Background: an optimization exercise with open tools, aiming at small area, a short achievable clock period and few clock cycles. Do not read the settings as production practice. At most, simulation tests tie the RTL to the original design; equivalence was not proved. The series may have gaps, and a smaller design here may also do less where the tests do not look. Only the layout flow was run in runs 2 and 4; the RTL was not checked for function there.

**config.mk**
```make
export PLATFORM = sky130hd
export DESIGN_NAME = CPU_top
export DESIGN_NICKNAME = CPU_top
export VERILOG_FILES = /design/flow/design.v
export SDC_FILE = /design/flow/constraint.sdc
export NUM_CORES = 8
export LEC_CHECK = 0
export CAP_MARGIN = 30
export CORE_MARGIN = 2
export CORE_UTILIZATION = 30
export SLEW_MARGIN = 30
```
**constraint.sdc**
```tcl
create_clock -name core_clock -period 27.0 [get_ports {clk}]
set_input_delay 5.4000 -clock core_clock [delete_from_list [all_inputs] [get_ports {clk}]]
set_output_delay 5.4000 -clock core_clock [all_outputs]
set_load 0.01 [all_outputs]
```
**design.v**
```verilog
`timescale 1ns / 1ps
module ALU(
input [63:0] aluin1_ex, aluin2_ex,
input [3:0] alu_control,
output sub_carryout,
output reg [63:0] result
    );
    wire [63:0] sub_in1, sub_in2;
    wire [63:0] sub_out;
    always@(alu_control, aluin1_ex, aluin2_ex ,sub_out)begin
        case(alu_control)
            4'b0000: begin  
                result = aluin1_ex & aluin2_ex; 
            end
            4'b0001: begin  
                result = aluin1_ex | aluin2_ex; 
            end
            4'b0010:begin  
                result = aluin1_ex + aluin2_ex;
            end
            4'b0110:begin  
                result = aluin1_ex - aluin2_ex;
            end
            4'b1011: begin 
                if (aluin1_ex[63] == 1'b1 && aluin2_ex[63] == 1'b0) result = 1; 
                else if (aluin1_ex[63] == 1'b0 && aluin2_ex[63] == 1'b1) result = 0;  
                else if (aluin1_ex[63] == 1'b0 && aluin2_ex[63] == 1'b0 && aluin1_ex < aluin2_ex) result = 1;  
                else if (aluin1_ex[63] == 1'b1 && aluin2_ex[63] == 1'b1 && aluin1_ex > aluin2_ex) result = 1;  
                else result = 0;  
            end
            4'b1111: result = aluin1_ex ^ aluin2_ex;  
            4'b1100: result = ~(aluin1_ex|aluin2_ex);  
            4'b0101 : begin 
                result = aluin1_ex << aluin2_ex[5:0]; 
            end
            4'b1010 : begin 
                result = (aluin1_ex < aluin2_ex) ? 1 : 0;
            end
            4'b0111 : begin  
                result = aluin1_ex >> aluin2_ex[5:0]; 
            end
            4'b1000: begin  
                result = $signed(aluin1_ex) >>> aluin2_ex[5:0];
            end
            default: begin
                result = 64'b0;
            end
        endcase
    end
    assign sub_in1 = aluin1_ex;
    assign sub_in2 = aluin2_ex;
    FA_alu sub_alu(
    .in1(sub_in1),
    .in2(sub_in2),
    .result(sub_out),
    .mod(1),
    .carry_out(sub_carryout)
    );
endmodule
module FA_alu(
    input mod,
    input [63:0] in1, in2,
    output carry_out,
    output [63:0] result  
    );
    wire [63:0] B_comp;
    wire [63:0] carry;
    wire [63:0] sum;
    assign carry_out = carry[63];
    assign B_comp = in2^{64{mod}};
    assign result = sum;
    adder adder0(
    .a(in1[0]),
    .b(B_comp[0]),
    .cin(mod),
    .cout(carry[0]),
    .sum(sum[0])
    );
    genvar i;
    generate
        for(i=1; i<64; i = i+1)begin: FA_loop
            adder adder(
            .a(in1[i]),
            .b(B_comp[i]),
            .cin(carry[i-1]),
            .sum(sum[i]),
            .cout(carry[i])
            );
        end
    endgenerate
endmodule
module adder(
    input a, b, cin,
    output cout, sum
    );
    assign cout = (a&b) | (a&cin) | (b&cin);
    assign sum = cin^a^b;
endmodule
`timescale 1ns / 1ps
module alu_ctrl(
input [1:0] aluop_ex,
input [6:0] funct7,
input [2:0] funct3,
output reg [3:0] alu_control
    );
    always@(*)begin
        case(aluop_ex)
            2'b00: alu_control = 4'b0010;  
            2'b01: alu_control = 4'b0110;  
            2'b10: begin  
                case(funct3)
                    3'b000:
                        case(funct7)
                            7'b0000000: alu_control = 4'b0010;  
                            7'b0100000: alu_control = 4'b0110;  
                            7'b0000001: alu_control = 4'b1001; 
                            default: alu_control = 4'b0000;  
                        endcase 
                    3'b001: alu_control = 4'b0101;  
                    3'b010: alu_control = 4'b1011;  
                    3'b011: alu_control = 4'b1010;  
                    3'b100:
                       case(funct7)
                            7'b0000001: alu_control = 4'b1101;  
                            7'b0000000: alu_control = 4'b1111;  
                            default: alu_control = 4'b0000;  
                       endcase
                    3'b110:
                       case(funct7) 
                            7'b0000000: alu_control = 4'b0001;  
                            7'b0000001: alu_control = 4'b1110 ; 
                            default: alu_control = 4'b0000;  
                       endcase
                    3'b111:
                       case(funct7)
                            7'b0000000: alu_control = 4'b0000;  
                            default: alu_control = 4'b0000;  
                       endcase 
                    3'b101:
                        case(funct7)
                            7'b0000000: alu_control = 4'b0111;  
                            7'b0100000: alu_control = 4'b1000;  
                            default: alu_control = 4'b0000;
                        endcase
                    default: alu_control = 4'b0000;
                endcase
            end
            2'b11: begin  
                case(funct3)
                    3'b000: alu_control = 4'b0010;  
                    3'b100: alu_control = 4'b1111;  
                    3'b111: alu_control = 4'b0000;  
                    3'b110: alu_control = 4'b0001;  
                    3'b010: alu_control = 4'b1011;  
                    3'b011: alu_control = 4'b1010;  
                    3'b001: alu_control = 4'b0101;  
                    3'b101: 
                        case(funct7)
                            7'b0000000: alu_control = 4'b0111;  
                            7'b0100000: alu_control = 4'b1000; 
                            default: alu_control = 4'b0000;  
                        endcase
                    default: alu_control = 4'b0000;  
                endcase
            end
        endcase
    end
endmodule
`timescale 1ns / 1ps
module branch_detection(
input branch, equal, hazard, jmp, jalr_id, jalr_ex, branch_ex, msb, msb2, 
input [2:0] funct3, funct3_ex,
output reg isbranch, if_flush, branch_select, pcwrite
    );
    always@(*)begin
        if(hazard)begin
            isbranch = 1'b0;
            if_flush = 1'b0;
            branch_select = 1'b0;
            pcwrite = 1'b1;
        end
        else if(jmp | jalr_id | jalr_ex)begin  
            isbranch = 1'b0;
            if_flush = 1'b1;
            branch_select = 1'b0;
            pcwrite = 1'b1;
        end 
        else if(branch) begin  
            if(equal == 1'b1 && funct3 == 3'b000)begin  
                isbranch = 1'b1;
                if_flush = 1'b1;
                branch_select = 1'b0;
                pcwrite = 1'b1;
            end
            else if(equal == 1'b0 && funct3 == 3'b001) begin  
                isbranch = 1'b1;
                if_flush = 1'b1;
                branch_select = 1'b0;
                pcwrite = 1'b1;
            end
            else if(funct3 == 3'b100 || funct3 == 3'b101 ||
                    funct3 == 3'b110 || funct3 == 3'b111) begin  
                isbranch = 1'b0;
                if_flush = 1'b1;
                branch_select = 1'b0;
                pcwrite = 1'b0;
            end
            else begin 
                isbranch = 1'b0;
                if_flush = 1'b0;
                branch_select = 1'b0;
                pcwrite = 1'b1;
            end
        end
        else if(branch_ex) begin  
            if(msb == 1'b1 && funct3_ex == 3'b100)begin  
                isbranch = 1'b1;
                if_flush = 1'b1;
                branch_select = 1'b1;
                pcwrite = 1'b1;
            end 
            else if(msb == 1'b0 && funct3_ex == 3'b101)begin  
                isbranch = 1'b1;
                if_flush = 1'b1;
                branch_select = 1'b1;
                pcwrite = 1'b1;
            end 
            else if(msb2 == 1'b0 && funct3_ex == 3'b110)begin  
                isbranch = 1'b1;
                if_flush = 1'b1;
                branch_select = 1'b1;
                pcwrite = 1'b1;
            end 
            else if(msb2 == 1'b1 && funct3_ex == 3'b111)begin  
                isbranch = 1'b1;
                if_flush = 1'b1;
                branch_select = 1'b1;
                pcwrite = 1'b1;
            end 
            else begin
                isbranch = 1'b0;
                if_flush = 1'b0;
                branch_select = 1'b0;
                pcwrite = 1'b1;
            end
        end
        else begin  
            isbranch = 1'b0;
            if_flush = 1'b0;
            branch_select = 1'b0;
            pcwrite = 1'b1;
        end
    end
endmodule
module branch_mux (
input regwrite_ex, regwrite_mem, branch,
input [4:0] rs_id, rt_id, dst_ex, dst_mem,
output reg [1:0] forwardA_id, forwardB_id);
    always@*begin
        if(branch)begin
            if(regwrite_ex && dst_ex && dst_ex == rt_id)begin  
                forwardB_id = 2'b01;
            end
            else if(regwrite_mem && dst_mem && dst_mem == rt_id)begin 
                forwardB_id = 2'b10;
            end
            else begin 
                forwardB_id = 2'b00;
            end
            if(regwrite_ex && dst_ex && dst_ex == rs_id)begin  
                forwardA_id = 2'b01;
            end
            else if(regwrite_mem && dst_mem && dst_mem == rs_id)begin 
                forwardA_id = 2'b10;
            end
            else begin 
                forwardA_id = 2'b00;
            end
        end
        else begin 
            forwardA_id = 2'b00;
            forwardB_id = 2'b00;
        end
    end  
endmodule
`timescale 1ns / 1ps
module control_unit(
input [6:0] opcode,
output reg jmp, branch, memread, memtoreg, memwrite, alusrc, regwrite, regdst_id, jalr_id,
           illegal_opcode, exception_ret,
output reg [1:0] aluop,
output reg [2:0] sign_select
    );
    always@(opcode)begin
        case(opcode)
            7'b0110011:begin  
                sign_select <= 3'b000;
                regdst_id <= 1'b0;
                jmp <= 1'b0;
                regdst_id <= 1'b0;
                branch <= 1'b0;
                memread <= 1'b0;
                memtoreg <= 1'b0;
                memwrite <= 1'b0;
                alusrc <= 1'b0;
                regwrite <= 1'b1;
                aluop <= 2'b10;
                jalr_id <= 1'b0;
                illegal_opcode <= 1'b0;
                exception_ret <= 1'b0;
            end
            7'b0010011:begin  
                sign_select <= 3'b000;
                jmp <= 1'b0;
                regdst_id <= 1'b0;
                branch <= 1'b0;
                memread <= 1'b0;
                memtoreg <= 1'b0;
                memwrite <= 1'b0;
                alusrc <= 1'b1;
                regwrite <= 1'b1;
                aluop <= 2'b11;
                jalr_id <= 1'b0;
                illegal_opcode <= 1'b0;
                exception_ret <= 1'b0;
            end
            7'b0000011:begin  
                sign_select <= 3'b000;
                jmp <= 1'b0;
                branch <= 1'b0;
                regdst_id <= 1'b0;
                memread <= 1'b1;
                memtoreg <= 1'b1;
                memwrite <= 1'b0;
                alusrc <= 1'b1;
                regwrite <= 1'b1;
                aluop <= 2'b00;
                jalr_id <= 1'b0;
                illegal_opcode <= 1'b0;
                exception_ret <= 1'b0;
            end
            7'b1100111:begin  
                sign_select <= 3'b000;
                jmp <= 1'b0;
                branch <= 1'b0;
                memread <= 1'b0;
                regdst_id <= 1'b0;
                memtoreg <= 1'b0;
                memwrite <= 1'b0;
                alusrc <= 1'b1;
                regwrite <= 1'b1;
                aluop <= 2'b00;
                jalr_id <= 1'b1;
                illegal_opcode <= 1'b0;
                exception_ret <= 1'b0;
            end
            7'b1110011:begin  
                sign_select <= 3'b000;
                jmp <= 1'b0;
                branch <= 1'b0;
                memread <= 1'b0;
                regdst_id <= 1'b0;
                memtoreg <= 1'b0;
                memwrite <= 1'b0;
                alusrc <= 1'b0;
                regwrite <= 1'b0;
                aluop <= 2'b00;
                jalr_id <= 1'b0;
                illegal_opcode <= 1'b0;
                exception_ret <= 1'b1;
            end
            7'b1100011:begin  
                sign_select <= 3'b011;
                jmp <= 1'b0;
                branch <= 1'b1;
                regdst_id <= 1'b0;
                memread <= 1'b0;
                memtoreg <= 1'b0;
                memwrite <= 1'b0;
                alusrc <= 1'b0;
                regwrite <= 1'b0;
                aluop <= 2'b01;
                jalr_id <= 1'b0;
                illegal_opcode <= 1'b0;
                exception_ret <= 1'b0;
            end
            7'b0100011:begin  
                sign_select <= 3'b001;
                jmp <= 1'b0;
                branch <= 1'b0;
                regdst_id <= 1'b1;
                memread <= 1'b0;
                memtoreg <= 1'b0;
                memwrite <= 1'b1;
                alusrc <= 1'b1;
                regwrite <= 1'b0;
                aluop <= 2'b00;
                jalr_id <= 1'b0;
                illegal_opcode <= 1'b0;
                exception_ret <= 1'b0;
            end
            7'b1101111:begin  
                sign_select <= 3'b000;
                jmp <= 1'b1;
                branch <= 1'b0;
                memread <= 1'b0;
                regdst_id <= 1'b0;
                memtoreg <= 1'b0;
                memwrite <= 1'b0;
                alusrc <= 1'b0;
                regwrite <= 1'b1;
                aluop <= 2'b00;
                jalr_id <= 1'b0;
                illegal_opcode <= 1'b0;
                exception_ret <= 1'b0;
            end
            7'b0000000: begin 
                sign_select <= 3'b000;
                jmp <= 1'b0;
                branch <= 1'b0;
                regdst_id <= 1'b0;
                memread <= 1'b0;
                memtoreg <= 1'b0;
                memwrite <= 1'b0;
                alusrc <= 1'b0;
                regwrite <= 1'b0;
                aluop <= 2'b00;
                jalr_id <= 1'b0;
                illegal_opcode <= 1'b0;
                exception_ret <= 1'b0;
            end
            default: begin
                sign_select <= 3'b000;
                jmp <= 1'b0;
                branch <= 1'b0;
                regdst_id <= 1'b0;
                memread <= 1'b0;
                memtoreg <= 1'b0;
                memwrite <= 1'b0;
                alusrc <= 1'b0;
                regwrite <= 1'b0;
                aluop <= 2'b00;
                jalr_id <= 1'b0;
                illegal_opcode <= 1'b1;
                exception_ret <= 1'b0;
            end
        endcase
    end
endmodule
module flush_control (
    input branch_flush, hazard, exception_ret,
    input [2:0] trap_type,
    output reg ifid_flush, idex_flush, exmem_flush, memwb_flush, exception_handled
    );
    always @(*) begin
        ifid_flush = 1'b0;
        idex_flush = 1'b0;
        exmem_flush = 1'b0;
        memwb_flush = 1'b0;
        exception_handled = 1'b0;
        if(exception_ret) begin
            ifid_flush = 1'b1;
            exception_handled = 1'b1;
        end
        else if(branch_flush) begin
            ifid_flush = 1'b1;
        end
        else if(hazard) begin
            idex_flush = 1'b1;
        end
        case (trap_type)
            3'b011: begin
                ifid_flush = 1'b1;
            end
            3'b010: begin
                ifid_flush = 1'b1;
                idex_flush = 1'b1;
            end
            3'b001: begin
                ifid_flush = 1'b1;
                idex_flush = 1'b1;
                exmem_flush = 1'b1;
                memwb_flush = 1'b1;
            end
        default: ;
    endcase
end
endmodule
module exception_pc_ctrl(
    input [2:0] trap_type,
    output reg exception_mod
    );
    always@(*)begin
        case(trap_type)
            3'b001: exception_mod = 1;
            3'b011: exception_mod = 1;
            3'b010: exception_mod = 1;
            default: exception_mod = 0;
        endcase
    end
endmodule
`timescale 1ns / 1ps
module ex_mem(
input clk, rstn, memread_ex, memwrite_ex, memtoreg_ex, regwrite_ex, exmem_flush,
input [4:0] dst_ex,
input [63:0] aluresult_ex, forwardBout_ex, pcadd4_ex, dmem_rdata,
output mem_access_fault,
output [63:0] dmemrd_mem,
output reg memread_mem, memtoreg_mem, regwrite_mem,
output reg [4:0] dst_mem,
output reg [63:0] aluresult_mem, pcadd4_mem
    );
    always@(posedge clk or negedge rstn)begin
        if(!rstn)begin
            memread_mem <= 1'b0;
            memtoreg_mem <= 1'b0;
            regwrite_mem <= 1'b0;
            aluresult_mem = 64'b0;
            pcadd4_mem <= 64'b0;
            dst_mem <= 5'b0;
        end
        else if(exmem_flush)begin
            memread_mem <= 1'b0;
            memtoreg_mem <= 1'b0;
            regwrite_mem <= 1'b0;
            aluresult_mem <= aluresult_ex;
            dst_mem <= dst_ex;
            pcadd4_mem <= pcadd4_ex;
        end
        else begin
            memread_mem <= memread_ex;
            memtoreg_mem <= memtoreg_ex;
            regwrite_mem <= regwrite_ex;
            aluresult_mem <= aluresult_ex;
            dst_mem <= dst_ex;
            pcadd4_mem <= pcadd4_ex;
        end
    end
    assign mem_access_fault = 1'b0;
    assign dmemrd_mem = dmem_rdata;
endmodule
`timescale 1ns / 1ps
module forwarding_unit(
input regwrite_mem, regwrite_wb,
input [4:0] rs_id, rt_id, rs_ex, rt_ex, dst_mem, dst_wb,
output reg [1:0] forwardA, forwardB
    );
    always@(*)begin
        if(regwrite_mem && dst_mem && dst_mem == rs_ex)
            forwardA = 2'b10;
        else if(regwrite_wb && dst_wb && dst_wb == rs_ex)
            forwardA = 2'b01;
        else 
            forwardA = 2'b00;
        if(regwrite_mem && dst_mem && dst_mem == rt_ex)
            forwardB = 2'b10;
        else if(regwrite_wb && dst_wb && dst_wb == rt_ex)
            forwardB = 2'b01;
        else 
            forwardB = 2'b00;
    end
endmodule
`timescale 1ns / 1ps
module hazard_detection_unit(
input branch, memread_ex, regwrite_ex, regwrite_mem, memread_mem, 
input [4:0] rs_id, rt_id, rt_ex, dst_ex, dst_mem, rd_ex,
output reg ifid_write, hazard, pcwrite
    );
    always@(*)begin
        if(memread_ex && rd_ex && (dst_ex == rs_id || dst_ex == rt_id))begin
            ifid_write = 1'b0;
            hazard = 1'b1;
            pcwrite = 1'b0;
        end
        else begin 
            ifid_write = 1'b1;
            hazard = 1'b0;
            pcwrite = 1'b1;
        end
    end  
endmodule
`timescale 1ns / 1ps
module id_ex(
input clk, idex_flush, rstn, alusrc_id, memread_id, memwrite_id,
      memtoreg_id, regwrite_id, regdst_id,jalr_id, jmp, branch,
input [1:0] aluop_id,
input [2:0] funct3_id,
input [4:0] rs_id, rt_id, rd_id,
input [6:0] funct7_id,
input [63:0] bmuxA, bmuxB, signextend_id, pcadd4_id, branch_addr,
output reg alusrc_ex, memread_ex, memwrite_ex, memtoreg_ex,
           regwrite_ex, regdst_ex, jalr_ex, jmp_ex, branch_ex,
output reg [1:0] aluop_ex,
output reg [2:0] funct3_ex,
output reg [4:0] rs_ex, rt_ex, rd_ex,
output reg [6:0] funct7_ex,
output reg [63:0] regrd1_ex, regrd2_ex, signextend_ex, pcadd4_ex, branch_addr_ex
    );
    always@(posedge clk or negedge rstn)begin
        if(!rstn) begin
            funct3_ex <= 3'b0;
            funct7_ex <= 7'b0;
            regdst_ex   <= 1'b0;
            alusrc_ex   <= 1'b0;
            memread_ex  <= 1'b0;
            memwrite_ex <= 1'b0;
            memtoreg_ex <= 1'b0;
            regwrite_ex <= 1'b0;
            jalr_ex     <= 1'b0;
            jmp_ex      <= 1'b0;
            branch_ex      <= 1'b0;
            aluop_ex <= 2'b00;
            rs_ex <= 5'b0;
            rt_ex <= 5'b0;
            rd_ex <= 5'b0;
            regrd1_ex <= 64'b0;
            regrd2_ex <= 64'b0;
            signextend_ex <= 64'b0;
            pcadd4_ex <= 64'b0;
            branch_addr_ex <= 64'b0;
        end
        else begin
            if(idex_flush)begin
                funct3_ex   <= 3'b0;
                funct7_ex   <= 7'b0;
                regdst_ex   <= 1'b0;
                alusrc_ex   <= 1'b0;
                memread_ex  <= 1'b0;
                memwrite_ex <= 1'b0;
                memtoreg_ex <= 1'b0;
                regwrite_ex <= 1'b0;
                jalr_ex     <= 1'b0;
                jmp_ex      <= 1'b0;
                branch_ex      <= 1'b0;
                aluop_ex <= 2'b00;
                rs_ex <= rs_id;
                rt_ex <= rt_id;
                rd_ex <= rd_id;
                regrd1_ex <= bmuxA;
                regrd2_ex <= bmuxB;
                signextend_ex <= signextend_id;
                pcadd4_ex <= pcadd4_id;
                branch_addr_ex <= branch_addr;
            end
            else begin
                funct3_ex <= funct3_id;
                funct7_ex <= funct7_id;
                regdst_ex   <= regdst_id;
                alusrc_ex   <= alusrc_id;
                memread_ex  <= memread_id;
                memwrite_ex <= memwrite_id;
                memtoreg_ex <= memtoreg_id;
                regwrite_ex <= regwrite_id;
                jalr_ex     <= jalr_id;
                jmp_ex      <= jmp;
                branch_ex      <= branch;
                aluop_ex <= aluop_id;
                rs_ex <= rs_id;
                rt_ex <= rt_id;
                rd_ex <= rd_id;
                regrd1_ex <= bmuxA;
                regrd2_ex <= bmuxB;
                signextend_ex <= signextend_id;
                pcadd4_ex <= pcadd4_id;
                branch_addr_ex <= branch_addr;
            end
        end
    end
endmodule
`timescale 1ns / 1ps
module if_id(
input clk, rstn, ifid_flush, ifid_write,
input [31:0] inst_if,
input [63:0] pcadd4_if,
output reg [31:0] inst_id,
output reg [63:0] pcadd4_id
    );
    always@(posedge clk or negedge rstn)begin
        if(!rstn) begin
            pcadd4_id <= 64'b0;
            inst_id <= 32'b0;
        end 
        else begin
            if(ifid_flush) begin
                pcadd4_id <= 64'd0;
                inst_id <= 32'b0;
            end
            else if(ifid_write)begin
                pcadd4_id <= pcadd4_if;
                inst_id <= inst_if;
            end
        end
    end
endmodule
`timescale 1ns / 1ps
module mem_wb(
input clk, rstn, memtoreg_mem, regwrite_mem, memwb_flush,
input [4:0] dst_mem,
input [63:0] dmemrd_mem, aluresult_mem,
output reg memtoreg_wb, regwrite_wb,
output reg [4:0] dst_wb,
output reg [63:0] dmemrd_wb, ALUresult_wb
    );
    always@(posedge clk)begin
        if(!rstn)begin 
            memtoreg_wb = 1'b0;
            regwrite_wb = 1'b0;
            dmemrd_wb = 64'b0;
            ALUresult_wb = 64'b0;
            dst_wb = 5'b0;
        end
        else if(memwb_flush)begin
            memtoreg_wb = 1'b0;
            regwrite_wb = 1'b0;
            dmemrd_wb    <= dmemrd_mem;
            dst_wb       <= dst_mem;
            ALUresult_wb <= aluresult_mem;
        end
        else begin
            memtoreg_wb  <= memtoreg_mem;
            regwrite_wb  <= regwrite_mem;
            dmemrd_wb    <= dmemrd_mem;
            dst_wb       <= dst_mem;
            ALUresult_wb <= aluresult_mem;
        end
    end
endmodule
`timescale 1ns / 1ps
module mux(
input [1:0] select,
input [63:0] a,b,c,d,
output reg [63:0] o
    );
    always@(*)begin
        case(select)
            2'b00: o = a;
            2'b01: o = b;
            2'b10: o = c;
            2'b11: o = d;
            default: o = 64'b0;
        endcase
    end
endmodule
`timescale 1ns / 1ps
module pc(
input clk, rstn, pcwrite,
input [63:0] pcin_if,
output reg [63:0] pcout_if
    );
    wire enable;
    assign enable = pcwrite & rstn;
    always@(posedge clk or negedge rstn)begin
        if(!rstn) pcout_if <= 64'hFFFFFFFFFFFFFFFC;
        else begin 
            if(enable) pcout_if <= pcin_if;
        end
    end
endmodule
`timescale 1ns / 1ps
module reg_file(
input clk, rstn, regwrite_wb,
input [4:0] rs_id, rt_id, dst_wb,
input [63:0] regwd_wb,
output [63:0] regrd1_id, regrd2_id
    );
    reg [63:0] register [0:31];
    always@(negedge clk or negedge rstn)begin
        if(!rstn)begin   
            register[0] <= 64'b0;     
            register[1] <= 64'b0;     
            register[2] <= 64'd2048;  
            register[3] <= 64'b0;     
            register[4] <= 64'b0;     
            register[5] <= 64'b0;     
            register[6] <= 64'b0;     
            register[7] <= 64'b0;     
            register[8] <= 64'b0;     
            register[9] <= 64'b0;     
            register[10] <= 64'b0;    
            register[11] <= 64'b0;    
            register[12] <= 64'b0;    
            register[13] <= 64'b0;    
            register[14] <= 64'b0;    
            register[15] <= 64'b0;    
            register[16] <= 64'b0;    
            register[17] <= 64'b0;    
            register[18] <= 64'b0;    
            register[19] <= 64'b0;    
            register[20] <= 64'b0;    
            register[21] <= 64'b0;    
            register[22] <= 64'b0;    
            register[23] <= 64'b0;    
            register[24] <= 64'b0;    
            register[25] <= 64'b0;    
            register[26] <= 64'b0;    
            register[27] <= 64'b0;    
            register[28] <= 64'b0;    
            register[29] <= 64'b0;    
            register[30] <= 64'b0;    
            register[31] <= 64'b0;    
        end
        else begin
            if(regwrite_wb)begin
                if(dst_wb != 5'b0)begin  
                    register[dst_wb] <= regwd_wb;
                end
            end
        end
    end
    assign regrd1_id = register[rs_id];
    assign regrd2_id = register[rt_id];
endmodule
`timescale 1ns / 1ps
module sign_mux(
input [63:0] a,b,c,d,e,
input [2:0] select,
output reg [63:0] o
    );
    always@*
        case(select)
            3'b000: o = a;
            3'b001: o = b;
            3'b010: o = c; 
            3'b011: o = d;
            3'b100: o = e;
            default: o = 3'b000;
        endcase
endmodule
`timescale 1ns / 1ps
module trap_detection(
    input rstn, illegal_opcode, inst_access_fault, mem_access_fault,clk,
    input [63:0] pc_ex_if, pcadd4_id, pcadd4_ex, pcadd4_mem,
    output [2:0] trap_type,
    output reg [63:0] mepc, mtvec_addr
    );
    reg mem_access_fault_d, illegal_opcode_d, inst_access_fault_d;
    reg [2:0] mcause;
        reg [63:0] mtvec [0:4];
    assign trap_type = mcause;
    always @(posedge clk) begin
        mem_access_fault_d     <= mem_access_fault;
        illegal_opcode_d       <= illegal_opcode;
        inst_access_fault_d    <= inst_access_fault;
    end
    wire mem_access_fault_edge  = mem_access_fault & ~mem_access_fault_d;
    wire illegal_opcode_edge    = illegal_opcode & ~illegal_opcode_d;
    wire inst_access_fault_edge = inst_access_fault & ~inst_access_fault_d;
    always @(posedge clk or negedge rstn) begin
        if(!rstn) begin
            mtvec[0] <= 64'd472;    
            mtvec[1] <= 64'd480;    
            mtvec[2] <= 64'd488;    
            mtvec[3] <= 64'd496;
            mtvec[4] <= 64'd504;
            mepc <= 0;
        end
        else begin
            if (mem_access_fault_edge) mepc <= pcadd4_mem;
            else if (illegal_opcode_edge) mepc <= pcadd4_id;
            else if (inst_access_fault_edge) mepc <= pc_ex_if;
        end
    end
    always@(*) begin 
        if(mem_access_fault) begin        
            mcause = 3'b001; 
            mtvec_addr = mtvec[0];
        end
        else if(illegal_opcode) begin     
            mcause = 3'b010;
            mtvec_addr = mtvec[1];
        end
        else if(inst_access_fault) begin    
            mcause = 3'b011;
            mtvec_addr = mtvec[2];
        end
        else begin
            mcause = 3'b000;        
            mtvec_addr = 64'd0;
        end
    end
endmodule
`timescale 1ns / 1ps
module CPU_top(
input clk, rstn,
output imem_en,
output [63:0] imem_addr,
input [31:0] imem_rdata,
output dmem_re, dmem_we,
output [63:0] dmem_addr, dmem_wdata,
input [63:0] dmem_rdata
    );
    wire [31:0] inst_if;
    wire [63:0] pcadd4_if, pcin_if, pcout_if, branch_if, pc_exception, pc_ex_if;
    wire pcwrite_en, ifid_write, branch, equal, hazard, jmp, isbranch, branch_flush,
         alusrc_id, memread_id, memwrite_id, memtoreg_id, regwrite_id, regdst_id, jalr_id, branch_select
         ,pcwrite_bu, illegal_opcode, inst_access_fault, exception_mod, exception_handled,
         ifid_flush, idex_flush, exmem_flush, memwb_flush, exception_ret;
    wire pcwrite;
    wire [1:0] aluop_id, forwardA_id, forwardB_id;
    wire [2:0] funct3_id,sign_select_id;
    wire [4:0] rs1_id, rs2_id, rd_id;
    wire [6:0] opcode, funct7_id;
    wire [31:0] inst_id;
    wire [63:0] pcadd4_id, signextend_id, branch_addr, jmp_addr,
                regrd1_id, regrd2_id, bmuxA, bmuxB, signextend_itype, signextend_stype, 
                signextend_utype, signextend_btype, signextend_jtype;
    wire memread_ex, regwrite_ex, alusrc_ex, regdst_ex,
         memwrite_ex, memtoreg_ex, jalr_ex, jmp_ex, branch_ex, msb2;
    wire [1:0] aluop_ex, forwardA, forwardB;
    wire [2:0] funct3_ex, trap_type;
    wire [3:0] alucontrol_ex;
    wire [4:0] rs_ex, rt_ex, rd_ex, dst_ex;
    wire [6:0] funct7_ex;
    wire [63:0] signextend_ex, aluresult_ex, regrd1_ex, regrd2_ex, forwardBout_ex,
                aluin1_ex, aluin2_ex, aluresult_exx, pcadd4_ex, branch_addr_ex, mepc_addr, mtvec_addr;
    wire regwrite_mem, memread_mem, memwrite_mem, memtoreg_mem, mem_access_fault;
    wire [4:0] dst_mem;
    wire [63:0] aluresult_mem, forwardBout_mem, dmemrd_mem, pcadd4_mem;
    wire memtoreg_wb, regwrite_wb;
    wire [4:0] dst_wb;
    wire [63:0] dmemrd_wb, regwd_wb, ALUresult_wb;
    (* DONT_TOUCH = "true" *) mux pc_mux(
    .a(pcadd4_if), 
    .b(jmp_addr),
    .c(branch_if),
    .d(64'b0),
    .select({isbranch,jmp}),
    .o(pcin_if) 
    );
    (* DONT_TOUCH = "true" *) pc pc(
    .clk(clk), 
    .rstn(rstn),
    .pcin_if(pcin_if),
    .pcwrite(pcwrite_en),
    .pcout_if(pcout_if) 
    );
    assign pc_exception = exception_handled? mepc_addr : mtvec_addr;
    assign pcwrite_en = pcwrite & pcwrite_bu;
    assign pcadd4_if =  (exception_mod|exception_handled)? pc_exception: jalr_ex? aluresult_ex : (pcout_if + 4);
    assign branch_if = branch_select? branch_addr_ex : branch_addr;
    assign pc_ex_if = pcout_if + 4;
    assign imem_en = pcwrite_en;
    assign imem_addr = pcin_if;
    assign inst_if = imem_rdata;
    assign inst_access_fault = 1'b0;
    (* DONT_TOUCH = "true" *) if_id if_id(
    .clk(clk), 
    .rstn(rstn),
    .ifid_flush(ifid_flush),
    .ifid_write(ifid_write),
    .inst_if(inst_if),
    .pcadd4_if(pcadd4_if),
    .pcadd4_id(pcadd4_id), 
    .inst_id(inst_id)
    );
    assign opcode = inst_id[6:0];
    assign rd_id = inst_id[11:7];
    assign funct3_id = inst_id[14:12];
    assign rs1_id = inst_id[19:15];
    assign rs2_id = inst_id[24:20];
    assign funct7_id = inst_id[31:25];
    (* DONT_TOUCH = "true" *) reg_file register_file(
    .clk(clk), 
    .rstn(rstn),
    .rs_id(rs1_id),
    .rt_id(rs2_id),
    .dst_wb(dst_wb),
    .regwd_wb(regwd_wb),
    .regwrite_wb(regwrite_wb),
    .regrd1_id(regrd1_id), 
    .regrd2_id(regrd2_id)
    );
    assign signextend_itype = {{52{inst_id[31]}},inst_id[31:20]};
    assign signextend_stype = {{52{inst_id[31]}},{inst_id[31:25],inst_id[11:7]}};
    assign signextend_utype = {{44{inst_id[31]}},inst_id[31:12]};
    assign signextend_btype = {{51{inst_id[31]}},{inst_id[31],inst_id[7],inst_id[30:25],inst_id[11:8]}, 1'b0};
    assign signextend_jtype = {{43{inst_id[31]}}, inst_id[31], inst_id[19:12], inst_id[20], inst_id[30:21], 1'b0};
    (* DONT_TOUCH = "true" *) sign_mux sign_mux(
    .a(signextend_itype), 
    .b(signextend_stype),
    .c(signextend_utype),
    .d(signextend_btype),
    .e(64'b0),
    .select(sign_select_id),
    .o(signextend_id) 
    );
    assign branch_addr = pcadd4_id - 64'd4 + (signextend_id << 1);
    assign jmp_addr = pcadd4_id - 64'd4 + (signextend_jtype << 1);
    assign equal = (bmuxA == bmuxB);
   (* DONT_TOUCH = "true" *) hazard_detection_unit hazard_detection_unit(
    .branch(branch), 
    .memread_ex(memread_ex),
    .regwrite_mem(regwrite_mem),
    .regwrite_ex(regwrite_ex),
    .memread_mem(memread_mem),
    .rs_id(rs1_id),
    .rt_id(rs2_id),
    .rt_ex(rt_ex),
    .rd_ex(rd_ex),
    .dst_ex(dst_ex),
    .dst_mem(dst_mem),
    .ifid_write(ifid_write), 
    .hazard(hazard),
    .pcwrite(pcwrite)
    );
    (* DONT_TOUCH = "true" *) control_unit control_unit(
    .opcode(opcode), 
    .sign_select(sign_select_id), 
    .jmp(jmp),
    .branch(branch),
    .memread(memread_id),
    .memtoreg(memtoreg_id),
    .memwrite(memwrite_id),
    .alusrc(alusrc_id),
    .regwrite(regwrite_id),
    .aluop(aluop_id),
    .regdst_id(regdst_id),
    .jalr_id(jalr_id),
    .illegal_opcode(illegal_opcode),
    .exception_ret(exception_ret)
    );
    (* DONT_TOUCH = "true" *) branch_detection branch_detection(
    .branch(branch), 
    .branch_ex(branch_ex),
    .equal(equal),
    .hazard(hazard),
    .msb2(msb2),
    .jmp(jmp),
    .msb(aluresult_ex[63]),
    .jalr_id(jalr_id),
    .jalr_ex(jalr_ex),
    .funct3(funct3_id),
    .funct3_ex(funct3_ex),
    .isbranch(isbranch), 
    .if_flush(branch_flush),
    .branch_select(branch_select),
    .pcwrite(pcwrite_bu)
    );
    branch_mux branch_mux(
    .regwrite_ex(regwrite_ex),
    .regwrite_mem(regwrite_mem),
    .rs_id(rs1_id),
    .rt_id(rs2_id),
    .dst_ex(dst_ex),
    .dst_mem(dst_mem),
    .forwardA_id(forwardA_id),
    .forwardB_id(forwardB_id),
    .branch(branch)
    );
    (* DONT_TOUCH = "true" *) mux branch_muxA(
    .a(regrd1_id), 
    .b(aluresult_exx),
    .c(aluresult_mem),
    .d(64'b0),
    .select(forwardA_id),
    .o(bmuxA) 
    );
    (* DONT_TOUCH = "true" *) mux branch_muxB(
    .a(regrd2_id), 
    .b(aluresult_exx),
    .c(aluresult_mem),
    .d(64'b0),
    .select(forwardB_id),
    .o(bmuxB) 
    );
    (* DONT_TOUCH = "true" *) flush_control flush_control(
    .trap_type(trap_type),  
    .branch_flush(branch_flush),
    .hazard(hazard),
    .exception_ret(exception_ret),
    .ifid_flush(ifid_flush),  
    .idex_flush(idex_flush),
    .exmem_flush(exmem_flush),
    .memwb_flush(memwb_flush),
    .exception_handled(exception_handled)
    );
    (* DONT_TOUCH = "true" *) exception_pc_ctrl exception_pc_ctrl(
    .trap_type(trap_type),
    .exception_mod(exception_mod)
    );
    (* DONT_TOUCH = "true" *) id_ex id_ex(
    .clk(clk), 
    .idex_flush(idex_flush),
    .funct3_id(funct3_id),
    .funct7_id(funct7_id),
    .rstn(rstn),
    .alusrc_id(alusrc_id),
    .memread_id(memread_id),
    .memwrite_id(memwrite_id),
    .memtoreg_id(memtoreg_id),
    .regwrite_id(regwrite_id),
    .aluop_id(aluop_id),
    .rs_id(rs1_id),
    .rt_id(rs2_id),
    .branch(branch),
    .regdst_id(regdst_id),
    .rd_id(rd_id),
    .bmuxA(bmuxA),
    .bmuxB(bmuxB),
    .signextend_id(signextend_id), 
    .jalr_id(jalr_id),
    .pcadd4_id(pcadd4_id),
    .jmp(jmp),
    .branch_addr(branch_addr),
    .alusrc_ex(alusrc_ex), 
    .memread_ex(memread_ex),
    .memwrite_ex(memwrite_ex),
    .memtoreg_ex(memtoreg_ex),
    .regwrite_ex(regwrite_ex),
    .aluop_ex(aluop_ex),
    .funct3_ex(funct3_ex),
    .funct7_ex(funct7_ex),
    .rs_ex(rs_ex),
    .rt_ex(rt_ex),
    .rd_ex(rd_ex),
    .branch_ex(branch_ex),
    .regrd1_ex(regrd1_ex),
    .regrd2_ex(regrd2_ex),
    .signextend_ex(signextend_ex),
    .regdst_ex(regdst_ex),
    .jalr_ex(jalr_ex),
    .pcadd4_ex(pcadd4_ex),
    .jmp_ex(jmp_ex),
    .branch_addr_ex(branch_addr_ex)
    );
    (* DONT_TOUCH = "true" *) alu_ctrl clu_ctrl(
    .aluop_ex(aluop_ex), 
    .funct7(funct7_ex),
    .funct3(funct3_ex),
    .alu_control(alucontrol_ex) 
    );
    (* DONT_TOUCH = "true" *) ALU ALU(
    .aluin1_ex(aluin1_ex), 
    .aluin2_ex(aluin2_ex),
    .alu_control(alucontrol_ex),
    .result(aluresult_ex), 
    .sub_carryout(msb2)
    );
    assign aluresult_exx = (jalr_ex | jmp_ex)? pcadd4_ex : aluresult_ex;
    (* DONT_TOUCH = "true" *) mux forwardAmux(
    .a(regrd1_ex), 
    .b(regwd_wb),
    .c(aluresult_mem),
    .d(64'b0),
    .select(forwardA),
    .o(aluin1_ex) 
    );
    (* DONT_TOUCH = "true" *) mux forwardBmux(
    .a(regrd2_ex), 
    .b(regwd_wb),
    .c(aluresult_mem),
    .d(64'b0),
    .select(forwardB),
    .o(forwardBout_ex) 
    );
    assign aluin2_ex = alusrc_ex? signextend_ex : forwardBout_ex;
    (* DONT_TOUCH = "true" *) forwarding_unit forwarding_unit(
    .regwrite_mem(regwrite_mem), 
    .regwrite_wb(regwrite_wb),
    .rs_id(rs1_id),
    .rt_id(rs2_id),
    .rs_ex(rs_ex),
    .rt_ex(rt_ex),
    .dst_mem(dst_mem),
    .dst_wb(dst_wb),
    .forwardA(forwardA), 
    .forwardB(forwardB)
    );
    assign dst_ex = regdst_ex? rt_ex : rd_ex;
    (* DONT_TOUCH = "true" *) trap_detection trap_detection(
    .rstn(rstn),  
    .clk(clk),
    .illegal_opcode(illegal_opcode),
    .inst_access_fault(inst_access_fault),
    .mem_access_fault(mem_access_fault),
    .pc_ex_if(pc_ex_if),
    .pcadd4_id(pcadd4_id),
    .pcadd4_ex(pcadd4_ex),
    .pcadd4_mem(pcadd4_mem),
    .trap_type(trap_type),  
    .mepc(mepc_addr),
    .mtvec_addr(mtvec_addr)
    );
    (* DONT_TOUCH = "true" *) ex_mem ex_mem(
    .clk(clk), 
    .rstn(rstn),
    .memread_ex(memread_ex),
    .memwrite_ex(memwrite_ex),
    .memtoreg_ex(memtoreg_ex),
    .regwrite_ex(regwrite_ex),
    .dst_ex(dst_ex),
    .aluresult_ex(aluresult_exx),
    .forwardBout_ex(forwardBout_ex),
    .exmem_flush(exmem_flush),
    .pcadd4_ex(pcadd4_ex),
    .dmem_rdata(dmem_rdata),
    .memread_mem(memread_mem),  
    .memtoreg_mem(memtoreg_mem),
    .regwrite_mem(regwrite_mem),
    .dmemrd_mem(dmemrd_mem),
    .mem_access_fault(mem_access_fault),
    .dst_mem(dst_mem),
    .aluresult_mem(aluresult_mem),
    .pcadd4_mem(pcadd4_mem)
    );
    assign dmem_re = memread_ex;
    assign dmem_we = memwrite_ex;
    assign dmem_addr = aluresult_exx;
    assign dmem_wdata = forwardBout_ex;
    (* DONT_TOUCH = "true" *) mem_wb mem_wb(
    .clk(clk), 
    .rstn(rstn),
    .memtoreg_mem(memtoreg_mem),
    .regwrite_mem(regwrite_mem),
    .dst_mem(dst_mem),
    .dmemrd_mem(dmemrd_mem),
    .aluresult_mem(aluresult_mem),
    .memwb_flush(memwb_flush),
    .memtoreg_wb(memtoreg_wb), 
    .regwrite_wb(regwrite_wb),
    .dst_wb(dst_wb),
    .dmemrd_wb(dmemrd_wb),
    .ALUresult_wb(ALUresult_wb)
    );
    assign regwd_wb = memtoreg_wb? dmemrd_wb : ALUresult_wb;
endmodule
```
**run.sh**
```bash
#!/bin/bash
# synth_recipe.tcl (not shown) runs the flow's synth.tcl, then flattens the netlist and writes it again
# the make line also repeats each setting of config.mk as NAME=value (left out here)
make -C /OpenROAD-flow-scripts/flow DESIGN_CONFIG=/design/flow/config.mk WORK_HOME=/design/flow/orfs CLKGATE_MAP_FILE= SYNTH_SCRIPT=/design/flow/synth_recipe.tcl finish
```
==> run_results.csv, run 1 <==
group,metric,value,unit
status,outcome,"complete, no violations",
worst_setup_path,arrival,21490,ps
place,dp_cells,24909,
yosys,synth_top_cells_by_count,"nand2_1, dfrtn_1, o21ai_0",
final_layout,fin_cells,25587,
worst_setup_path,worstSetupPathType,"reg -> out",
worst_setup_path,worstReg2RegStart,"register_file.register[24][15]$_DFFE_NN0P_",
timing,fin_skew,183,ps
final_layout,largest_reg_flops,1984,
worst_hold_path,hp-start,"id_ex.regwrite_ex$_DFF_PN0_",
grt,grt_overflow,0,
grt,use_met2,51.0,%
routing,wl_met1,415000,um
worst_setup_path,r2r_setup_slack,6880,ps
final_layout,synthToLayoutAreaGrowth,16.1,%
worst_setup_path,crit_end,"imem_addr[1]",
yosys,yosysSeqAreaShare,42.9,%
worst_setup_path,cp-startpoint,"register_file.register[24][15]$_DFFE_NN0P_",
worst_setup_path,worst_path_max_delay_cell,"a222oi_1",
floorplan,io_pins,293,
worst_setup_path,critPathRequiredTime,21600,ps
yosys,yosysMostFrequentCell,"nand2_1",
timing,worstMarginPinSlew,1320,ps
yosys,synthCells,18571,
worst_hold_path,hold_path.class,"reg -> reg",
final_layout,layout_common_cells,"nand2_1, dfrtn_1, o21ai_0",
floorplan,start_util,30.2,%
clock_tree,clkLatencyLatePin,1090,ps
place,hpwl,732000,um
clock_tree,cts_max_level,5,
yosys,synth.yosys.warnings,21,
timing,finalSetupViolations,0,
grt,grt_start_max_net_pins,169,
place,dpl_cell_area,171000,um^2
floorplan,core_area,522000,um^2
yosys,synth.area.top_cells,"dfrtn_1, dfrtp_1, a22oi_1",
grt,grt.busiest_layer,"met2",
grt,grt_pass1_wl,1410000,um
worst_setup_path,max_stage_delay,630,ps
routing,wl_met2,407000,um
routing,wl_per_cell,41.7,um
yosys,yosys.cell_types.count,116,
worst_setup_path,crit_path_end_kind,"primary output",
final_layout,drive_above_1_share,10.6,%
routing,drt_iter0_drc,33918,
place,pre_cts_ws,907,ps
routing,first_pass_iters,17,
place,place_congestion,1.08,
yosys,ys_ff_latch,2724,
yosys,yosys.area.top_type,"dfrtn_1",
final_layout,layout_commonest_cell,"nand2_1",
worst_setup_path,crit_fanout,11,
timing,slew_headroom,11.9,%
timing,hold_viol,0,
place,portBuffers,292,
grt,grt_usage,38.6,%
grt,first_global_vias,157358,
routing,dr.max_layer_used,"met5",
final_layout,top_register,"register_file.register",
timing,drv_slew,0,
worst_setup_path,cp.depth,20,
yosys,synth_edf_count,0,
yosys,async_flop_share,95.0,%
routing,met3WireLength,150000,um
routing,via_per_inst,6.71,
worst_setup_path,worstReg2RegEnd,"pc.pcout_if[8]$_DFFE_PN1P_",
clock_tree,clock-sinks,2724,
worst_setup_path,cp_top_family,"simple AND/OR/NAND/NOR gates",
worst_setup_path,path_cells,"a222oi_1 -> nand3_1 -> nor3_1 -> nand2_1 -> a222oi_1 -> xnor2_1 -> o21ai_1 -> a221o_1 -> nor4_4 -> nand4_1 -> nor4_2 -> nand4_1 -> a211oi_1 -> and4_4 -> buf_12 -> mux2i_2 -> nor3_4 -> buf_4 -> a221o_1 -> clkdlybuf4s50_1",
clock_tree,numCtsBuffers,312,
grt,use_met1,50.9,%
worst_setup_path,ff2ff_path_depth,20,
clock_tree,clk_pin_slew_worst_paths,60,ps
worst_setup_path,worst-path-buf-inv,3,
final_layout,final_nets,18717,
yosys,netlist_area,157000,um^2
worst_hold_path,whs_endpoint,"ex_mem.regwrite_mem$_DFF_PN0_",
routing,drc,0,
worst_setup_path,start_kind,"register",
floorplan,die-width,728,um
yosys,synthFlopType,"dfrtn_1",
run,drv_cap,0,
worst_hold_path,holdPathStages,0,
timing,layout_setup_ws,112,ps
timing,rsz0062_at_grt,"false",
yosys,synth.top_cell.area_share,31.5,%
timing,hold_ws,383,ps
yosys,syn_avg_cell_area,8.47,um^2
grt,antenna_found_initial,145,
clock_tree,root_buffer,"clkbuf_16",
timing,setup_tns,0,ps
routing,antenna_left,0,
clock_tree,ctsLongestPathBuffers,4,
clock_tree,cts_tree,"yes",
Testbench counts for the RTL of run 1, summed over its fixed seeds: cycles 37,456.
run 1: cell type report:
type                    instances  area, um^2
diodes                        103         258
clock buffers                 448        9030
clock inverters               114        1540
fillers                     53970      339000
inverters                     392        1480
multi-input cells           13814       84400
flip-flops and latches       2724       67600
well taps                    6942        8690
repair buffers               1050        9650
run 1: timing repair:
action | CTS | global route
gates resized for setup | 1 | 3
setup buffers | 0 | 3
hold buffers | 0 | 0
endpoints found under the setup margin | 5 | 47
pin swaps | 2 | 3
run 1: logic make-up (layout without fill, tap and decap cells):
family	Yosys count	in the layout	synth area share (%)
other	0	103	0
buffers and inverters	2033	2004	5.06
xor gates and xnor gates	339	339	1.89
muxes	344	344	2.38
AOI/OAI and AO/OA	6996	6996	28.8
DFF	2724	2724	42.9
adders and majority gates	324	324	2.60
and+or+nand+nor	5811	5811	16.3
run 1: worst register-to-register path: stages (launching register included):
cell and delay (ps):
dfrtn_1 380, a222oi_1 350, nand3_1 130, nor3_1 320, nand2_1 300, a222oi_1 630
xnor2_1 210, o21ai_1 100, a221o_1 360, nor4_4 380, nand4_1 550, nor4_2 380
nand4_1 150, a211oi_1 270, and4_4 290, buf_12 180, mux2_2 410, nand2_2 310
buf_12 230, mux2_2 380, o21ai_0 320
Run 1, met3 routing:
Scale: 1 px per um.
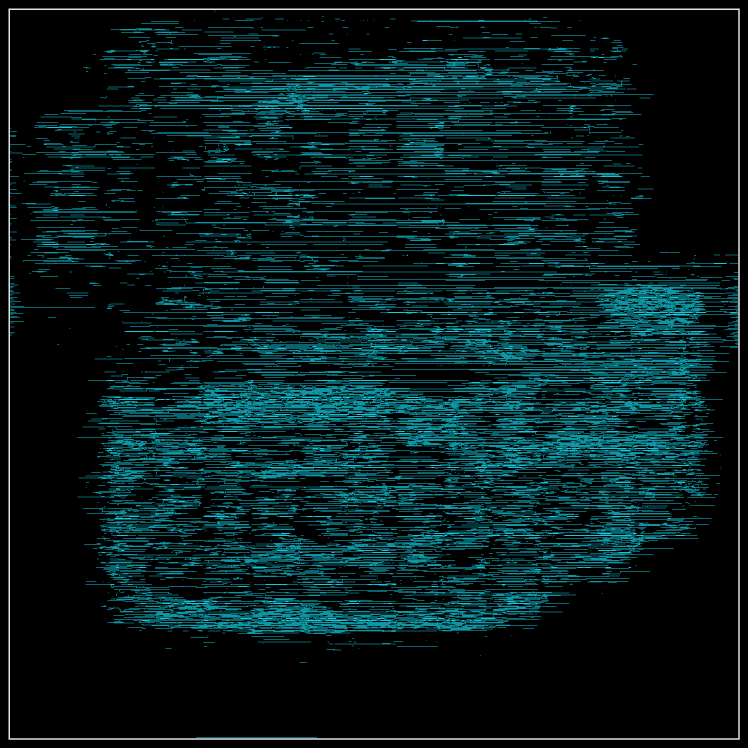
longest straight run	422 um
wire length on this layer	150 mm
wirelength, routed: 1070000 um
Vias: 171567
met3 Track Usage GR: 14.5%

Run 1, metal 1:
Scale: 1 px per um. Cells faint in the background.
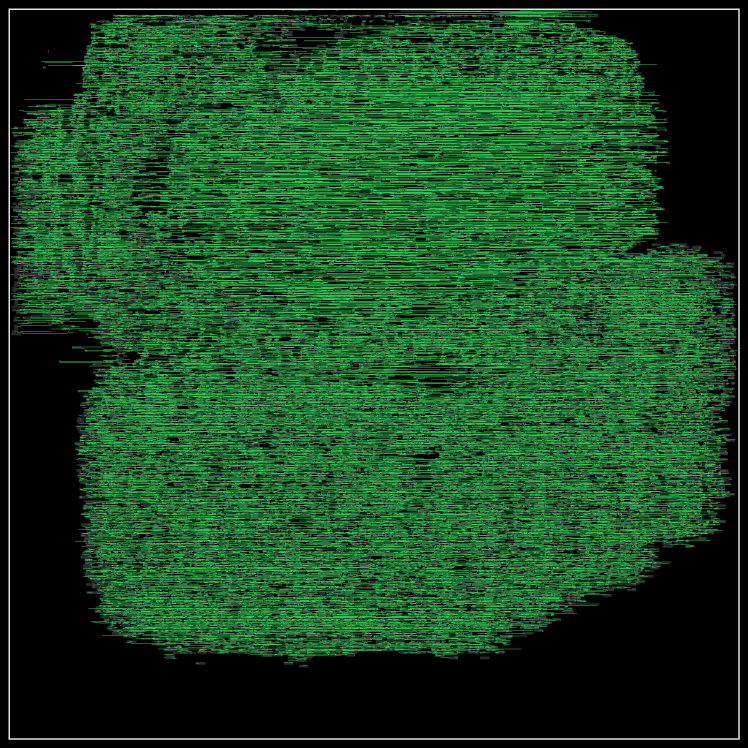
longest straight run	223 um
main direction	horizontal
share of all routed wire	39%
wire length on this layer	415 mm

Run 1, final layout:
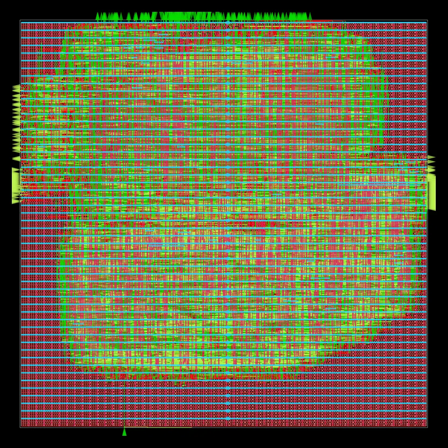
die area: 530000 um^2
fin util: 35.0%
Finished Cell Area: 183000 um^2
die height: 728 um
row count: 265

Run 1, the metal 4 layer:
Scale: 1 px per um.
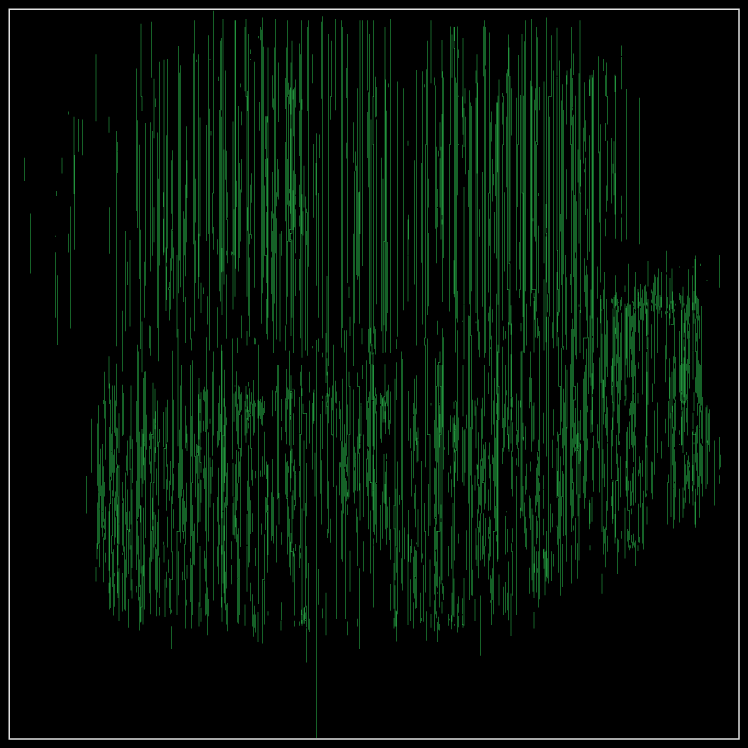
main direction	vertical
nets with wire on the layer	851

--- run 2 (changed files replaced; the others as in run 1) ---
removed: run.sh
==> design.v <==
`timescale 1ns / 1ps
module ALU(
input [63:0] a, b,
input sub,         
input arith,       
input left,        
input s_add, s_sll, s_slt, s_sltu, s_xor, s_sr, s_or, s_and,
output [63:0] sum,
output carry,      
output eq,         
output [63:0] res
    );
    wire [63:0] bx = b ^ {64{sub}};
    wire [63:0] g0 = a & bx;
    wire [63:0] p0 = a ^ bx;
    wire [63:0] G [0:6];
    wire [63:0] P [0:6];
    assign G[0] = {g0[63:1], g0[0] | (p0[0] & sub)};
    assign P[0] = p0;
    genvar l, j;
    generate
        for (l = 0; l < 6; l = l + 1) begin: g_lv
            for (j = 0; j < 64; j = j + 1) begin: g_bit
                if (((j >> l) & 1) == 1) begin: g_op
                    localparam integer k = ((j >> l) << l) - 1;
                    assign G[l+1][j] = G[l][j] | (P[l][j] & G[l][k]);
                    assign P[l+1][j] = P[l][j] & P[l][k];
                end else begin: g_pass
                    assign G[l+1][j] = G[l][j];
                    assign P[l+1][j] = P[l][j];
                end
            end
        end
    endgenerate
    assign sum = p0 ^ {G[6][62:0], sub};
    assign carry = G[6][63];
    wire [63:0] x = a ^ b;
    assign eq = ~|x;
    wire ltu = ~carry;
    wire gtu = carry & ~eq;
    wire slt = (a[63] ^ b[63]) ? a[63] : (a[63] ? gtu : ltu);
    wire [63:0] ain, sr, sl;
    genvar i;
    generate
        for (i = 0; i < 64; i = i + 1) begin: g_rev
            assign ain[i] = left ? a[63-i] : a[i];
            assign sl[i] = sr[63-i];
        end
    endgenerate
    wire f = arith & a[63];
    wire [111:0] x0 = {{48{f}}, ain};
    reg [63:0] r0, r1;
    always @* begin
        case (b[5:4])
            2'd0: r0 = x0[63:0];
            2'd1: r0 = x0[79:16];
            2'd2: r0 = x0[95:32];
            default: r0 = x0[111:48];
        endcase
    end
    wire [75:0] x1 = {{12{f}}, r0};
    always @* begin
        case (b[3:2])
            2'd0: r1 = x1[63:0];
            2'd1: r1 = x1[67:4];
            2'd2: r1 = x1[71:8];
            default: r1 = x1[75:12];
        endcase
    end
    wire [66:0] x2 = {{3{f}}, r1};
    reg [63:0] r2;
    always @* begin
        case (b[1:0])
            2'd0: r2 = x2[63:0];
            2'd1: r2 = x2[64:1];
            2'd2: r2 = x2[65:2];
            default: r2 = x2[66:3];
        endcase
    end
    assign sr = r2;
    assign res = ({64{s_add}} & sum)
               | ({64{s_sll}} & sl)
               | {63'd0, s_slt & slt}
               | {63'd0, s_sltu & ltu}
               | ({64{s_xor}} & x)
               | ({64{s_sr}} & sr)
               | ({64{s_or}} & (a | b))
               | ({64{s_and}} & (a & b));
endmodule
`timescale 1ns / 1ps
module branch_detection(
input [31:0] w,
input [11:0] pc,
output pt,
output [63:0] tgt
    );
    wire w_jal = (w[6:0] == 7'b1101111) & ({w[31], w[19:12], w[20], w[30:21]} != 20'd1);
    wire w_bb = (w[6:0] == 7'b1100011) & w[31];
    assign pt = w_jal | w_bb;
    wire [22:0] off = w[2] ? {w[31], w[31], w[19:12], w[20], w[30:21], 2'b00}
                           : {{9{w[31]}}, w[31], w[7], w[30:25], w[11:8], 2'b00};
    wire [23:0] t = {12'd0, pc} + {off[22], off};
    assign tgt = {{40{t[23]}}, t};
endmodule
`timescale 1ns / 1ps
module control_unit(
input [31:0] w,
output [31:0] rs1_oh, rs2_oh,    
output c_op, c_opi, c_ld, c_st, c_br, c_jal, c_jalr,
output c_use1, c_use2, c_wr, c_ldw,
output c_sub, c_arith, c_left,
output s_add, s_sll, s_slt, s_sltu, s_xor, s_sr, s_or, s_and, s_link,
output b_rs2, b_immi, b_imms,
output t_eq, t_ne, t_lt, t_ge, t_ltu, t_geu, c_pt
    );
    wire [6:0] op = w[6:0];
    wire [2:0] f3 = w[14:12];
    wire [4:0] rs1 = w[19:15];
    wire [4:0] rs2 = w[24:20];
    wire rdnz = (w[11:7] != 5'd0);
    wire alt = w[30];
    genvar i;
    generate
        for (i = 0; i < 32; i = i + 1) begin: g_oh
            assign rs1_oh[i] = (rs1 == i);
            assign rs2_oh[i] = (rs2 == i);
        end
    endgenerate
    assign c_op   = (op == 7'b0110011);
    assign c_opi  = (op == 7'b0010011);
    assign c_ld   = (op == 7'b0000011);
    assign c_st   = (op == 7'b0100011);
    assign c_br   = (op == 7'b1100011);
    assign c_jal  = (op == 7'b1101111);
    assign c_jalr = (op == 7'b1100111);
    wire alu = c_op | c_opi;
    wire ft_b = ({w[31], w[7], w[30:25], w[11:8]} == 12'd1);
    wire ft_j = ({w[31], w[19:12], w[20], w[30:21]} == 20'd1);
    wire brt = c_br & ~ft_b;
    assign c_use1 = c_op | c_opi | c_ld | c_st | c_br | c_jalr;
    assign c_use2 = c_op | c_st | c_br;
    assign c_wr = (alu | c_jal | c_jalr) & rdnz;
    assign c_ldw = c_ld & rdnz;
    assign c_sub = c_br | (alu & (f3 == 3'b010 || f3 == 3'b011)) | (c_op & f3 == 3'b000 & alt);
    assign c_arith = alt & (f3 == 3'b101);
    assign c_left = (f3 == 3'b001);
    assign s_add = alu & (f3 == 3'b000);
    assign s_sll = alu & (f3 == 3'b001);
    assign s_slt = alu & (f3 == 3'b010);
    assign s_sltu = alu & (f3 == 3'b011);
    assign s_xor = alu & (f3 == 3'b100);
    assign s_sr = alu & (f3 == 3'b101);
    assign s_or = alu & (f3 == 3'b110);
    assign s_and = alu & (f3 == 3'b111);
    assign s_link = c_jal | c_jalr;
    assign b_rs2 = c_op | c_br;
    assign b_immi = c_opi | c_ld | c_jalr;
    assign b_imms = c_st;
    assign t_eq = brt & (f3 == 3'b000);
    assign t_ne = brt & (f3 == 3'b001);
    assign t_lt = brt & (f3 == 3'b100);
    assign t_ge = brt & (f3 == 3'b101);
    assign t_ltu = brt & (f3 == 3'b110);
    assign t_geu = brt & (f3 == 3'b111);
    assign c_pt = (c_jal & ~ft_j) | (c_br & w[31]);
endmodule
`timescale 1ns / 1ps
module rdmux(
input [31:1] sel,
input [64*31-1:0] d,
output [63:0] o
    );
    reg [63:0] m;
    integer k;
    always @* begin
        m = 64'd0;
        for (k = 1; k < 32; k = k + 1)
            m = m | ({64{sel[k]}} & d[64*(k-1) +: 64]);
    end
    assign o = m;
endmodule
`timescale 1ns / 1ps
module CPU_top(
input clk, rstn,
output imem_en,
output [63:0] imem_addr,
input [31:0] imem_rdata,
output dmem_re, dmem_we,
output [63:0] dmem_addr, dmem_wdata,
input [63:0] dmem_rdata
    );
    wire rst = ~rstn;
    reg [63:0] pcf;           
    reg        en;            
    reg        rv;            
    reg [11:0] rpc;           
    reg [31:0] ir;            
    reg [11:0] irpc;
    reg        irv;
    reg [31:0] ib;            
    reg [11:0] ibpc;
    reg        ibv;
    reg        mv, wv;        
    reg [4:0]  mrd, wrd;
    reg        ldrv;          
    reg [4:0]  ldrrd;
    reg [63:0] ldr;
    reg        resv;          
    reg [4:0]  resrd;
    reg [63:0] res;
    reg        dwe, dre;
    reg [11:3] daddr;         
    reg [63:0] dwdata;
    reg [64*31-1:0] rf;       
    reg [31:1] rfv;           
    reg c_op, c_opi, c_ld, c_st, c_br, c_jal, c_jalr;
    reg c_use1, c_use2, c_wr, c_ldw;
    reg c_sub, c_arith, c_left;
    reg s_add, s_sll, s_slt, s_sltu, s_xor, s_sr, s_or, s_and, s_link;
    reg b_rs2, b_immi, b_imms;
    reg t_eq, t_ne, t_lt, t_ge, t_ltu, t_geu, c_pt;
    reg [31:1] sel1, sel2;    
    reg sr1, sr2;             
    reg sl1, sl2;             
    reg x2a, x2b;             
    assign imem_en = en;
    assign imem_addr = pcf;
    assign dmem_we = dwe;
    assign dmem_re = dre;
    assign dmem_addr = {52'd0, daddr, 3'b000};
    assign dmem_wdata = dwdata;
    wire [4:0] rs1 = ir[19:15];
    wire [4:0] rs2 = ir[24:20];
    wire [4:0] rd  = ir[11:7];
    wire haz1 = c_use1 & ((mv & (mrd == rs1)) | (wv & (wrd == rs1)));
    wire haz2 = c_use2 & ((mv & (mrd == rs2)) | (wv & (wrd == rs2)));
    wire hazw = c_wr & mv & (wv | (ldrv & resv));
    wire fire = irv & ~(haz1 | haz2 | hazw);
    wire wdx = fire & c_wr;
    wire [63:0] p1, p2;
    rdmux rd1(.sel(sel1), .d(rf), .o(p1));
    rdmux rd2(.sel(sel2), .d(rf), .o(p2));
    wire [63:0] va = p1 | ({64{sl1}} & ldr) | ({64{sr1}} & res) | {52'd0, x2a, 11'd0};
    wire [63:0] vb = p2 | ({64{sl2}} & ldr) | ({64{sr2}} & res) | {52'd0, x2b, 11'd0};
    wire [63:0] imm_i = {{52{ir[31]}}, ir[31:20]};
    wire [63:0] imm_s = {{52{ir[31]}}, ir[31:25], ir[11:7]};
    wire [63:0] bop = ({64{b_rs2}} & vb) | ({64{b_immi}} & imm_i) | ({64{b_imms}} & imm_s);
    wire [63:0] sum, alu_res;
    wire carry, eq;
    ALU ALU(
    .a(va), .b(bop),
    .sub(c_sub), .arith(c_arith), .left(c_left),
    .s_add(s_add), .s_sll(s_sll), .s_slt(s_slt), .s_sltu(s_sltu),
    .s_xor(s_xor), .s_sr(s_sr), .s_or(s_or), .s_and(s_and),
    .sum(sum), .carry(carry), .eq(eq), .res(alu_res)
    );
    wire [12:0] link = {1'b0, irpc} + 13'd4;
    wire taken = (t_eq & eq) | (t_ne & ~eq) | (t_lt & sum[63]) | (t_ge & ~sum[63])
               | (t_ltu & ~carry) | (t_geu & carry);
    wire [22:0] off_b = {{9{ir[31]}}, ir[31], ir[7], ir[30:25], ir[11:8], 2'b00};
    wire [23:0] tgt = {12'd0, irpc} + (c_pt ? 24'd4 : {off_b[22], off_b});
    wire redir = fire & ((c_br & (taken ^ c_pt)) | c_jalr);
    wire [63:0] target = c_jalr ? sum : {{40{tgt[23]}}, tgt};
    wire pt;
    wire [63:0] ptgt;
    branch_detection predict(.w(imem_rdata), .pc(rpc), .pt(pt), .tgt(ptgt));
    wire irfree = ~irv | fire;
    wire take = rv & ~ibv;                
    wire pred = take & pt;
    wire ibv_n = ~redir & (irfree ? 1'b0 : (ibv | rv));
    wire [63:0] pcf_seq = pred ? ptgt : (en ? pcf + 64'd4 : pcf);
    always @(posedge clk) begin
        if (rst) begin
            pcf <= 64'd0;
            en <= 1'b1;
            rv <= 1'b0;
            irv <= 1'b0;
            ibv <= 1'b0;
        end else begin
            en <= ~ibv_n;
            ibv <= ibv_n;
            pcf <= redir ? target : pcf_seq;
            rv <= ~redir & ~pred & (en | (rv & ~take));
            if (redir) irv <= 1'b0;
            else if (irfree) irv <= ibv | rv;
        end
    end
    always @(posedge clk) begin
        if (en) rpc <= pcf[11:0];
        if (irfree) begin
            ir <= ibv ? ib : imem_rdata;
            irpc <= ibv ? ibpc : rpc;
        end
        if (~irfree & ~ibv) begin
            ib <= imem_rdata;
            ibpc <= rpc;
        end
    end
    wire wl = ldrv & ~resv;
    wire [4:0] wa = resv ? resrd : ldrrd;
    wire [63:0] wd = resv ? res : ldr;
    wire kill_m = wdx & (mrd == rd);
    wire kill_w = wdx & (wrd == rd);
    wire kill_l = wdx & (ldrrd == rd);
    wire ldnew = wv & ~kill_w;
    wire ldrv_n = ldnew | (ldrv & ~(wl | kill_l));
    wire [4:0] ldrrd_n = ldnew ? wrd : ldrrd;
    wire [31:1] wdec;
    wire [31:1] rfv_n;
    genvar gi;
    generate
        for (gi = 1; gi < 32; gi = gi + 1) begin: g_rf
            assign wdec[gi] = (resv | wl) & (wa == gi);
            assign rfv_n[gi] = rfv[gi] | wdec[gi];
            always @(posedge clk)
                if (wdec[gi]) rf[64*(gi-1) +: 64] <= wd;
        end
    endgenerate
    always @(posedge clk) begin
        if (rst) begin
            rfv <= 31'd0;
            dwe <= 1'b0;
            dre <= 1'b0;
            mv <= 1'b0;
            wv <= 1'b0;
            ldrv <= 1'b0;
            resv <= 1'b0;
        end else begin
            rfv <= rfv_n;
            dwe <= fire & c_st;
            dre <= fire & c_ld;
            mv <= fire & c_ldw;
            wv <= mv & ~kill_m;
            ldrv <= ldrv_n;
            resv <= wdx;
        end
    end
    always @(posedge clk) begin
        daddr <= sum[11:3];
        dwdata <= vb;
        mrd <= rd;
        wrd <= mrd;
        if (ldnew) ldr <= dmem_rdata;
        ldrrd <= ldrrd_n;
        res <= alu_res | {51'd0, {13{s_link}} & link};
        resrd <= rd;
    end
    wire take_rd = irfree & ~ibv;
    wire [31:0] hold = irfree ? ib : ir;
    wire [31:0] r1_r, r2_r, r1_h, r2_h;
    wire [32:0] k_r, k_h;
    control_unit dec_r(
    .w(imem_rdata), .rs1_oh(r1_r), .rs2_oh(r2_r),
    .c_op(k_r[0]), .c_opi(k_r[1]), .c_ld(k_r[2]), .c_st(k_r[3]), .c_br(k_r[4]),
    .c_jal(k_r[5]), .c_jalr(k_r[6]), .c_use1(k_r[7]), .c_use2(k_r[8]), .c_wr(k_r[9]),
    .c_ldw(k_r[10]), .c_sub(k_r[11]), .c_arith(k_r[12]), .c_left(k_r[13]),
    .s_add(k_r[14]), .s_sll(k_r[15]), .s_slt(k_r[16]), .s_sltu(k_r[17]), .s_xor(k_r[18]),
    .s_sr(k_r[19]), .s_or(k_r[20]), .s_and(k_r[21]), .s_link(k_r[22]),
    .b_rs2(k_r[23]), .b_immi(k_r[24]), .b_imms(k_r[25]),
    .t_eq(k_r[26]), .t_ne(k_r[27]), .t_lt(k_r[28]), .t_ge(k_r[29]),
    .t_ltu(k_r[30]), .t_geu(k_r[31]), .c_pt(k_r[32])
    );
    control_unit dec_h(
    .w(hold), .rs1_oh(r1_h), .rs2_oh(r2_h),
    .c_op(k_h[0]), .c_opi(k_h[1]), .c_ld(k_h[2]), .c_st(k_h[3]), .c_br(k_h[4]),
    .c_jal(k_h[5]), .c_jalr(k_h[6]), .c_use1(k_h[7]), .c_use2(k_h[8]), .c_wr(k_h[9]),
    .c_ldw(k_h[10]), .c_sub(k_h[11]), .c_arith(k_h[12]), .c_left(k_h[13]),
    .s_add(k_h[14]), .s_sll(k_h[15]), .s_slt(k_h[16]), .s_sltu(k_h[17]), .s_xor(k_h[18]),
    .s_sr(k_h[19]), .s_or(k_h[20]), .s_and(k_h[21]), .s_link(k_h[22]),
    .b_rs2(k_h[23]), .b_immi(k_h[24]), .b_imms(k_h[25]),
    .t_eq(k_h[26]), .t_ne(k_h[27]), .t_lt(k_h[28]), .t_ge(k_h[29]),
    .t_ltu(k_h[30]), .t_geu(k_h[31]), .c_pt(k_h[32])
    );
    wire [32:0] k_n = take_rd ? k_r : k_h;
    wire [31:0] r1_n = take_rd ? r1_r : r1_h;
    wire [31:0] r2_n = take_rd ? r2_r : r2_h;
    wire [4:0] resrd_n = rd;
    wire [31:0] onres, onldr;
    generate
        for (gi = 0; gi < 32; gi = gi + 1) begin: g_src
            assign onres[gi] = wdx & (resrd_n == gi);
            assign onldr[gi] = ldrv_n & (ldrrd_n == gi);
        end
    endgenerate
    wire [31:1] rfok_n = rfv_n & ~onres[31:1] & ~onldr[31:1];
    always @(posedge clk) begin
        {c_pt, t_geu, t_ltu, t_ge, t_lt, t_ne, t_eq, b_imms, b_immi, b_rs2, s_link, s_and, s_or, s_sr,
         s_xor, s_sltu, s_slt, s_sll, s_add, c_left, c_arith, c_sub, c_ldw, c_wr,
         c_use2, c_use1, c_jalr, c_jal, c_br, c_st, c_ld, c_opi, c_op} <= k_n;
        sel1 <= r1_n[31:1] & rfok_n;
        sel2 <= r2_n[31:1] & rfok_n;
        sr1 <= |(r1_n & onres);
        sr2 <= |(r2_n & onres);
        sl1 <= |(r1_n & onldr);
        sl2 <= |(r2_n & onldr);
        x2a <= r1_n[2] & ~rfv_n[2] & ~onres[2] & ~onldr[2];
        x2b <= r2_n[2] & ~rfv_n[2] & ~onres[2] & ~onldr[2];
    end
endmodule
==> flow/run.sh <==
#!/bin/bash
# The standard ORFS layout (standard.sh) with these changes:
#  - the timing repair steps aim at more setup slack than zero, so that they
#    work on the paths that set the achieved period (SDC, clock period and I/O
#    constraints stay the standard flow's);
#  - ports are buffered with buf_4 rather than the delay cell buffer_ports
#    picks on its own;
#  - CTS clusters somewhat more sinks per leaf buffer and adds no dummy loads.
set -euo pipefail
bash standard.sh \
  SETUP_SLACK_MARGIN=20.3 \
  "BUFFER_PORTS_ARGS=-buffer_cell sky130_fd_sc_hd__buf_4" \
  "CTS_ARGS=-sink_clustering_enable -repair_clock_nets -dont_use_dummy_load -sink_clustering_size 25 -sink_clustering_max_diameter 80" \
  finish > standard.log 2>&1
==> standard.sh <==
#!/bin/bash
# synth_recipe.tcl (not shown) runs the flow's synth.tcl, then flattens the netlist and writes it again
# the make line also repeats each setting of config.mk as NAME=value (left out here)
make -C /OpenROAD-flow-scripts/flow DESIGN_CONFIG=/design/flow/config.mk WORK_HOME=/design/flow/orfs CLKGATE_MAP_FILE= SYNTH_SCRIPT=/design/flow/synth_recipe.tcl "${@:-finish}"
==> config.mk <==
export PLATFORM = sky130hd
export DESIGN_NAME = CPU_top
export DESIGN_NICKNAME = CPU_top
export VERILOG_FILES = /design/flow/design.v
export SDC_FILE = /design/flow/constraint.sdc
export NUM_CORES = 8
export LEC_CHECK = 0
export CAP_MARGIN = 30
export CORE_MARGIN = 2
export CORE_UTILIZATION = 55
export SLEW_MARGIN = 30
export SYNTH_HIERARCHICAL = 1
==> run 2 against run 1 <==
  * Synthesized area is 22% lower
  * Count of clock-buffer cells in the layout is 309 lower
  * Die area is 57% lower
  * Flip-flop and latch count is 221 lower
  * Worst setup slack better by 19000 ps
  * Utilization is 27 points higher
  * Routed wire length is 47% lower
  * Clock skew is 57 ps lower
  * Highest routed layer unchanged
==> run_results.csv, run 2 <==
group,metric,value,unit
status,outcome,"complete, no violations",
worst_setup_path,crit_fanout,26,
grt,use_met1,59.1,%
timing,fin_skew,126,ps
routing,wl_per_cell,43.8,um
timing,worstMarginPinSlew,1330,ps
worst_hold_path,holdPathStages,2,
grt,use_met2,69.1,%
timing,setup_tns,0,ps
floorplan,die-width,477,um
final_layout,layout_common_cells,"edfxtp_1, a22oi_1, buf_4",
floorplan,start_util,55.4,%
grt,grt_pass1_wl,764000,um
timing,period_share,28.5,%
place,hpwl,356000,um
worst_setup_path,cp_top_family,"compound AO/OA/AOI/OAI gates",
timing,fin_crit,7700,ps
final_layout,final_nets,10228,
place,place_congestion,1.05,
grt,antenna_found_initial,66,
routing,first_pass_iters,13,
clock_tree,clkLatencyLatePin,890,ps
timing,hold_viol,0,
clock_tree,root_buffer,"clkbuf_16",
final_layout,top_register,"rf",
grt,grtUsageMet3,18.6,%
worst_setup_path,max_stage_delay,690,ps
worst_setup_path,worstReg2RegEnd,"pcf[46]$_SDFFE_PN0P_",
final_layout,fin_area,138000,um^2
final_layout,layout_commonest_cell,"edfxtp_1",
place,dpl_cell_area,127000,um^2
floorplan,io_pins,293,
final_layout,drive_above_1_share,20.6,%
timing,max_clock_freq,130,MHz
worst_setup_path,worst-path-buf-inv,6,
worst_setup_path,worstSetupPathType,"reg -> reg",
routing,dr.max_layer_used,"met5",
final_layout,final_util,61.9,%
routing,drc,0,
routing,drt_iter0_drc,20149,
run,drv_cap,0,
clock_tree,cts_tree,"yes",
timing,finalSetupViolations,0,
yosys,synth.yosys.warnings,9,
clock_tree,ctsLongestPathBuffers,3,
routing,wl_met1,191000,um
timing,slew_headroom,11.3,%
grt,grt_overflow,0,
clock_tree,cts_resized,623,
timing,rsz0062_at_grt,"true",
floorplan,core_area,222000,um^2
routing,via_per_inst,7.96,
final_layout,synthToLayoutAreaGrowth,11.8,%
grt,grt_start_max_net_pins,65,
yosys,syn_avg_cell_area,12.6,um^2
worst_setup_path,arrival,8350,ps
clock_tree,clk_pin_slew_worst_paths,100,ps
worst_setup_path,r2r_setup_slack,19300,ps
yosys,synthCells,9793,
worst_setup_path,critPathRequiredTime,27650,ps
worst_hold_path,whs_endpoint,"rfv[3]$_SDFF_PN0_",
grt,grt_usage,47.9,%
clock_tree,numCtsBuffers,139,
clock_tree,clock-sinks,2503,
place,portBuffers,237,
routing,antenna_left,0,
worst_hold_path,hold_path.class,"reg -> reg",
grt,grt.busiest_layer,"met2",
clock_tree,cts_hold_buf,0,
worst_setup_path,worst_path_max_delay_cell,"or4_1",
worst_setup_path,ff2ff_path_depth,28,
worst_setup_path,start_kind,"register",
place,dp_cells,12440,
worst_setup_path,worstReg2RegStart,"sel1[30]$_DFF_P_",
worst_setup_path,crit_path_end_kind,"register",
final_layout,largest_reg_flops,1984,
routing,met3WireLength,88700,um
timing,drv_slew,0,
grt,first_global_vias,94780,
clock_tree,post_cts_buffers,203,
yosys,netlist_area,123000,um^2
worst_setup_path,cp_common_cell,"buf_6",
clock_tree,cts_max_level,4,
worst_hold_path,hp-start,"rfv[3]$_SDFF_PN0_",
routing,wl_met2,237000,um
-- run 2: worst max path at each step --
stage                                start              endpoint  depth (start not counted)
after floorplan              imem_rdata[2]  pcf[56]$_SDFFE_PN0P_                         15
after global routing      sel2[12]$_DFF_P_  pcf[21]$_SDFFE_PN0P_                         29
after CTS                    imem_rdata[2]  pcf[23]$_SDFFE_PN0P_                         16
after global placement     sel2[8]$_DFF_P_  pcf[36]$_SDFFE_PN0P_                         30
final                     sel1[30]$_DFF_P_  pcf[46]$_SDFFE_PN0P_                         28
after detailed placement   sel2[8]$_DFF_P_  pcf[49]$_SDFFE_PN0P_                         30
-- run 2: through the flow --
step / worst slack [ps] / hold slack, ps
final: 19300 / 464
after floorplan: 18820 / 326
after CTS: 19650 / 458
after global routing: 19340 / 474
after global placement: 17060 / 435
after detailed placement: 17050 / 445
-- run 2: area by class of cell --
cell class / instances / area (um^2)
repair buffers: 773 / 8250
flip-flops and latches: 2503 / 72200
well taps: 2975 / 3720
fillers: 16885 / 84700
diodes: 68 / 170
inverters: 206 / 786
multi-input cells: 6287 / 49000
clock buffers: 139 / 3480
Run 2, final layout:
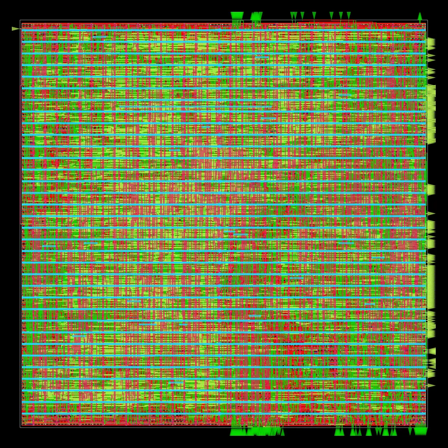
row count: 173
non-filler cells in the finished layout: 12951
die area: 228000 um^2
die height: 477 um

Run 2, met3 routing:
Scale: 1 px per um.
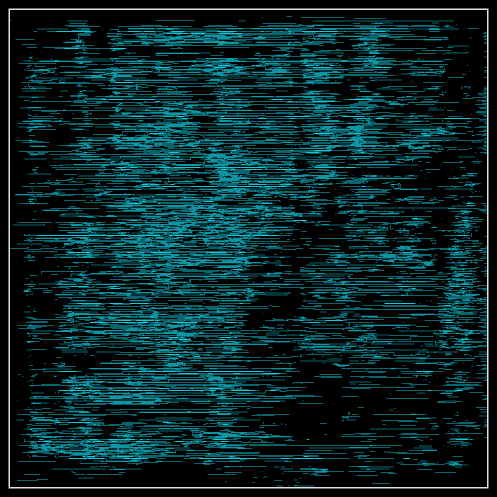
share of all routed wire	16%
main direction	horizontal
wire length on this layer	88.7 mm
longest straight run	225 um
nets with wire on the layer	2287
wirelength, routed: 567000 um
Vias: 103052

Run 2, metal 1:
Scale: 1 px per um. Cells faint in the background.
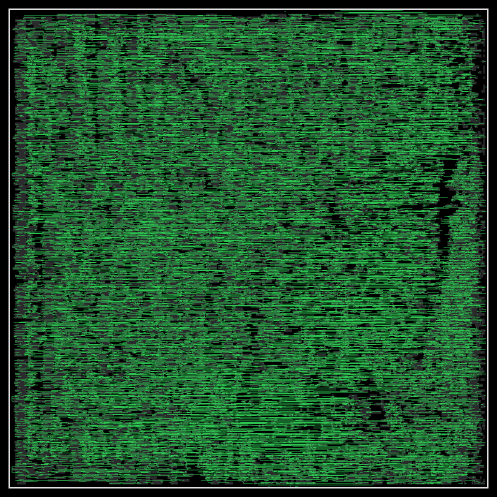

--- run 3 (changed files replaced; the others as in run 2) ---
==> design.v <==
`timescale 1ns / 1ps
module ALU(
input [63:0] a, b,
input sub,         
input arith,       
input left,        
input s_add, s_sll, s_slt, s_sltu, s_xor, s_sr, s_or, s_and,
output [63:0] sum,
output carry,      
output eq,         
output [63:0] res
    );
    wire [63:0] bx = b ^ {64{sub}};
    wire [63:0] g0 = a & bx;
    wire [63:0] p0 = a ^ bx;
    wire [63:0] G [0:6];
    wire [63:0] P [0:6];
    assign G[0] = {g0[63:1], g0[0] | (p0[0] & sub)};
    assign P[0] = p0;
    genvar l, j;
    generate
        for (l = 0; l < 6; l = l + 1) begin: g_lv
            for (j = 0; j < 64; j = j + 1) begin: g_bit
                if (((j >> l) & 1) == 1) begin: g_op
                    localparam integer k = ((j >> l) << l) - 1;
                    assign G[l+1][j] = G[l][j] | (P[l][j] & G[l][k]);
                    assign P[l+1][j] = P[l][j] & P[l][k];
                end else begin: g_pass
                    assign G[l+1][j] = G[l][j];
                    assign P[l+1][j] = P[l][j];
                end
            end
        end
    endgenerate
    assign sum = p0 ^ {G[6][62:0], sub};
    assign carry = G[6][63];
    wire [63:0] x = a ^ b;
    assign eq = ~|x;
    wire ltu = ~carry;
    wire gtu = carry & ~eq;
    wire slt = (a[63] ^ b[63]) ? a[63] : (a[63] ? gtu : ltu);
    wire [63:0] ain, sr, sl;
    genvar i;
    generate
        for (i = 0; i < 64; i = i + 1) begin: g_rev
            assign ain[i] = left ? a[63-i] : a[i];
            assign sl[i] = sr[63-i];
        end
    endgenerate
    wire f = arith & a[63];
    wire [111:0] x0 = {{48{f}}, ain};
    reg [63:0] r0, r1;
    always @* begin
        case (b[5:4])
            2'd0: r0 = x0[63:0];
            2'd1: r0 = x0[79:16];
            2'd2: r0 = x0[95:32];
            default: r0 = x0[111:48];
        endcase
    end
    wire [75:0] x1 = {{12{f}}, r0};
    always @* begin
        case (b[3:2])
            2'd0: r1 = x1[63:0];
            2'd1: r1 = x1[67:4];
            2'd2: r1 = x1[71:8];
            default: r1 = x1[75:12];
        endcase
    end
    wire [66:0] x2 = {{3{f}}, r1};
    reg [63:0] r2;
    always @* begin
        case (b[1:0])
            2'd0: r2 = x2[63:0];
            2'd1: r2 = x2[64:1];
            2'd2: r2 = x2[65:2];
            default: r2 = x2[66:3];
        endcase
    end
    assign sr = r2;
    assign res = ({64{s_add}} & sum)
               | ({64{s_sll}} & sl)
               | {63'd0, s_slt & slt}
               | {63'd0, s_sltu & ltu}
               | ({64{s_xor}} & x)
               | ({64{s_sr}} & sr)
               | ({64{s_or}} & (a | b))
               | ({64{s_and}} & (a & b));
endmodule
`timescale 1ns / 1ps
module rdmux(
input [31:1] sel,
input [64*31-1:0] d,
output [63:0] o
    );
    reg [63:0] m;
    integer k;
    always @* begin
        m = 64'd0;
        for (k = 1; k < 32; k = k + 1)
            m = m | ({64{sel[k]}} & d[64*(k-1) +: 64]);
    end
    assign o = m;
endmodule
`timescale 1ns / 1ps
module CPU_top(
input clk, rstn,
output imem_en,
output [63:0] imem_addr,
input [31:0] imem_rdata,
output dmem_re, dmem_we,
output [63:0] dmem_addr, dmem_wdata,
input [63:0] dmem_rdata
    );
    wire rst = ~rstn;
    reg [63:0] pcf;           
    reg        en;            
    reg        rv;            
    reg [11:0] rpc;           
    reg [31:0] ir;            
    reg [11:0] irpc;
    reg        irv;
    reg [31:0] ib;            
    reg [11:0] ibpc;
    reg        ibv;
    reg        mv, wv;        
    reg [4:0]  mrd, wrd;
    reg        ldrv;          
    reg [4:0]  ldrrd;
    reg [63:0] ldr;
    reg        dwe, dre;
    reg [11:3] daddr;         
    reg [63:0] dwdata;
    reg [64*31-1:0] rf;       
    reg [31:1] rfv;           
    reg c_op, c_opi, c_ld, c_st, c_br, c_jal, c_jalr;
    reg c_use1, c_use2, c_wr, c_ldw;
    reg c_sub, c_arith, c_left;
    reg s_add, s_sll, s_slt, s_sltu, s_xor, s_sr, s_or, s_and, s_link;
    reg b_rs2, b_immi, b_imms;
    reg t_eq, t_ne, t_lt, t_ge, t_ltu, t_geu, c_pt;
    reg [31:1] sel1, sel2;    
    reg sl1, sl2;             
    reg x2a, x2b;             
    assign imem_en = en;
    assign imem_addr = pcf;
    assign dmem_we = dwe;
    assign dmem_re = dre;
    assign dmem_addr = {52'd0, daddr, 3'b000};
    assign dmem_wdata = dwdata;
    wire [4:0] rs1 = ir[19:15];
    wire [4:0] rs2 = ir[24:20];
    wire [4:0] rd  = ir[11:7];
    wire haz1 = c_use1 & ((mv & (mrd == rs1)) | (wv & (wrd == rs1)));
    wire haz2 = c_use2 & ((mv & (mrd == rs2)) | (wv & (wrd == rs2)));
    wire conflict = wv & ldrv & c_wr;    
    wire fire = irv & ~(haz1 | haz2 | conflict);
    wire wsel_dx = fire & c_wr;
    wire wsel_ld = ldrv & ~wsel_dx;
    wire [63:0] p1, p2;
    rdmux rd1(.sel(sel1), .d(rf), .o(p1));
    rdmux rd2(.sel(sel2), .d(rf), .o(p2));
    wire [63:0] va = p1 | ({64{sl1}} & ldr) | {52'd0, x2a, 11'd0};
    wire [63:0] vb = p2 | ({64{sl2}} & ldr) | {52'd0, x2b, 11'd0};
    wire [63:0] imm_i = {{52{ir[31]}}, ir[31:20]};
    wire [63:0] imm_s = {{52{ir[31]}}, ir[31:25], ir[11:7]};
    wire [63:0] bop = ({64{b_rs2}} & vb) | ({64{b_immi}} & imm_i) | ({64{b_imms}} & imm_s);
    wire [63:0] sum, alu_res;
    wire carry, eq;
    ALU ALU(
    .a(va), .b(bop),
    .sub(c_sub), .arith(c_arith), .left(c_left),
    .s_add(s_add), .s_sll(s_sll), .s_slt(s_slt), .s_sltu(s_sltu),
    .s_xor(s_xor), .s_sr(s_sr), .s_or(s_or), .s_and(s_and),
    .sum(sum), .carry(carry), .eq(eq), .res(alu_res)
    );
    wire [12:0] link = {1'b0, irpc} + 13'd4;
    wire [63:0] wres = alu_res | {51'd0, {13{s_link}} & link};
    wire [63:0] wd = wsel_dx ? wres : ldr;
    wire taken = (t_eq & eq) | (t_ne & ~eq) | (t_lt & sum[63]) | (t_ge & ~sum[63])
               | (t_ltu & ~carry) | (t_geu & carry);
    wire [22:0] off_b = {{9{ir[31]}}, ir[31], ir[7], ir[30:25], ir[11:8], 2'b00};
    wire [23:0] tgt = {12'd0, irpc} + (c_pt ? 24'd4 : {off_b[22], off_b});
    wire redir = fire & ((c_br & (taken ^ c_pt)) | c_jalr);
    wire [63:0] target = c_jalr ? sum : {{40{tgt[23]}}, tgt};
    wire [31:0] w = imem_rdata;
    wire w_jal = (w[6:0] == 7'b1101111) & ({w[31], w[19:12], w[20], w[30:21]} != 20'd1);
    wire w_bb = (w[6:0] == 7'b1100011) & w[31];
    wire [22:0] w_off = (w[2] ? {w[31], w[31], w[19:12], w[20], w[30:21], 2'b00}
                              : {{9{w[31]}}, w[31], w[7], w[30:25], w[11:8], 2'b00});
    wire [23:0] ptgt = {12'd0, rpc} + {w_off[22], w_off};
    wire irfree = ~irv | fire;
    reg take;
    reg ibv_n;
    always @* begin
        take = 1'b0;
        ibv_n = ibv;
        if (redir) ibv_n = 1'b0;
        else if (irfree) begin
            if (ibv) ibv_n = 1'b0;
            else take = rv;
        end else if (~ibv & rv) begin
            take = 1'b1;
            ibv_n = 1'b1;
        end
    end
    wire pred = take & (w_jal | w_bb);
    always @(posedge clk) begin
        if (rst) begin
            pcf <= 64'd0;
            en <= 1'b1;
            rv <= 1'b0;
            irv <= 1'b0;
            ibv <= 1'b0;
        end else begin
            en <= ~ibv_n;
            ibv <= ibv_n;
            if (redir) begin
                pcf <= target;
                rv <= 1'b0;
                irv <= 1'b0;
            end else begin
                if (pred) begin
                    pcf <= {{40{ptgt[23]}}, ptgt};
                    rv <= 1'b0;
                end else begin
                    if (en) pcf <= pcf + 64'd4;
                    rv <= en | (rv & ~take);
                end
                if (irfree) irv <= ibv | rv;
            end
        end
    end
    wire [31:0] ir_n = irfree ? (ibv ? ib : imem_rdata) : ir;
    always @(posedge clk) begin
        if (en) rpc <= pcf[11:0];
        ir <= ir_n;
        if (irfree) irpc <= ibv ? ibpc : rpc;
        if (~irfree & ~ibv) begin
            ib <= imem_rdata;
            ibpc <= rpc;
        end
    end
    wire kill_m = wsel_dx & (mrd == rd);
    wire kill_w = wsel_dx & (wrd == rd);
    wire kill_l = wsel_dx & (ldrrd == rd);
    wire ldnew = wv & ~kill_w;
    wire ldrv_n = ldnew | (ldrv & ~(wsel_ld | kill_l));
    wire [4:0] ldrrd_n = ldnew ? wrd : ldrrd;
    wire [31:1] wdec;
    wire [31:1] rfv_n;
    wire [31:1] rfok_n;       
    genvar gi;
    generate
        for (gi = 1; gi < 32; gi = gi + 1) begin: g_rf
            assign wdec[gi] = (wsel_dx & (rd == gi)) | (wsel_ld & (ldrrd == gi));
            assign rfv_n[gi] = rfv[gi] | wdec[gi];
            assign rfok_n[gi] = rfv_n[gi] & ~(ldrv_n & (ldrrd_n == gi));
            always @(posedge clk)
                if (wdec[gi]) rf[64*(gi-1) +: 64] <= wd;
        end
    endgenerate
    always @(posedge clk) begin
        if (rst) begin
            rfv <= 31'd0;
            dwe <= 1'b0;
            dre <= 1'b0;
            mv <= 1'b0;
            wv <= 1'b0;
            ldrv <= 1'b0;
        end else begin
            rfv <= rfv_n;
            dwe <= fire & c_st;
            dre <= fire & c_ld;
            mv <= fire & c_ldw;
            wv <= mv & ~kill_m;
            ldrv <= ldrv_n;
        end
    end
    always @(posedge clk) begin
        daddr <= sum[11:3];
        dwdata <= vb;
        mrd <= rd;
        wrd <= mrd;
        if (ldnew) ldr <= dmem_rdata;
        ldrrd <= ldrrd_n;
    end
    wire [6:0] op_n = ir_n[6:0];
    wire [2:0] f3_n = ir_n[14:12];
    wire [4:0] rs1_n = ir_n[19:15];
    wire [4:0] rs2_n = ir_n[24:20];
    wire [4:0] rd_n = ir_n[11:7];
    wire alt_n = ir_n[30];
    wire op_op   = (op_n == 7'b0110011);
    wire op_opi  = (op_n == 7'b0010011);
    wire op_ld   = (op_n == 7'b0000011);
    wire op_st   = (op_n == 7'b0100011);
    wire op_br   = (op_n == 7'b1100011);
    wire op_jal  = (op_n == 7'b1101111);
    wire op_jalr = (op_n == 7'b1100111);
    wire alu_n = op_op | op_opi;
    wire rdnz_n = (rd_n != 5'd0);
    wire ft_b = ({ir_n[31], ir_n[7], ir_n[30:25], ir_n[11:8]} == 12'd1);
    wire ft_j = ({ir_n[31], ir_n[19:12], ir_n[20], ir_n[30:21]} == 20'd1);
    wire brt = op_br & ~ft_b;
    integer k;
    always @(posedge clk) begin
        c_op <= op_op;
        c_opi <= op_opi;
        c_ld <= op_ld;
        c_st <= op_st;
        c_br <= op_br;
        c_jal <= op_jal;
        c_jalr <= op_jalr;
        c_use1 <= op_op | op_opi | op_ld | op_st | op_br | op_jalr;
        c_use2 <= op_op | op_st | op_br;
        c_wr <= (alu_n | op_jal | op_jalr) & rdnz_n;
        c_ldw <= op_ld & rdnz_n;
        c_sub <= op_br | (alu_n & (f3_n == 3'b010 || f3_n == 3'b011)) | (op_op & f3_n == 3'b000 & alt_n);
        c_arith <= alt_n & (f3_n == 3'b101);
        c_left <= (f3_n == 3'b001);
        s_add <= alu_n & (f3_n == 3'b000);
        s_sll <= alu_n & (f3_n == 3'b001);
        s_slt <= alu_n & (f3_n == 3'b010);
        s_sltu <= alu_n & (f3_n == 3'b011);
        s_xor <= alu_n & (f3_n == 3'b100);
        s_sr <= alu_n & (f3_n == 3'b101);
        s_or <= alu_n & (f3_n == 3'b110);
        s_and <= alu_n & (f3_n == 3'b111);
        s_link <= op_jal | op_jalr;
        b_rs2 <= op_op | op_br;
        b_immi <= op_opi | op_ld | op_jalr;
        b_imms <= op_st;
        t_eq <= brt & (f3_n == 3'b000);
        t_ne <= brt & (f3_n == 3'b001);
        t_lt <= brt & (f3_n == 3'b100);
        t_ge <= brt & (f3_n == 3'b101);
        t_ltu <= brt & (f3_n == 3'b110);
        t_geu <= brt & (f3_n == 3'b111);
        c_pt <= (op_jal & ~ft_j) | (op_br & ir_n[31]);
        for (k = 1; k < 32; k = k + 1) begin
            sel1[k] <= (rs1_n == k) & rfok_n[k];
            sel2[k] <= (rs2_n == k) & rfok_n[k];
        end
        sl1 <= ldrv_n & (ldrrd_n == rs1_n);
        sl2 <= ldrv_n & (ldrrd_n == rs2_n);
        x2a <= (rs1_n == 5'd2) & ~rfv_n[2] & ~(ldrv_n & (ldrrd_n == 5'd2));
        x2b <= (rs2_n == 5'd2) & ~rfv_n[2] & ~(ldrv_n & (ldrrd_n == 5'd2));
    end
endmodule
Run 3, metal 1:
Scale: 1 px per um. Cells faint in the background.
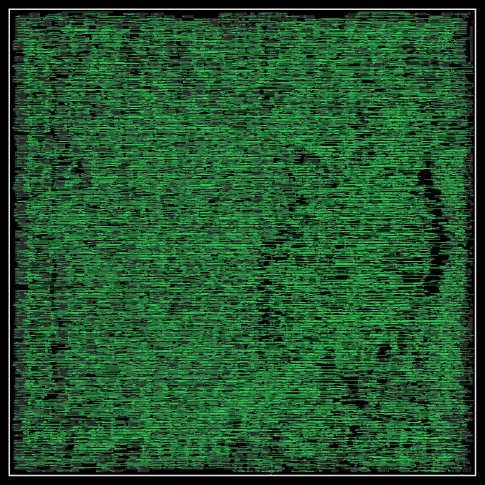
longest straight run	151 um
wire length on this layer	181 mm
share of all routed wire	34%
main direction	horizontal
wirelength, routed: 529000 um
Vias: 96230
GR Layer Usage met1: 59.6%

==> run 3 against run 2 <==
  * Still clean
  * Synthesized area decreased by 5.1%
  * Non-clock buffer count shrank 58
  * Cell area shrank 4.9%
  * Count of clock-buffer cells in the layout down 7
  * Utilization decreased by 0.10 points
  * Global-route usage down 0.95 points
  * Sequential share of layout area rose by 1.4 points
  * Critical path depth is 12 lower
  * Flip-flop and latch count fell by 68
  * Highest routed layer unchanged
==> run_results.csv, run 3 <==
group,metric,value,unit
final_layout,multi_input_comb_area,45100,um^2
clock_tree,numCtsBuffers,132,
grt,grt_overflow,0,
clock_tree,cts_tree,"yes",
yosys,synth_top_family_by_area,"compound AO/OA/AOI/OAI gates",
run,drv_cap,0,
worst_setup_path,crit_fanout,5,
timing,rsz0062_at_grt,"true",
clock_tree,root_buffer,"clkbuf_16",
routing,wl_per_cell,43.4,um
final_layout,fin_cells,12197,
yosys,synth_top_cells_by_count,"edfxtp_1, a22oi_1, nand2_1",
yosys,ys_ff_latch,2435,
final_layout,layout_common_cells,"edfxtp_1, a22oi_1, nand2_1",
place,portBuffers,237,
final_layout,final_nets,9644,
floorplan,core_area,212000,um^2
routing,wl_met2,219000,um
final_layout,n_fill_cell,16302,
place,place_congestion,1.04,
yosys,yosysMostFrequentCell,"edfxtp_1",
yosys,async_flop_share,0,%
routing,drc,0,
grt,antenna_found_initial,65,
timing,worstMarginPinSlew,1180,ps
grt,grt.busiest_layer,"met2",
floorplan,start_util,55.2,%
worst_setup_path,crit_path_end_kind,"register",
timing,fin_skew,156,ps
routing,met3WireLength,89300,um
routing,antenna_left,0,
yosys,yosys.area_share.xor_xnor,1.82,%
timing,slew_headroom,21.5,%
timing,layout_setup_ws,19760,ps
place,dp_cells,11743,
yosys,synthCells,9173,
final_layout,layout_commonest_cell,"edfxtp_1",
final_layout,drive_above_1_share,19.9,%
floorplan,die-width,465,um
floorplan,die_height,465,um
final_layout,seq_area,70500,um^2
final_layout,fin_area,131000,um^2
yosys,synth.yosys.warnings,9,
yosys,synth_mux_area_share,3.76,%
clock_tree,cts_max_level,4,
yosys,synth.area.top_cells,"edfxtp_1, a22oi_1, dfxtp_1",
timing,period_share,26.8,%
yosys,synth_compound_area_share,20.0,%
yosys,synthAdderAreaFrac,2.41,%
status,outcome,"complete, no violations",
yosys,yosysSeqAreaShare,59.9,%
place,hpwl,328000,um
grt,first_global_vias,87566,
yosys,yosys.cell_types.count,106,
clock_tree,ctsLongestPathBuffers,3,
timing,hold_ws,413,ps
grt,grt_pass1_wl,706000,um
final_layout,top_register,"rf",
yosys,synth_edf_count,2116,
Testbench counts for the RTL of run 3, summed over its fixed seeds: cycles 37,687.
Run 3, metal 2:
Scale: 1 px per um. Cells faint in the background.
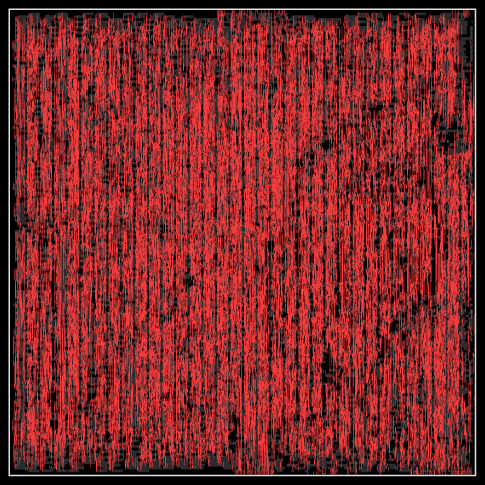
main direction	vertical
wire length on this layer	219 mm
nets with wire on the layer	8440
longest straight run	145 um
GR Util met2: 66.3%

==> run 3: worst paths after layout <==
check,depth (start not counted),slack [ps],start,endpoint
worst min-delay path,0,410,mrd[1]$_DFF_P_,wrd[1]$_DFF_P_
worst max register to register,28,19780,sel1[10]$_DFF_P_,pcf[21]$_SDFFE_PN0P_
worst max-delay path,16,19760,imem_rdata[2],pcf[40]$_SDFFE_PN0P_
worst min register to register,0,410,mrd[1]$_DFF_P_,wrd[1]$_DFF_P_
==> run 3: logic make-up (layout without fill, tap and decap cells) <==
group	count (synthesis)	after routing
fa+ha+maj	220	220
buf+inv	962	1049
mux	355	362
simple gates	1938	1941
compound gates	3019	3019
flops	2435	2435
other cells	1	107
xor+xnor	243	243
==> run 3: final cells by class <==
type,instances,share of cell area [%]
Antenna cell,52,0.0995
Clock buffer,132,2.53
Inverter,202,0.584
Multi-Input combinational cell,5840,34.5
Sequential cell,2435,53.9
Tap cell,2821,2.70
Timing Repair Buffer,715,5.72
==> run 3: repair_timing <==
action,4_1_cts,5_1_grt
setup buffers,175,55
pin swaps,91,82
setup endpoints to repair,2071,1508
gates resized for setup,550,208
gates cloned,20,17
endpoints found under the hold margin,0,0
hold buffers,0,0
==> run 4: a larger rewrite; changed files in full <==
==> design.v <==
`timescale 1ns / 1ps
module ALU(
input [63:0] a, b,
input sub,         
input arith,       
input left,        
input s_add, s_sll, s_slt, s_sltu, s_xor, s_sr, s_or, s_and,
output [63:0] sum,
output carry,      
output eq,         
output [63:0] res
    );
    wire [63:0] p, g;
    adder add(.a(a), .b(b), .sub(sub), .sum(sum), .carry(carry), .p(p), .g(g));
    assign eq = &p;
    wire ltu = ~carry;
    wire gtu = carry & ~eq;
    wire slt = (a[63] ^ b[63]) ? a[63] : (a[63] ? gtu : ltu);
    wire f = arith & a[63];
    wire fn = ~f;
    wire [63:0] t [0:6];
    genvar i, l;
    generate
        for (i = 0; i < 64; i = i + 1) begin: g_rev
            g_mux2i u(.a0(a[i]), .a1(a[63-i]), .s(left), .y(t[0][i]));
        end
        for (l = 1; l < 7; l = l + 1) begin: g_lvl
            localparam integer SH = 1 << (6 - l);
            wire fill = ((l - 1) % 2 == 0) ? fn : f;
            for (i = 0; i < 64; i = i + 1) begin: g_bit
                if (i + SH < 64) begin: g_in
                    g_mux2i u(.a0(t[l-1][i]), .a1(t[l-1][i+SH]), .s(b[6-l]), .y(t[l][i]));
                end else begin: g_fill
                    g_mux2i u(.a0(t[l-1][i]), .a1(fill), .s(b[6-l]), .y(t[l][i]));
                end
            end
        end
    endgenerate
    wire [63:0] sr_n = t[6];
    wire [63:0] sl_n;
    generate
        for (i = 0; i < 64; i = i + 1) begin: g_sl
            assign sl_n[i] = sr_n[63-i];
        end
    endgenerate
    wire sp = s_xor | s_or;
    wire sg = s_and | s_or;
    wire ns_sll = ~s_sll;
    wire ns_sr = ~s_sr;
    wire [63:0] y1;
    generate
        for (i = 0; i < 64; i = i + 1) begin: g_res
            g_aoi222 u1(.a1(s_add), .b1(sum[i]), .a2(sp), .b2(p[i]), .a3(sg), .b3(g[i]), .y(y1[i]));
            if (i > 0) begin: g_hi
                g_o221ai u2(.a1(ns_sll), .a2(sl_n[i]), .b1(ns_sr), .b2(sr_n[i]), .c(y1[i]), .y(res[i]));
            end
        end
    endgenerate
    assign res[0] = ~y1[0] | (s_sll & ~sl_n[0]) | (s_sr & ~sr_n[0])
                  | (s_slt & slt) | (s_sltu & ltu);
endmodule
module adder(
input [63:0] a, b,
input sub,
output [63:0] sum,
output carry,
output [63:0] p, g
    );
    wire [63:0] bx = b ^ {64{sub}};
    assign g = a & bx;
    assign p = a ^ bx;
    wire [63:0] G [0:6];
    wire [63:0] P [0:6];
    assign G[0] = {g[63:1], g[0] | (p[0] & sub)};
    assign P[0] = p;
    genvar l, j;
    generate
        for (l = 0; l < 6; l = l + 1) begin: g_lv
            for (j = 0; j < 64; j = j + 1) begin: g_bit
                if (((j >> l) & 1) == 1) begin: g_op
                    localparam integer k = ((j >> l) << l) - 1;
                    assign G[l+1][j] = G[l][j] | (P[l][j] & G[l][k]);
                    assign P[l+1][j] = P[l][j] & P[l][k];
                end else begin: g_pass
                    assign G[l+1][j] = G[l][j];
                    assign P[l+1][j] = P[l][j];
                end
            end
        end
    endgenerate
    assign sum = p ^ {G[6][62:0], sub};
    assign carry = G[6][63];
endmodule
`timescale 1ns / 1ps
module branch_detection(
input [31:0] w,
input [11:0] pc,
output pt,
output [11:0] tgt,
output bad
    );
    wire w_jal = (w[6:0] == 7'b1101111) & ({w[31], w[19:12], w[20], w[30:21]} != 20'd1);
    wire w_bb = (w[6:0] == 7'b1100011) & w[31];
    assign pt = w_jal | w_bb;
    wire [11:2] off = {w[30:25], w[2] ? w[24:21] : w[11:8]};
    wire [10:0] hi = w[2] ? {w[31], w[31], w[19:12], w[20]} : {{9{w[31]}}, w[31], w[7]};
    wire [11:2] g, p;
    wire [11:2] G1, P1, G2, P2, G3, P3, G4;
    genvar i;
    generate
        for (i = 2; i < 12; i = i + 1) begin: g_pre
            g_and2 ug(.a(pc[i]), .b(off[i]), .y(g[i]));
            g_xor2 up(.a(pc[i]), .b(off[i]), .y(p[i]));
            if (((i - 2) & 1) == 1) begin: l1
                g_ao21 uG(.a(g[i]), .b(p[i]), .c(g[i-1]), .y(G1[i]));
                g_and2 uP(.a(p[i]), .b(p[i-1]), .y(P1[i]));
            end else begin: l1p
                assign G1[i] = g[i];
                assign P1[i] = p[i];
            end
            if (((i - 2) & 2) == 2) begin: l2
                localparam integer k = ((i - 2) & ~3) + 1 + 2;
                g_ao21 uG(.a(G1[i]), .b(P1[i]), .c(G1[k]), .y(G2[i]));
                g_and2 uP(.a(P1[i]), .b(P1[k]), .y(P2[i]));
            end else begin: l2p
                assign G2[i] = G1[i];
                assign P2[i] = P1[i];
            end
            if (((i - 2) & 4) == 4) begin: l3
                localparam integer k = ((i - 2) & ~7) + 3 + 2;
                g_ao21 uG(.a(G2[i]), .b(P2[i]), .c(G2[k]), .y(G3[i]));
                g_and2 uP(.a(P2[i]), .b(P2[k]), .y(P3[i]));
            end else begin: l3p
                assign G3[i] = G2[i];
                assign P3[i] = P2[i];
            end
            if (((i - 2) & 8) == 8) begin: l4
                g_ao21 uG(.a(G3[i]), .b(P3[i]), .c(G3[9]), .y(G4[i]));
            end else begin: l4p
                assign G4[i] = G3[i];
            end
        end
    endgenerate
    wire [11:3] s;
    generate
        for (i = 3; i < 12; i = i + 1) begin: g_sum
            g_xor2 us(.a(p[i]), .b(G4[i-1]), .y(s[i]));
        end
    endgenerate
    assign tgt = {s, p[2], pc[1:0]};
    wire c12 = G4[11];
    assign bad = c12 ? (hi != 11'h7ff) : (hi != 11'd0);
endmodule
`timescale 1ns / 1ps
module control_unit(
input [31:0] w,
output [31:0] rs1_oh, rs2_oh,    
output c_op, c_opi, c_ld, c_st, c_br, c_jal, c_jalr,
output c_use1, c_use2, c_wr, c_ldw,
output c_sub, c_arith, c_left,
output s_add, s_sll, s_slt, s_sltu, s_xor, s_sr, s_or, s_and, s_link,
output b_rs2, b_immi, b_imms,
output t_eq, t_ne, t_lt, t_ge, t_ltu, t_geu, c_pt
    );
    wire [6:0] op = w[6:0];
    wire [2:0] f3 = w[14:12];
    wire [4:0] rs1 = w[19:15];
    wire [4:0] rs2 = w[24:20];
    wire rdnz = (w[11:7] != 5'd0);
    wire alt = w[30];
    genvar i;
    generate
        for (i = 0; i < 32; i = i + 1) begin: g_oh
            assign rs1_oh[i] = (rs1 == i);
            assign rs2_oh[i] = (rs2 == i);
        end
    endgenerate
    assign c_op   = (op == 7'b0110011);
    assign c_opi  = (op == 7'b0010011);
    assign c_ld   = (op == 7'b0000011);
    assign c_st   = (op == 7'b0100011);
    assign c_br   = (op == 7'b1100011);
    assign c_jal  = (op == 7'b1101111);
    assign c_jalr = (op == 7'b1100111);
    wire alu = c_op | c_opi;
    wire ft_b = ({w[31], w[7], w[30:25], w[11:8]} == 12'd1);
    wire ft_j = ({w[31], w[19:12], w[20], w[30:21]} == 20'd1);
    wire brt = c_br & ~ft_b;
    assign c_use1 = c_op | c_opi | c_ld | c_st | c_br | c_jalr;
    assign c_use2 = c_op | c_st | c_br;
    assign c_wr = (alu | c_jal | c_jalr) & rdnz;
    assign c_ldw = c_ld & rdnz;
    assign c_sub = c_br | (alu & (f3 == 3'b010 || f3 == 3'b011)) | (c_op & f3 == 3'b000 & alt);
    assign c_arith = alt & (f3 == 3'b101);
    assign c_left = (f3 == 3'b001);
    assign s_add = alu & (f3 == 3'b000);
    assign s_sll = alu & (f3 == 3'b001);
    assign s_slt = alu & (f3 == 3'b010);
    assign s_sltu = alu & (f3 == 3'b011);
    assign s_xor = alu & (f3 == 3'b100);
    assign s_sr = alu & (f3 == 3'b101);
    assign s_or = alu & (f3 == 3'b110);
    assign s_and = alu & (f3 == 3'b111);
    assign s_link = c_jal | c_jalr;
    assign b_rs2 = c_op | c_br;
    assign b_immi = c_opi | c_ld | c_jalr;
    assign b_imms = c_st;
    assign t_eq = brt & (f3 == 3'b000);
    assign t_ne = brt & (f3 == 3'b001);
    assign t_lt = brt & (f3 == 3'b100);
    assign t_ge = brt & (f3 == 3'b101);
    assign t_ltu = brt & (f3 == 3'b110);
    assign t_geu = brt & (f3 == 3'b111);
    assign c_pt = (c_jal & ~ft_j) | (c_br & w[31]);
endmodule
`timescale 1ns / 1ps
module rdbit(
input [31:1] sel,
input [31:1] d,
input sl, l, sr, r,
input e,
output o
    );
    wire [10:0] x;
    genvar k;
    generate
        for (k = 0; k < 10; k = k + 1) begin: g_x
            g_aoi222 u(.a1(sel[3*k+1]), .b1(d[3*k+1]), .a2(sel[3*k+2]), .b2(d[3*k+2]),
                       .a3(sel[3*k+3]), .b3(d[3*k+3]), .y(x[k]));
        end
    endgenerate
    g_aoi222 u10(.a1(sel[31]), .b1(d[31]), .a2(sl), .b2(l), .a3(sr), .b3(r), .y(x[10]));
    wire y0, y1, y2;
    g_nand4 n0(.a(x[0]), .b(x[1]), .c(x[2]), .d(x[3]), .y(y0));
    g_nand4 n1(.a(x[4]), .b(x[5]), .c(x[6]), .d(x[7]), .y(y1));
    g_nand3 n2(.a(x[8]), .b(x[9]), .c(x[10]), .y(y2));
    g_or4 n3(.a(y0), .b(y1), .c(y2), .d(e), .y(o));
endmodule
module rdmux(
input [31:1] sel,
input [64*31-1:0] d,
input sl, sr,
input [63:0] l, r,
input [63:0] e,
output [63:0] o
    );
    genvar b, k;
    generate
        for (b = 0; b < 64; b = b + 1) begin: g_bit
            wire [31:1] db;
            for (k = 1; k < 32; k = k + 1) begin: g_reg
                assign db[k] = d[64*(k-1) + b];
            end
            rdbit u(.sel(sel), .d(db), .sl(sl), .l(l[b]), .sr(sr), .r(r[b]), .e(e[b]), .o(o[b]));
        end
    endgenerate
endmodule
`timescale 1ns / 1ps
module g_aoi222(input a1, b1, a2, b2, a3, b3, output y);
    assign y = ~((a1 & b1) | (a2 & b2) | (a3 & b3));
endmodule
module g_aoi22(input a1, b1, a2, b2, output y);
    assign y = ~((a1 & b1) | (a2 & b2));
endmodule
module g_nand4(input a, b, c, d, output y);
    assign y = ~(a & b & c & d);
endmodule
module g_nand3(input a, b, c, output y);
    assign y = ~(a & b & c);
endmodule
module g_or3(input a, b, c, output y);
    assign y = a | b | c;
endmodule
module g_mux2i(input a0, a1, s, output y);
    assign y = ~(s ? a1 : a0);
endmodule
module g_o221ai(input a1, a2, b1, b2, c, output y);
    assign y = ~((a1 | a2) & (b1 | b2) & c);
endmodule
module g_or4(input a, b, c, d, output y);
    assign y = a | b | c | d;
endmodule
module g_xor2(input a, b, output y);
    assign y = a ^ b;
endmodule
module g_and2(input a, b, output y);
    assign y = a & b;
endmodule
module g_ao21(input a, b, c, output y);
    assign y = a | (b & c);
endmodule
module g_ao22(input a1, b1, a2, b2, output y);
    assign y = (a1 & b1) | (a2 & b2);
endmodule
module g_mux2(input a0, a1, s, output y);
    assign y = s ? a1 : a0;
endmodule
module g_pcnext(input a1, b1, c1, a0, fj, b0, c0, tb1, tb0, s, pt, sq, tk, output d);
    wire t1n, x0n, y0n, t0n;
    g_aoi222 u1(.a1(a1), .b1(tb1), .a2(b1), .b2(pt), .a3(c1), .b3(sq), .y(t1n));
    g_aoi22 ux(.a1(a0), .b1(tb0), .a2(fj), .b2(s), .y(x0n));
    g_aoi22 uy(.a1(b0), .b1(pt), .a2(c0), .b2(sq), .y(y0n));
    g_and2 u0(.a(x0n), .b(y0n), .y(t0n));
    g_mux2i um(.a0(t0n), .a1(t1n), .s(tk), .y(d));
endmodule
module g_pcnext_hi(input a1, n1, a0, fj, n0, tb1, tb0, s, sq, tk, output d);
    wire t1n, t0n;
    g_aoi22 u1(.a1(a1), .b1(tb1), .a2(n1), .b2(sq), .y(t1n));
    g_aoi222 u0(.a1(a0), .b1(tb0), .a2(fj), .b2(s), .a3(n0), .b3(sq), .y(t0n));
    g_mux2i um(.a0(t0n), .a1(t1n), .s(tk), .y(d));
endmodule
`timescale 1ns / 1ps
module CPU_top(
input clk, rstn,
output imem_en,
output [63:0] imem_addr,
input [31:0] imem_rdata,
output dmem_re, dmem_we,
output [63:0] dmem_addr, dmem_wdata,
input [63:0] dmem_rdata
    );
    wire rst = ~rstn;
    reg [63:0] pcf;           
    reg        en;            
    reg        rv;            
    reg [11:0] rpc;           
    reg [31:0] ir;            
    reg [11:0] irpc;
    reg        irv;
    reg [31:0] ib;            
    reg [11:0] ibpc;
    reg        ibv;
    reg        mv, wv;        
    reg [4:0]  mrd, wrd;
    reg        ldrv;          
    reg [4:0]  ldrrd;
    reg [63:0] ldr;
    reg        resv;          
    reg [4:0]  resrd;
    reg [63:0] res;
    reg        dwe, dre;
    reg [11:3] daddr;         
    reg [63:0] dwdata;
    reg [64*31-1:0] rf;       
    reg [31:1] rfv;           
    reg c_op, c_opi, c_ld, c_st, c_br, c_jal, c_jalr;
    reg c_use1, c_use2, c_wr, c_ldw;
    reg c_sub, c_arith, c_left;
    reg s_add, s_sll, s_slt, s_sltu, s_xor, s_sr, s_or, s_and, s_link;
    reg b_rs2, b_immi, b_imms;
    reg t_eq, t_ne, t_lt, t_ge, t_ltu, t_geu, c_pt;
    reg [31:1] sel1, sel2;    
    reg sr1, sr2;             
    reg sl1, sl2;             
    reg x2a, x2b;             
    assign imem_en = en;
    assign imem_addr = pcf;
    assign dmem_we = dwe;
    assign dmem_re = dre;
    assign dmem_addr = {52'd0, daddr, 3'b000};
    assign dmem_wdata = dwdata;
    wire [4:0] rs1 = ir[19:15];
    wire [4:0] rs2 = ir[24:20];
    wire [4:0] rd  = ir[11:7];
    wire haz1 = c_use1 & ((mv & (mrd == rs1)) | (wv & (wrd == rs1)));
    wire haz2 = c_use2 & ((mv & (mrd == rs2)) | (wv & (wrd == rs2)));
    wire ldw_if = (wv & (wrd != rd)) | (ldrv & resv & (ldrrd != rd));
    wire [4:0] ldrd_if = (wv & (wrd != rd)) ? wrd : ldrrd;
    wire hazw = c_wr & mv & (mrd != rd) & ldw_if & (ldrd_if != mrd);
    wire fire = irv & ~(haz1 | haz2 | hazw);
    wire wdx = fire & c_wr;
    wire [63:0] p1, p2;
    wire [63:0] imm_i = {{52{ir[31]}}, ir[31:20]};
    wire [63:0] imm_s = {{52{ir[31]}}, ir[31:25], ir[11:7]};
    wire [63:0] e1 = {52'd0, x2a, 11'd0};
    wire [63:0] e2 = ({64{b_immi}} & imm_i) | {52'd0, x2b, 11'd0};
    rdmux rd1(.sel(sel1), .d(rf), .sl(sl1), .l(ldr), .sr(sr1), .r(res), .e(e1), .o(p1));
    rdmux rd2(.sel(sel2), .d(rf), .sl(sl2), .l(ldr), .sr(sr2), .r(res), .e(e2), .o(p2));
    wire [63:0] va = p1;
    wire [63:0] vb = p2;
    wire [11:0] aoff = c_st ? imm_s[11:0] : imm_i[11:0];
    wire [11:0] asum = va[11:0] + aoff;
    wire [63:0] sum, alu_res;
    wire carry, eq;
    ALU ALU(
    .a(va), .b(vb),
    .sub(c_sub), .arith(c_arith), .left(c_left),
    .s_add(s_add), .s_sll(s_sll), .s_slt(s_slt), .s_sltu(s_sltu),
    .s_xor(s_xor), .s_sr(s_sr), .s_or(s_or), .s_and(s_and),
    .sum(sum), .carry(carry), .eq(eq), .res(alu_res)
    );
    wire [12:0] link = {1'b0, irpc} + 13'd4;
    wire taken = (t_eq & eq) | (t_ne & ~eq) | (t_lt & sum[63]) | (t_ge & ~sum[63])
               | (t_ltu & ~carry) | (t_geu & carry);
    wire [22:0] off_b = {{9{ir[31]}}, ir[31], ir[7], ir[30:25], ir[11:8], 2'b00};
    wire [22:0] off_j = {ir[31], ir[31], ir[19:12], ir[20], ir[30:21], 2'b00};
    wire [23:0] tbr = {12'd0, irpc} + (c_jal ? {off_j[22], off_j} : {off_b[22], off_b});
    wire [63:0] tgt_br = {{40{tbr[23]}}, tbr};
    wire c_bad;
    branch_detection dxbad(.w(ir), .pc(irpc), .pt(), .tgt(), .bad(c_bad));
    wire fbr = fire & c_br;
    wire fjr = fire & c_jalr;
    wire jbad = fire & c_jal & c_pt & c_bad;
    wire redir = fjr | (fbr & (taken ? (~c_pt | c_bad) : c_pt)) | jbad;
    wire pt;
    wire [11:0] ptgt;
    branch_detection predict(.w(imem_rdata), .pc(rpc), .pt(pt), .tgt(ptgt), .bad());
    wire irfree = ~irv | fire;
    wire take = rv & ~ibv;                
    wire pred = take & pt;
    wire ibv_n = ~redir & (irfree ? 1'b0 : (ibv | rv));
    wire [63:0] pcf_seq = en ? pcf + 64'd4 : pcf;
    wire a1 = fbr & (~c_pt | c_bad);       
    wire a0 = (fbr & c_pt) | jbad;         
    wire [63:0] tb0 = c_jal ? tgt_br : {51'd0, link};
    wire b1 = ~a1 & pred;
    wire c1 = ~a1 & ~pred;
    wire b0 = ~a0 & ~fjr & pred;
    wire c0 = ~a0 & ~fjr & ~pred;
    wire [63:0] pcf_d;
    genvar pb;
    generate
        for (pb = 0; pb < 13; pb = pb + 1) begin: g_pc
            g_pcnext u(.a1(a1), .b1(b1), .c1(c1), .a0(a0), .fj(fjr), .b0(b0), .c0(c0),
                       .tb1(tgt_br[pb]), .tb0(tb0[pb]), .s(sum[pb]),
                       .pt(pb < 12 ? ptgt[pb % 12] : 1'b0), .sq(pcf_seq[pb]),
                       .tk(taken), .d(pcf_d[pb]));
        end
        for (pb = 13; pb < 64; pb = pb + 1) begin: g_pch
            g_pcnext_hi u(.a1(a1), .n1(~a1), .a0(a0), .fj(fjr), .n0(~a0 & ~fjr),
                          .tb1(tgt_br[pb]), .tb0(tb0[pb]), .s(sum[pb]), .sq(pcf_seq[pb]),
                          .tk(taken), .d(pcf_d[pb]));
        end
    endgenerate
    always @(posedge clk or negedge rstn) begin
        if (!rstn) pcf <= 64'd0;
        else pcf <= pcf_d;
    end
    always @(posedge clk) begin
        if (rst) begin
            en <= 1'b1;
            rv <= 1'b0;
            irv <= 1'b0;
            ibv <= 1'b0;
        end else begin
            en <= ~ibv_n;
            ibv <= ibv_n;
            rv <= ~redir & ~pred & (en | (rv & ~take));
            if (redir) irv <= 1'b0;
            else if (irfree) irv <= ibv | rv;
        end
    end
    always @(posedge clk) begin
        if (en) rpc <= pcf[11:0];
        if (irfree) begin
            ir <= ibv ? ib : imem_rdata;
            irpc <= ibv ? ibpc : rpc;
        end
        if (~irfree & ~ibv) begin
            ib <= imem_rdata;
            ibpc <= rpc;
        end
    end
    wire wl = ldrv & ~resv;
    wire [4:0] wa = resv ? resrd : ldrrd;
    wire [63:0] wd = resv ? res : ldr;
    wire kill_m = wdx & (mrd == rd);
    wire kill_w = wdx & (wrd == rd);
    wire kill_l = wdx & (ldrrd == rd);
    wire ldnew = wv & ~kill_w;
    wire ldrv_n = ldnew | (ldrv & ~(wl | kill_l));
    wire [4:0] ldrrd_n = ldnew ? wrd : ldrrd;
    wire [31:1] wdec;
    wire [31:1] rfv_n;
    genvar gi, gb;
    generate
        for (gi = 1; gi < 32; gi = gi + 1) begin: g_rf
            assign wdec[gi] = (resv | wl) & (wa == gi);
            assign rfv_n[gi] = rfv[gi] | wdec[gi];
            wire [63:0] rf_n;
            for (gb = 0; gb < 64; gb = gb + 1) begin: g_b
                g_ao22 u(.a1(wdec[gi]), .b1(wd[gb]), .a2(~wdec[gi]), .b2(rf[64*(gi-1) + gb]), .y(rf_n[gb]));
            end
            always @(posedge clk)
                rf[64*(gi-1) +: 64] <= rf_n;
        end
    endgenerate
    always @(posedge clk) begin
        if (rst) begin
            rfv <= 31'd0;
            dwe <= 1'b0;
            dre <= 1'b0;
            mv <= 1'b0;
            wv <= 1'b0;
            ldrv <= 1'b0;
            resv <= 1'b0;
        end else begin
            rfv <= rfv_n;
            dwe <= fire & c_st;
            dre <= fire & c_ld;
            mv <= fire & c_ldw;
            wv <= mv & ~kill_m;
            ldrv <= ldrv_n;
            resv <= wdx;
        end
    end
    always @(posedge clk) begin
        daddr <= asum[11:3];
        dwdata <= vb;
        mrd <= rd;
        wrd <= mrd;
        if (ldnew) ldr <= dmem_rdata;
        ldrrd <= ldrrd_n;
        res <= alu_res | {51'd0, {13{s_link}} & link};
        resrd <= rd;
    end
    wire take_rd = irfree & ~ibv;
    wire [31:0] hold = irfree ? ib : ir;
    wire [31:0] r1_r, r2_r, r1_h, r2_h;
    wire [32:0] k_r, k_h;
    control_unit dec_r(
    .w(imem_rdata), .rs1_oh(r1_r), .rs2_oh(r2_r),
    .c_op(k_r[0]), .c_opi(k_r[1]), .c_ld(k_r[2]), .c_st(k_r[3]), .c_br(k_r[4]),
    .c_jal(k_r[5]), .c_jalr(k_r[6]), .c_use1(k_r[7]), .c_use2(k_r[8]), .c_wr(k_r[9]),
    .c_ldw(k_r[10]), .c_sub(k_r[11]), .c_arith(k_r[12]), .c_left(k_r[13]),
    .s_add(k_r[14]), .s_sll(k_r[15]), .s_slt(k_r[16]), .s_sltu(k_r[17]), .s_xor(k_r[18]),
    .s_sr(k_r[19]), .s_or(k_r[20]), .s_and(k_r[21]), .s_link(k_r[22]),
    .b_rs2(k_r[23]), .b_immi(k_r[24]), .b_imms(k_r[25]),
    .t_eq(k_r[26]), .t_ne(k_r[27]), .t_lt(k_r[28]), .t_ge(k_r[29]),
    .t_ltu(k_r[30]), .t_geu(k_r[31]), .c_pt(k_r[32])
    );
    control_unit dec_h(
    .w(hold), .rs1_oh(r1_h), .rs2_oh(r2_h),
    .c_op(k_h[0]), .c_opi(k_h[1]), .c_ld(k_h[2]), .c_st(k_h[3]), .c_br(k_h[4]),
    .c_jal(k_h[5]), .c_jalr(k_h[6]), .c_use1(k_h[7]), .c_use2(k_h[8]), .c_wr(k_h[9]),
    .c_ldw(k_h[10]), .c_sub(k_h[11]), .c_arith(k_h[12]), .c_left(k_h[13]),
    .s_add(k_h[14]), .s_sll(k_h[15]), .s_slt(k_h[16]), .s_sltu(k_h[17]), .s_xor(k_h[18]),
    .s_sr(k_h[19]), .s_or(k_h[20]), .s_and(k_h[21]), .s_link(k_h[22]),
    .b_rs2(k_h[23]), .b_immi(k_h[24]), .b_imms(k_h[25]),
    .t_eq(k_h[26]), .t_ne(k_h[27]), .t_lt(k_h[28]), .t_ge(k_h[29]),
    .t_ltu(k_h[30]), .t_geu(k_h[31]), .c_pt(k_h[32])
    );
    wire [32:0] k_n = take_rd ? k_r : k_h;
    wire [31:0] r1_n = take_rd ? r1_r : r1_h;
    wire [31:0] r2_n = take_rd ? r2_r : r2_h;
    wire [4:0] resrd_n = rd;
    wire [31:0] onres, onldr;
    generate
        for (gi = 0; gi < 32; gi = gi + 1) begin: g_src
            assign onres[gi] = wdx & (resrd_n == gi);
            assign onldr[gi] = ldrv_n & (ldrrd_n == gi);
        end
    endgenerate
    wire [31:1] rfok_n = rfv_n & ~onres[31:1] & ~onldr[31:1];
    wire g2_n = k_n[0] | k_n[4] | k_n[3];     
    always @(posedge clk) begin
        {c_pt, t_geu, t_ltu, t_ge, t_lt, t_ne, t_eq, b_imms, b_immi, b_rs2, s_link, s_and, s_or, s_sr,
         s_xor, s_sltu, s_slt, s_sll, s_add, c_left, c_arith, c_sub, c_ldw, c_wr,
         c_use2, c_use1, c_jalr, c_jal, c_br, c_st, c_ld, c_opi, c_op} <= k_n;
        sel1 <= r1_n[31:1] & rfok_n;
        sel2 <= r2_n[31:1] & rfok_n & {31{g2_n}};
        sr1 <= |(r1_n & onres);
        sr2 <= |(r2_n & onres) & g2_n;
        sl1 <= |(r1_n & onldr);
        sl2 <= |(r2_n & onldr) & g2_n;
        x2a <= r1_n[2] & ~rfv_n[2] & ~onres[2] & ~onldr[2];
        x2b <= r2_n[2] & ~rfv_n[2] & ~onres[2] & ~onldr[2] & g2_n;
    end
endmodule
==> flow/run.sh <==
#!/bin/bash
# The standard ORFS layout (standard.sh) with these changes:
#  - the timing repair steps aim at more setup slack than zero, so that they
#    work on the paths that set the achieved period (SDC, clock period and I/O
#    constraints stay the standard flow's);
#  - every port still gets one buffer: buf_2 on inputs, buf_4 on outputs
#    (flow/bp.tcl), rather than the delay cell buffer_ports picks on its own;
#  - CTS clusters somewhat more sinks per leaf buffer and adds no dummy loads.
set -euo pipefail
here=$(pwd)
bash standard.sh \
  SETUP_SLACK_MARGIN=20.3 \
  DONT_BUFFER_PORTS=1 \
  "PRE_GLOBAL_PLACE_TCL=$here/flow/bp.tcl" \
  "CTS_ARGS=-sink_clustering_enable -repair_clock_nets -dont_use_dummy_load -sink_clustering_size 25 -sink_clustering_max_diameter 80" \
  finish > standard.log 2>&1
==> flow/bp.tcl <==
# Port buffers: inputs get buf_2, outputs buf_4 (every port gets one buffer,
# as in the standard flow).
buffer_ports -inputs -buffer_cell sky130_fd_sc_hd__buf_2
buffer_ports -outputs -buffer_cell sky130_fd_sc_hd__buf_4
Run 4, met3 routing:
Scale: 1 px per um.
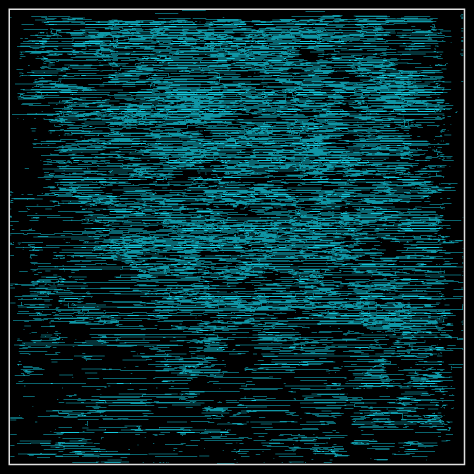
main direction	horizontal
wire length on this layer	100 mm
nets with wire on the layer	2086
longest straight run	179 um
share of all routed wire	17%
wirelength, routed: 590000 um
met3 Track Usage GR: 22.3%
Vias: 112513

Run 4, final layout:
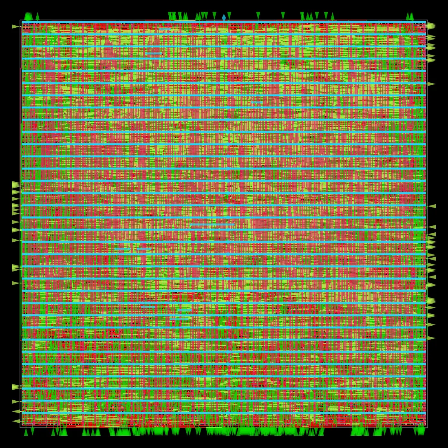
Finished Cell Area: 121000 um^2
die height: 454 um
row count: 165
width of the chip: 454 um
non-filler cells in the finished layout: 12617

==> run 4 against run 3 <==
  * Routed wire length is 11% higher
  * Maximum frequency is 5.6% higher
  * Critical path depth is 5 higher
  * Critical endpoint is now irv$_SDFFE_PP0N_
==> run_results.csv, run 4 <==
group,metric,value,unit
timing,fin_crit,6850,ps
worst_setup_path,start_kind,"register",
timing,finalSetupViolations,0,
place,dpl_cell_area,117000,um^2
timing,drv_slew,0,
routing,via_per_inst,8.92,
yosys,syn_avg_cell_area,11.6,um^2
clock_tree,post_cts_buffers,8,
run,drv_cap,0,
floorplan,die_area,206000,um^2
routing,met3WireLength,100000,um
timing,worstMarginPinSlew,1160,ps
routing,antenna_left,0,
routing,wl_met1,196000,um
clock_tree,numCtsBuffers,134,
final_layout,final_nets,10092,
grt,use_met1,66.2,%
clock_tree,clock-sinks,2502,
final_layout,drive_above_1_share,11.1,%
timing,layout_setup_ws,20150,ps
clock_tree,cts_resized,122,
clock_tree,clkLatencyLatePin,880,ps
place,pre_cts_ws,19190,ps
worst_setup_path,worstReg2RegEnd,"irv$_SDFFE_PP0N_",
clock_tree,cts_max_level,4,
worst_setup_path,arrival,7620,ps
final_layout,synthToLayoutAreaGrowth,9.06,%
timing,period_share,25.4,%
worst_setup_path,worstReg2RegStart,"sel1[18]$_DFF_P_",
grt,grt_overflow,0,
routing,first_pass_iters,23,
timing,setup_tns,0,ps
final_layout,n_fill_cell,16345,
routing,dr.max_layer_used,"met5",
timing,hold_ws,416,ps
clock_tree,ctsLongestPathBuffers,3,
floorplan,io_pins,293,
final_layout,largest_reg_flops,1984,
grt,use_met2,72.6,%
place,place_congestion,1.05,
yosys,synthCells,9555,
grt,first_global_vias,103984,
place,dp_cells,12394,
worst_setup_path,crit_path_end_kind,"register",
worst_setup_path,crit_fanout,43,
final_layout,final_util,60.2,%
yosys,synth.yosys.warnings,9,
timing,max_clock_freq,146,MHz
clock_tree,root_buffer,"clkbuf_16",
worst_setup_path,worstSetupPathType,"reg -> reg",
floorplan,start_util,55.2,%
place,portBuffers,237,
clock_tree,cts_hold_buf,0,
worst_setup_path,crit_end,"irv$_SDFFE_PP0N_",
yosys,netlist_area,111000,um^2
floorplan,core_area,202000,um^2
clock_tree,clk_pin_slew_worst_paths,100,ps
worst_hold_path,hold_path.class,"reg -> reg",
worst_setup_path,critPathRequiredTime,27760,ps
grt,grt.busiest_layer,"met2",
grt,grt_usage,54.2,%
clock_tree,cts_tree,"yes",
place,hpwl,371000,um
routing,wl_met2,225000,um
timing,hold_viol,0,
grt,antenna_found_initial,48,
routing,wl_per_cell,46.7,um
worst_hold_path,hp-start,"rfv[2]$_SDFF_PN0_",
final_layout,layout_commonest_cell,"dfxtp_1",
grt,grt_pass1_wl,806000,um
routing,drc,0,
grt,grt_start_max_net_pins,104,
final_layout,top_register,"rf",
status,outcome,"complete, no violations",
routing,drt_iter0_drc,31105,
-- run 4: worst min-delay path by stage --
stage | to | slack, ps | cells past startpoint
3_5_place_dp | x2a$_DFF_P_ | 420 | 1
6_report | x2a$_DFF_P_ | 420 | 1
5_1_grt | x2a$_DFF_P_ | 440 | 1
4_1_cts | x2a$_DFF_P_ | 410 | 1
3_3_place_gp | x2a$_DFF_P_ | 410 | 1
2_1_floorplan | wrd[4]$_DFF_P_ | 330 | 0
-- run 4: final cells by class --
class	count	area, um^2	area share (%)
multi-input cells	6881	59100	48.7
flip-flops and latches	2502	52400	43.2
clock buffers	134	3350	2.76
well taps	2672	3340	2.76
repair buffers	263	2540	2.10
inverters	119	504	0.416
diodes	46	115	0.0949
-- run 4: worst max-delay path, cell delays in order, from the launching register on --
cell and delay [ps]:
dfxtp_4 680, buf_4 870, a222oi_1 260, nand4_1 190
or4_1 520, inv_1 160, fa_1 490, nor2b_1 170
o2111ai_1 180, a311o_2 580, a211oi_4 360, o31ai_4 120
buf_12 180, nand3_1 160, a31oi_4 160, xnor2_4 300
mux2i_2 310, nand3_4 130, mux2_2 290, a221oi_1 240
o21ai_0 140, a21oi_1 140
Run 4, the metal 4 layer:
Scale: 1 px per um.
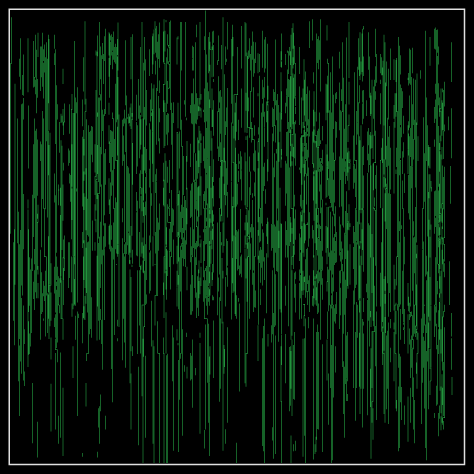

==> run 5: changes to the inputs <==
--- a/design.v
+++ b/design.v
@@ -98,2 +98,3 @@
 output pt,
+output bb,           
 output [11:0] tgt,
@@ -104,2 +105,3 @@
     assign pt = w_jal | w_bb;
+    assign bb = w_bb;
     wire [11:2] off = {w[30:25], w[2] ? w[24:21] : w[11:8]};
@@ -238,3 +240,24 @@
 endmodule
-module rdmux(
+module rdbit_ne(
+input [31:1] sel,
+input [31:1] d,
+input sl, l, sr, r,
+output o
+    );
+    wire [10:0] x;
+    genvar k;
+    generate
+        for (k = 0; k < 10; k = k + 1) begin: g_x
+            g_aoi222 u(.a1(sel[3*k+1]), .b1(d[3*k+1]), .a2(sel[3*k+2]), .b2(d[3*k+2]),
+                       .a3(sel[3*k+3]), .b3(d[3*k+3]), .y(x[k]));
+        end
+    endgenerate
+    g_aoi222 u10(.a1(sel[31]), .b1(d[31]), .a2(sl), .b2(l), .a3(sr), .b3(r), .y(x[10]));
+    wire y0, y1, y2;
+    g_nand4 n0(.a(x[0]), .b(x[1]), .c(x[2]), .d(x[3]), .y(y0));
+    g_nand4 n1(.a(x[4]), .b(x[5]), .c(x[6]), .d(x[7]), .y(y1));
+    g_nand3 n2(.a(x[8]), .b(x[9]), .c(x[10]), .y(y2));
+    g_or3 n3(.a(y0), .b(y1), .c(y2), .y(o));
+endmodule
+module rdmux #(parameter [63:0] EMASK = {64{1'b1}}) (
 input [31:1] sel,
@@ -253,3 +276,7 @@
             end
-            rdbit u(.sel(sel), .d(db), .sl(sl), .l(l[b]), .sr(sr), .r(r[b]), .e(e[b]), .o(o[b]));
+            if (EMASK[b]) begin: g_e
+                rdbit u(.sel(sel), .d(db), .sl(sl), .l(l[b]), .sr(sr), .r(r[b]), .e(e[b]), .o(o[b]));
+            end else begin: g_ne
+                rdbit_ne u(.sel(sel), .d(db), .sl(sl), .l(l[b]), .sr(sr), .r(r[b]), .o(o[b]));
+            end
         end
@@ -267,2 +294,8 @@
 endmodule
+module g_nand2(input a, b, output y);
+    assign y = ~(a & b);
+endmodule
+module g_and3(input a, b, c, output y);
+    assign y = a & b & c;
+endmodule
 module g_nand3(input a, b, c, output y);
@@ -297,8 +330,12 @@
 endmodule
-module g_pcnext(input a1, b1, c1, a0, fj, b0, c0, tb1, tb0, s, pt, sq, tk, output d);
-    wire t1n, x0n, y0n, t0n;
-    g_aoi222 u1(.a1(a1), .b1(tb1), .a2(b1), .b2(pt), .a3(c1), .b3(sq), .y(t1n));
-    g_aoi22 ux(.a1(a0), .b1(tb0), .a2(fj), .b2(s), .y(x0n));
-    g_aoi22 uy(.a1(b0), .b1(pt), .a2(c0), .b2(sq), .y(y0n));
-    g_and2 u0(.a(x0n), .b(y0n), .y(t0n));
+module g_pcnext(input a1, b1, h1, c1, a0, fj, b0, h0, c0, tb1, tb0, s, pt, bt, sq, tk,
+                output d);
+    wire x1n, y1n, t1n, x0n, y0n, z0n, t0n;
+    g_aoi22 ux1(.a1(b1), .b1(pt), .a2(h1), .b2(bt), .y(x1n));
+    g_aoi22 uy1(.a1(a1), .b1(tb1), .a2(c1), .b2(sq), .y(y1n));
+    g_and2 u1(.a(x1n), .b(y1n), .y(t1n));
+    g_aoi22 ux0(.a1(b0), .b1(pt), .a2(h0), .b2(bt), .y(x0n));
+    g_aoi22 uy0(.a1(a0), .b1(tb0), .a2(fj), .b2(s), .y(y0n));
+    g_nand2 uz0(.a(c0), .b(sq), .y(z0n));
+    g_and3 u0(.a(x0n), .b(y0n), .c(z0n), .y(t0n));
     g_mux2i um(.a0(t0n), .a1(t1n), .s(tk), .y(d));
@@ -329,5 +366,3 @@
     reg        irv;
-    reg [31:0] ib;            
-    reg [11:0] ibpc;
-    reg        ibv;
+    reg        stl;           
     reg        mv, wv;        
@@ -364,8 +399,3 @@
     wire [4:0] rd  = ir[11:7];
-    wire haz1 = c_use1 & ((mv & (mrd == rs1)) | (wv & (wrd == rs1)));
-    wire haz2 = c_use2 & ((mv & (mrd == rs2)) | (wv & (wrd == rs2)));
-    wire ldw_if = (wv & (wrd != rd)) | (ldrv & resv & (ldrrd != rd));
-    wire [4:0] ldrd_if = (wv & (wrd != rd)) ? wrd : ldrrd;
-    wire hazw = c_wr & mv & (mrd != rd) & ldw_if & (ldrd_if != mrd);
-    wire fire = irv & ~(haz1 | haz2 | hazw);
+    wire fire = irv & ~stl;
     wire wdx = fire & c_wr;
@@ -376,3 +406,3 @@
     wire [63:0] e2 = ({64{b_immi}} & imm_i) | {52'd0, x2b, 11'd0};
-    rdmux rd1(.sel(sel1), .d(rf), .sl(sl1), .l(ldr), .sr(sr1), .r(res), .e(e1), .o(p1));
+    rdmux #(.EMASK(64'h800)) rd1(.sel(sel1), .d(rf), .sl(sl1), .l(ldr), .sr(sr1), .r(res), .e(e1), .o(p1));
     rdmux rd2(.sel(sel2), .d(rf), .sl(sl2), .l(ldr), .sr(sr2), .r(res), .e(e2), .o(p2));
@@ -399,3 +429,3 @@
     wire c_bad;
-    branch_detection dxbad(.w(ir), .pc(irpc), .pt(), .tgt(), .bad(c_bad));
+    branch_detection dxbad(.w(ir), .pc(irpc), .pt(), .bb(), .tgt(), .bad(c_bad));
     wire fbr = fire & c_br;
@@ -406,7 +436,10 @@
     wire [11:0] ptgt;
-    branch_detection predict(.w(imem_rdata), .pc(rpc), .pt(pt), .tgt(ptgt), .bad());
+    wire pbb;
+    branch_detection predict(.w(imem_rdata), .pc(rpc), .pt(pt), .bb(pbb), .tgt(ptgt), .bad());
+    reg        btbv, rvb;
+    reg [11:0] btbtag, btbtgt;
+    wire hit = btbv & en & (pcf[11:0] == btbtag) & (pcf[63:12] == 52'd0);
     wire irfree = ~irv | fire;
-    wire take = rv & ~ibv;                
-    wire pred = take & pt;
-    wire ibv_n = ~redir & (irfree ? 1'b0 : (ibv | rv));
+    wire take = rv & irfree;              
+    wire pred = take & pt & ~rvb;
     wire [63:0] pcf_seq = en ? pcf + 64'd4 : pcf;
@@ -416,5 +449,7 @@
     wire b1 = ~a1 & pred;
-    wire c1 = ~a1 & ~pred;
+    wire h1 = ~a1 & ~pred & hit;
+    wire c1 = ~a1 & ~pred & ~hit;
     wire b0 = ~a0 & ~fjr & pred;
-    wire c0 = ~a0 & ~fjr & ~pred;
+    wire h0 = ~a0 & ~fjr & ~pred & hit;
+    wire c0 = ~a0 & ~fjr & ~pred & ~hit;
     wire [63:0] pcf_d;
@@ -423,6 +458,7 @@
         for (pb = 0; pb < 13; pb = pb + 1) begin: g_pc
-            g_pcnext u(.a1(a1), .b1(b1), .c1(c1), .a0(a0), .fj(fjr), .b0(b0), .c0(c0),
+            g_pcnext u(.a1(a1), .b1(b1), .h1(h1), .c1(c1),
+                       .a0(a0), .fj(fjr), .b0(b0), .h0(h0), .c0(c0),
                        .tb1(tgt_br[pb]), .tb0(tb0[pb]), .s(sum[pb]),
-                       .pt(pb < 12 ? ptgt[pb % 12] : 1'b0), .sq(pcf_seq[pb]),
-                       .tk(taken), .d(pcf_d[pb]));
+                       .pt(pb < 12 ? ptgt[pb % 12] : 1'b0), .bt(pb < 12 ? btbtgt[pb % 12] : 1'b0),
+                       .sq(pcf_seq[pb]), .tk(taken), .d(pcf_d[pb]));
         end
@@ -440,2 +476,4 @@
         if (rst) begin
+            btbv <= 1'b0;
+            rvb <= 1'b0;
             en <= 1'b1;
@@ -443,9 +481,15 @@
             irv <= 1'b0;
-            ibv <= 1'b0;
+            stl <= 1'b0;
         end else begin
-            en <= ~ibv_n;
-            ibv <= ibv_n;
+            en <= ~stl_n;
+            stl <= stl_n;
             rv <= ~redir & ~pred & (en | (rv & ~take));
+            if (en) rvb <= hit;
+            if (fbr & c_pt) begin
+                btbv <= 1'b1;
+                btbtag <= irpc;
+                btbtgt <= tbr[11:0];
+            end
             if (redir) irv <= 1'b0;
-            else if (irfree) irv <= ibv | rv;
+            else if (irfree) irv <= rv;
         end
@@ -455,8 +499,4 @@
         if (irfree) begin
-            ir <= ibv ? ib : imem_rdata;
-            irpc <= ibv ? ibpc : rpc;
-        end
-        if (~irfree & ~ibv) begin
-            ib <= imem_rdata;
-            ibpc <= rpc;
+            ir <= imem_rdata;
+            irpc <= rpc;
         end
@@ -516,4 +556,4 @@
     end
-    wire take_rd = irfree & ~ibv;
-    wire [31:0] hold = irfree ? ib : ir;
+    wire take_rd = irfree;
+    wire [31:0] hold = ir;
     wire [31:0] r1_r, r2_r, r1_h, r2_h;
@@ -568,2 +608,17 @@
     end
+    wire [31:0] ir_n = take_rd ? imem_rdata : ir;
+    wire [4:0] rs1_n = ir_n[19:15];
+    wire [4:0] rs2_n = ir_n[24:20];
+    wire [4:0] rd_n = ir_n[11:7];
+    wire irv_n = ~redir & (irfree ? rv : irv);
+    wire mv_n = fire & c_ldw;
+    wire [4:0] mrd_n = rd;
+    wire wv_n = mv & ~kill_m;
+    wire [4:0] wrd_n = mrd;
+    wire haz1_n = k_n[7] & ((mv_n & (mrd_n == rs1_n)) | (wv_n & (wrd_n == rs1_n)));
+    wire haz2_n = k_n[8] & ((mv_n & (mrd_n == rs2_n)) | (wv_n & (wrd_n == rs2_n)));
+    wire ldw_if = (wv_n & (wrd_n != rd_n)) | (ldrv_n & wdx & (ldrrd_n != rd_n));
+    wire [4:0] ldrd_if = (wv_n & (wrd_n != rd_n)) ? wrd_n : ldrrd_n;
+    wire hazw_n = k_n[9] & mv_n & (mrd_n != rd_n) & ldw_if & (ldrd_if != mrd_n);
+    wire stl_n = irv_n & (haz1_n | haz2_n | hazw_n);
 endmodule
==> flow/run.sh (replaced) <==
#!/bin/bash
# The standard ORFS layout (standard.sh) with these changes:
#  - before floorplanning, combinational cells synthesis sized up go back to
#    their smallest size (flow/downsize.tcl); the timing repair sizes up those
#    on critical paths again;
#  - the timing repair steps aim at more setup slack than zero, so that they
#    work on the paths that set the achieved period (SDC, clock period and I/O
#    constraints stay the standard flow's);
#  - ports are buffered with buf_4 rather than the delay cell buffer_ports
#    picks on its own;
#  - CTS clusters somewhat more sinks per leaf buffer and adds no dummy loads.
set -euo pipefail
here=$(pwd)
bash standard.sh \
  "PRE_FLOORPLAN_TCL=$here/flow/downsize.tcl" \
  SETUP_SLACK_MARGIN=20.2 \
  "BUFFER_PORTS_ARGS=-buffer_cell sky130_fd_sc_hd__buf_4" \
  "CTS_ARGS=-sink_clustering_enable -repair_clock_nets -dont_use_dummy_load -sink_clustering_size 25 -sink_clustering_max_diameter 80" \
  finish > standard.log 2>&1
==> flow/downsize.tcl (new file) <==
# Before floorplanning: put combinational cells that synthesis sized up back
# at their smallest drive strength; the timing repair that follows sizes up
# the ones on critical paths again.
set db [ord::get_db]
set block [ord::get_db_block]
set n 0
foreach inst [$block getInsts] {
  set name [[$inst getMaster] getName]
  if {![regexp {^(sky130_fd_sc_hd__[a-z0-9]+)_([0-9]+)$} $name -> base size]} { continue }
  if {$size eq "0" || $size eq "1"} { continue }
  if {[regexp {__(df|edf|sdf|dl|clk|conb|tap|fill|decap|diode)} $base]} { continue }
  set small [$db findMaster ${base}_1]
  if {$small eq "NULL"} { set small [$db findMaster ${base}_0] }
  if {$small eq "NULL"} { continue }
  $inst swapMaster $small
  incr n
}
puts "downsize.tcl: $n cells set to their smallest drive strength"
removed: flow/bp.tcl
Run 5, the metal 4 layer:
Scale: 1 px per um.
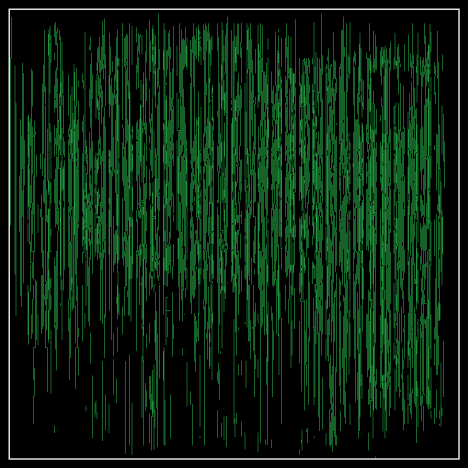
main direction	vertical
share of all routed wire	12%
nets with wire on the layer	1062
wirelength, routed: 624000 um
Vias: 117375

Run 5, metal 1:
Scale: 1 px per um. Cells faint in the background.
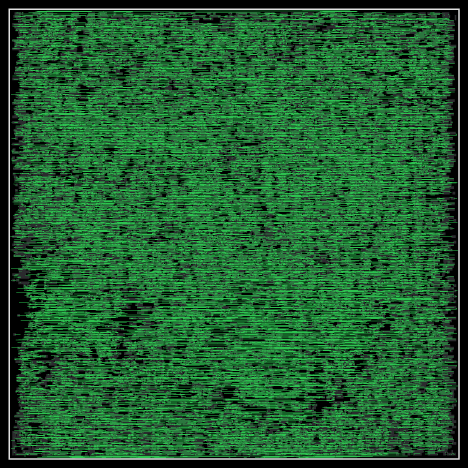
wire length on this layer	200 mm
share of all routed wire	32%
longest straight run	145 um

==> run 5 against run 4 <==
  * Cell count up 2.6%
  * Critical endpoint is now res[49]$_DFF_P_
  * Cell area is 2.2% higher
  * Critical path depth shrank 2
  * Worst setup slack worse by 420 ps
  * Count of clock-buffer cells in the layout is the same
  * Largest cell class unchanged
==> run_results.csv, run 5 <==
group,metric,value,unit
grt,use_met2,76.3,%
run,drv_cap,0,
timing,setup_tns,0,ps
floorplan,die-width,448,um
routing,met3WireLength,117000,um
floorplan,die_height,448,um
final_layout,final_util,63.0,%
floorplan,core_area,197000,um^2
grt,grt_start_max_net_pins,65,
place,pre_cts_ws,18670,ps
yosys,syn_avg_cell_area,11.4,um^2
final_layout,multi_input_area_share,47.0,%
routing,drc,0,
floorplan,row_count,163,
final_layout,largestClassByArea,"multi-input gates",
worst_setup_path,worstReg2RegStart,"sel2[1]$_DFF_P_",
clock_tree,numCtsBuffers,134,
final_layout,layout_commonest_cell,"dfxtp_1",
timing,rsz0062_at_grt,"true",
worst_setup_path,crit_fanout,38,
final_layout,n_all_buffers,707,
status,outcome,"complete, no violations",
clock_tree,cts_tree,"yes",
clock_tree,ctsLongestPathBuffers,3,
grt,antenna_found_initial,73,
worst_setup_path,arrival,7900,ps
grt,grt_pass1_wl,837000,um
grt,grt_usage,58.3,%
routing,dr.max_layer_used,"met5",
timing,layout_setup_ws,19720,ps
clock_tree,clkLatencyLatePin,890,ps
worst_setup_path,worst-path-buf-inv,3,
final_layout,n_clock_buffer,134,
timing,finalSetupViolations,0,
routing,wl_per_cell,48.2,um
worst_setup_path,worstSetupPathType,"reg -> reg",
final_layout,fin_cells,12942,
worst_setup_path,crit_path_end_kind,"register",
grt,grtUsageMet3,30.8,%
worst_setup_path,start_kind,"register",
floorplan,tap_cells,2640,
place,portBuffers,237,
final_layout,nonClkBufAreaFrac,5.44,%
timing,drv_slew,0,
timing,hold_viol,0,
clock_tree,cts_resized,339,
final_layout,n_all_inverters,117,
routing,drt_iter0_drc,37093,
final_layout,seq_area,51700,um^2
grt,use_met1,68.7,%
final_layout,antennaDiodeCount,55,
floorplan,start_util,55.2,%
timing,period_share,27.0,%
timing,fin_crit,7280,ps
place,place_congestion,1.11,
final_layout,layout_common_cells,"dfxtp_1, a22o_1, a222oi_1",
worst_hold_path,hp-start,"c_ld$_DFF_P_",
timing,fin_skew,98.3,ps
yosys,synth.yosys.warnings,9,
clock_tree,post_cts_buffers,117,
routing,via_per_inst,9.07,
worst_setup_path,r2r_setup_slack,19720,ps
final_layout,fin_area,124000,um^2
final_layout,flops_and_latches,2480,
Testbench counts for the RTL of run 5, summed over its fixed seeds: cycles 36,678.
-- run 5: cell types whose count changed in the layout (fill, tap and decap cells not counted), moves of 43 or more --
cell      previous run  this run
a22oi_1              9        95
or4_1               98        40
mux2_2             206        31
conb_1             120        59
buf_4              198       513
or3_1               16        72
mux2_1               6        78
nor2b_1             69        26
o221ai_1            10        83
a22oi_2             77        11
buf_6               33       113
o221ai_2            63         7
-- run 5: path summary, 6_finish.rpt --
path / cells past startpoint / endpoint
min in group asynchronous: 1 / pcf[2]$_DFF_PN0_
worst min-delay path: 1 / dre$_SDFF_PN0_
worst max-delay path: 19 / res[49]$_DFF_P_
worst min register to register: 1 / dre$_SDFF_PN0_
worst max register to register: 19 / res[49]$_DFF_P_
max in group asynchronous: 2 / pcf[23]$_DFF_PN0_
==> run 6: changes to the inputs <==
--- a/design.v
+++ b/design.v
@@ -514,3 +514,3 @@
     wire [31:1] rfv_n;
-    genvar gi, gb;
+    genvar gi;
     generate
@@ -519,8 +519,4 @@
             assign rfv_n[gi] = rfv[gi] | wdec[gi];
-            wire [63:0] rf_n;
-            for (gb = 0; gb < 64; gb = gb + 1) begin: g_b
-                g_ao22 u(.a1(wdec[gi]), .b1(wd[gb]), .a2(~wdec[gi]), .b2(rf[64*(gi-1) + gb]), .y(rf_n[gb]));
-            end
             always @(posedge clk)
-                rf[64*(gi-1) +: 64] <= rf_n;
+                if (wdec[gi]) rf[64*(gi-1) +: 64] <= wd;
         end
Run 6, metal 1:
Scale: 1 px per um. Cells faint in the background.
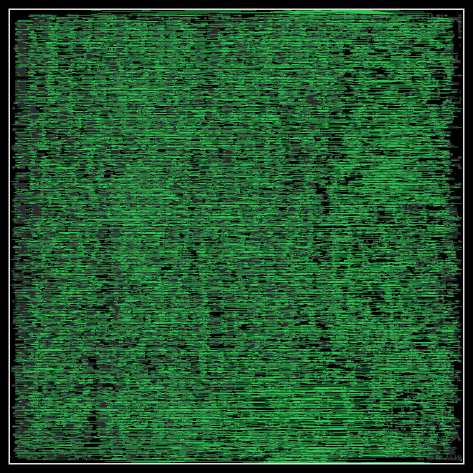
wire length on this layer	179 mm
share of all routed wire	32%
main direction	horizontal
GR Layer Usage met1: 63.6%
wirelength, routed: 562000 um
Vias: 96700

Run 6, metal 2:
Scale: 1 px per um. Cells faint in the background.
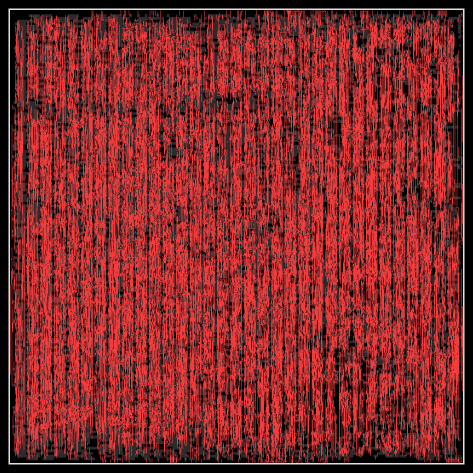
longest straight run	138 um
wire length on this layer	221 mm

==> run 6 against run 5 <==
  * Routed wire length shrank 9.8%
  * Global-route usage shrank 5.8 points
  * Critical path depth shrank 1
  * Synthesized area grew 2.2%
  * Synthesized cell count shrank 20%
  * Via count shrank 18%
  * Clock skew grew 15 ps
  * Count of clock-buffer cells in the layout grew 4
  * First-iteration DRC count shrank 19%
==> run_results.csv, run 6 <==
group,metric,value,unit
status,outcome,"complete, no violations",
grt,antenna_found_initial,79,
grt,grt_pass1_wl,734000,um
place,pre_cts_ws,18120,ps
grt,use_met2,71.6,%
clock_tree,cts_hold_buf,0,
clock_tree,ctsLongestPathBuffers,3,
routing,dr.max_layer_used,"met5",
worst_hold_path,hold_path.class,"reg -> reg",
yosys,synth.yosys.warnings,9,
final_layout,top_register,"rf",
grt,grtUsageMet3,30.0,%
floorplan,io_pins,293,
worst_setup_path,crit_fanout,22,
run,drv_cap,0,
final_layout,n_all_buffers,815,
final_layout,layout_commonest_cell,"edfxtp_1",
yosys,syn_avg_cell_area,14.7,um^2
final_layout,clkCellAreaFrac,2.69,%
final_layout,largestClassByArea,"sequential cells",
place,portBuffers,237,
timing,max_clock_freq,135,MHz
timing,worstMarginPinSlew,1100,ps
final_layout,seq-cell-share,55.8,%
grt,grt_usage,52.4,%
final_layout,flops_and_latches,2480,
floorplan,die_area,205000,um^2
grt,grt.busiest_layer,"met2",
timing,finalSetupViolations,0,
final_layout,seq_area,71500,um^2
timing,hold_viol,0,
worst_setup_path,crit_path_end_kind,"register",
final_layout,nonClkBufAreaFrac,6.69,%
clock_tree,root_buffer,"clkbuf_16",
grt,grt_overflow,0,
clock_tree,clk_pin_slew_worst_paths,100,ps
final_layout,n_clock_buffer,138,
final_layout,drive_above_1_share,17.2,%
floorplan,die-width,453,um
timing,fin_crit,7410,ps
place,place_congestion,1.04,
final_layout,num-multi-input-gates,4880,
clock_tree,clkLatencyLatePin,880,ps
place,hpwl,352000,um
clock_tree,clock-sinks,2480,
worst_setup_path,worstReg2RegStart,"sel1[20]$_DFF_P_",
worst_setup_path,critPathRequiredTime,27690,ps
timing,period_share,27.5,%
final_layout,multi_input_comb_area,40800,um^2
final_layout,antennaDiodeCount,56,
worst_setup_path,max_stage_delay,860,ps
worst_setup_path,worst-path-buf-inv,3,
routing,drt_iter0_drc,30054,
routing,drc,0,
final_layout,n_fill_cell,14697,
timing,drv_slew,0,
routing,via_per_inst,8.70,
worst_setup_path,path_cells,"buf_6 -> buf_6 -> a222oi_1 -> nand4_1 -> or3_4 -> ha_2 -> nand4_1 -> nor4_1 -> and4_1 -> mux2i_1 -> nand3_4 -> mux2_4 -> a221o_1 -> a21boi_2 -> o21ai_2 -> inv_2 -> nand4_1 -> o22a_1",
timing,fin_skew,113,ps
place,dpl_cell_area,118000,um^2
timing,setup_tns,0,ps
routing,met3WireLength,111000,um
floorplan,core_area,200000,um^2
yosys,synthCells,7552,
final_layout,synthToLayoutAreaGrowth,15.6,%
timing,layout_setup_ws,19590,ps
yosys,netlist_area,111000,um^2
routing,wl_per_cell,50.6,um
floorplan,tap_cells,2656,
routing,wl_met1,179000,um
clock_tree,numCtsBuffers,138,
routing,antenna_left,0,
timing,slew_headroom,26.2,%
timing,rsz0062_at_grt,"true",
final_layout,fin_area,128000,um^2
worst_setup_path,cp_common_cell,"nand4_1",
grt,first_global_vias,85539,
worst_setup_path,worst_path_max_delay_cell,"nand4_1",
timing,hold_ws,474,ps
final_layout,n_all_inverters,86,
worst_setup_path,cp-startpoint,"sel1[20]$_DFF_P_",
routing,wl_met2,221000,um
grt,grt_start_max_net_pins,65,
final_layout,layout_common_cells,"edfxtp_1, a222oi_1, mux2i_1",
routing,first_pass_iters,22,
floorplan,row_count,164,
worst_setup_path,start_kind,"register",
worst_setup_path,worstSetupPathType,"reg -> reg",
worst_setup_path,arrival,8110,ps
floorplan,die_height,453,um
worst_setup_path,cp_top_family,"simple AND/OR/NAND/NOR gates",
final_layout,final_nets,8592,
final_layout,multi_input_area_share,31.8,%
worst_hold_path,hp-start,"rfv[2]$_SDFF_PN0_",
final_layout,largest_reg_flops,1984,
worst_setup_path,r2r_setup_slack,19590,ps
clock_tree,cts_max_level,4,
floorplan,start_util,55.4,%
clock_tree,cts_tree,"yes",
Testbench counts for the RTL of run 6, summed over its fixed seeds: cycles 36,678.
[run 6: metrics by stage]
step                utilization (%)  std cells
finish                         64.1      11111
global route                   64.0      11059
CTS                            63.3      10967
detailed placement             59.0      10550
global placement               58.9      10542
floorplan                         -       7610
[run 6: what timing repair did]
item,4_1_cts,5_1_grt
endpoints found under the hold margin,0,0
gates resized for setup,474,113
pin swaps,155,96
buffers inserted,253,79
endpoints found under the setup margin,193,133
cloned,26,9
[run 6: worst paths after layout]
path / cells past startpoint / end
worst max register to register: 18 / en$_SDFF_PN1_
min in group asynchronous: 2 / pcf[2]$_DFF_PN0_
max in group asynchronous: 3 / pcf[30]$_DFF_PN0_
worst max-delay path: 18 / en$_SDFF_PN1_
worst min register to register: 1 / x2b$_DFF_P_
worst min-delay path: 1 / x2b$_DFF_P_
Run 6, the metal 4 layer:
Scale: 1 px per um.
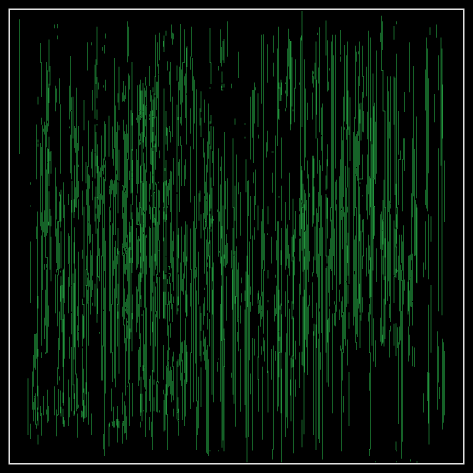

==> run 7: changes to the inputs <==
--- a/design.v
+++ b/design.v
@@ -608,3 +608,3 @@
     wire [4:0] rd_n = ir_n[11:7];
-    wire irv_n = ~redir & (irfree ? rv : irv);
+    wire irv_n = irfree ? rv : irv;
     wire mv_n = fire & c_ldw;
Run 7, the metal 4 layer:
Scale: 1 px per um.
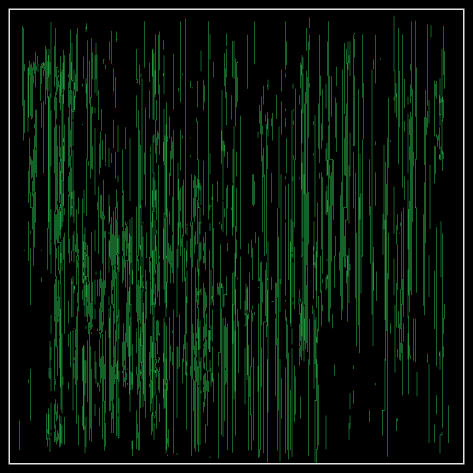
wire length on this layer	46.7 mm
nets with wire on the layer	663

Run 7, metal 2:
Scale: 1 px per um. Cells faint in the background.
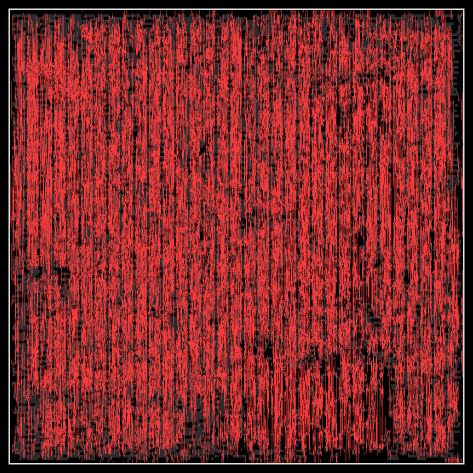
share of all routed wire	40%
wire length on this layer	216 mm
nets with wire on the layer	7784
main direction	vertical
longest straight run	126 um

==> run 7 against run 6 <==
  * Routed wire length shrank 3.1%
  * Count of clock-buffer cells in the layout shrank 4
  * Flip-flop and latch count is the same
  * Clock skew grew 4.7 ps
  * Worst setup slack gained 400 ps
  * Hold slack lost 18 ps
  * Register-to-register slack gained 430 ps
  * Via count shrank 1.3%
  * Critical path depth shrank 9
  * Largest cell class unchanged
==> run_results.csv, run 7 <==
group,metric,value,unit
grt,grtUsageMet3,26.8,%
worst_setup_path,critPathRequiredTime,27690,ps
final_layout,fin_cells,10921,
final_layout,synthToLayoutAreaGrowth,13.0,%
routing,wirelength,545000,um
timing,layout_setup_ws,19990,ps
timing,fin_crit,7010,ps
grt,first_global_vias,86518,
floorplan,die_height,453,um
final_layout,top_register,"rf",
final_layout,nonClkBufAreaFrac,4.99,%
worst_setup_path,arrival,7690,ps
clock_tree,clkLatencyLatePin,870,ps
worst_setup_path,worst_path_max_delay_cell,"nor3_2",
yosys,netlist_area,111000,um^2
floorplan,tap_cells,2656,
worst_setup_path,worst-path-buf-inv,4,
final_layout,largestClassByArea,"sequential cells",
place,dpl_cell_area,118000,um^2
timing,drv_slew,0,
final_layout,antennaDiodeCount,32,
floorplan,core_area,200000,um^2
status,outcome,"complete, no violations",
clock_tree,clock-sinks,2480,
clock_tree,cts_max_level,4,
final_layout,n_all_buffers,646,
timing,finalSetupViolations,0,
routing,met3WireLength,106000,um
clock_tree,clk_pin_slew_worst_paths,100,ps
place,portBuffers,237,
grt,use_met1,62.5,%
final_layout,fin_area,125000,um^2
final_layout,layout_commonest_cell,"edfxtp_1",
place,hpwl,343000,um
worst_setup_path,crit_path_end_kind,"register",
final_layout,multi_input_area_share,32.3,%
final_layout,final_util,62.6,%
final_layout,flops_and_latches,2480,
place,place_congestion,1.07,
worst_setup_path,cp_top_family,"simple AND/OR/NAND/NOR gates",
clock_tree,cts_tree,"yes",
routing,dr.max_layer_used,"met5",
final_layout,largest_reg_flops,1984,
routing,wl_met2,216000,um
final_layout,n_fill_cell,14793,
worst_setup_path,max_stage_delay,720,ps
clock_tree,ctsLongestPathBuffers,3,
final_layout,n_clock_buffer,134,
final_layout,clkCellAreaFrac,2.68,%
timing,max_clock_freq,143,MHz
routing,drt_iter0_drc,31010,
clock_tree,root_buffer,"clkbuf_16",
floorplan,row_count,164,
run,drv_cap,0,
grt,grt_usage,50.6,%
timing,hold_ws,456,ps
final_layout,seq-cell-share,57.1,%
final_layout,multi_input_comb_area,40500,um^2
worst_hold_path,hold_path.class,"reg -> reg",
final_layout,num-multi-input-gates,4888,
timing,fin_skew,118,ps
grt,antenna_found_initial,76,
place,dp_cells,10562,
worst_setup_path,worstSetupPathType,"in -> reg",
final_layout,drive_above_1_share,14.7,%
timing,period_share,26.0,%
grt,grt_start_max_net_pins,73,
floorplan,start_util,55.4,%
yosys,synthCells,7551,
final_layout,final_nets,8426,
clock_tree,numCtsBuffers,134,
timing,worstMarginPinSlew,1200,ps
routing,first_pass_iters,22,
timing,setup_tns,0,ps
yosys,synth.yosys.warnings,9,
timing,hold_viol,0,
routing,wl_per_cell,49.9,um
floorplan,die_area,205000,um^2
grt,grt.busiest_layer,"met2",
worst_setup_path,cp_common_cell,"buf_4",
worst_setup_path,crit_fanout,34,
yosys,syn_avg_cell_area,14.7,um^2
grt,grt_overflow,0,
routing,wl_met1,176000,um
grt,use_met2,69.8,%
routing,vias,95396,
routing,antenna_left,0,
routing,drc,0,
final_layout,layout_common_cells,"edfxtp_1, a222oi_1, mux2i_1",
place,pre_cts_ws,18710,ps
final_layout,seq_area,71500,um^2
floorplan,io_pins,293,
floorplan,die-width,453,um
grt,grt_pass1_wl,716000,um
routing,via_per_inst,8.74,
timing,slew_headroom,20.0,%
final_layout,n_all_inverters,85,
timing,rsz0062_at_grt,"true",
worst_setup_path,start_kind,"input pin",
worst_setup_path,path_cells,"buf_4 -> nand4bb_1 -> or3_1 -> clkinv_4 -> mux2i_1 -> inv_1 -> a2111oi_4 -> buf_4 -> nor3_2",
Testbench counts for the RTL of run 7, summed over its fixed seeds: cycles 36,688.
## run 7: path summary, 6_finish.rpt
check,startpoint,to,cells past startpoint,slack [ps]
max,imem_rdata[3],sel2[4]$_DFF_P_,9,19990
min,rfv[2]$_SDFF_PN0_,x2a$_DFF_P_,1,460
max reg2reg,sel1[7]$_DFF_P_,rv$_SDFF_PN0_,22,20020
min reg2reg,rfv[2]$_SDFF_PN0_,x2a$_DFF_P_,1,460
max in group asynchronous,rstn,pcf[27]$_DFF_PN0_,3,20820
min in group asynchronous,rstn,pcf[58]$_DFF_PN0_,2,4910
## run 7: what timing repair did
action / in CTS / in global routing
setup buffers: 122 / 59
setup endpoints to repair: 188 / 146
pin swaps: 25 / 69
gates resized for setup: 294 / 137
hold buffers: 0 / 0
gates cloned: 4 / 3
==> run 8: changes to the inputs <==
--- a/flow/run.sh
+++ b/flow/run.sh
@@ -15,3 +15,3 @@
   "PRE_FLOORPLAN_TCL=$here/flow/downsize.tcl" \
-  SETUP_SLACK_MARGIN=20.2 \
+  SETUP_SLACK_MARGIN=20.35 \
   "BUFFER_PORTS_ARGS=-buffer_cell sky130_fd_sc_hd__buf_4" \
==> run 8 against run 7 <==
  * Flip-flop and latch count stayed put
  * Maximum frequency hardly changed
  * Clock skew rose by 15 ps
  * Cell count rose by 0.67%
  * Largest cell class unchanged
  * Worst setup slack got worse by 5.8 ps
  * Critical path depth down 8
  * Cell area rose by 1.6%
  * Synthesized area did not move
  * Still clean on timing, DRC and antenna
  * Critical path type is now reg -> out
==> run_results.csv, run 8 <==
group,metric,value,unit
yosys,syn_avg_cell_area,14.7,um^2
worst_setup_path,ff2ff_path_depth,25,
grt,antenna_found_initial,72,
run,drv_cap,0,
final_layout,largest_reg_flops,1984,
floorplan,row_count,164,
clock_tree,clkLatencyLatePin,880,ps
final_layout,fin_area,127000,um^2
place,hpwl,344000,um
clock_tree,root_buffer,"clkbuf_16",
floorplan,start_util,55.4,%
floorplan,core_area,200000,um^2
grt,grt_overflow,0,
yosys,synthCells,7551,
timing,rsz0062_at_grt,"true",
clock_tree,cts_tree,"yes",
final_layout,synthToLayoutAreaGrowth,14.8,%
yosys,synth.yosys.warnings,9,
timing,max_clock_freq,143,MHz
routing,wl_per_cell,48.8,um
worst_setup_path,crit_fanout,4,
worst_hold_path,holdPathStages,1,
timing,fin_crit,7010,ps
final_layout,top_register,"rf",
timing,period_share,26.0,%
final_layout,layout_commonest_cell,"edfxtp_1",
timing,hold_ws,472,ps
worst_hold_path,hold_path.class,"reg -> reg",
grt,first_global_vias,85182,
worst_setup_path,critPathRequiredTime,21600,ps
place,dpl_cell_area,118000,um^2
final_layout,fin_cells,10994,
worst_setup_path,cp_top_family,"flip-flops",
routing,drc,0,
floorplan,die_area,205000,um^2
timing,fin_skew,133,ps
final_layout,layout_common_cells,"edfxtp_1, a222oi_1, mux2i_1",
clock_tree,ctsLongestPathBuffers,3,
final_layout,final_nets,8471,
worst_setup_path,path_cells,"buf_6",
timing,setup_tns,0,ps
yosys,netlist_area,111000,um^2
worst_setup_path,cp.depth,1,
place,dp_cells,10558,
place,place_congestion,1.06,
timing,worstMarginPinSlew,1120,ps
timing,hold_viol,0,
routing,antenna_left,0,
clock_tree,clk_pin_slew_worst_paths,90,ps
worst_setup_path,worst_path_max_delay_cell,"dfrtp_4",
clock_tree,cts_hold_buf,0,
worst_setup_path,max_stage_delay,600,ps
timing,finalSetupViolations,0,
floorplan,io_pins,293,
routing,first_pass_iters,17,
floorplan,die-width,453,um
final_layout,final_util,63.6,%
worst_setup_path,start_kind,"register",
clock_tree,numCtsBuffers,135,
worst_setup_path,worst-path-buf-inv,1,
worst_setup_path,worstSetupPathType,"reg -> out",
grt,grt_pass1_wl,705000,um
status,outcome,"complete, no violations",
[run 8: area by class of cell]
type	instances	area (um^2)	area share, %
tap	2656	3320	2.61
multi-input combinational	4890	41300	32.4
inverter	85	334	0.262
sequential	2480	71600	56.3
clock buffer	135	3380	2.65
timing repair buffer	688	7190	5.65
antenna	60	150	0.118
[run 8: final timing paths]
| check | startpoint | to | slack (ps) |
|---|---|---|---|
| max reg2reg | sel2[7]$_DFF_P_ | irv$_SDFF_PP0_ | 20010 |
| min in group asynchronous | rstn | pcf[60]$_DFF_PN0_ | 4540 |
| max in group asynchronous | rstn | pcf[42]$_DFF_PN0_ | 21140 |
| min | c_ld$_DFF_P_ | dre$_SDFF_PN0_ | 470 |
| max | pcf[42]$_DFF_PN0_ | imem_addr[42] | 19990 |
| min reg2reg | c_ld$_DFF_P_ | dre$_SDFF_PN0_ | 470 |
[run 8: what timing repair did]
item | 4_1_cts | 5_1_grt
endpoints found under the setup margin | 261 | 216
cloned | 15 | 12
gates resized for setup | 569 | 170
pin swaps | 96 | 109
setup buffers | 144 | 66
[run 8: metal layers]
metal	part of all wire, %	up-vias
met5	0.35	-
met4	7.8	82
met3	20	2252
met2	40	10511
met1	32	46762
li1	-	35497
Run 8, metal 2:
Scale: 1 px per um. Cells faint in the background.
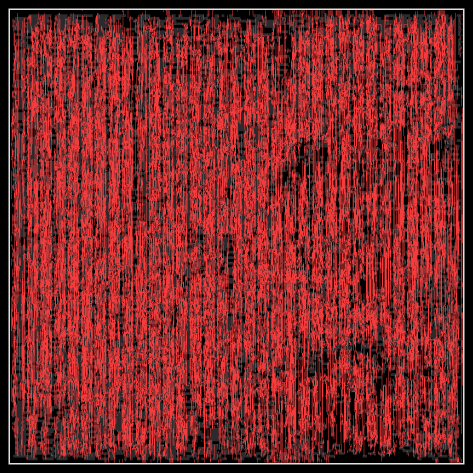
main direction	vertical
wire length on this layer	213 mm
longest straight run	312 um
nets with wire on the layer	7879
wirelength, routed: 536000 um
Vias: 95104
GR Util met2: 69.2%

Run 8, met3 routing:
Scale: 1 px per um.
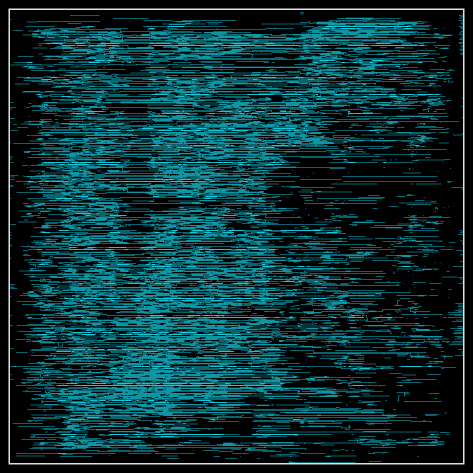
wire length on this layer	106 mm
share of all routed wire	20%
longest straight run	245 um
met3 Track Usage GR: 26.1%

==> run 9: changes to the inputs <==
--- a/flow/run.sh
+++ b/flow/run.sh
@@ -15,3 +15,3 @@
   "PRE_FLOORPLAN_TCL=$here/flow/downsize.tcl" \
-  SETUP_SLACK_MARGIN=20.35 \
+  SETUP_SLACK_MARGIN=20.1 \
   "BUFFER_PORTS_ARGS=-buffer_cell sky130_fd_sc_hd__buf_4" \
==> run 9 against run 8 <==
  * First-iteration DRC count up 0.26%
  * Non-clock buffer count fell by 100
  * Global-route usage increased by 0.22 points
  * Utilization down 1.7 points
  * Cell area decreased by 2.7%
==> run_results.csv, run 9 <==
group,metric,value,unit
final_layout,drive_above_1_share,13.2,%
final_layout,num-multi-input-gates,4889,
worst_setup_path,worstReg2RegEnd,"rv$_SDFF_PN0_",
timing,rsz0062_at_grt,"true",
floorplan,row_count,164,
grt,use_met2,68.5,%
final_layout,nonClkBufAreaFrac,4.30,%
timing,fin_crit,7120,ps
worst_setup_path,ff2ff_path_depth,22,
run,drv_cap,0,
timing,worstMarginPinSlew,1250,ps
grt,first_global_vias,85978,
floorplan,die_area,205000,um^2
worst_setup_path,worstReg2RegStart,"sel1[5]$_DFF_P_",
floorplan,die-width,453,um
routing,first_pass_iters,17,
grt,antenna_found_initial,54,
routing,wl_per_cell,49.7,um
clock_tree,numCtsBuffers,130,
worst_hold_path,holdPathStages,1,
timing,hold_ws,439,ps
grt,grt_start_max_net_pins,73,
final_layout,synthToLayoutAreaGrowth,11.7,%
final_layout,final_nets,8365,
grt,grt_pass1_wl,707000,um
grt,grt_usage,50.0,%
timing,hold_viol,0,
worst_setup_path,start_kind,"register",
grt,grt_overflow,0,
timing,setup_tns,0,ps
worst_setup_path,critPathRequiredTime,27730,ps
status,outcome,"complete, no violations",
timing,drv_slew,0,
place,hpwl,342000,um
final_layout,n_all_buffers,588,
final_layout,fin_cells,10852,
final_layout,n_all_inverters,85,
place,place_congestion,1.11,
clock_tree,clkLatencyLatePin,870,ps
yosys,syn_avg_cell_area,14.7,um^2
clock_tree,cts_tree,"yes",
final_layout,n_fill_cell,15126,
floorplan,tap_cells,2656,
worst_hold_path,hold_path.class,"reg -> reg",
final_layout,multi_input_area_share,32.4,%
timing,layout_setup_ws,19880,ps
floorplan,start_util,55.4,%
final_layout,top_register,"rf",
place,dpl_cell_area,118000,um^2
final_layout,fin_area,124000,um^2
timing,period_share,26.4,%
final_layout,antennaDiodeCount,24,
floorplan,io_pins,293,
timing,slew_headroom,16.8,%
grt,use_met1,62.5,%
routing,drc,0,
place,portBuffers,237,
clock_tree,root_buffer,"clkbuf_16",
routing,wl_met2,213000,um
place,pre_cts_ws,19080,ps
worst_setup_path,arrival,7850,ps
floorplan,die_height,453,um
clock_tree,clk_pin_slew_worst_paths,100,ps
yosys,synthCells,7551,
floorplan,core_area,200000,um^2
worst_setup_path,crit_fanout,37,
final_layout,seq-cell-share,57.7,%
clock_tree,cts_max_level,4,
grt,grtUsageMet3,23.3,%
clock_tree,cts_hold_buf,0,
routing,dr.max_layer_used,"met5",
final_layout,seq_area,71400,um^2
place,dp_cells,10579,
timing,fin_skew,115,ps
worst_setup_path,worstSetupPathType,"reg -> reg",
worst_hold_path,hp-start,"c_ld$_DFF_P_",
yosys,synth.yosys.warnings,9,
final_layout,multi_input_comb_area,40100,um^2
final_layout,n_clock_buffer,130,
final_layout,largestClassByArea,"sequential cells",
clock_tree,ctsLongestPathBuffers,3,
final_layout,flops_and_latches,2480,
routing,via_per_inst,8.74,
routing,wl_met1,174000,um
routing,antenna_left,0,
final_layout,layout_common_cells,"edfxtp_1, a222oi_1, mux2i_1",
grt,grt.busiest_layer,"met2",
timing,finalSetupViolations,0,
routing,met3WireLength,101000,um
routing,drt_iter0_drc,29307,
worst_setup_path,crit_path_end_kind,"register",
timing,max_clock_freq,141,MHz
final_layout,layout_commonest_cell,"edfxtp_1",
final_layout,clkCellAreaFrac,2.63,%
worst_hold_path,whs_endpoint,"dre$_SDFF_PN0_",
worst_setup_path,r2r_setup_slack,19880,ps
final_layout,final_util,61.9,%
final_layout,largest_reg_flops,1984,
yosys,netlist_area,111000,um^2
clock_tree,clock-sinks,2480,
## run 9: how the worst max path moves through the flow
stage	end	slack [ps]	startpoint	depth (start not counted)
after detailed placement	rv$_SDFF_PN0_	19080	sel2[21]$_DFF_P_	24
after global placement	pcf[1]$_DFF_PN0_	18790	imem_rdata[4]	10
after CTS	imem_addr[33]	20010	pcf[33]$_DFF_PN0_	1
after global routing	rv$_SDFF_PN0_	19940	sel2[22]$_DFF_P_	24
final	rv$_SDFF_PN0_	19880	sel1[5]$_DFF_P_	22
after floorplan	pcf[11]$_DFF_PN0_	19560	imem_rdata[2]	11
## run 9: critical path: stages, from the launching register on
cell	delay (ps)
dfxtp_4	520
buf_4	460
a222oi_1	410
nand4_1	860
or3_4	750
ha_4	290
nand2_1	70
o21ai_1	160
a221oi_2	290
buf_4	170
o221a_1	260
o21a_1	180
o31ai_4	110
a221o_1	370
a41oi_2	280
o31a_1	290
mux2i_2	310
nand3_4	160
mux2_1	350
a221o_1	290
nand2_1	60
nand2_1	70
nor3b_1	200
## run 9: what timing repair did
item	in CTS	in global routing
endpoints found under the setup margin	149	81
pin swaps	28	65
buffers inserted	63	49
resized for setup	163	172
gates cloned	4	3
Run 9, met3 routing:
Scale: 1 px per um.
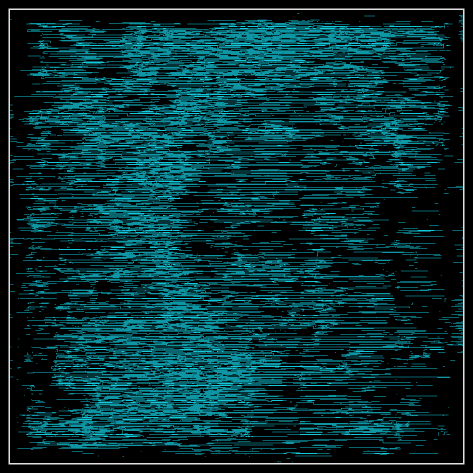
nets with wire on the layer	2124
wire length on this layer	101 mm

Run 9, metal 2:
Scale: 1 px per um. Cells faint in the background.
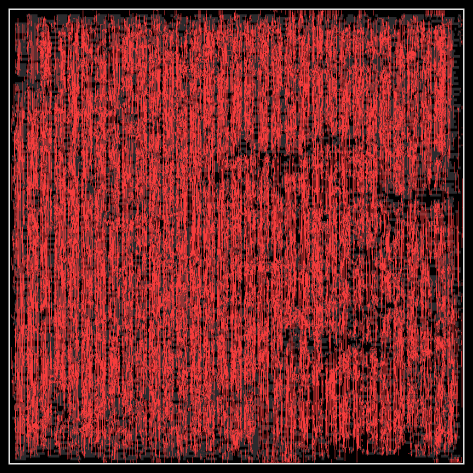
nets with wire on the layer	7627
wire length on this layer	213 mm
share of all routed wire	40%
wirelength, routed: 539000 um
Vias: 94890

==> run 10: changes to the inputs <==
--- a/design.v
+++ b/design.v
@@ -433,3 +433,5 @@
     wire jbad = fire & c_jal & c_pt & c_bad;
-    wire redir = fjr | (fbr & (taken ? (~c_pt | c_bad) : c_pt)) | jbad;
+    wire redir_t = fjr | (fbr & (~c_pt | c_bad)) | jbad;    
+    wire redir_nt = fjr | (fbr & c_pt) | jbad;              
+    wire redir = taken ? redir_t : redir_nt;
     wire pt;
@@ -474,2 +476,7 @@
     end
+    wire rv_keep = ~pred & (en | (rv & ~take));
+    wire irv_keep = irfree ? rv : irv;
+    wire rv_n, irv_d;
+    g_mux2 u_rv(.a0(~redir_nt & rv_keep), .a1(~redir_t & rv_keep), .s(taken), .y(rv_n));
+    g_mux2 u_irv(.a0(~redir_nt & irv_keep), .a1(~redir_t & irv_keep), .s(taken), .y(irv_d));
     always @(posedge clk) begin
@@ -485,3 +492,3 @@
             stl <= stl_n;
-            rv <= ~redir & ~pred & (en | (rv & ~take));
+            rv <= rv_n;
             if (en) rvb <= hit;
@@ -492,4 +499,3 @@
             end
-            if (redir) irv <= 1'b0;
-            else if (irfree) irv <= rv;
+            irv <= irv_d;
         end
--- a/flow/run.sh
+++ b/flow/run.sh
@@ -15,3 +15,3 @@
   "PRE_FLOORPLAN_TCL=$here/flow/downsize.tcl" \
-  SETUP_SLACK_MARGIN=20.1 \
+  SETUP_SLACK_MARGIN=20.25 \
   "BUFFER_PORTS_ARGS=-buffer_cell sky130_fd_sc_hd__buf_4" \
Run 10, metal 2:
Scale: 1 px per um. Cells faint in the background.
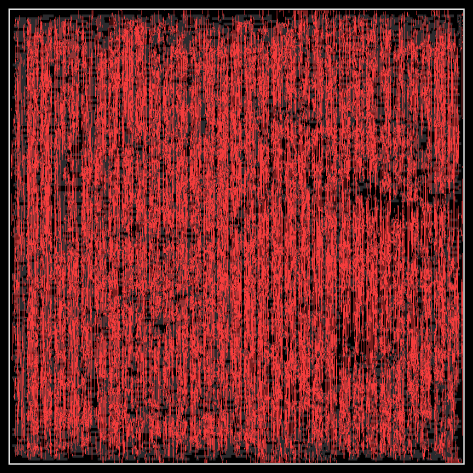
main direction	vertical
longest straight run	123 um
GR Util met2: 69.8%
Vias: 95562
wirelength, routed: 547000 um

Run 10, final layout:
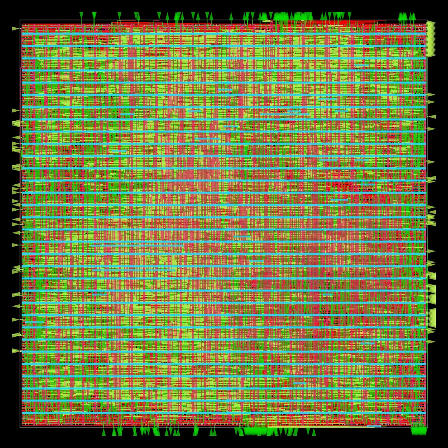
die height: 453 um
non-filler cells in the finished layout: 10961
Ports: 293
row count: 164

==> run 10 against run 9 <==
  * Still clean
  * First-iteration DRC count is 0.29% higher
  * Clock skew is 16 ps higher
  * Maximum frequency is 1.1% higher
  * Critical path depth is 2 lower
  * Critical endpoint is now res[51]$_DFF_P_
==> run_results.csv, run 10 <==
group,metric,value,unit
clock_tree,root_buffer,"clkbuf_16",
final_layout,multi_input_comb_area,40800,um^2
final_layout,largestClassByArea,"sequential cells",
worst_setup_path,start_kind,"register",
final_layout,largest_reg_flops,1984,
final_layout,seq_area,71500,um^2
final_layout,num-multi-input-gates,4894,
clock_tree,clkLatencyLatePin,880,ps
final_layout,synthToLayoutAreaGrowth,13.5,%
floorplan,die_area,205000,um^2
yosys,synthCells,7560,
place,dp_cells,10585,
final_layout,seq-cell-share,56.8,%
routing,drt_iter0_drc,29392,
status,outcome,"complete, no violations",
timing,setup_tns,0,ps
final_layout,n_all_inverters,91,
worst_setup_path,crit_fanout,24,
timing,fin_skew,131,ps
floorplan,core_area,200000,um^2
worst_setup_path,worst_path_max_delay_cell,"or4_4",
timing,fin_crit,7040,ps
place,place_congestion,1.11,
timing,period_share,26.1,%
clock_tree,clk_pin_slew_worst_paths,100,ps
grt,antenna_found_initial,75,
routing,wl_per_cell,49.9,um
grt,grt_pass1_wl,715000,um
timing,hold_viol,0,
floorplan,tap_cells,2656,
worst_setup_path,worstSetupPathType,"reg -> reg",
clock_tree,cts_tree,"yes",
final_layout,n_fill_cell,15246,
timing,slew_headroom,17.8,%
grt,grt_start_max_net_pins,72,
worst_setup_path,worst-path-buf-inv,4,
clock_tree,clock-sinks,2480,
worst_setup_path,max_stage_delay,580,ps
routing,drc,0,
grt,grt_usage,50.6,%
worst_setup_path,cp_common_cell,"buf_4",
clock_tree,cts_resized,287,
final_layout,layout_commonest_cell,"edfxtp_1",
run,drv_cap,0,
grt,first_global_vias,86544,
floorplan,start_util,55.4,%
final_layout,antennaDiodeCount,38,
timing,rsz0062_at_grt,"true",
worst_setup_path,cp_top_family,"compound AO/OA/AOI/OAI gates",
grt,grt_overflow,0,
clock_tree,ctsLongestPathBuffers,3,
timing,worstMarginPinSlew,1200,ps
worst_setup_path,crit_path_end_kind,"register",
timing,hold_ws,452,ps
yosys,synth.yosys.warnings,9,
final_layout,clkCellAreaFrac,2.66,%
final_layout,multi_input_area_share,32.4,%
worst_hold_path,hold_path.class,"reg -> reg",
worst_setup_path,critPathRequiredTime,27630,ps
yosys,netlist_area,111000,um^2
final_layout,top_register,"rf",
final_layout,n_clock_buffer,134,
final_layout,layout_common_cells,"edfxtp_1, a222oi_1, mux2i_1",
clock_tree,cts_max_level,4,
clock_tree,cts_hold_buf,0,
final_layout,flops_and_latches,2480,
place,portBuffers,237,
yosys,syn_avg_cell_area,14.7,um^2
place,hpwl,344000,um
worst_setup_path,arrival,7670,ps
floorplan,die-width,453,um
final_layout,drive_above_1_share,15.3,%
final_layout,nonClkBufAreaFrac,5.20,%
final_layout,n_all_buffers,668,
Testbench counts for the RTL of run 10, summed over its fixed seeds: cycles 36,688.
## run 10: path summary, 6_finish.rpt
path	cells after the start	endpoint	slack, ps	startpoint
min in group asynchronous	1	pcf[59]$_DFF_PN0_	4570	rstn
worst max register to register	20	res[51]$_DFF_P_	19960	sel2[25]$_DFF_P_
max in group asynchronous	2	pcf[31]$_DFF_PN0_	21110	rstn
worst max-delay path	20	res[51]$_DFF_P_	19960	sel2[25]$_DFF_P_
worst min-delay path	1	dre$_SDFF_PN0_	450	c_ld$_DFF_P_
worst min register to register	1	dre$_SDFF_PN0_	450	c_ld$_DFF_P_
## run 10: layer usage
metal | vias to the layer above | track usage [%] | share of wire (%)
met3 | 2533 | 25.2 | 19
met1 | 46817 | 62.9 | 32
met5 | - | 0.746 | 0.10
li1 | 35448 | - | -
met2 | 10712 | 69.8 | 40
met4 | 52 | 31.8 | 9.2
## run 10: metrics by stage
step	instance area, um^2	setup WS [ps]	utilization (%)
6_report	126000	19960	62.9
5_1_grt	126000	20040	62.9
4_1_cts	124000	20030	61.8
3_5_place_dp	118000	18540	59.1
3_3_place_gp	118000	18230	59.0
2_1_floorplan	112000	19570	-
==> run 11: changes to the inputs <==
--- a/flow/run.sh
+++ b/flow/run.sh
@@ -15,3 +15,3 @@
   "PRE_FLOORPLAN_TCL=$here/flow/downsize.tcl" \
-  SETUP_SLACK_MARGIN=20.25 \
+  SETUP_SLACK_MARGIN=20.2 \
   "BUFFER_PORTS_ARGS=-buffer_cell sky130_fd_sc_hd__buf_4" \
==> run 11 against run 10 <==
  * Still clean
  * Global-route usage fell by 1.7 points
  * Maximum frequency rose by 0.88%
  * Non-clock buffer count fell by 68
==> run_results.csv, run 11 <==
group,metric,value,unit
worst_setup_path,worst_path_max_delay_cell,"dfrtp_4",
place,dpl_cell_area,118000,um^2
yosys,synthCells,7560,
clock_tree,ctsLongestPathBuffers,3,
final_layout,top_register,"rf",
timing,rsz0062_at_grt,"true",
floorplan,start_util,55.4,%
final_layout,multi_input_comb_area,40600,um^2
worst_setup_path,cp_top_family,"flip-flops",
timing,drv_slew,0,
worst_hold_path,hold_path.class,"reg -> reg",
final_layout,synthToLayoutAreaGrowth,12.4,%
timing,setup_tns,0,ps
final_layout,antennaDiodeCount,47,
final_layout,seq-cell-share,57.3,%
final_layout,layout_common_cells,"edfxtp_1, a222oi_1, mux2i_1",
timing,worstMarginPinSlew,1230,ps
yosys,syn_avg_cell_area,14.7,um^2
routing,wl_met2,210000,um
worst_setup_path,worst-path-buf-inv,1,
run,drv_cap,0,
final_layout,multi_input_area_share,32.6,%
timing,slew_headroom,18.3,%
timing,hold_viol,0,
worst_setup_path,critPathRequiredTime,21600,ps
place,place_congestion,1.05,
final_layout,num-multi-input-gates,4892,
final_layout,drive_above_1_share,14.5,%
clock_tree,clkLatencyLatePin,880,ps
routing,met3WireLength,101000,um
final_layout,flops_and_latches,2480,
final_layout,largest_reg_flops,1984,
routing,drt_iter0_drc,28781,
routing,wl_met1,176000,um
place,portBuffers,237,
clock_tree,clock-sinks,2480,
grt,grtUsageMet3,23.6,%
worst_setup_path,crit_path_end_kind,"primary output",
timing,fin_crit,6980,ps
final_layout,nonClkBufAreaFrac,4.41,%
final_layout,n_fill_cell,15071,
final_layout,layout_commonest_cell,"edfxtp_1",
worst_setup_path,worstSetupPathType,"reg -> out",
clock_tree,cts_tree,"yes",
final_layout,n_clock_buffer,132,
grt,use_met2,67.5,%
worst_setup_path,arrival,1580,ps
yosys,netlist_area,111000,um^2
timing,hold_ws,469,ps
place,hpwl,344000,um
worst_setup_path,path_cells,"buf_6",
place,pre_cts_ws,18620,ps
routing,drc,0,
floorplan,tap_cells,2656,
routing,dr.max_layer_used,"met5",
grt,grt_overflow,0,
clock_tree,clk_pin_slew_worst_paths,70,ps
worst_setup_path,start_kind,"register",
final_layout,seq_area,71500,um^2
grt,grt_start_max_net_pins,67,
routing,first_pass_iters,17,
timing,finalSetupViolations,0,
final_layout,clkCellAreaFrac,2.65,%
final_layout,n_all_inverters,91,
final_layout,n_all_buffers,600,
floorplan,core_area,200000,um^2
place,dp_cells,10573,
grt,grt_pass1_wl,694000,um
grt,first_global_vias,83435,
grt,antenna_found_initial,69,
timing,period_share,25.9,%
worst_setup_path,crit_fanout,2,
worst_setup_path,max_stage_delay,590,ps
final_layout,fin_cells,10898,
floorplan,row_count,164,
grt,grt_usage,48.9,%
routing,wl_per_cell,48.2,um
final_layout,largestClassByArea,"sequential cells",
timing,max_clock_freq,143,MHz
final_layout,final_nets,8388,
routing,antenna_left,0,
status,outcome,"complete, no violations",
timing,fin_skew,112,ps
timing,layout_setup_ws,20020,ps
grt,grt.busiest_layer,"met2",
clock_tree,root_buffer,"clkbuf_16",
clock_tree,cts_max_level,4,
yosys,synth.yosys.warnings,9,
clock_tree,numCtsBuffers,132,
floorplan,io_pins,293,
routing,via_per_inst,8.60,
-- run 11: changes by cell type in the layout (fill, tap and decap cells not counted), sizes merged --
| cell | delta |
|---|---|
| clkbuf | -7 |
| bufbuf | +1 |
| nand3 | -1 |
| diode | +9 |
| or4 | -1 |
| buf | -64 |
-- run 11: path summary, 6_finish.rpt --
kind,end,slack [ps],startpoint,cells after the start
worst max-delay path,imem_addr[46],20020,pcf[46]$_DFF_PN0_,1
worst min-delay path,dre$_SDFF_PN0_,470,c_ld$_DFF_P_,1
worst max register to register,res[54]$_DFF_P_,20060,sel2[31]$_DFF_P_,16
worst min register to register,dre$_SDFF_PN0_,470,c_ld$_DFF_P_,1
max in group asynchronous,pcf[46]$_DFF_PN0_,20790,rstn,3
min in group asynchronous,pcf[57]$_DFF_PN0_,4840,rstn,2
-- run 11: what timing repair did --
action	in CTS	in global routing
setup endpoints to repair	212	174
resized for setup	268	194
gates cloned	3	7
hold buffers	0	0
pin swaps	24	103
setup buffers	86	47
Run 11, final layout:
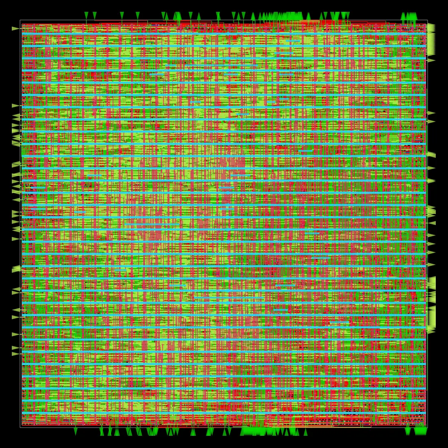
width of the chip: 453 um
die area: 205000 um^2
fin util: 62.3%
Finished Cell Area: 125000 um^2

Run 11, metal 1:
Scale: 1 px per um. Cells faint in the background.
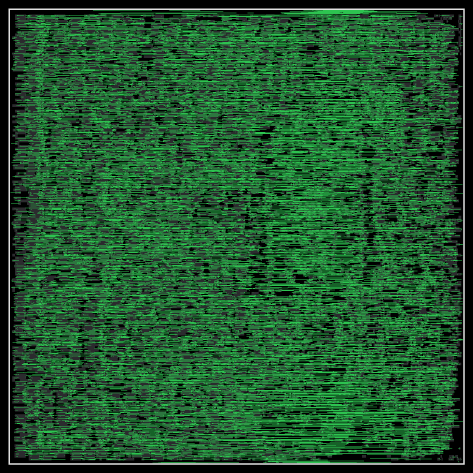
nets with wire on the layer	8101
wire length on this layer	176 mm
longest straight run	125 um
Vias: 93748
wirelength, routed: 525000 um
GR Layer Usage met1: 63.7%

==> run 12: changes to the inputs <==
--- a/design.v
+++ b/design.v
@@ -221,3 +221,3 @@
 input [31:1] d,
-input sl, l, sr, r,
+input sl, l,
 input e,
@@ -233,3 +233,3 @@
     endgenerate
-    g_aoi222 u10(.a1(sel[31]), .b1(d[31]), .a2(sl), .b2(l), .a3(sr), .b3(r), .y(x[10]));
+    g_aoi22 u10(.a1(sel[31]), .b1(d[31]), .a2(sl), .b2(l), .y(x[10]));
     wire y0, y1, y2;
@@ -243,3 +243,3 @@
 input [31:1] d,
-input sl, l, sr, r,
+input sl, l,
 output o
@@ -254,3 +254,3 @@
     endgenerate
-    g_aoi222 u10(.a1(sel[31]), .b1(d[31]), .a2(sl), .b2(l), .a3(sr), .b3(r), .y(x[10]));
+    g_aoi22 u10(.a1(sel[31]), .b1(d[31]), .a2(sl), .b2(l), .y(x[10]));
     wire y0, y1, y2;
@@ -264,4 +264,4 @@
 input [64*31-1:0] d,
-input sl, sr,
-input [63:0] l, r,
+input sl,
+input [63:0] l,
 input [63:0] e,
@@ -277,5 +277,5 @@
             if (EMASK[b]) begin: g_e
-                rdbit u(.sel(sel), .d(db), .sl(sl), .l(l[b]), .sr(sr), .r(r[b]), .e(e[b]), .o(o[b]));
+                rdbit u(.sel(sel), .d(db), .sl(sl), .l(l[b]), .e(e[b]), .o(o[b]));
             end else begin: g_ne
-                rdbit_ne u(.sel(sel), .d(db), .sl(sl), .l(l[b]), .sr(sr), .r(r[b]), .o(o[b]));
+                rdbit_ne u(.sel(sel), .d(db), .sl(sl), .l(l[b]), .o(o[b]));
             end
@@ -372,5 +372,2 @@
     reg [63:0] ldr;
-    reg        resv;          
-    reg [4:0]  resrd;
-    reg [63:0] res;
     reg        dwe, dre;
@@ -387,3 +384,2 @@
     reg [31:1] sel1, sel2;    
-    reg sr1, sr2;             
     reg sl1, sl2;             
@@ -406,4 +402,4 @@
     wire [63:0] e2 = ({64{b_immi}} & imm_i) | {52'd0, x2b, 11'd0};
-    rdmux #(.EMASK(64'h800)) rd1(.sel(sel1), .d(rf), .sl(sl1), .l(ldr), .sr(sr1), .r(res), .e(e1), .o(p1));
-    rdmux rd2(.sel(sel2), .d(rf), .sl(sl2), .l(ldr), .sr(sr2), .r(res), .e(e2), .o(p2));
+    rdmux #(.EMASK(64'h800)) rd1(.sel(sel1), .d(rf), .sl(sl1), .l(ldr), .e(e1), .o(p1));
+    rdmux rd2(.sel(sel2), .d(rf), .sl(sl2), .l(ldr), .e(e2), .o(p2));
     wire [63:0] va = p1;
@@ -433,5 +429,3 @@
     wire jbad = fire & c_jal & c_pt & c_bad;
-    wire redir_t = fjr | (fbr & (~c_pt | c_bad)) | jbad;    
-    wire redir_nt = fjr | (fbr & c_pt) | jbad;              
-    wire redir = taken ? redir_t : redir_nt;
+    wire redir = fjr | (fbr & (taken ? (~c_pt | c_bad) : c_pt)) | jbad;
     wire pt;
@@ -476,7 +470,2 @@
     end
-    wire rv_keep = ~pred & (en | (rv & ~take));
-    wire irv_keep = irfree ? rv : irv;
-    wire rv_n, irv_d;
-    g_mux2 u_rv(.a0(~redir_nt & rv_keep), .a1(~redir_t & rv_keep), .s(taken), .y(rv_n));
-    g_mux2 u_irv(.a0(~redir_nt & irv_keep), .a1(~redir_t & irv_keep), .s(taken), .y(irv_d));
     always @(posedge clk) begin
@@ -492,3 +481,3 @@
             stl <= stl_n;
-            rv <= rv_n;
+            rv <= ~redir & ~pred & (en | (rv & ~take));
             if (en) rvb <= hit;
@@ -499,3 +488,4 @@
             end
-            irv <= irv_d;
+            if (redir) irv <= 1'b0;
+            else if (irfree) irv <= rv;
         end
@@ -509,5 +499,4 @@
     end
-    wire wl = ldrv & ~resv;
-    wire [4:0] wa = resv ? resrd : ldrrd;
-    wire [63:0] wd = resv ? res : ldr;
+    wire wl = ldrv & ~wdx;
+    wire [63:0] wd = wdx ? (alu_res | {51'd0, {13{s_link}} & link}) : ldr;
     wire kill_m = wdx & (mrd == rd);
@@ -523,3 +512,3 @@
         for (gi = 1; gi < 32; gi = gi + 1) begin: g_rf
-            assign wdec[gi] = (resv | wl) & (wa == gi);
+            assign wdec[gi] = (wdx & (rd == gi)) | (wl & (ldrrd == gi));
             assign rfv_n[gi] = rfv[gi] | wdec[gi];
@@ -537,3 +526,2 @@
             ldrv <= 1'b0;
-            resv <= 1'b0;
         end else begin
@@ -545,3 +533,2 @@
             ldrv <= ldrv_n;
-            resv <= wdx;
         end
@@ -555,4 +542,2 @@
         ldrrd <= ldrrd_n;
-        res <= alu_res | {51'd0, {13{s_link}} & link};
-        resrd <= rd;
     end
@@ -587,7 +572,5 @@
     wire [31:0] r2_n = take_rd ? r2_r : r2_h;
-    wire [4:0] resrd_n = rd;
-    wire [31:0] onres, onldr;
+    wire [31:0] onldr;
     generate
         for (gi = 0; gi < 32; gi = gi + 1) begin: g_src
-            assign onres[gi] = wdx & (resrd_n == gi);
             assign onldr[gi] = ldrv_n & (ldrrd_n == gi);
@@ -595,3 +578,3 @@
     endgenerate
-    wire [31:1] rfok_n = rfv_n & ~onres[31:1] & ~onldr[31:1];
+    wire [31:1] rfok_n = rfv_n & ~onldr[31:1];
     wire g2_n = k_n[0] | k_n[4] | k_n[3];     
@@ -603,8 +586,6 @@
         sel2 <= r2_n[31:1] & rfok_n & {31{g2_n}};
-        sr1 <= |(r1_n & onres);
-        sr2 <= |(r2_n & onres) & g2_n;
         sl1 <= |(r1_n & onldr);
         sl2 <= |(r2_n & onldr) & g2_n;
-        x2a <= r1_n[2] & ~rfv_n[2] & ~onres[2] & ~onldr[2];
-        x2b <= r2_n[2] & ~rfv_n[2] & ~onres[2] & ~onldr[2] & g2_n;
+        x2a <= r1_n[2] & ~rfv_n[2] & ~onldr[2];
+        x2b <= r2_n[2] & ~rfv_n[2] & ~onldr[2] & g2_n;
     end
@@ -621,5 +602,3 @@
     wire haz2_n = k_n[8] & ((mv_n & (mrd_n == rs2_n)) | (wv_n & (wrd_n == rs2_n)));
-    wire ldw_if = (wv_n & (wrd_n != rd_n)) | (ldrv_n & wdx & (ldrrd_n != rd_n));
-    wire [4:0] ldrd_if = (wv_n & (wrd_n != rd_n)) ? wrd_n : ldrrd_n;
-    wire hazw_n = k_n[9] & mv_n & (mrd_n != rd_n) & ldw_if & (ldrd_if != mrd_n);
+    wire hazw_n = k_n[9] & wv_n & ldrv_n & (wrd_n != rd_n) & (ldrrd_n != rd_n) & (ldrrd_n != wrd_n);
     wire stl_n = irv_n & (haz1_n | haz2_n | hazw_n);
--- a/flow/run.sh
+++ b/flow/run.sh
@@ -15,3 +15,3 @@
   "PRE_FLOORPLAN_TCL=$here/flow/downsize.tcl" \
-  SETUP_SLACK_MARGIN=20.2 \
+  SETUP_SLACK_MARGIN=20.35 \
   "BUFFER_PORTS_ARGS=-buffer_cell sky130_fd_sc_hd__buf_4" \
Run 12, final layout:
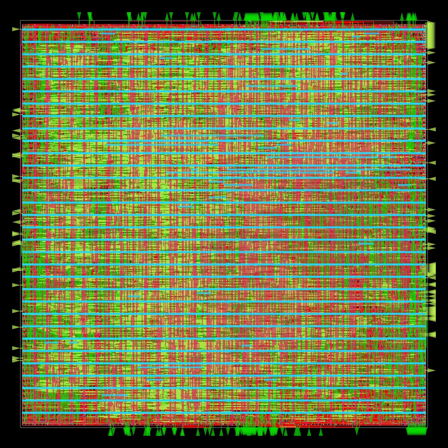
die area: 201000 um^2
non-filler cells in the finished layout: 10950
wirelength, routed: 551000 um

Run 12, met3 routing:
Scale: 1 px per um.
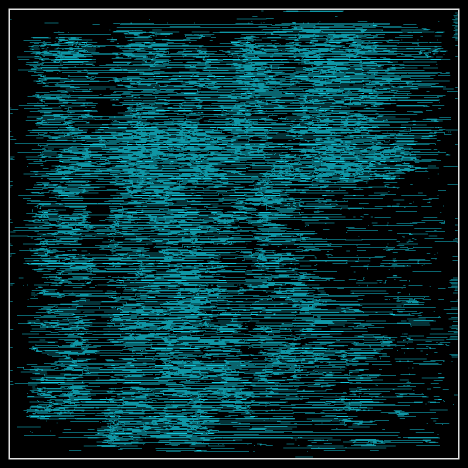
main direction	horizontal
wire length on this layer	105 mm
longest straight run	270 um
nets with wire on the layer	2341
share of all routed wire	19%
Vias: 95059
met3 Track Usage GR: 28.8%

==> run 12 against run 11 <==
  * Still clean
  * Synthesized cell count decreased by 1.0%
  * Clock skew grew 1.1 ps
  * Synthesized area down 2.3%
  * Routed wire length up 4.8%
  * Sequential share of layout area is 1.3 points lower
  * Hold slack got worse by 4.8 ps
  * First-iteration DRC count grew 1.0%
==> run_results.csv, run 12 <==
group,metric,value,unit
final_layout,layout_common_cells,"edfxtp_1, a222oi_1, mux2i_1",
timing,max_clock_freq,137,MHz
timing,period_share,27.0,%
timing,layout_setup_ws,19710,ps
clock_tree,cts_tree,"yes",
clock_tree,clock-sinks,2413,
final_layout,drive_above_1_share,17.8,%
timing,hold_ws,464,ps
routing,wl_met2,217000,um
routing,antenna_left,0,
worst_setup_path,worstSetupPathType,"reg -> reg",
worst_setup_path,r2r_setup_slack,19710,ps
worst_setup_path,worst-path-buf-inv,2,
run,drv_cap,0,
yosys,syn_avg_cell_area,14.5,um^2
routing,via_per_inst,8.68,
routing,dr.max_layer_used,"met5",
worst_setup_path,crit_fanout,9,
final_layout,top_register,"rf",
timing,hold_viol,0,
worst_setup_path,cp_top_family,"simple AND/OR/NAND/NOR gates",
grt,grt_usage,52.6,%
place,dpl_cell_area,116000,um^2
clock_tree,cts_max_level,4,
yosys,synthCells,7481,
clock_tree,clkLatencyLatePin,880,ps
final_layout,layout_commonest_cell,"edfxtp_1",
final_layout,final_nets,8461,
floorplan,io_pins,293,
place,portBuffers,237,
floorplan,row_count,162,
clock_tree,ctsLongestPathBuffers,3,
worst_setup_path,arrival,8050,ps
floorplan,start_util,55.5,%
worst_hold_path,hp-start,"c_ld$_DFF_P_",
clock_tree,post_cts_buffers,171,
worst_setup_path,max_stage_delay,930,ps
floorplan,die_height,448,um
timing,rsz0062_at_grt,"true",
grt,grt_overflow,0,
clock_tree,cts_resized,560,
routing,drt_iter0_drc,29083,
grt,use_met2,72.0,%
final_layout,synthToLayoutAreaGrowth,15.7,%
floorplan,die-width,448,um
worst_setup_path,start_kind,"register",
routing,wl_met1,171000,um
timing,fin_crit,7290,ps
timing,setup_tns,0,ps
final_layout,n_fill_cell,14519,
timing,slew_headroom,19.4,%
place,place_congestion,1.15,
worst_setup_path,worst_path_max_delay_cell,"nor4_1",
grt,grt_pass1_wl,719000,um
worst_hold_path,hold_path.class,"reg -> reg",
grt,grt.busiest_layer,"met2",
timing,drv_slew,0,
routing,met3WireLength,105000,um
routing,wl_per_cell,50.3,um
yosys,netlist_area,108000,um^2
floorplan,core_area,195000,um^2
worst_setup_path,path_cells,"buf_4 -> a222oi_1 -> nand4_1 -> or4_4 -> xor2_1 -> ha_1 -> buf_4 -> nand4_1 -> nor4_1 -> and4_1 -> mux2i_2 -> nand3_4 -> mux2_4 -> a221o_1 -> nand2_2 -> nand2_2 -> nor3b_2",
status,outcome,"complete, no violations",
worst_setup_path,critPathRequiredTime,27750,ps
grt,grt_start_max_net_pins,67,
final_layout,fin_area,125000,um^2
place,pre_cts_ws,18190,ps
worst_setup_path,crit_path_end_kind,"register",
routing,first_pass_iters,17,
timing,finalSetupViolations,0,
clock_tree,root_buffer,"clkbuf_16",
timing,worstMarginPinSlew,1200,ps
final_layout,largest_reg_flops,1984,
clock_tree,cts_hold_buf,0,
grt,first_global_vias,85593,
clock_tree,numCtsBuffers,133,
grt,antenna_found_initial,86,
place,dp_cells,10486,
yosys,synth.yosys.warnings,9,
routing,drc,0,
worst_setup_path,cp-startpoint,"sel2[9]$_DFF_P_",
worst_setup_path,worstReg2RegStart,"sel2[9]$_DFF_P_",
clock_tree,clk_pin_slew_worst_paths,90,ps
grt,use_met1,62.1,%
place,hpwl,345000,um
timing,fin_skew,113,ps
Testbench counts for the RTL of run 12, summed over its fixed seeds: cycles 36,776.
[run 12: worst paths after layout]
path	cells past startpoint	end
max	17	rv$_SDFF_PN0_
max in group asynchronous	2	pcf[16]$_DFF_PN0_
min reg2reg	1	dre$_SDFF_PN0_
max reg2reg	17	rv$_SDFF_PN0_
min in group asynchronous	1	pcf[38]$_DFF_PN0_
min	1	dre$_SDFF_PN0_
[run 12: stage by stage]
| step | util (%) |
|---|---|
| after floorplan | - |
| after global placement | 59.4 |
| after detailed placement | 59.5 |
| after CTS | 63.2 |
| after global routing | 64.1 |
| final | 64.2 |
[run 12: area by class of cell]
class                      count  area (um^2)  area share, %
antenna                       58          145          0.116
clock buffer                 133         3330           2.65
inverter                      84          337          0.268
multi-input combinational   4885        40500           32.3
sequential                  2413        70200           56.0
tap                         2624         3280           2.62
timing repair buffer         752         7560           6.03
timing repair inverter         1         7.51        0.00599

==> layout pictures side by side <==
Met3 routing.
Scale: 1 px per um.
Plate I
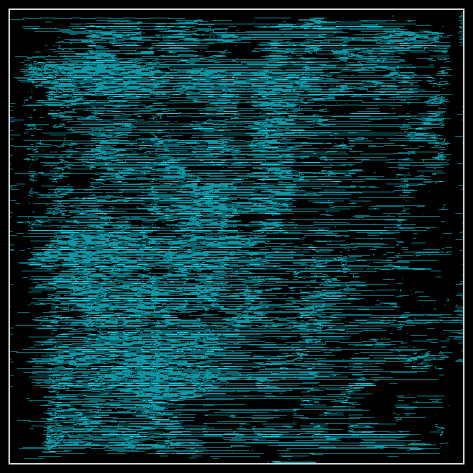
Plate II
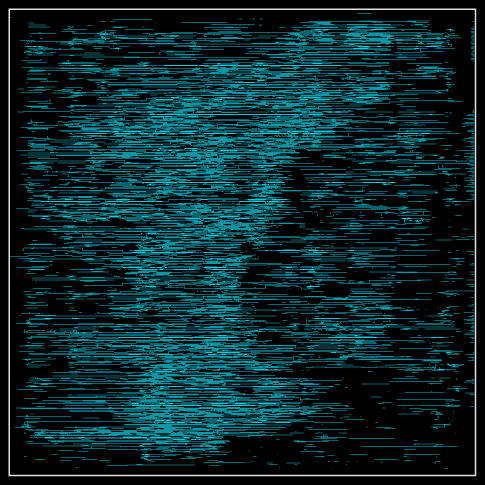
Plate III
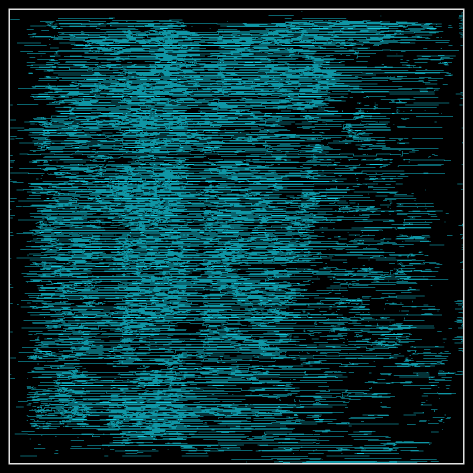
Plate IV
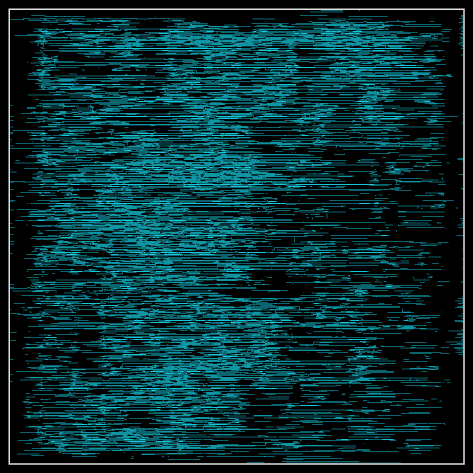
Plate V
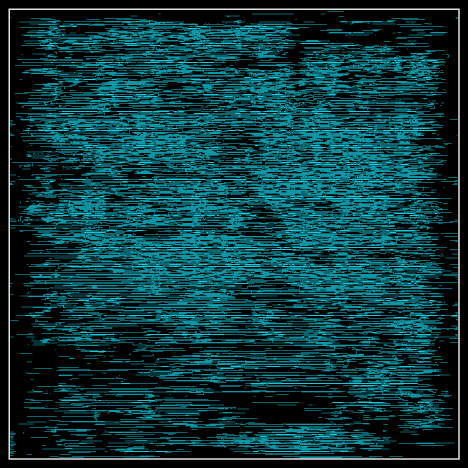
For run 11, see Plate IV.
For run 3, see Plate II.
For run 6, see Plate III.
For run 7, see Plate I.
For run 5, see Plate V.


==> layout pictures side by side <==
The metal 4 layer.
Scale: 1 px per um.
(a)
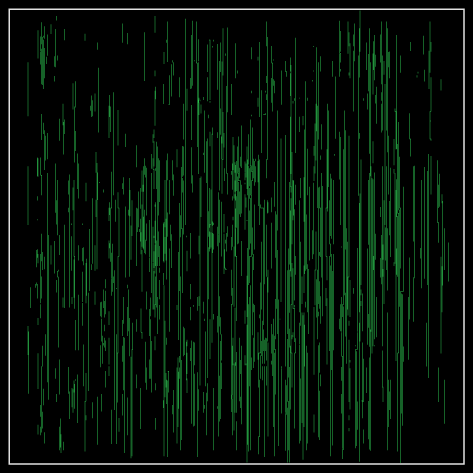
(b)
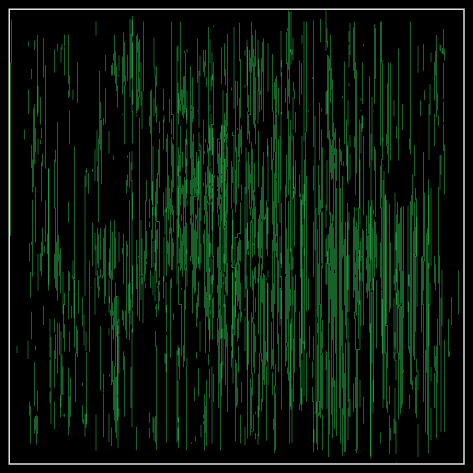
(c)
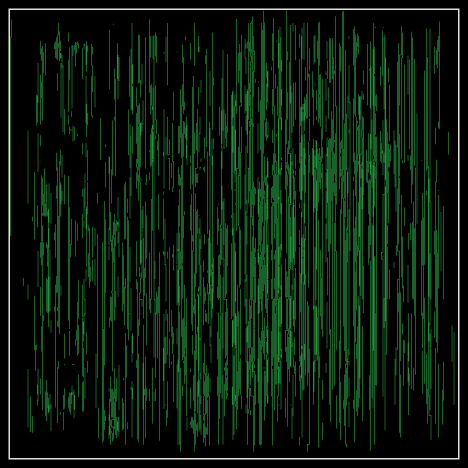
(d)
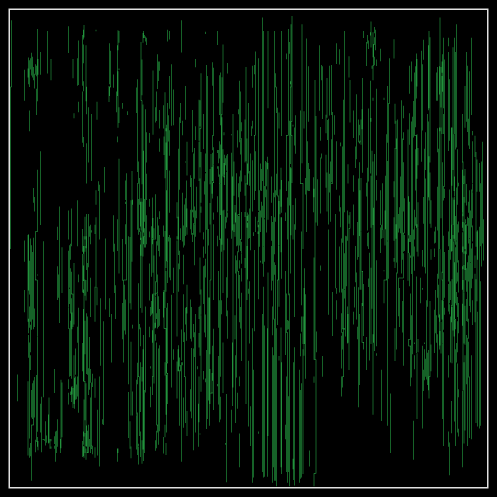
(e)
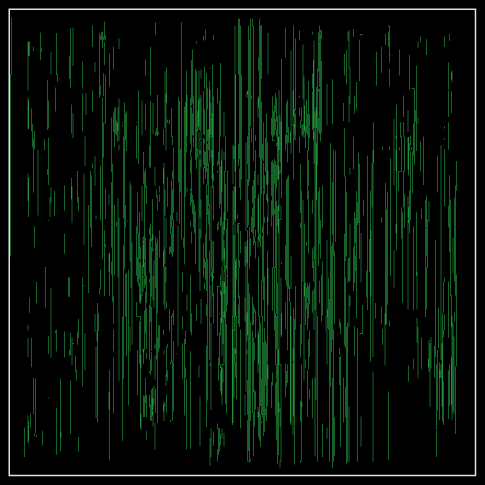
(f)
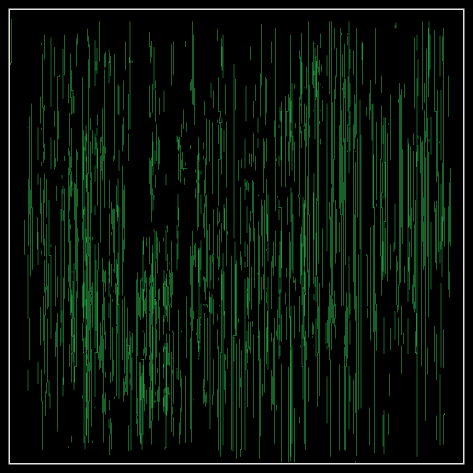
(d) -> run 2
(b) -> run 10
(a) -> run 11
(c) -> run 12
(f) -> run 8
(e) -> run 3

==> afterwards: timing with drivers on the ports <==
Ports are ideal in the flow. The routed layouts listed here were re-timed in OpenROAD.
Step 1: set_driving_cell puts a clkbuf_16 on clk and a buf_2 on each other input, an assumption about the parent block.
Step 2 also shifts input and output timing later by t, the mid clock arrival at the registers, as if the neighbouring blocks saw the same clock.
Three values: no drivers, after step 1, after step 2; two values: the first two.
run	t (ns)	slack for setup (ns)	worst hold slack (ns)	slew at the worst register clock pin (ns)	slew violations	max-capacitance violations
run 2	0.920	19.301 / 19.301 / 18.641	0.464 / 0.464 / 0.464	0.11 / 0.11	0 / 0	0 / 0
run 3	0.889	19.763 / 19.761 / 18.873	0.413 / 0.413 / 0.413	0.10 / 0.10	0 / 0	0 / 0
run 4	0.928	20.145 / 19.896 / 18.968	0.416 / 0.416 / 0.416	0.11 / 0.11	0 / 104	0 / 1
run 5	0.946	19.721 / 19.721 / 19.297	0.459 / 0.459 / 0.459	0.11 / 0.11	0 / 0	0 / 0
run 6	0.933	19.588 / 19.588 / 19.209	0.474 / 0.474 / 0.474	0.10 / 0.10	0 / 0	0 / 0
run 7	0.914	19.993 / 20.016 / 19.150	0.456 / 0.456 / 0.456	0.11 / 0.11	0 / 0	0 / 0
run 8	0.922	19.987 / 19.879 / 19.277	0.472 / 0.472 / 0.472	0.10 / 0.10	0 / 0	0 / 0
run 9	0.903	19.883 / 19.883 / 19.225	0.439 / 0.439 / 0.439	0.11 / 0.11	0 / 0	0 / 0
run 10	0.904	19.958 / 19.956 / 19.274	0.452 / 0.452 / 0.452	0.10 / 0.10	0 / 0	0 / 0
run 11	0.930	20.020 / 19.919 / 19.222	0.469 / 0.469 / 0.469	0.10 / 0.10	0 / 0	0 / 0
run 12	0.918	19.705 / 19.705 / 19.287	0.464 / 0.464 / 0.464	0.10 / 0.10	0 / 0	0 / 0
After both steps setup and hold are still met in every run listed. With drivers on, slew violations rise in run 4. The drivers bring new capacitance violations in run 4. The setup slack of run 4, which loses most, moves by -0.249 ns with the drivers and by -1.177 ns with both steps. Setup slack includes reset recovery checks.
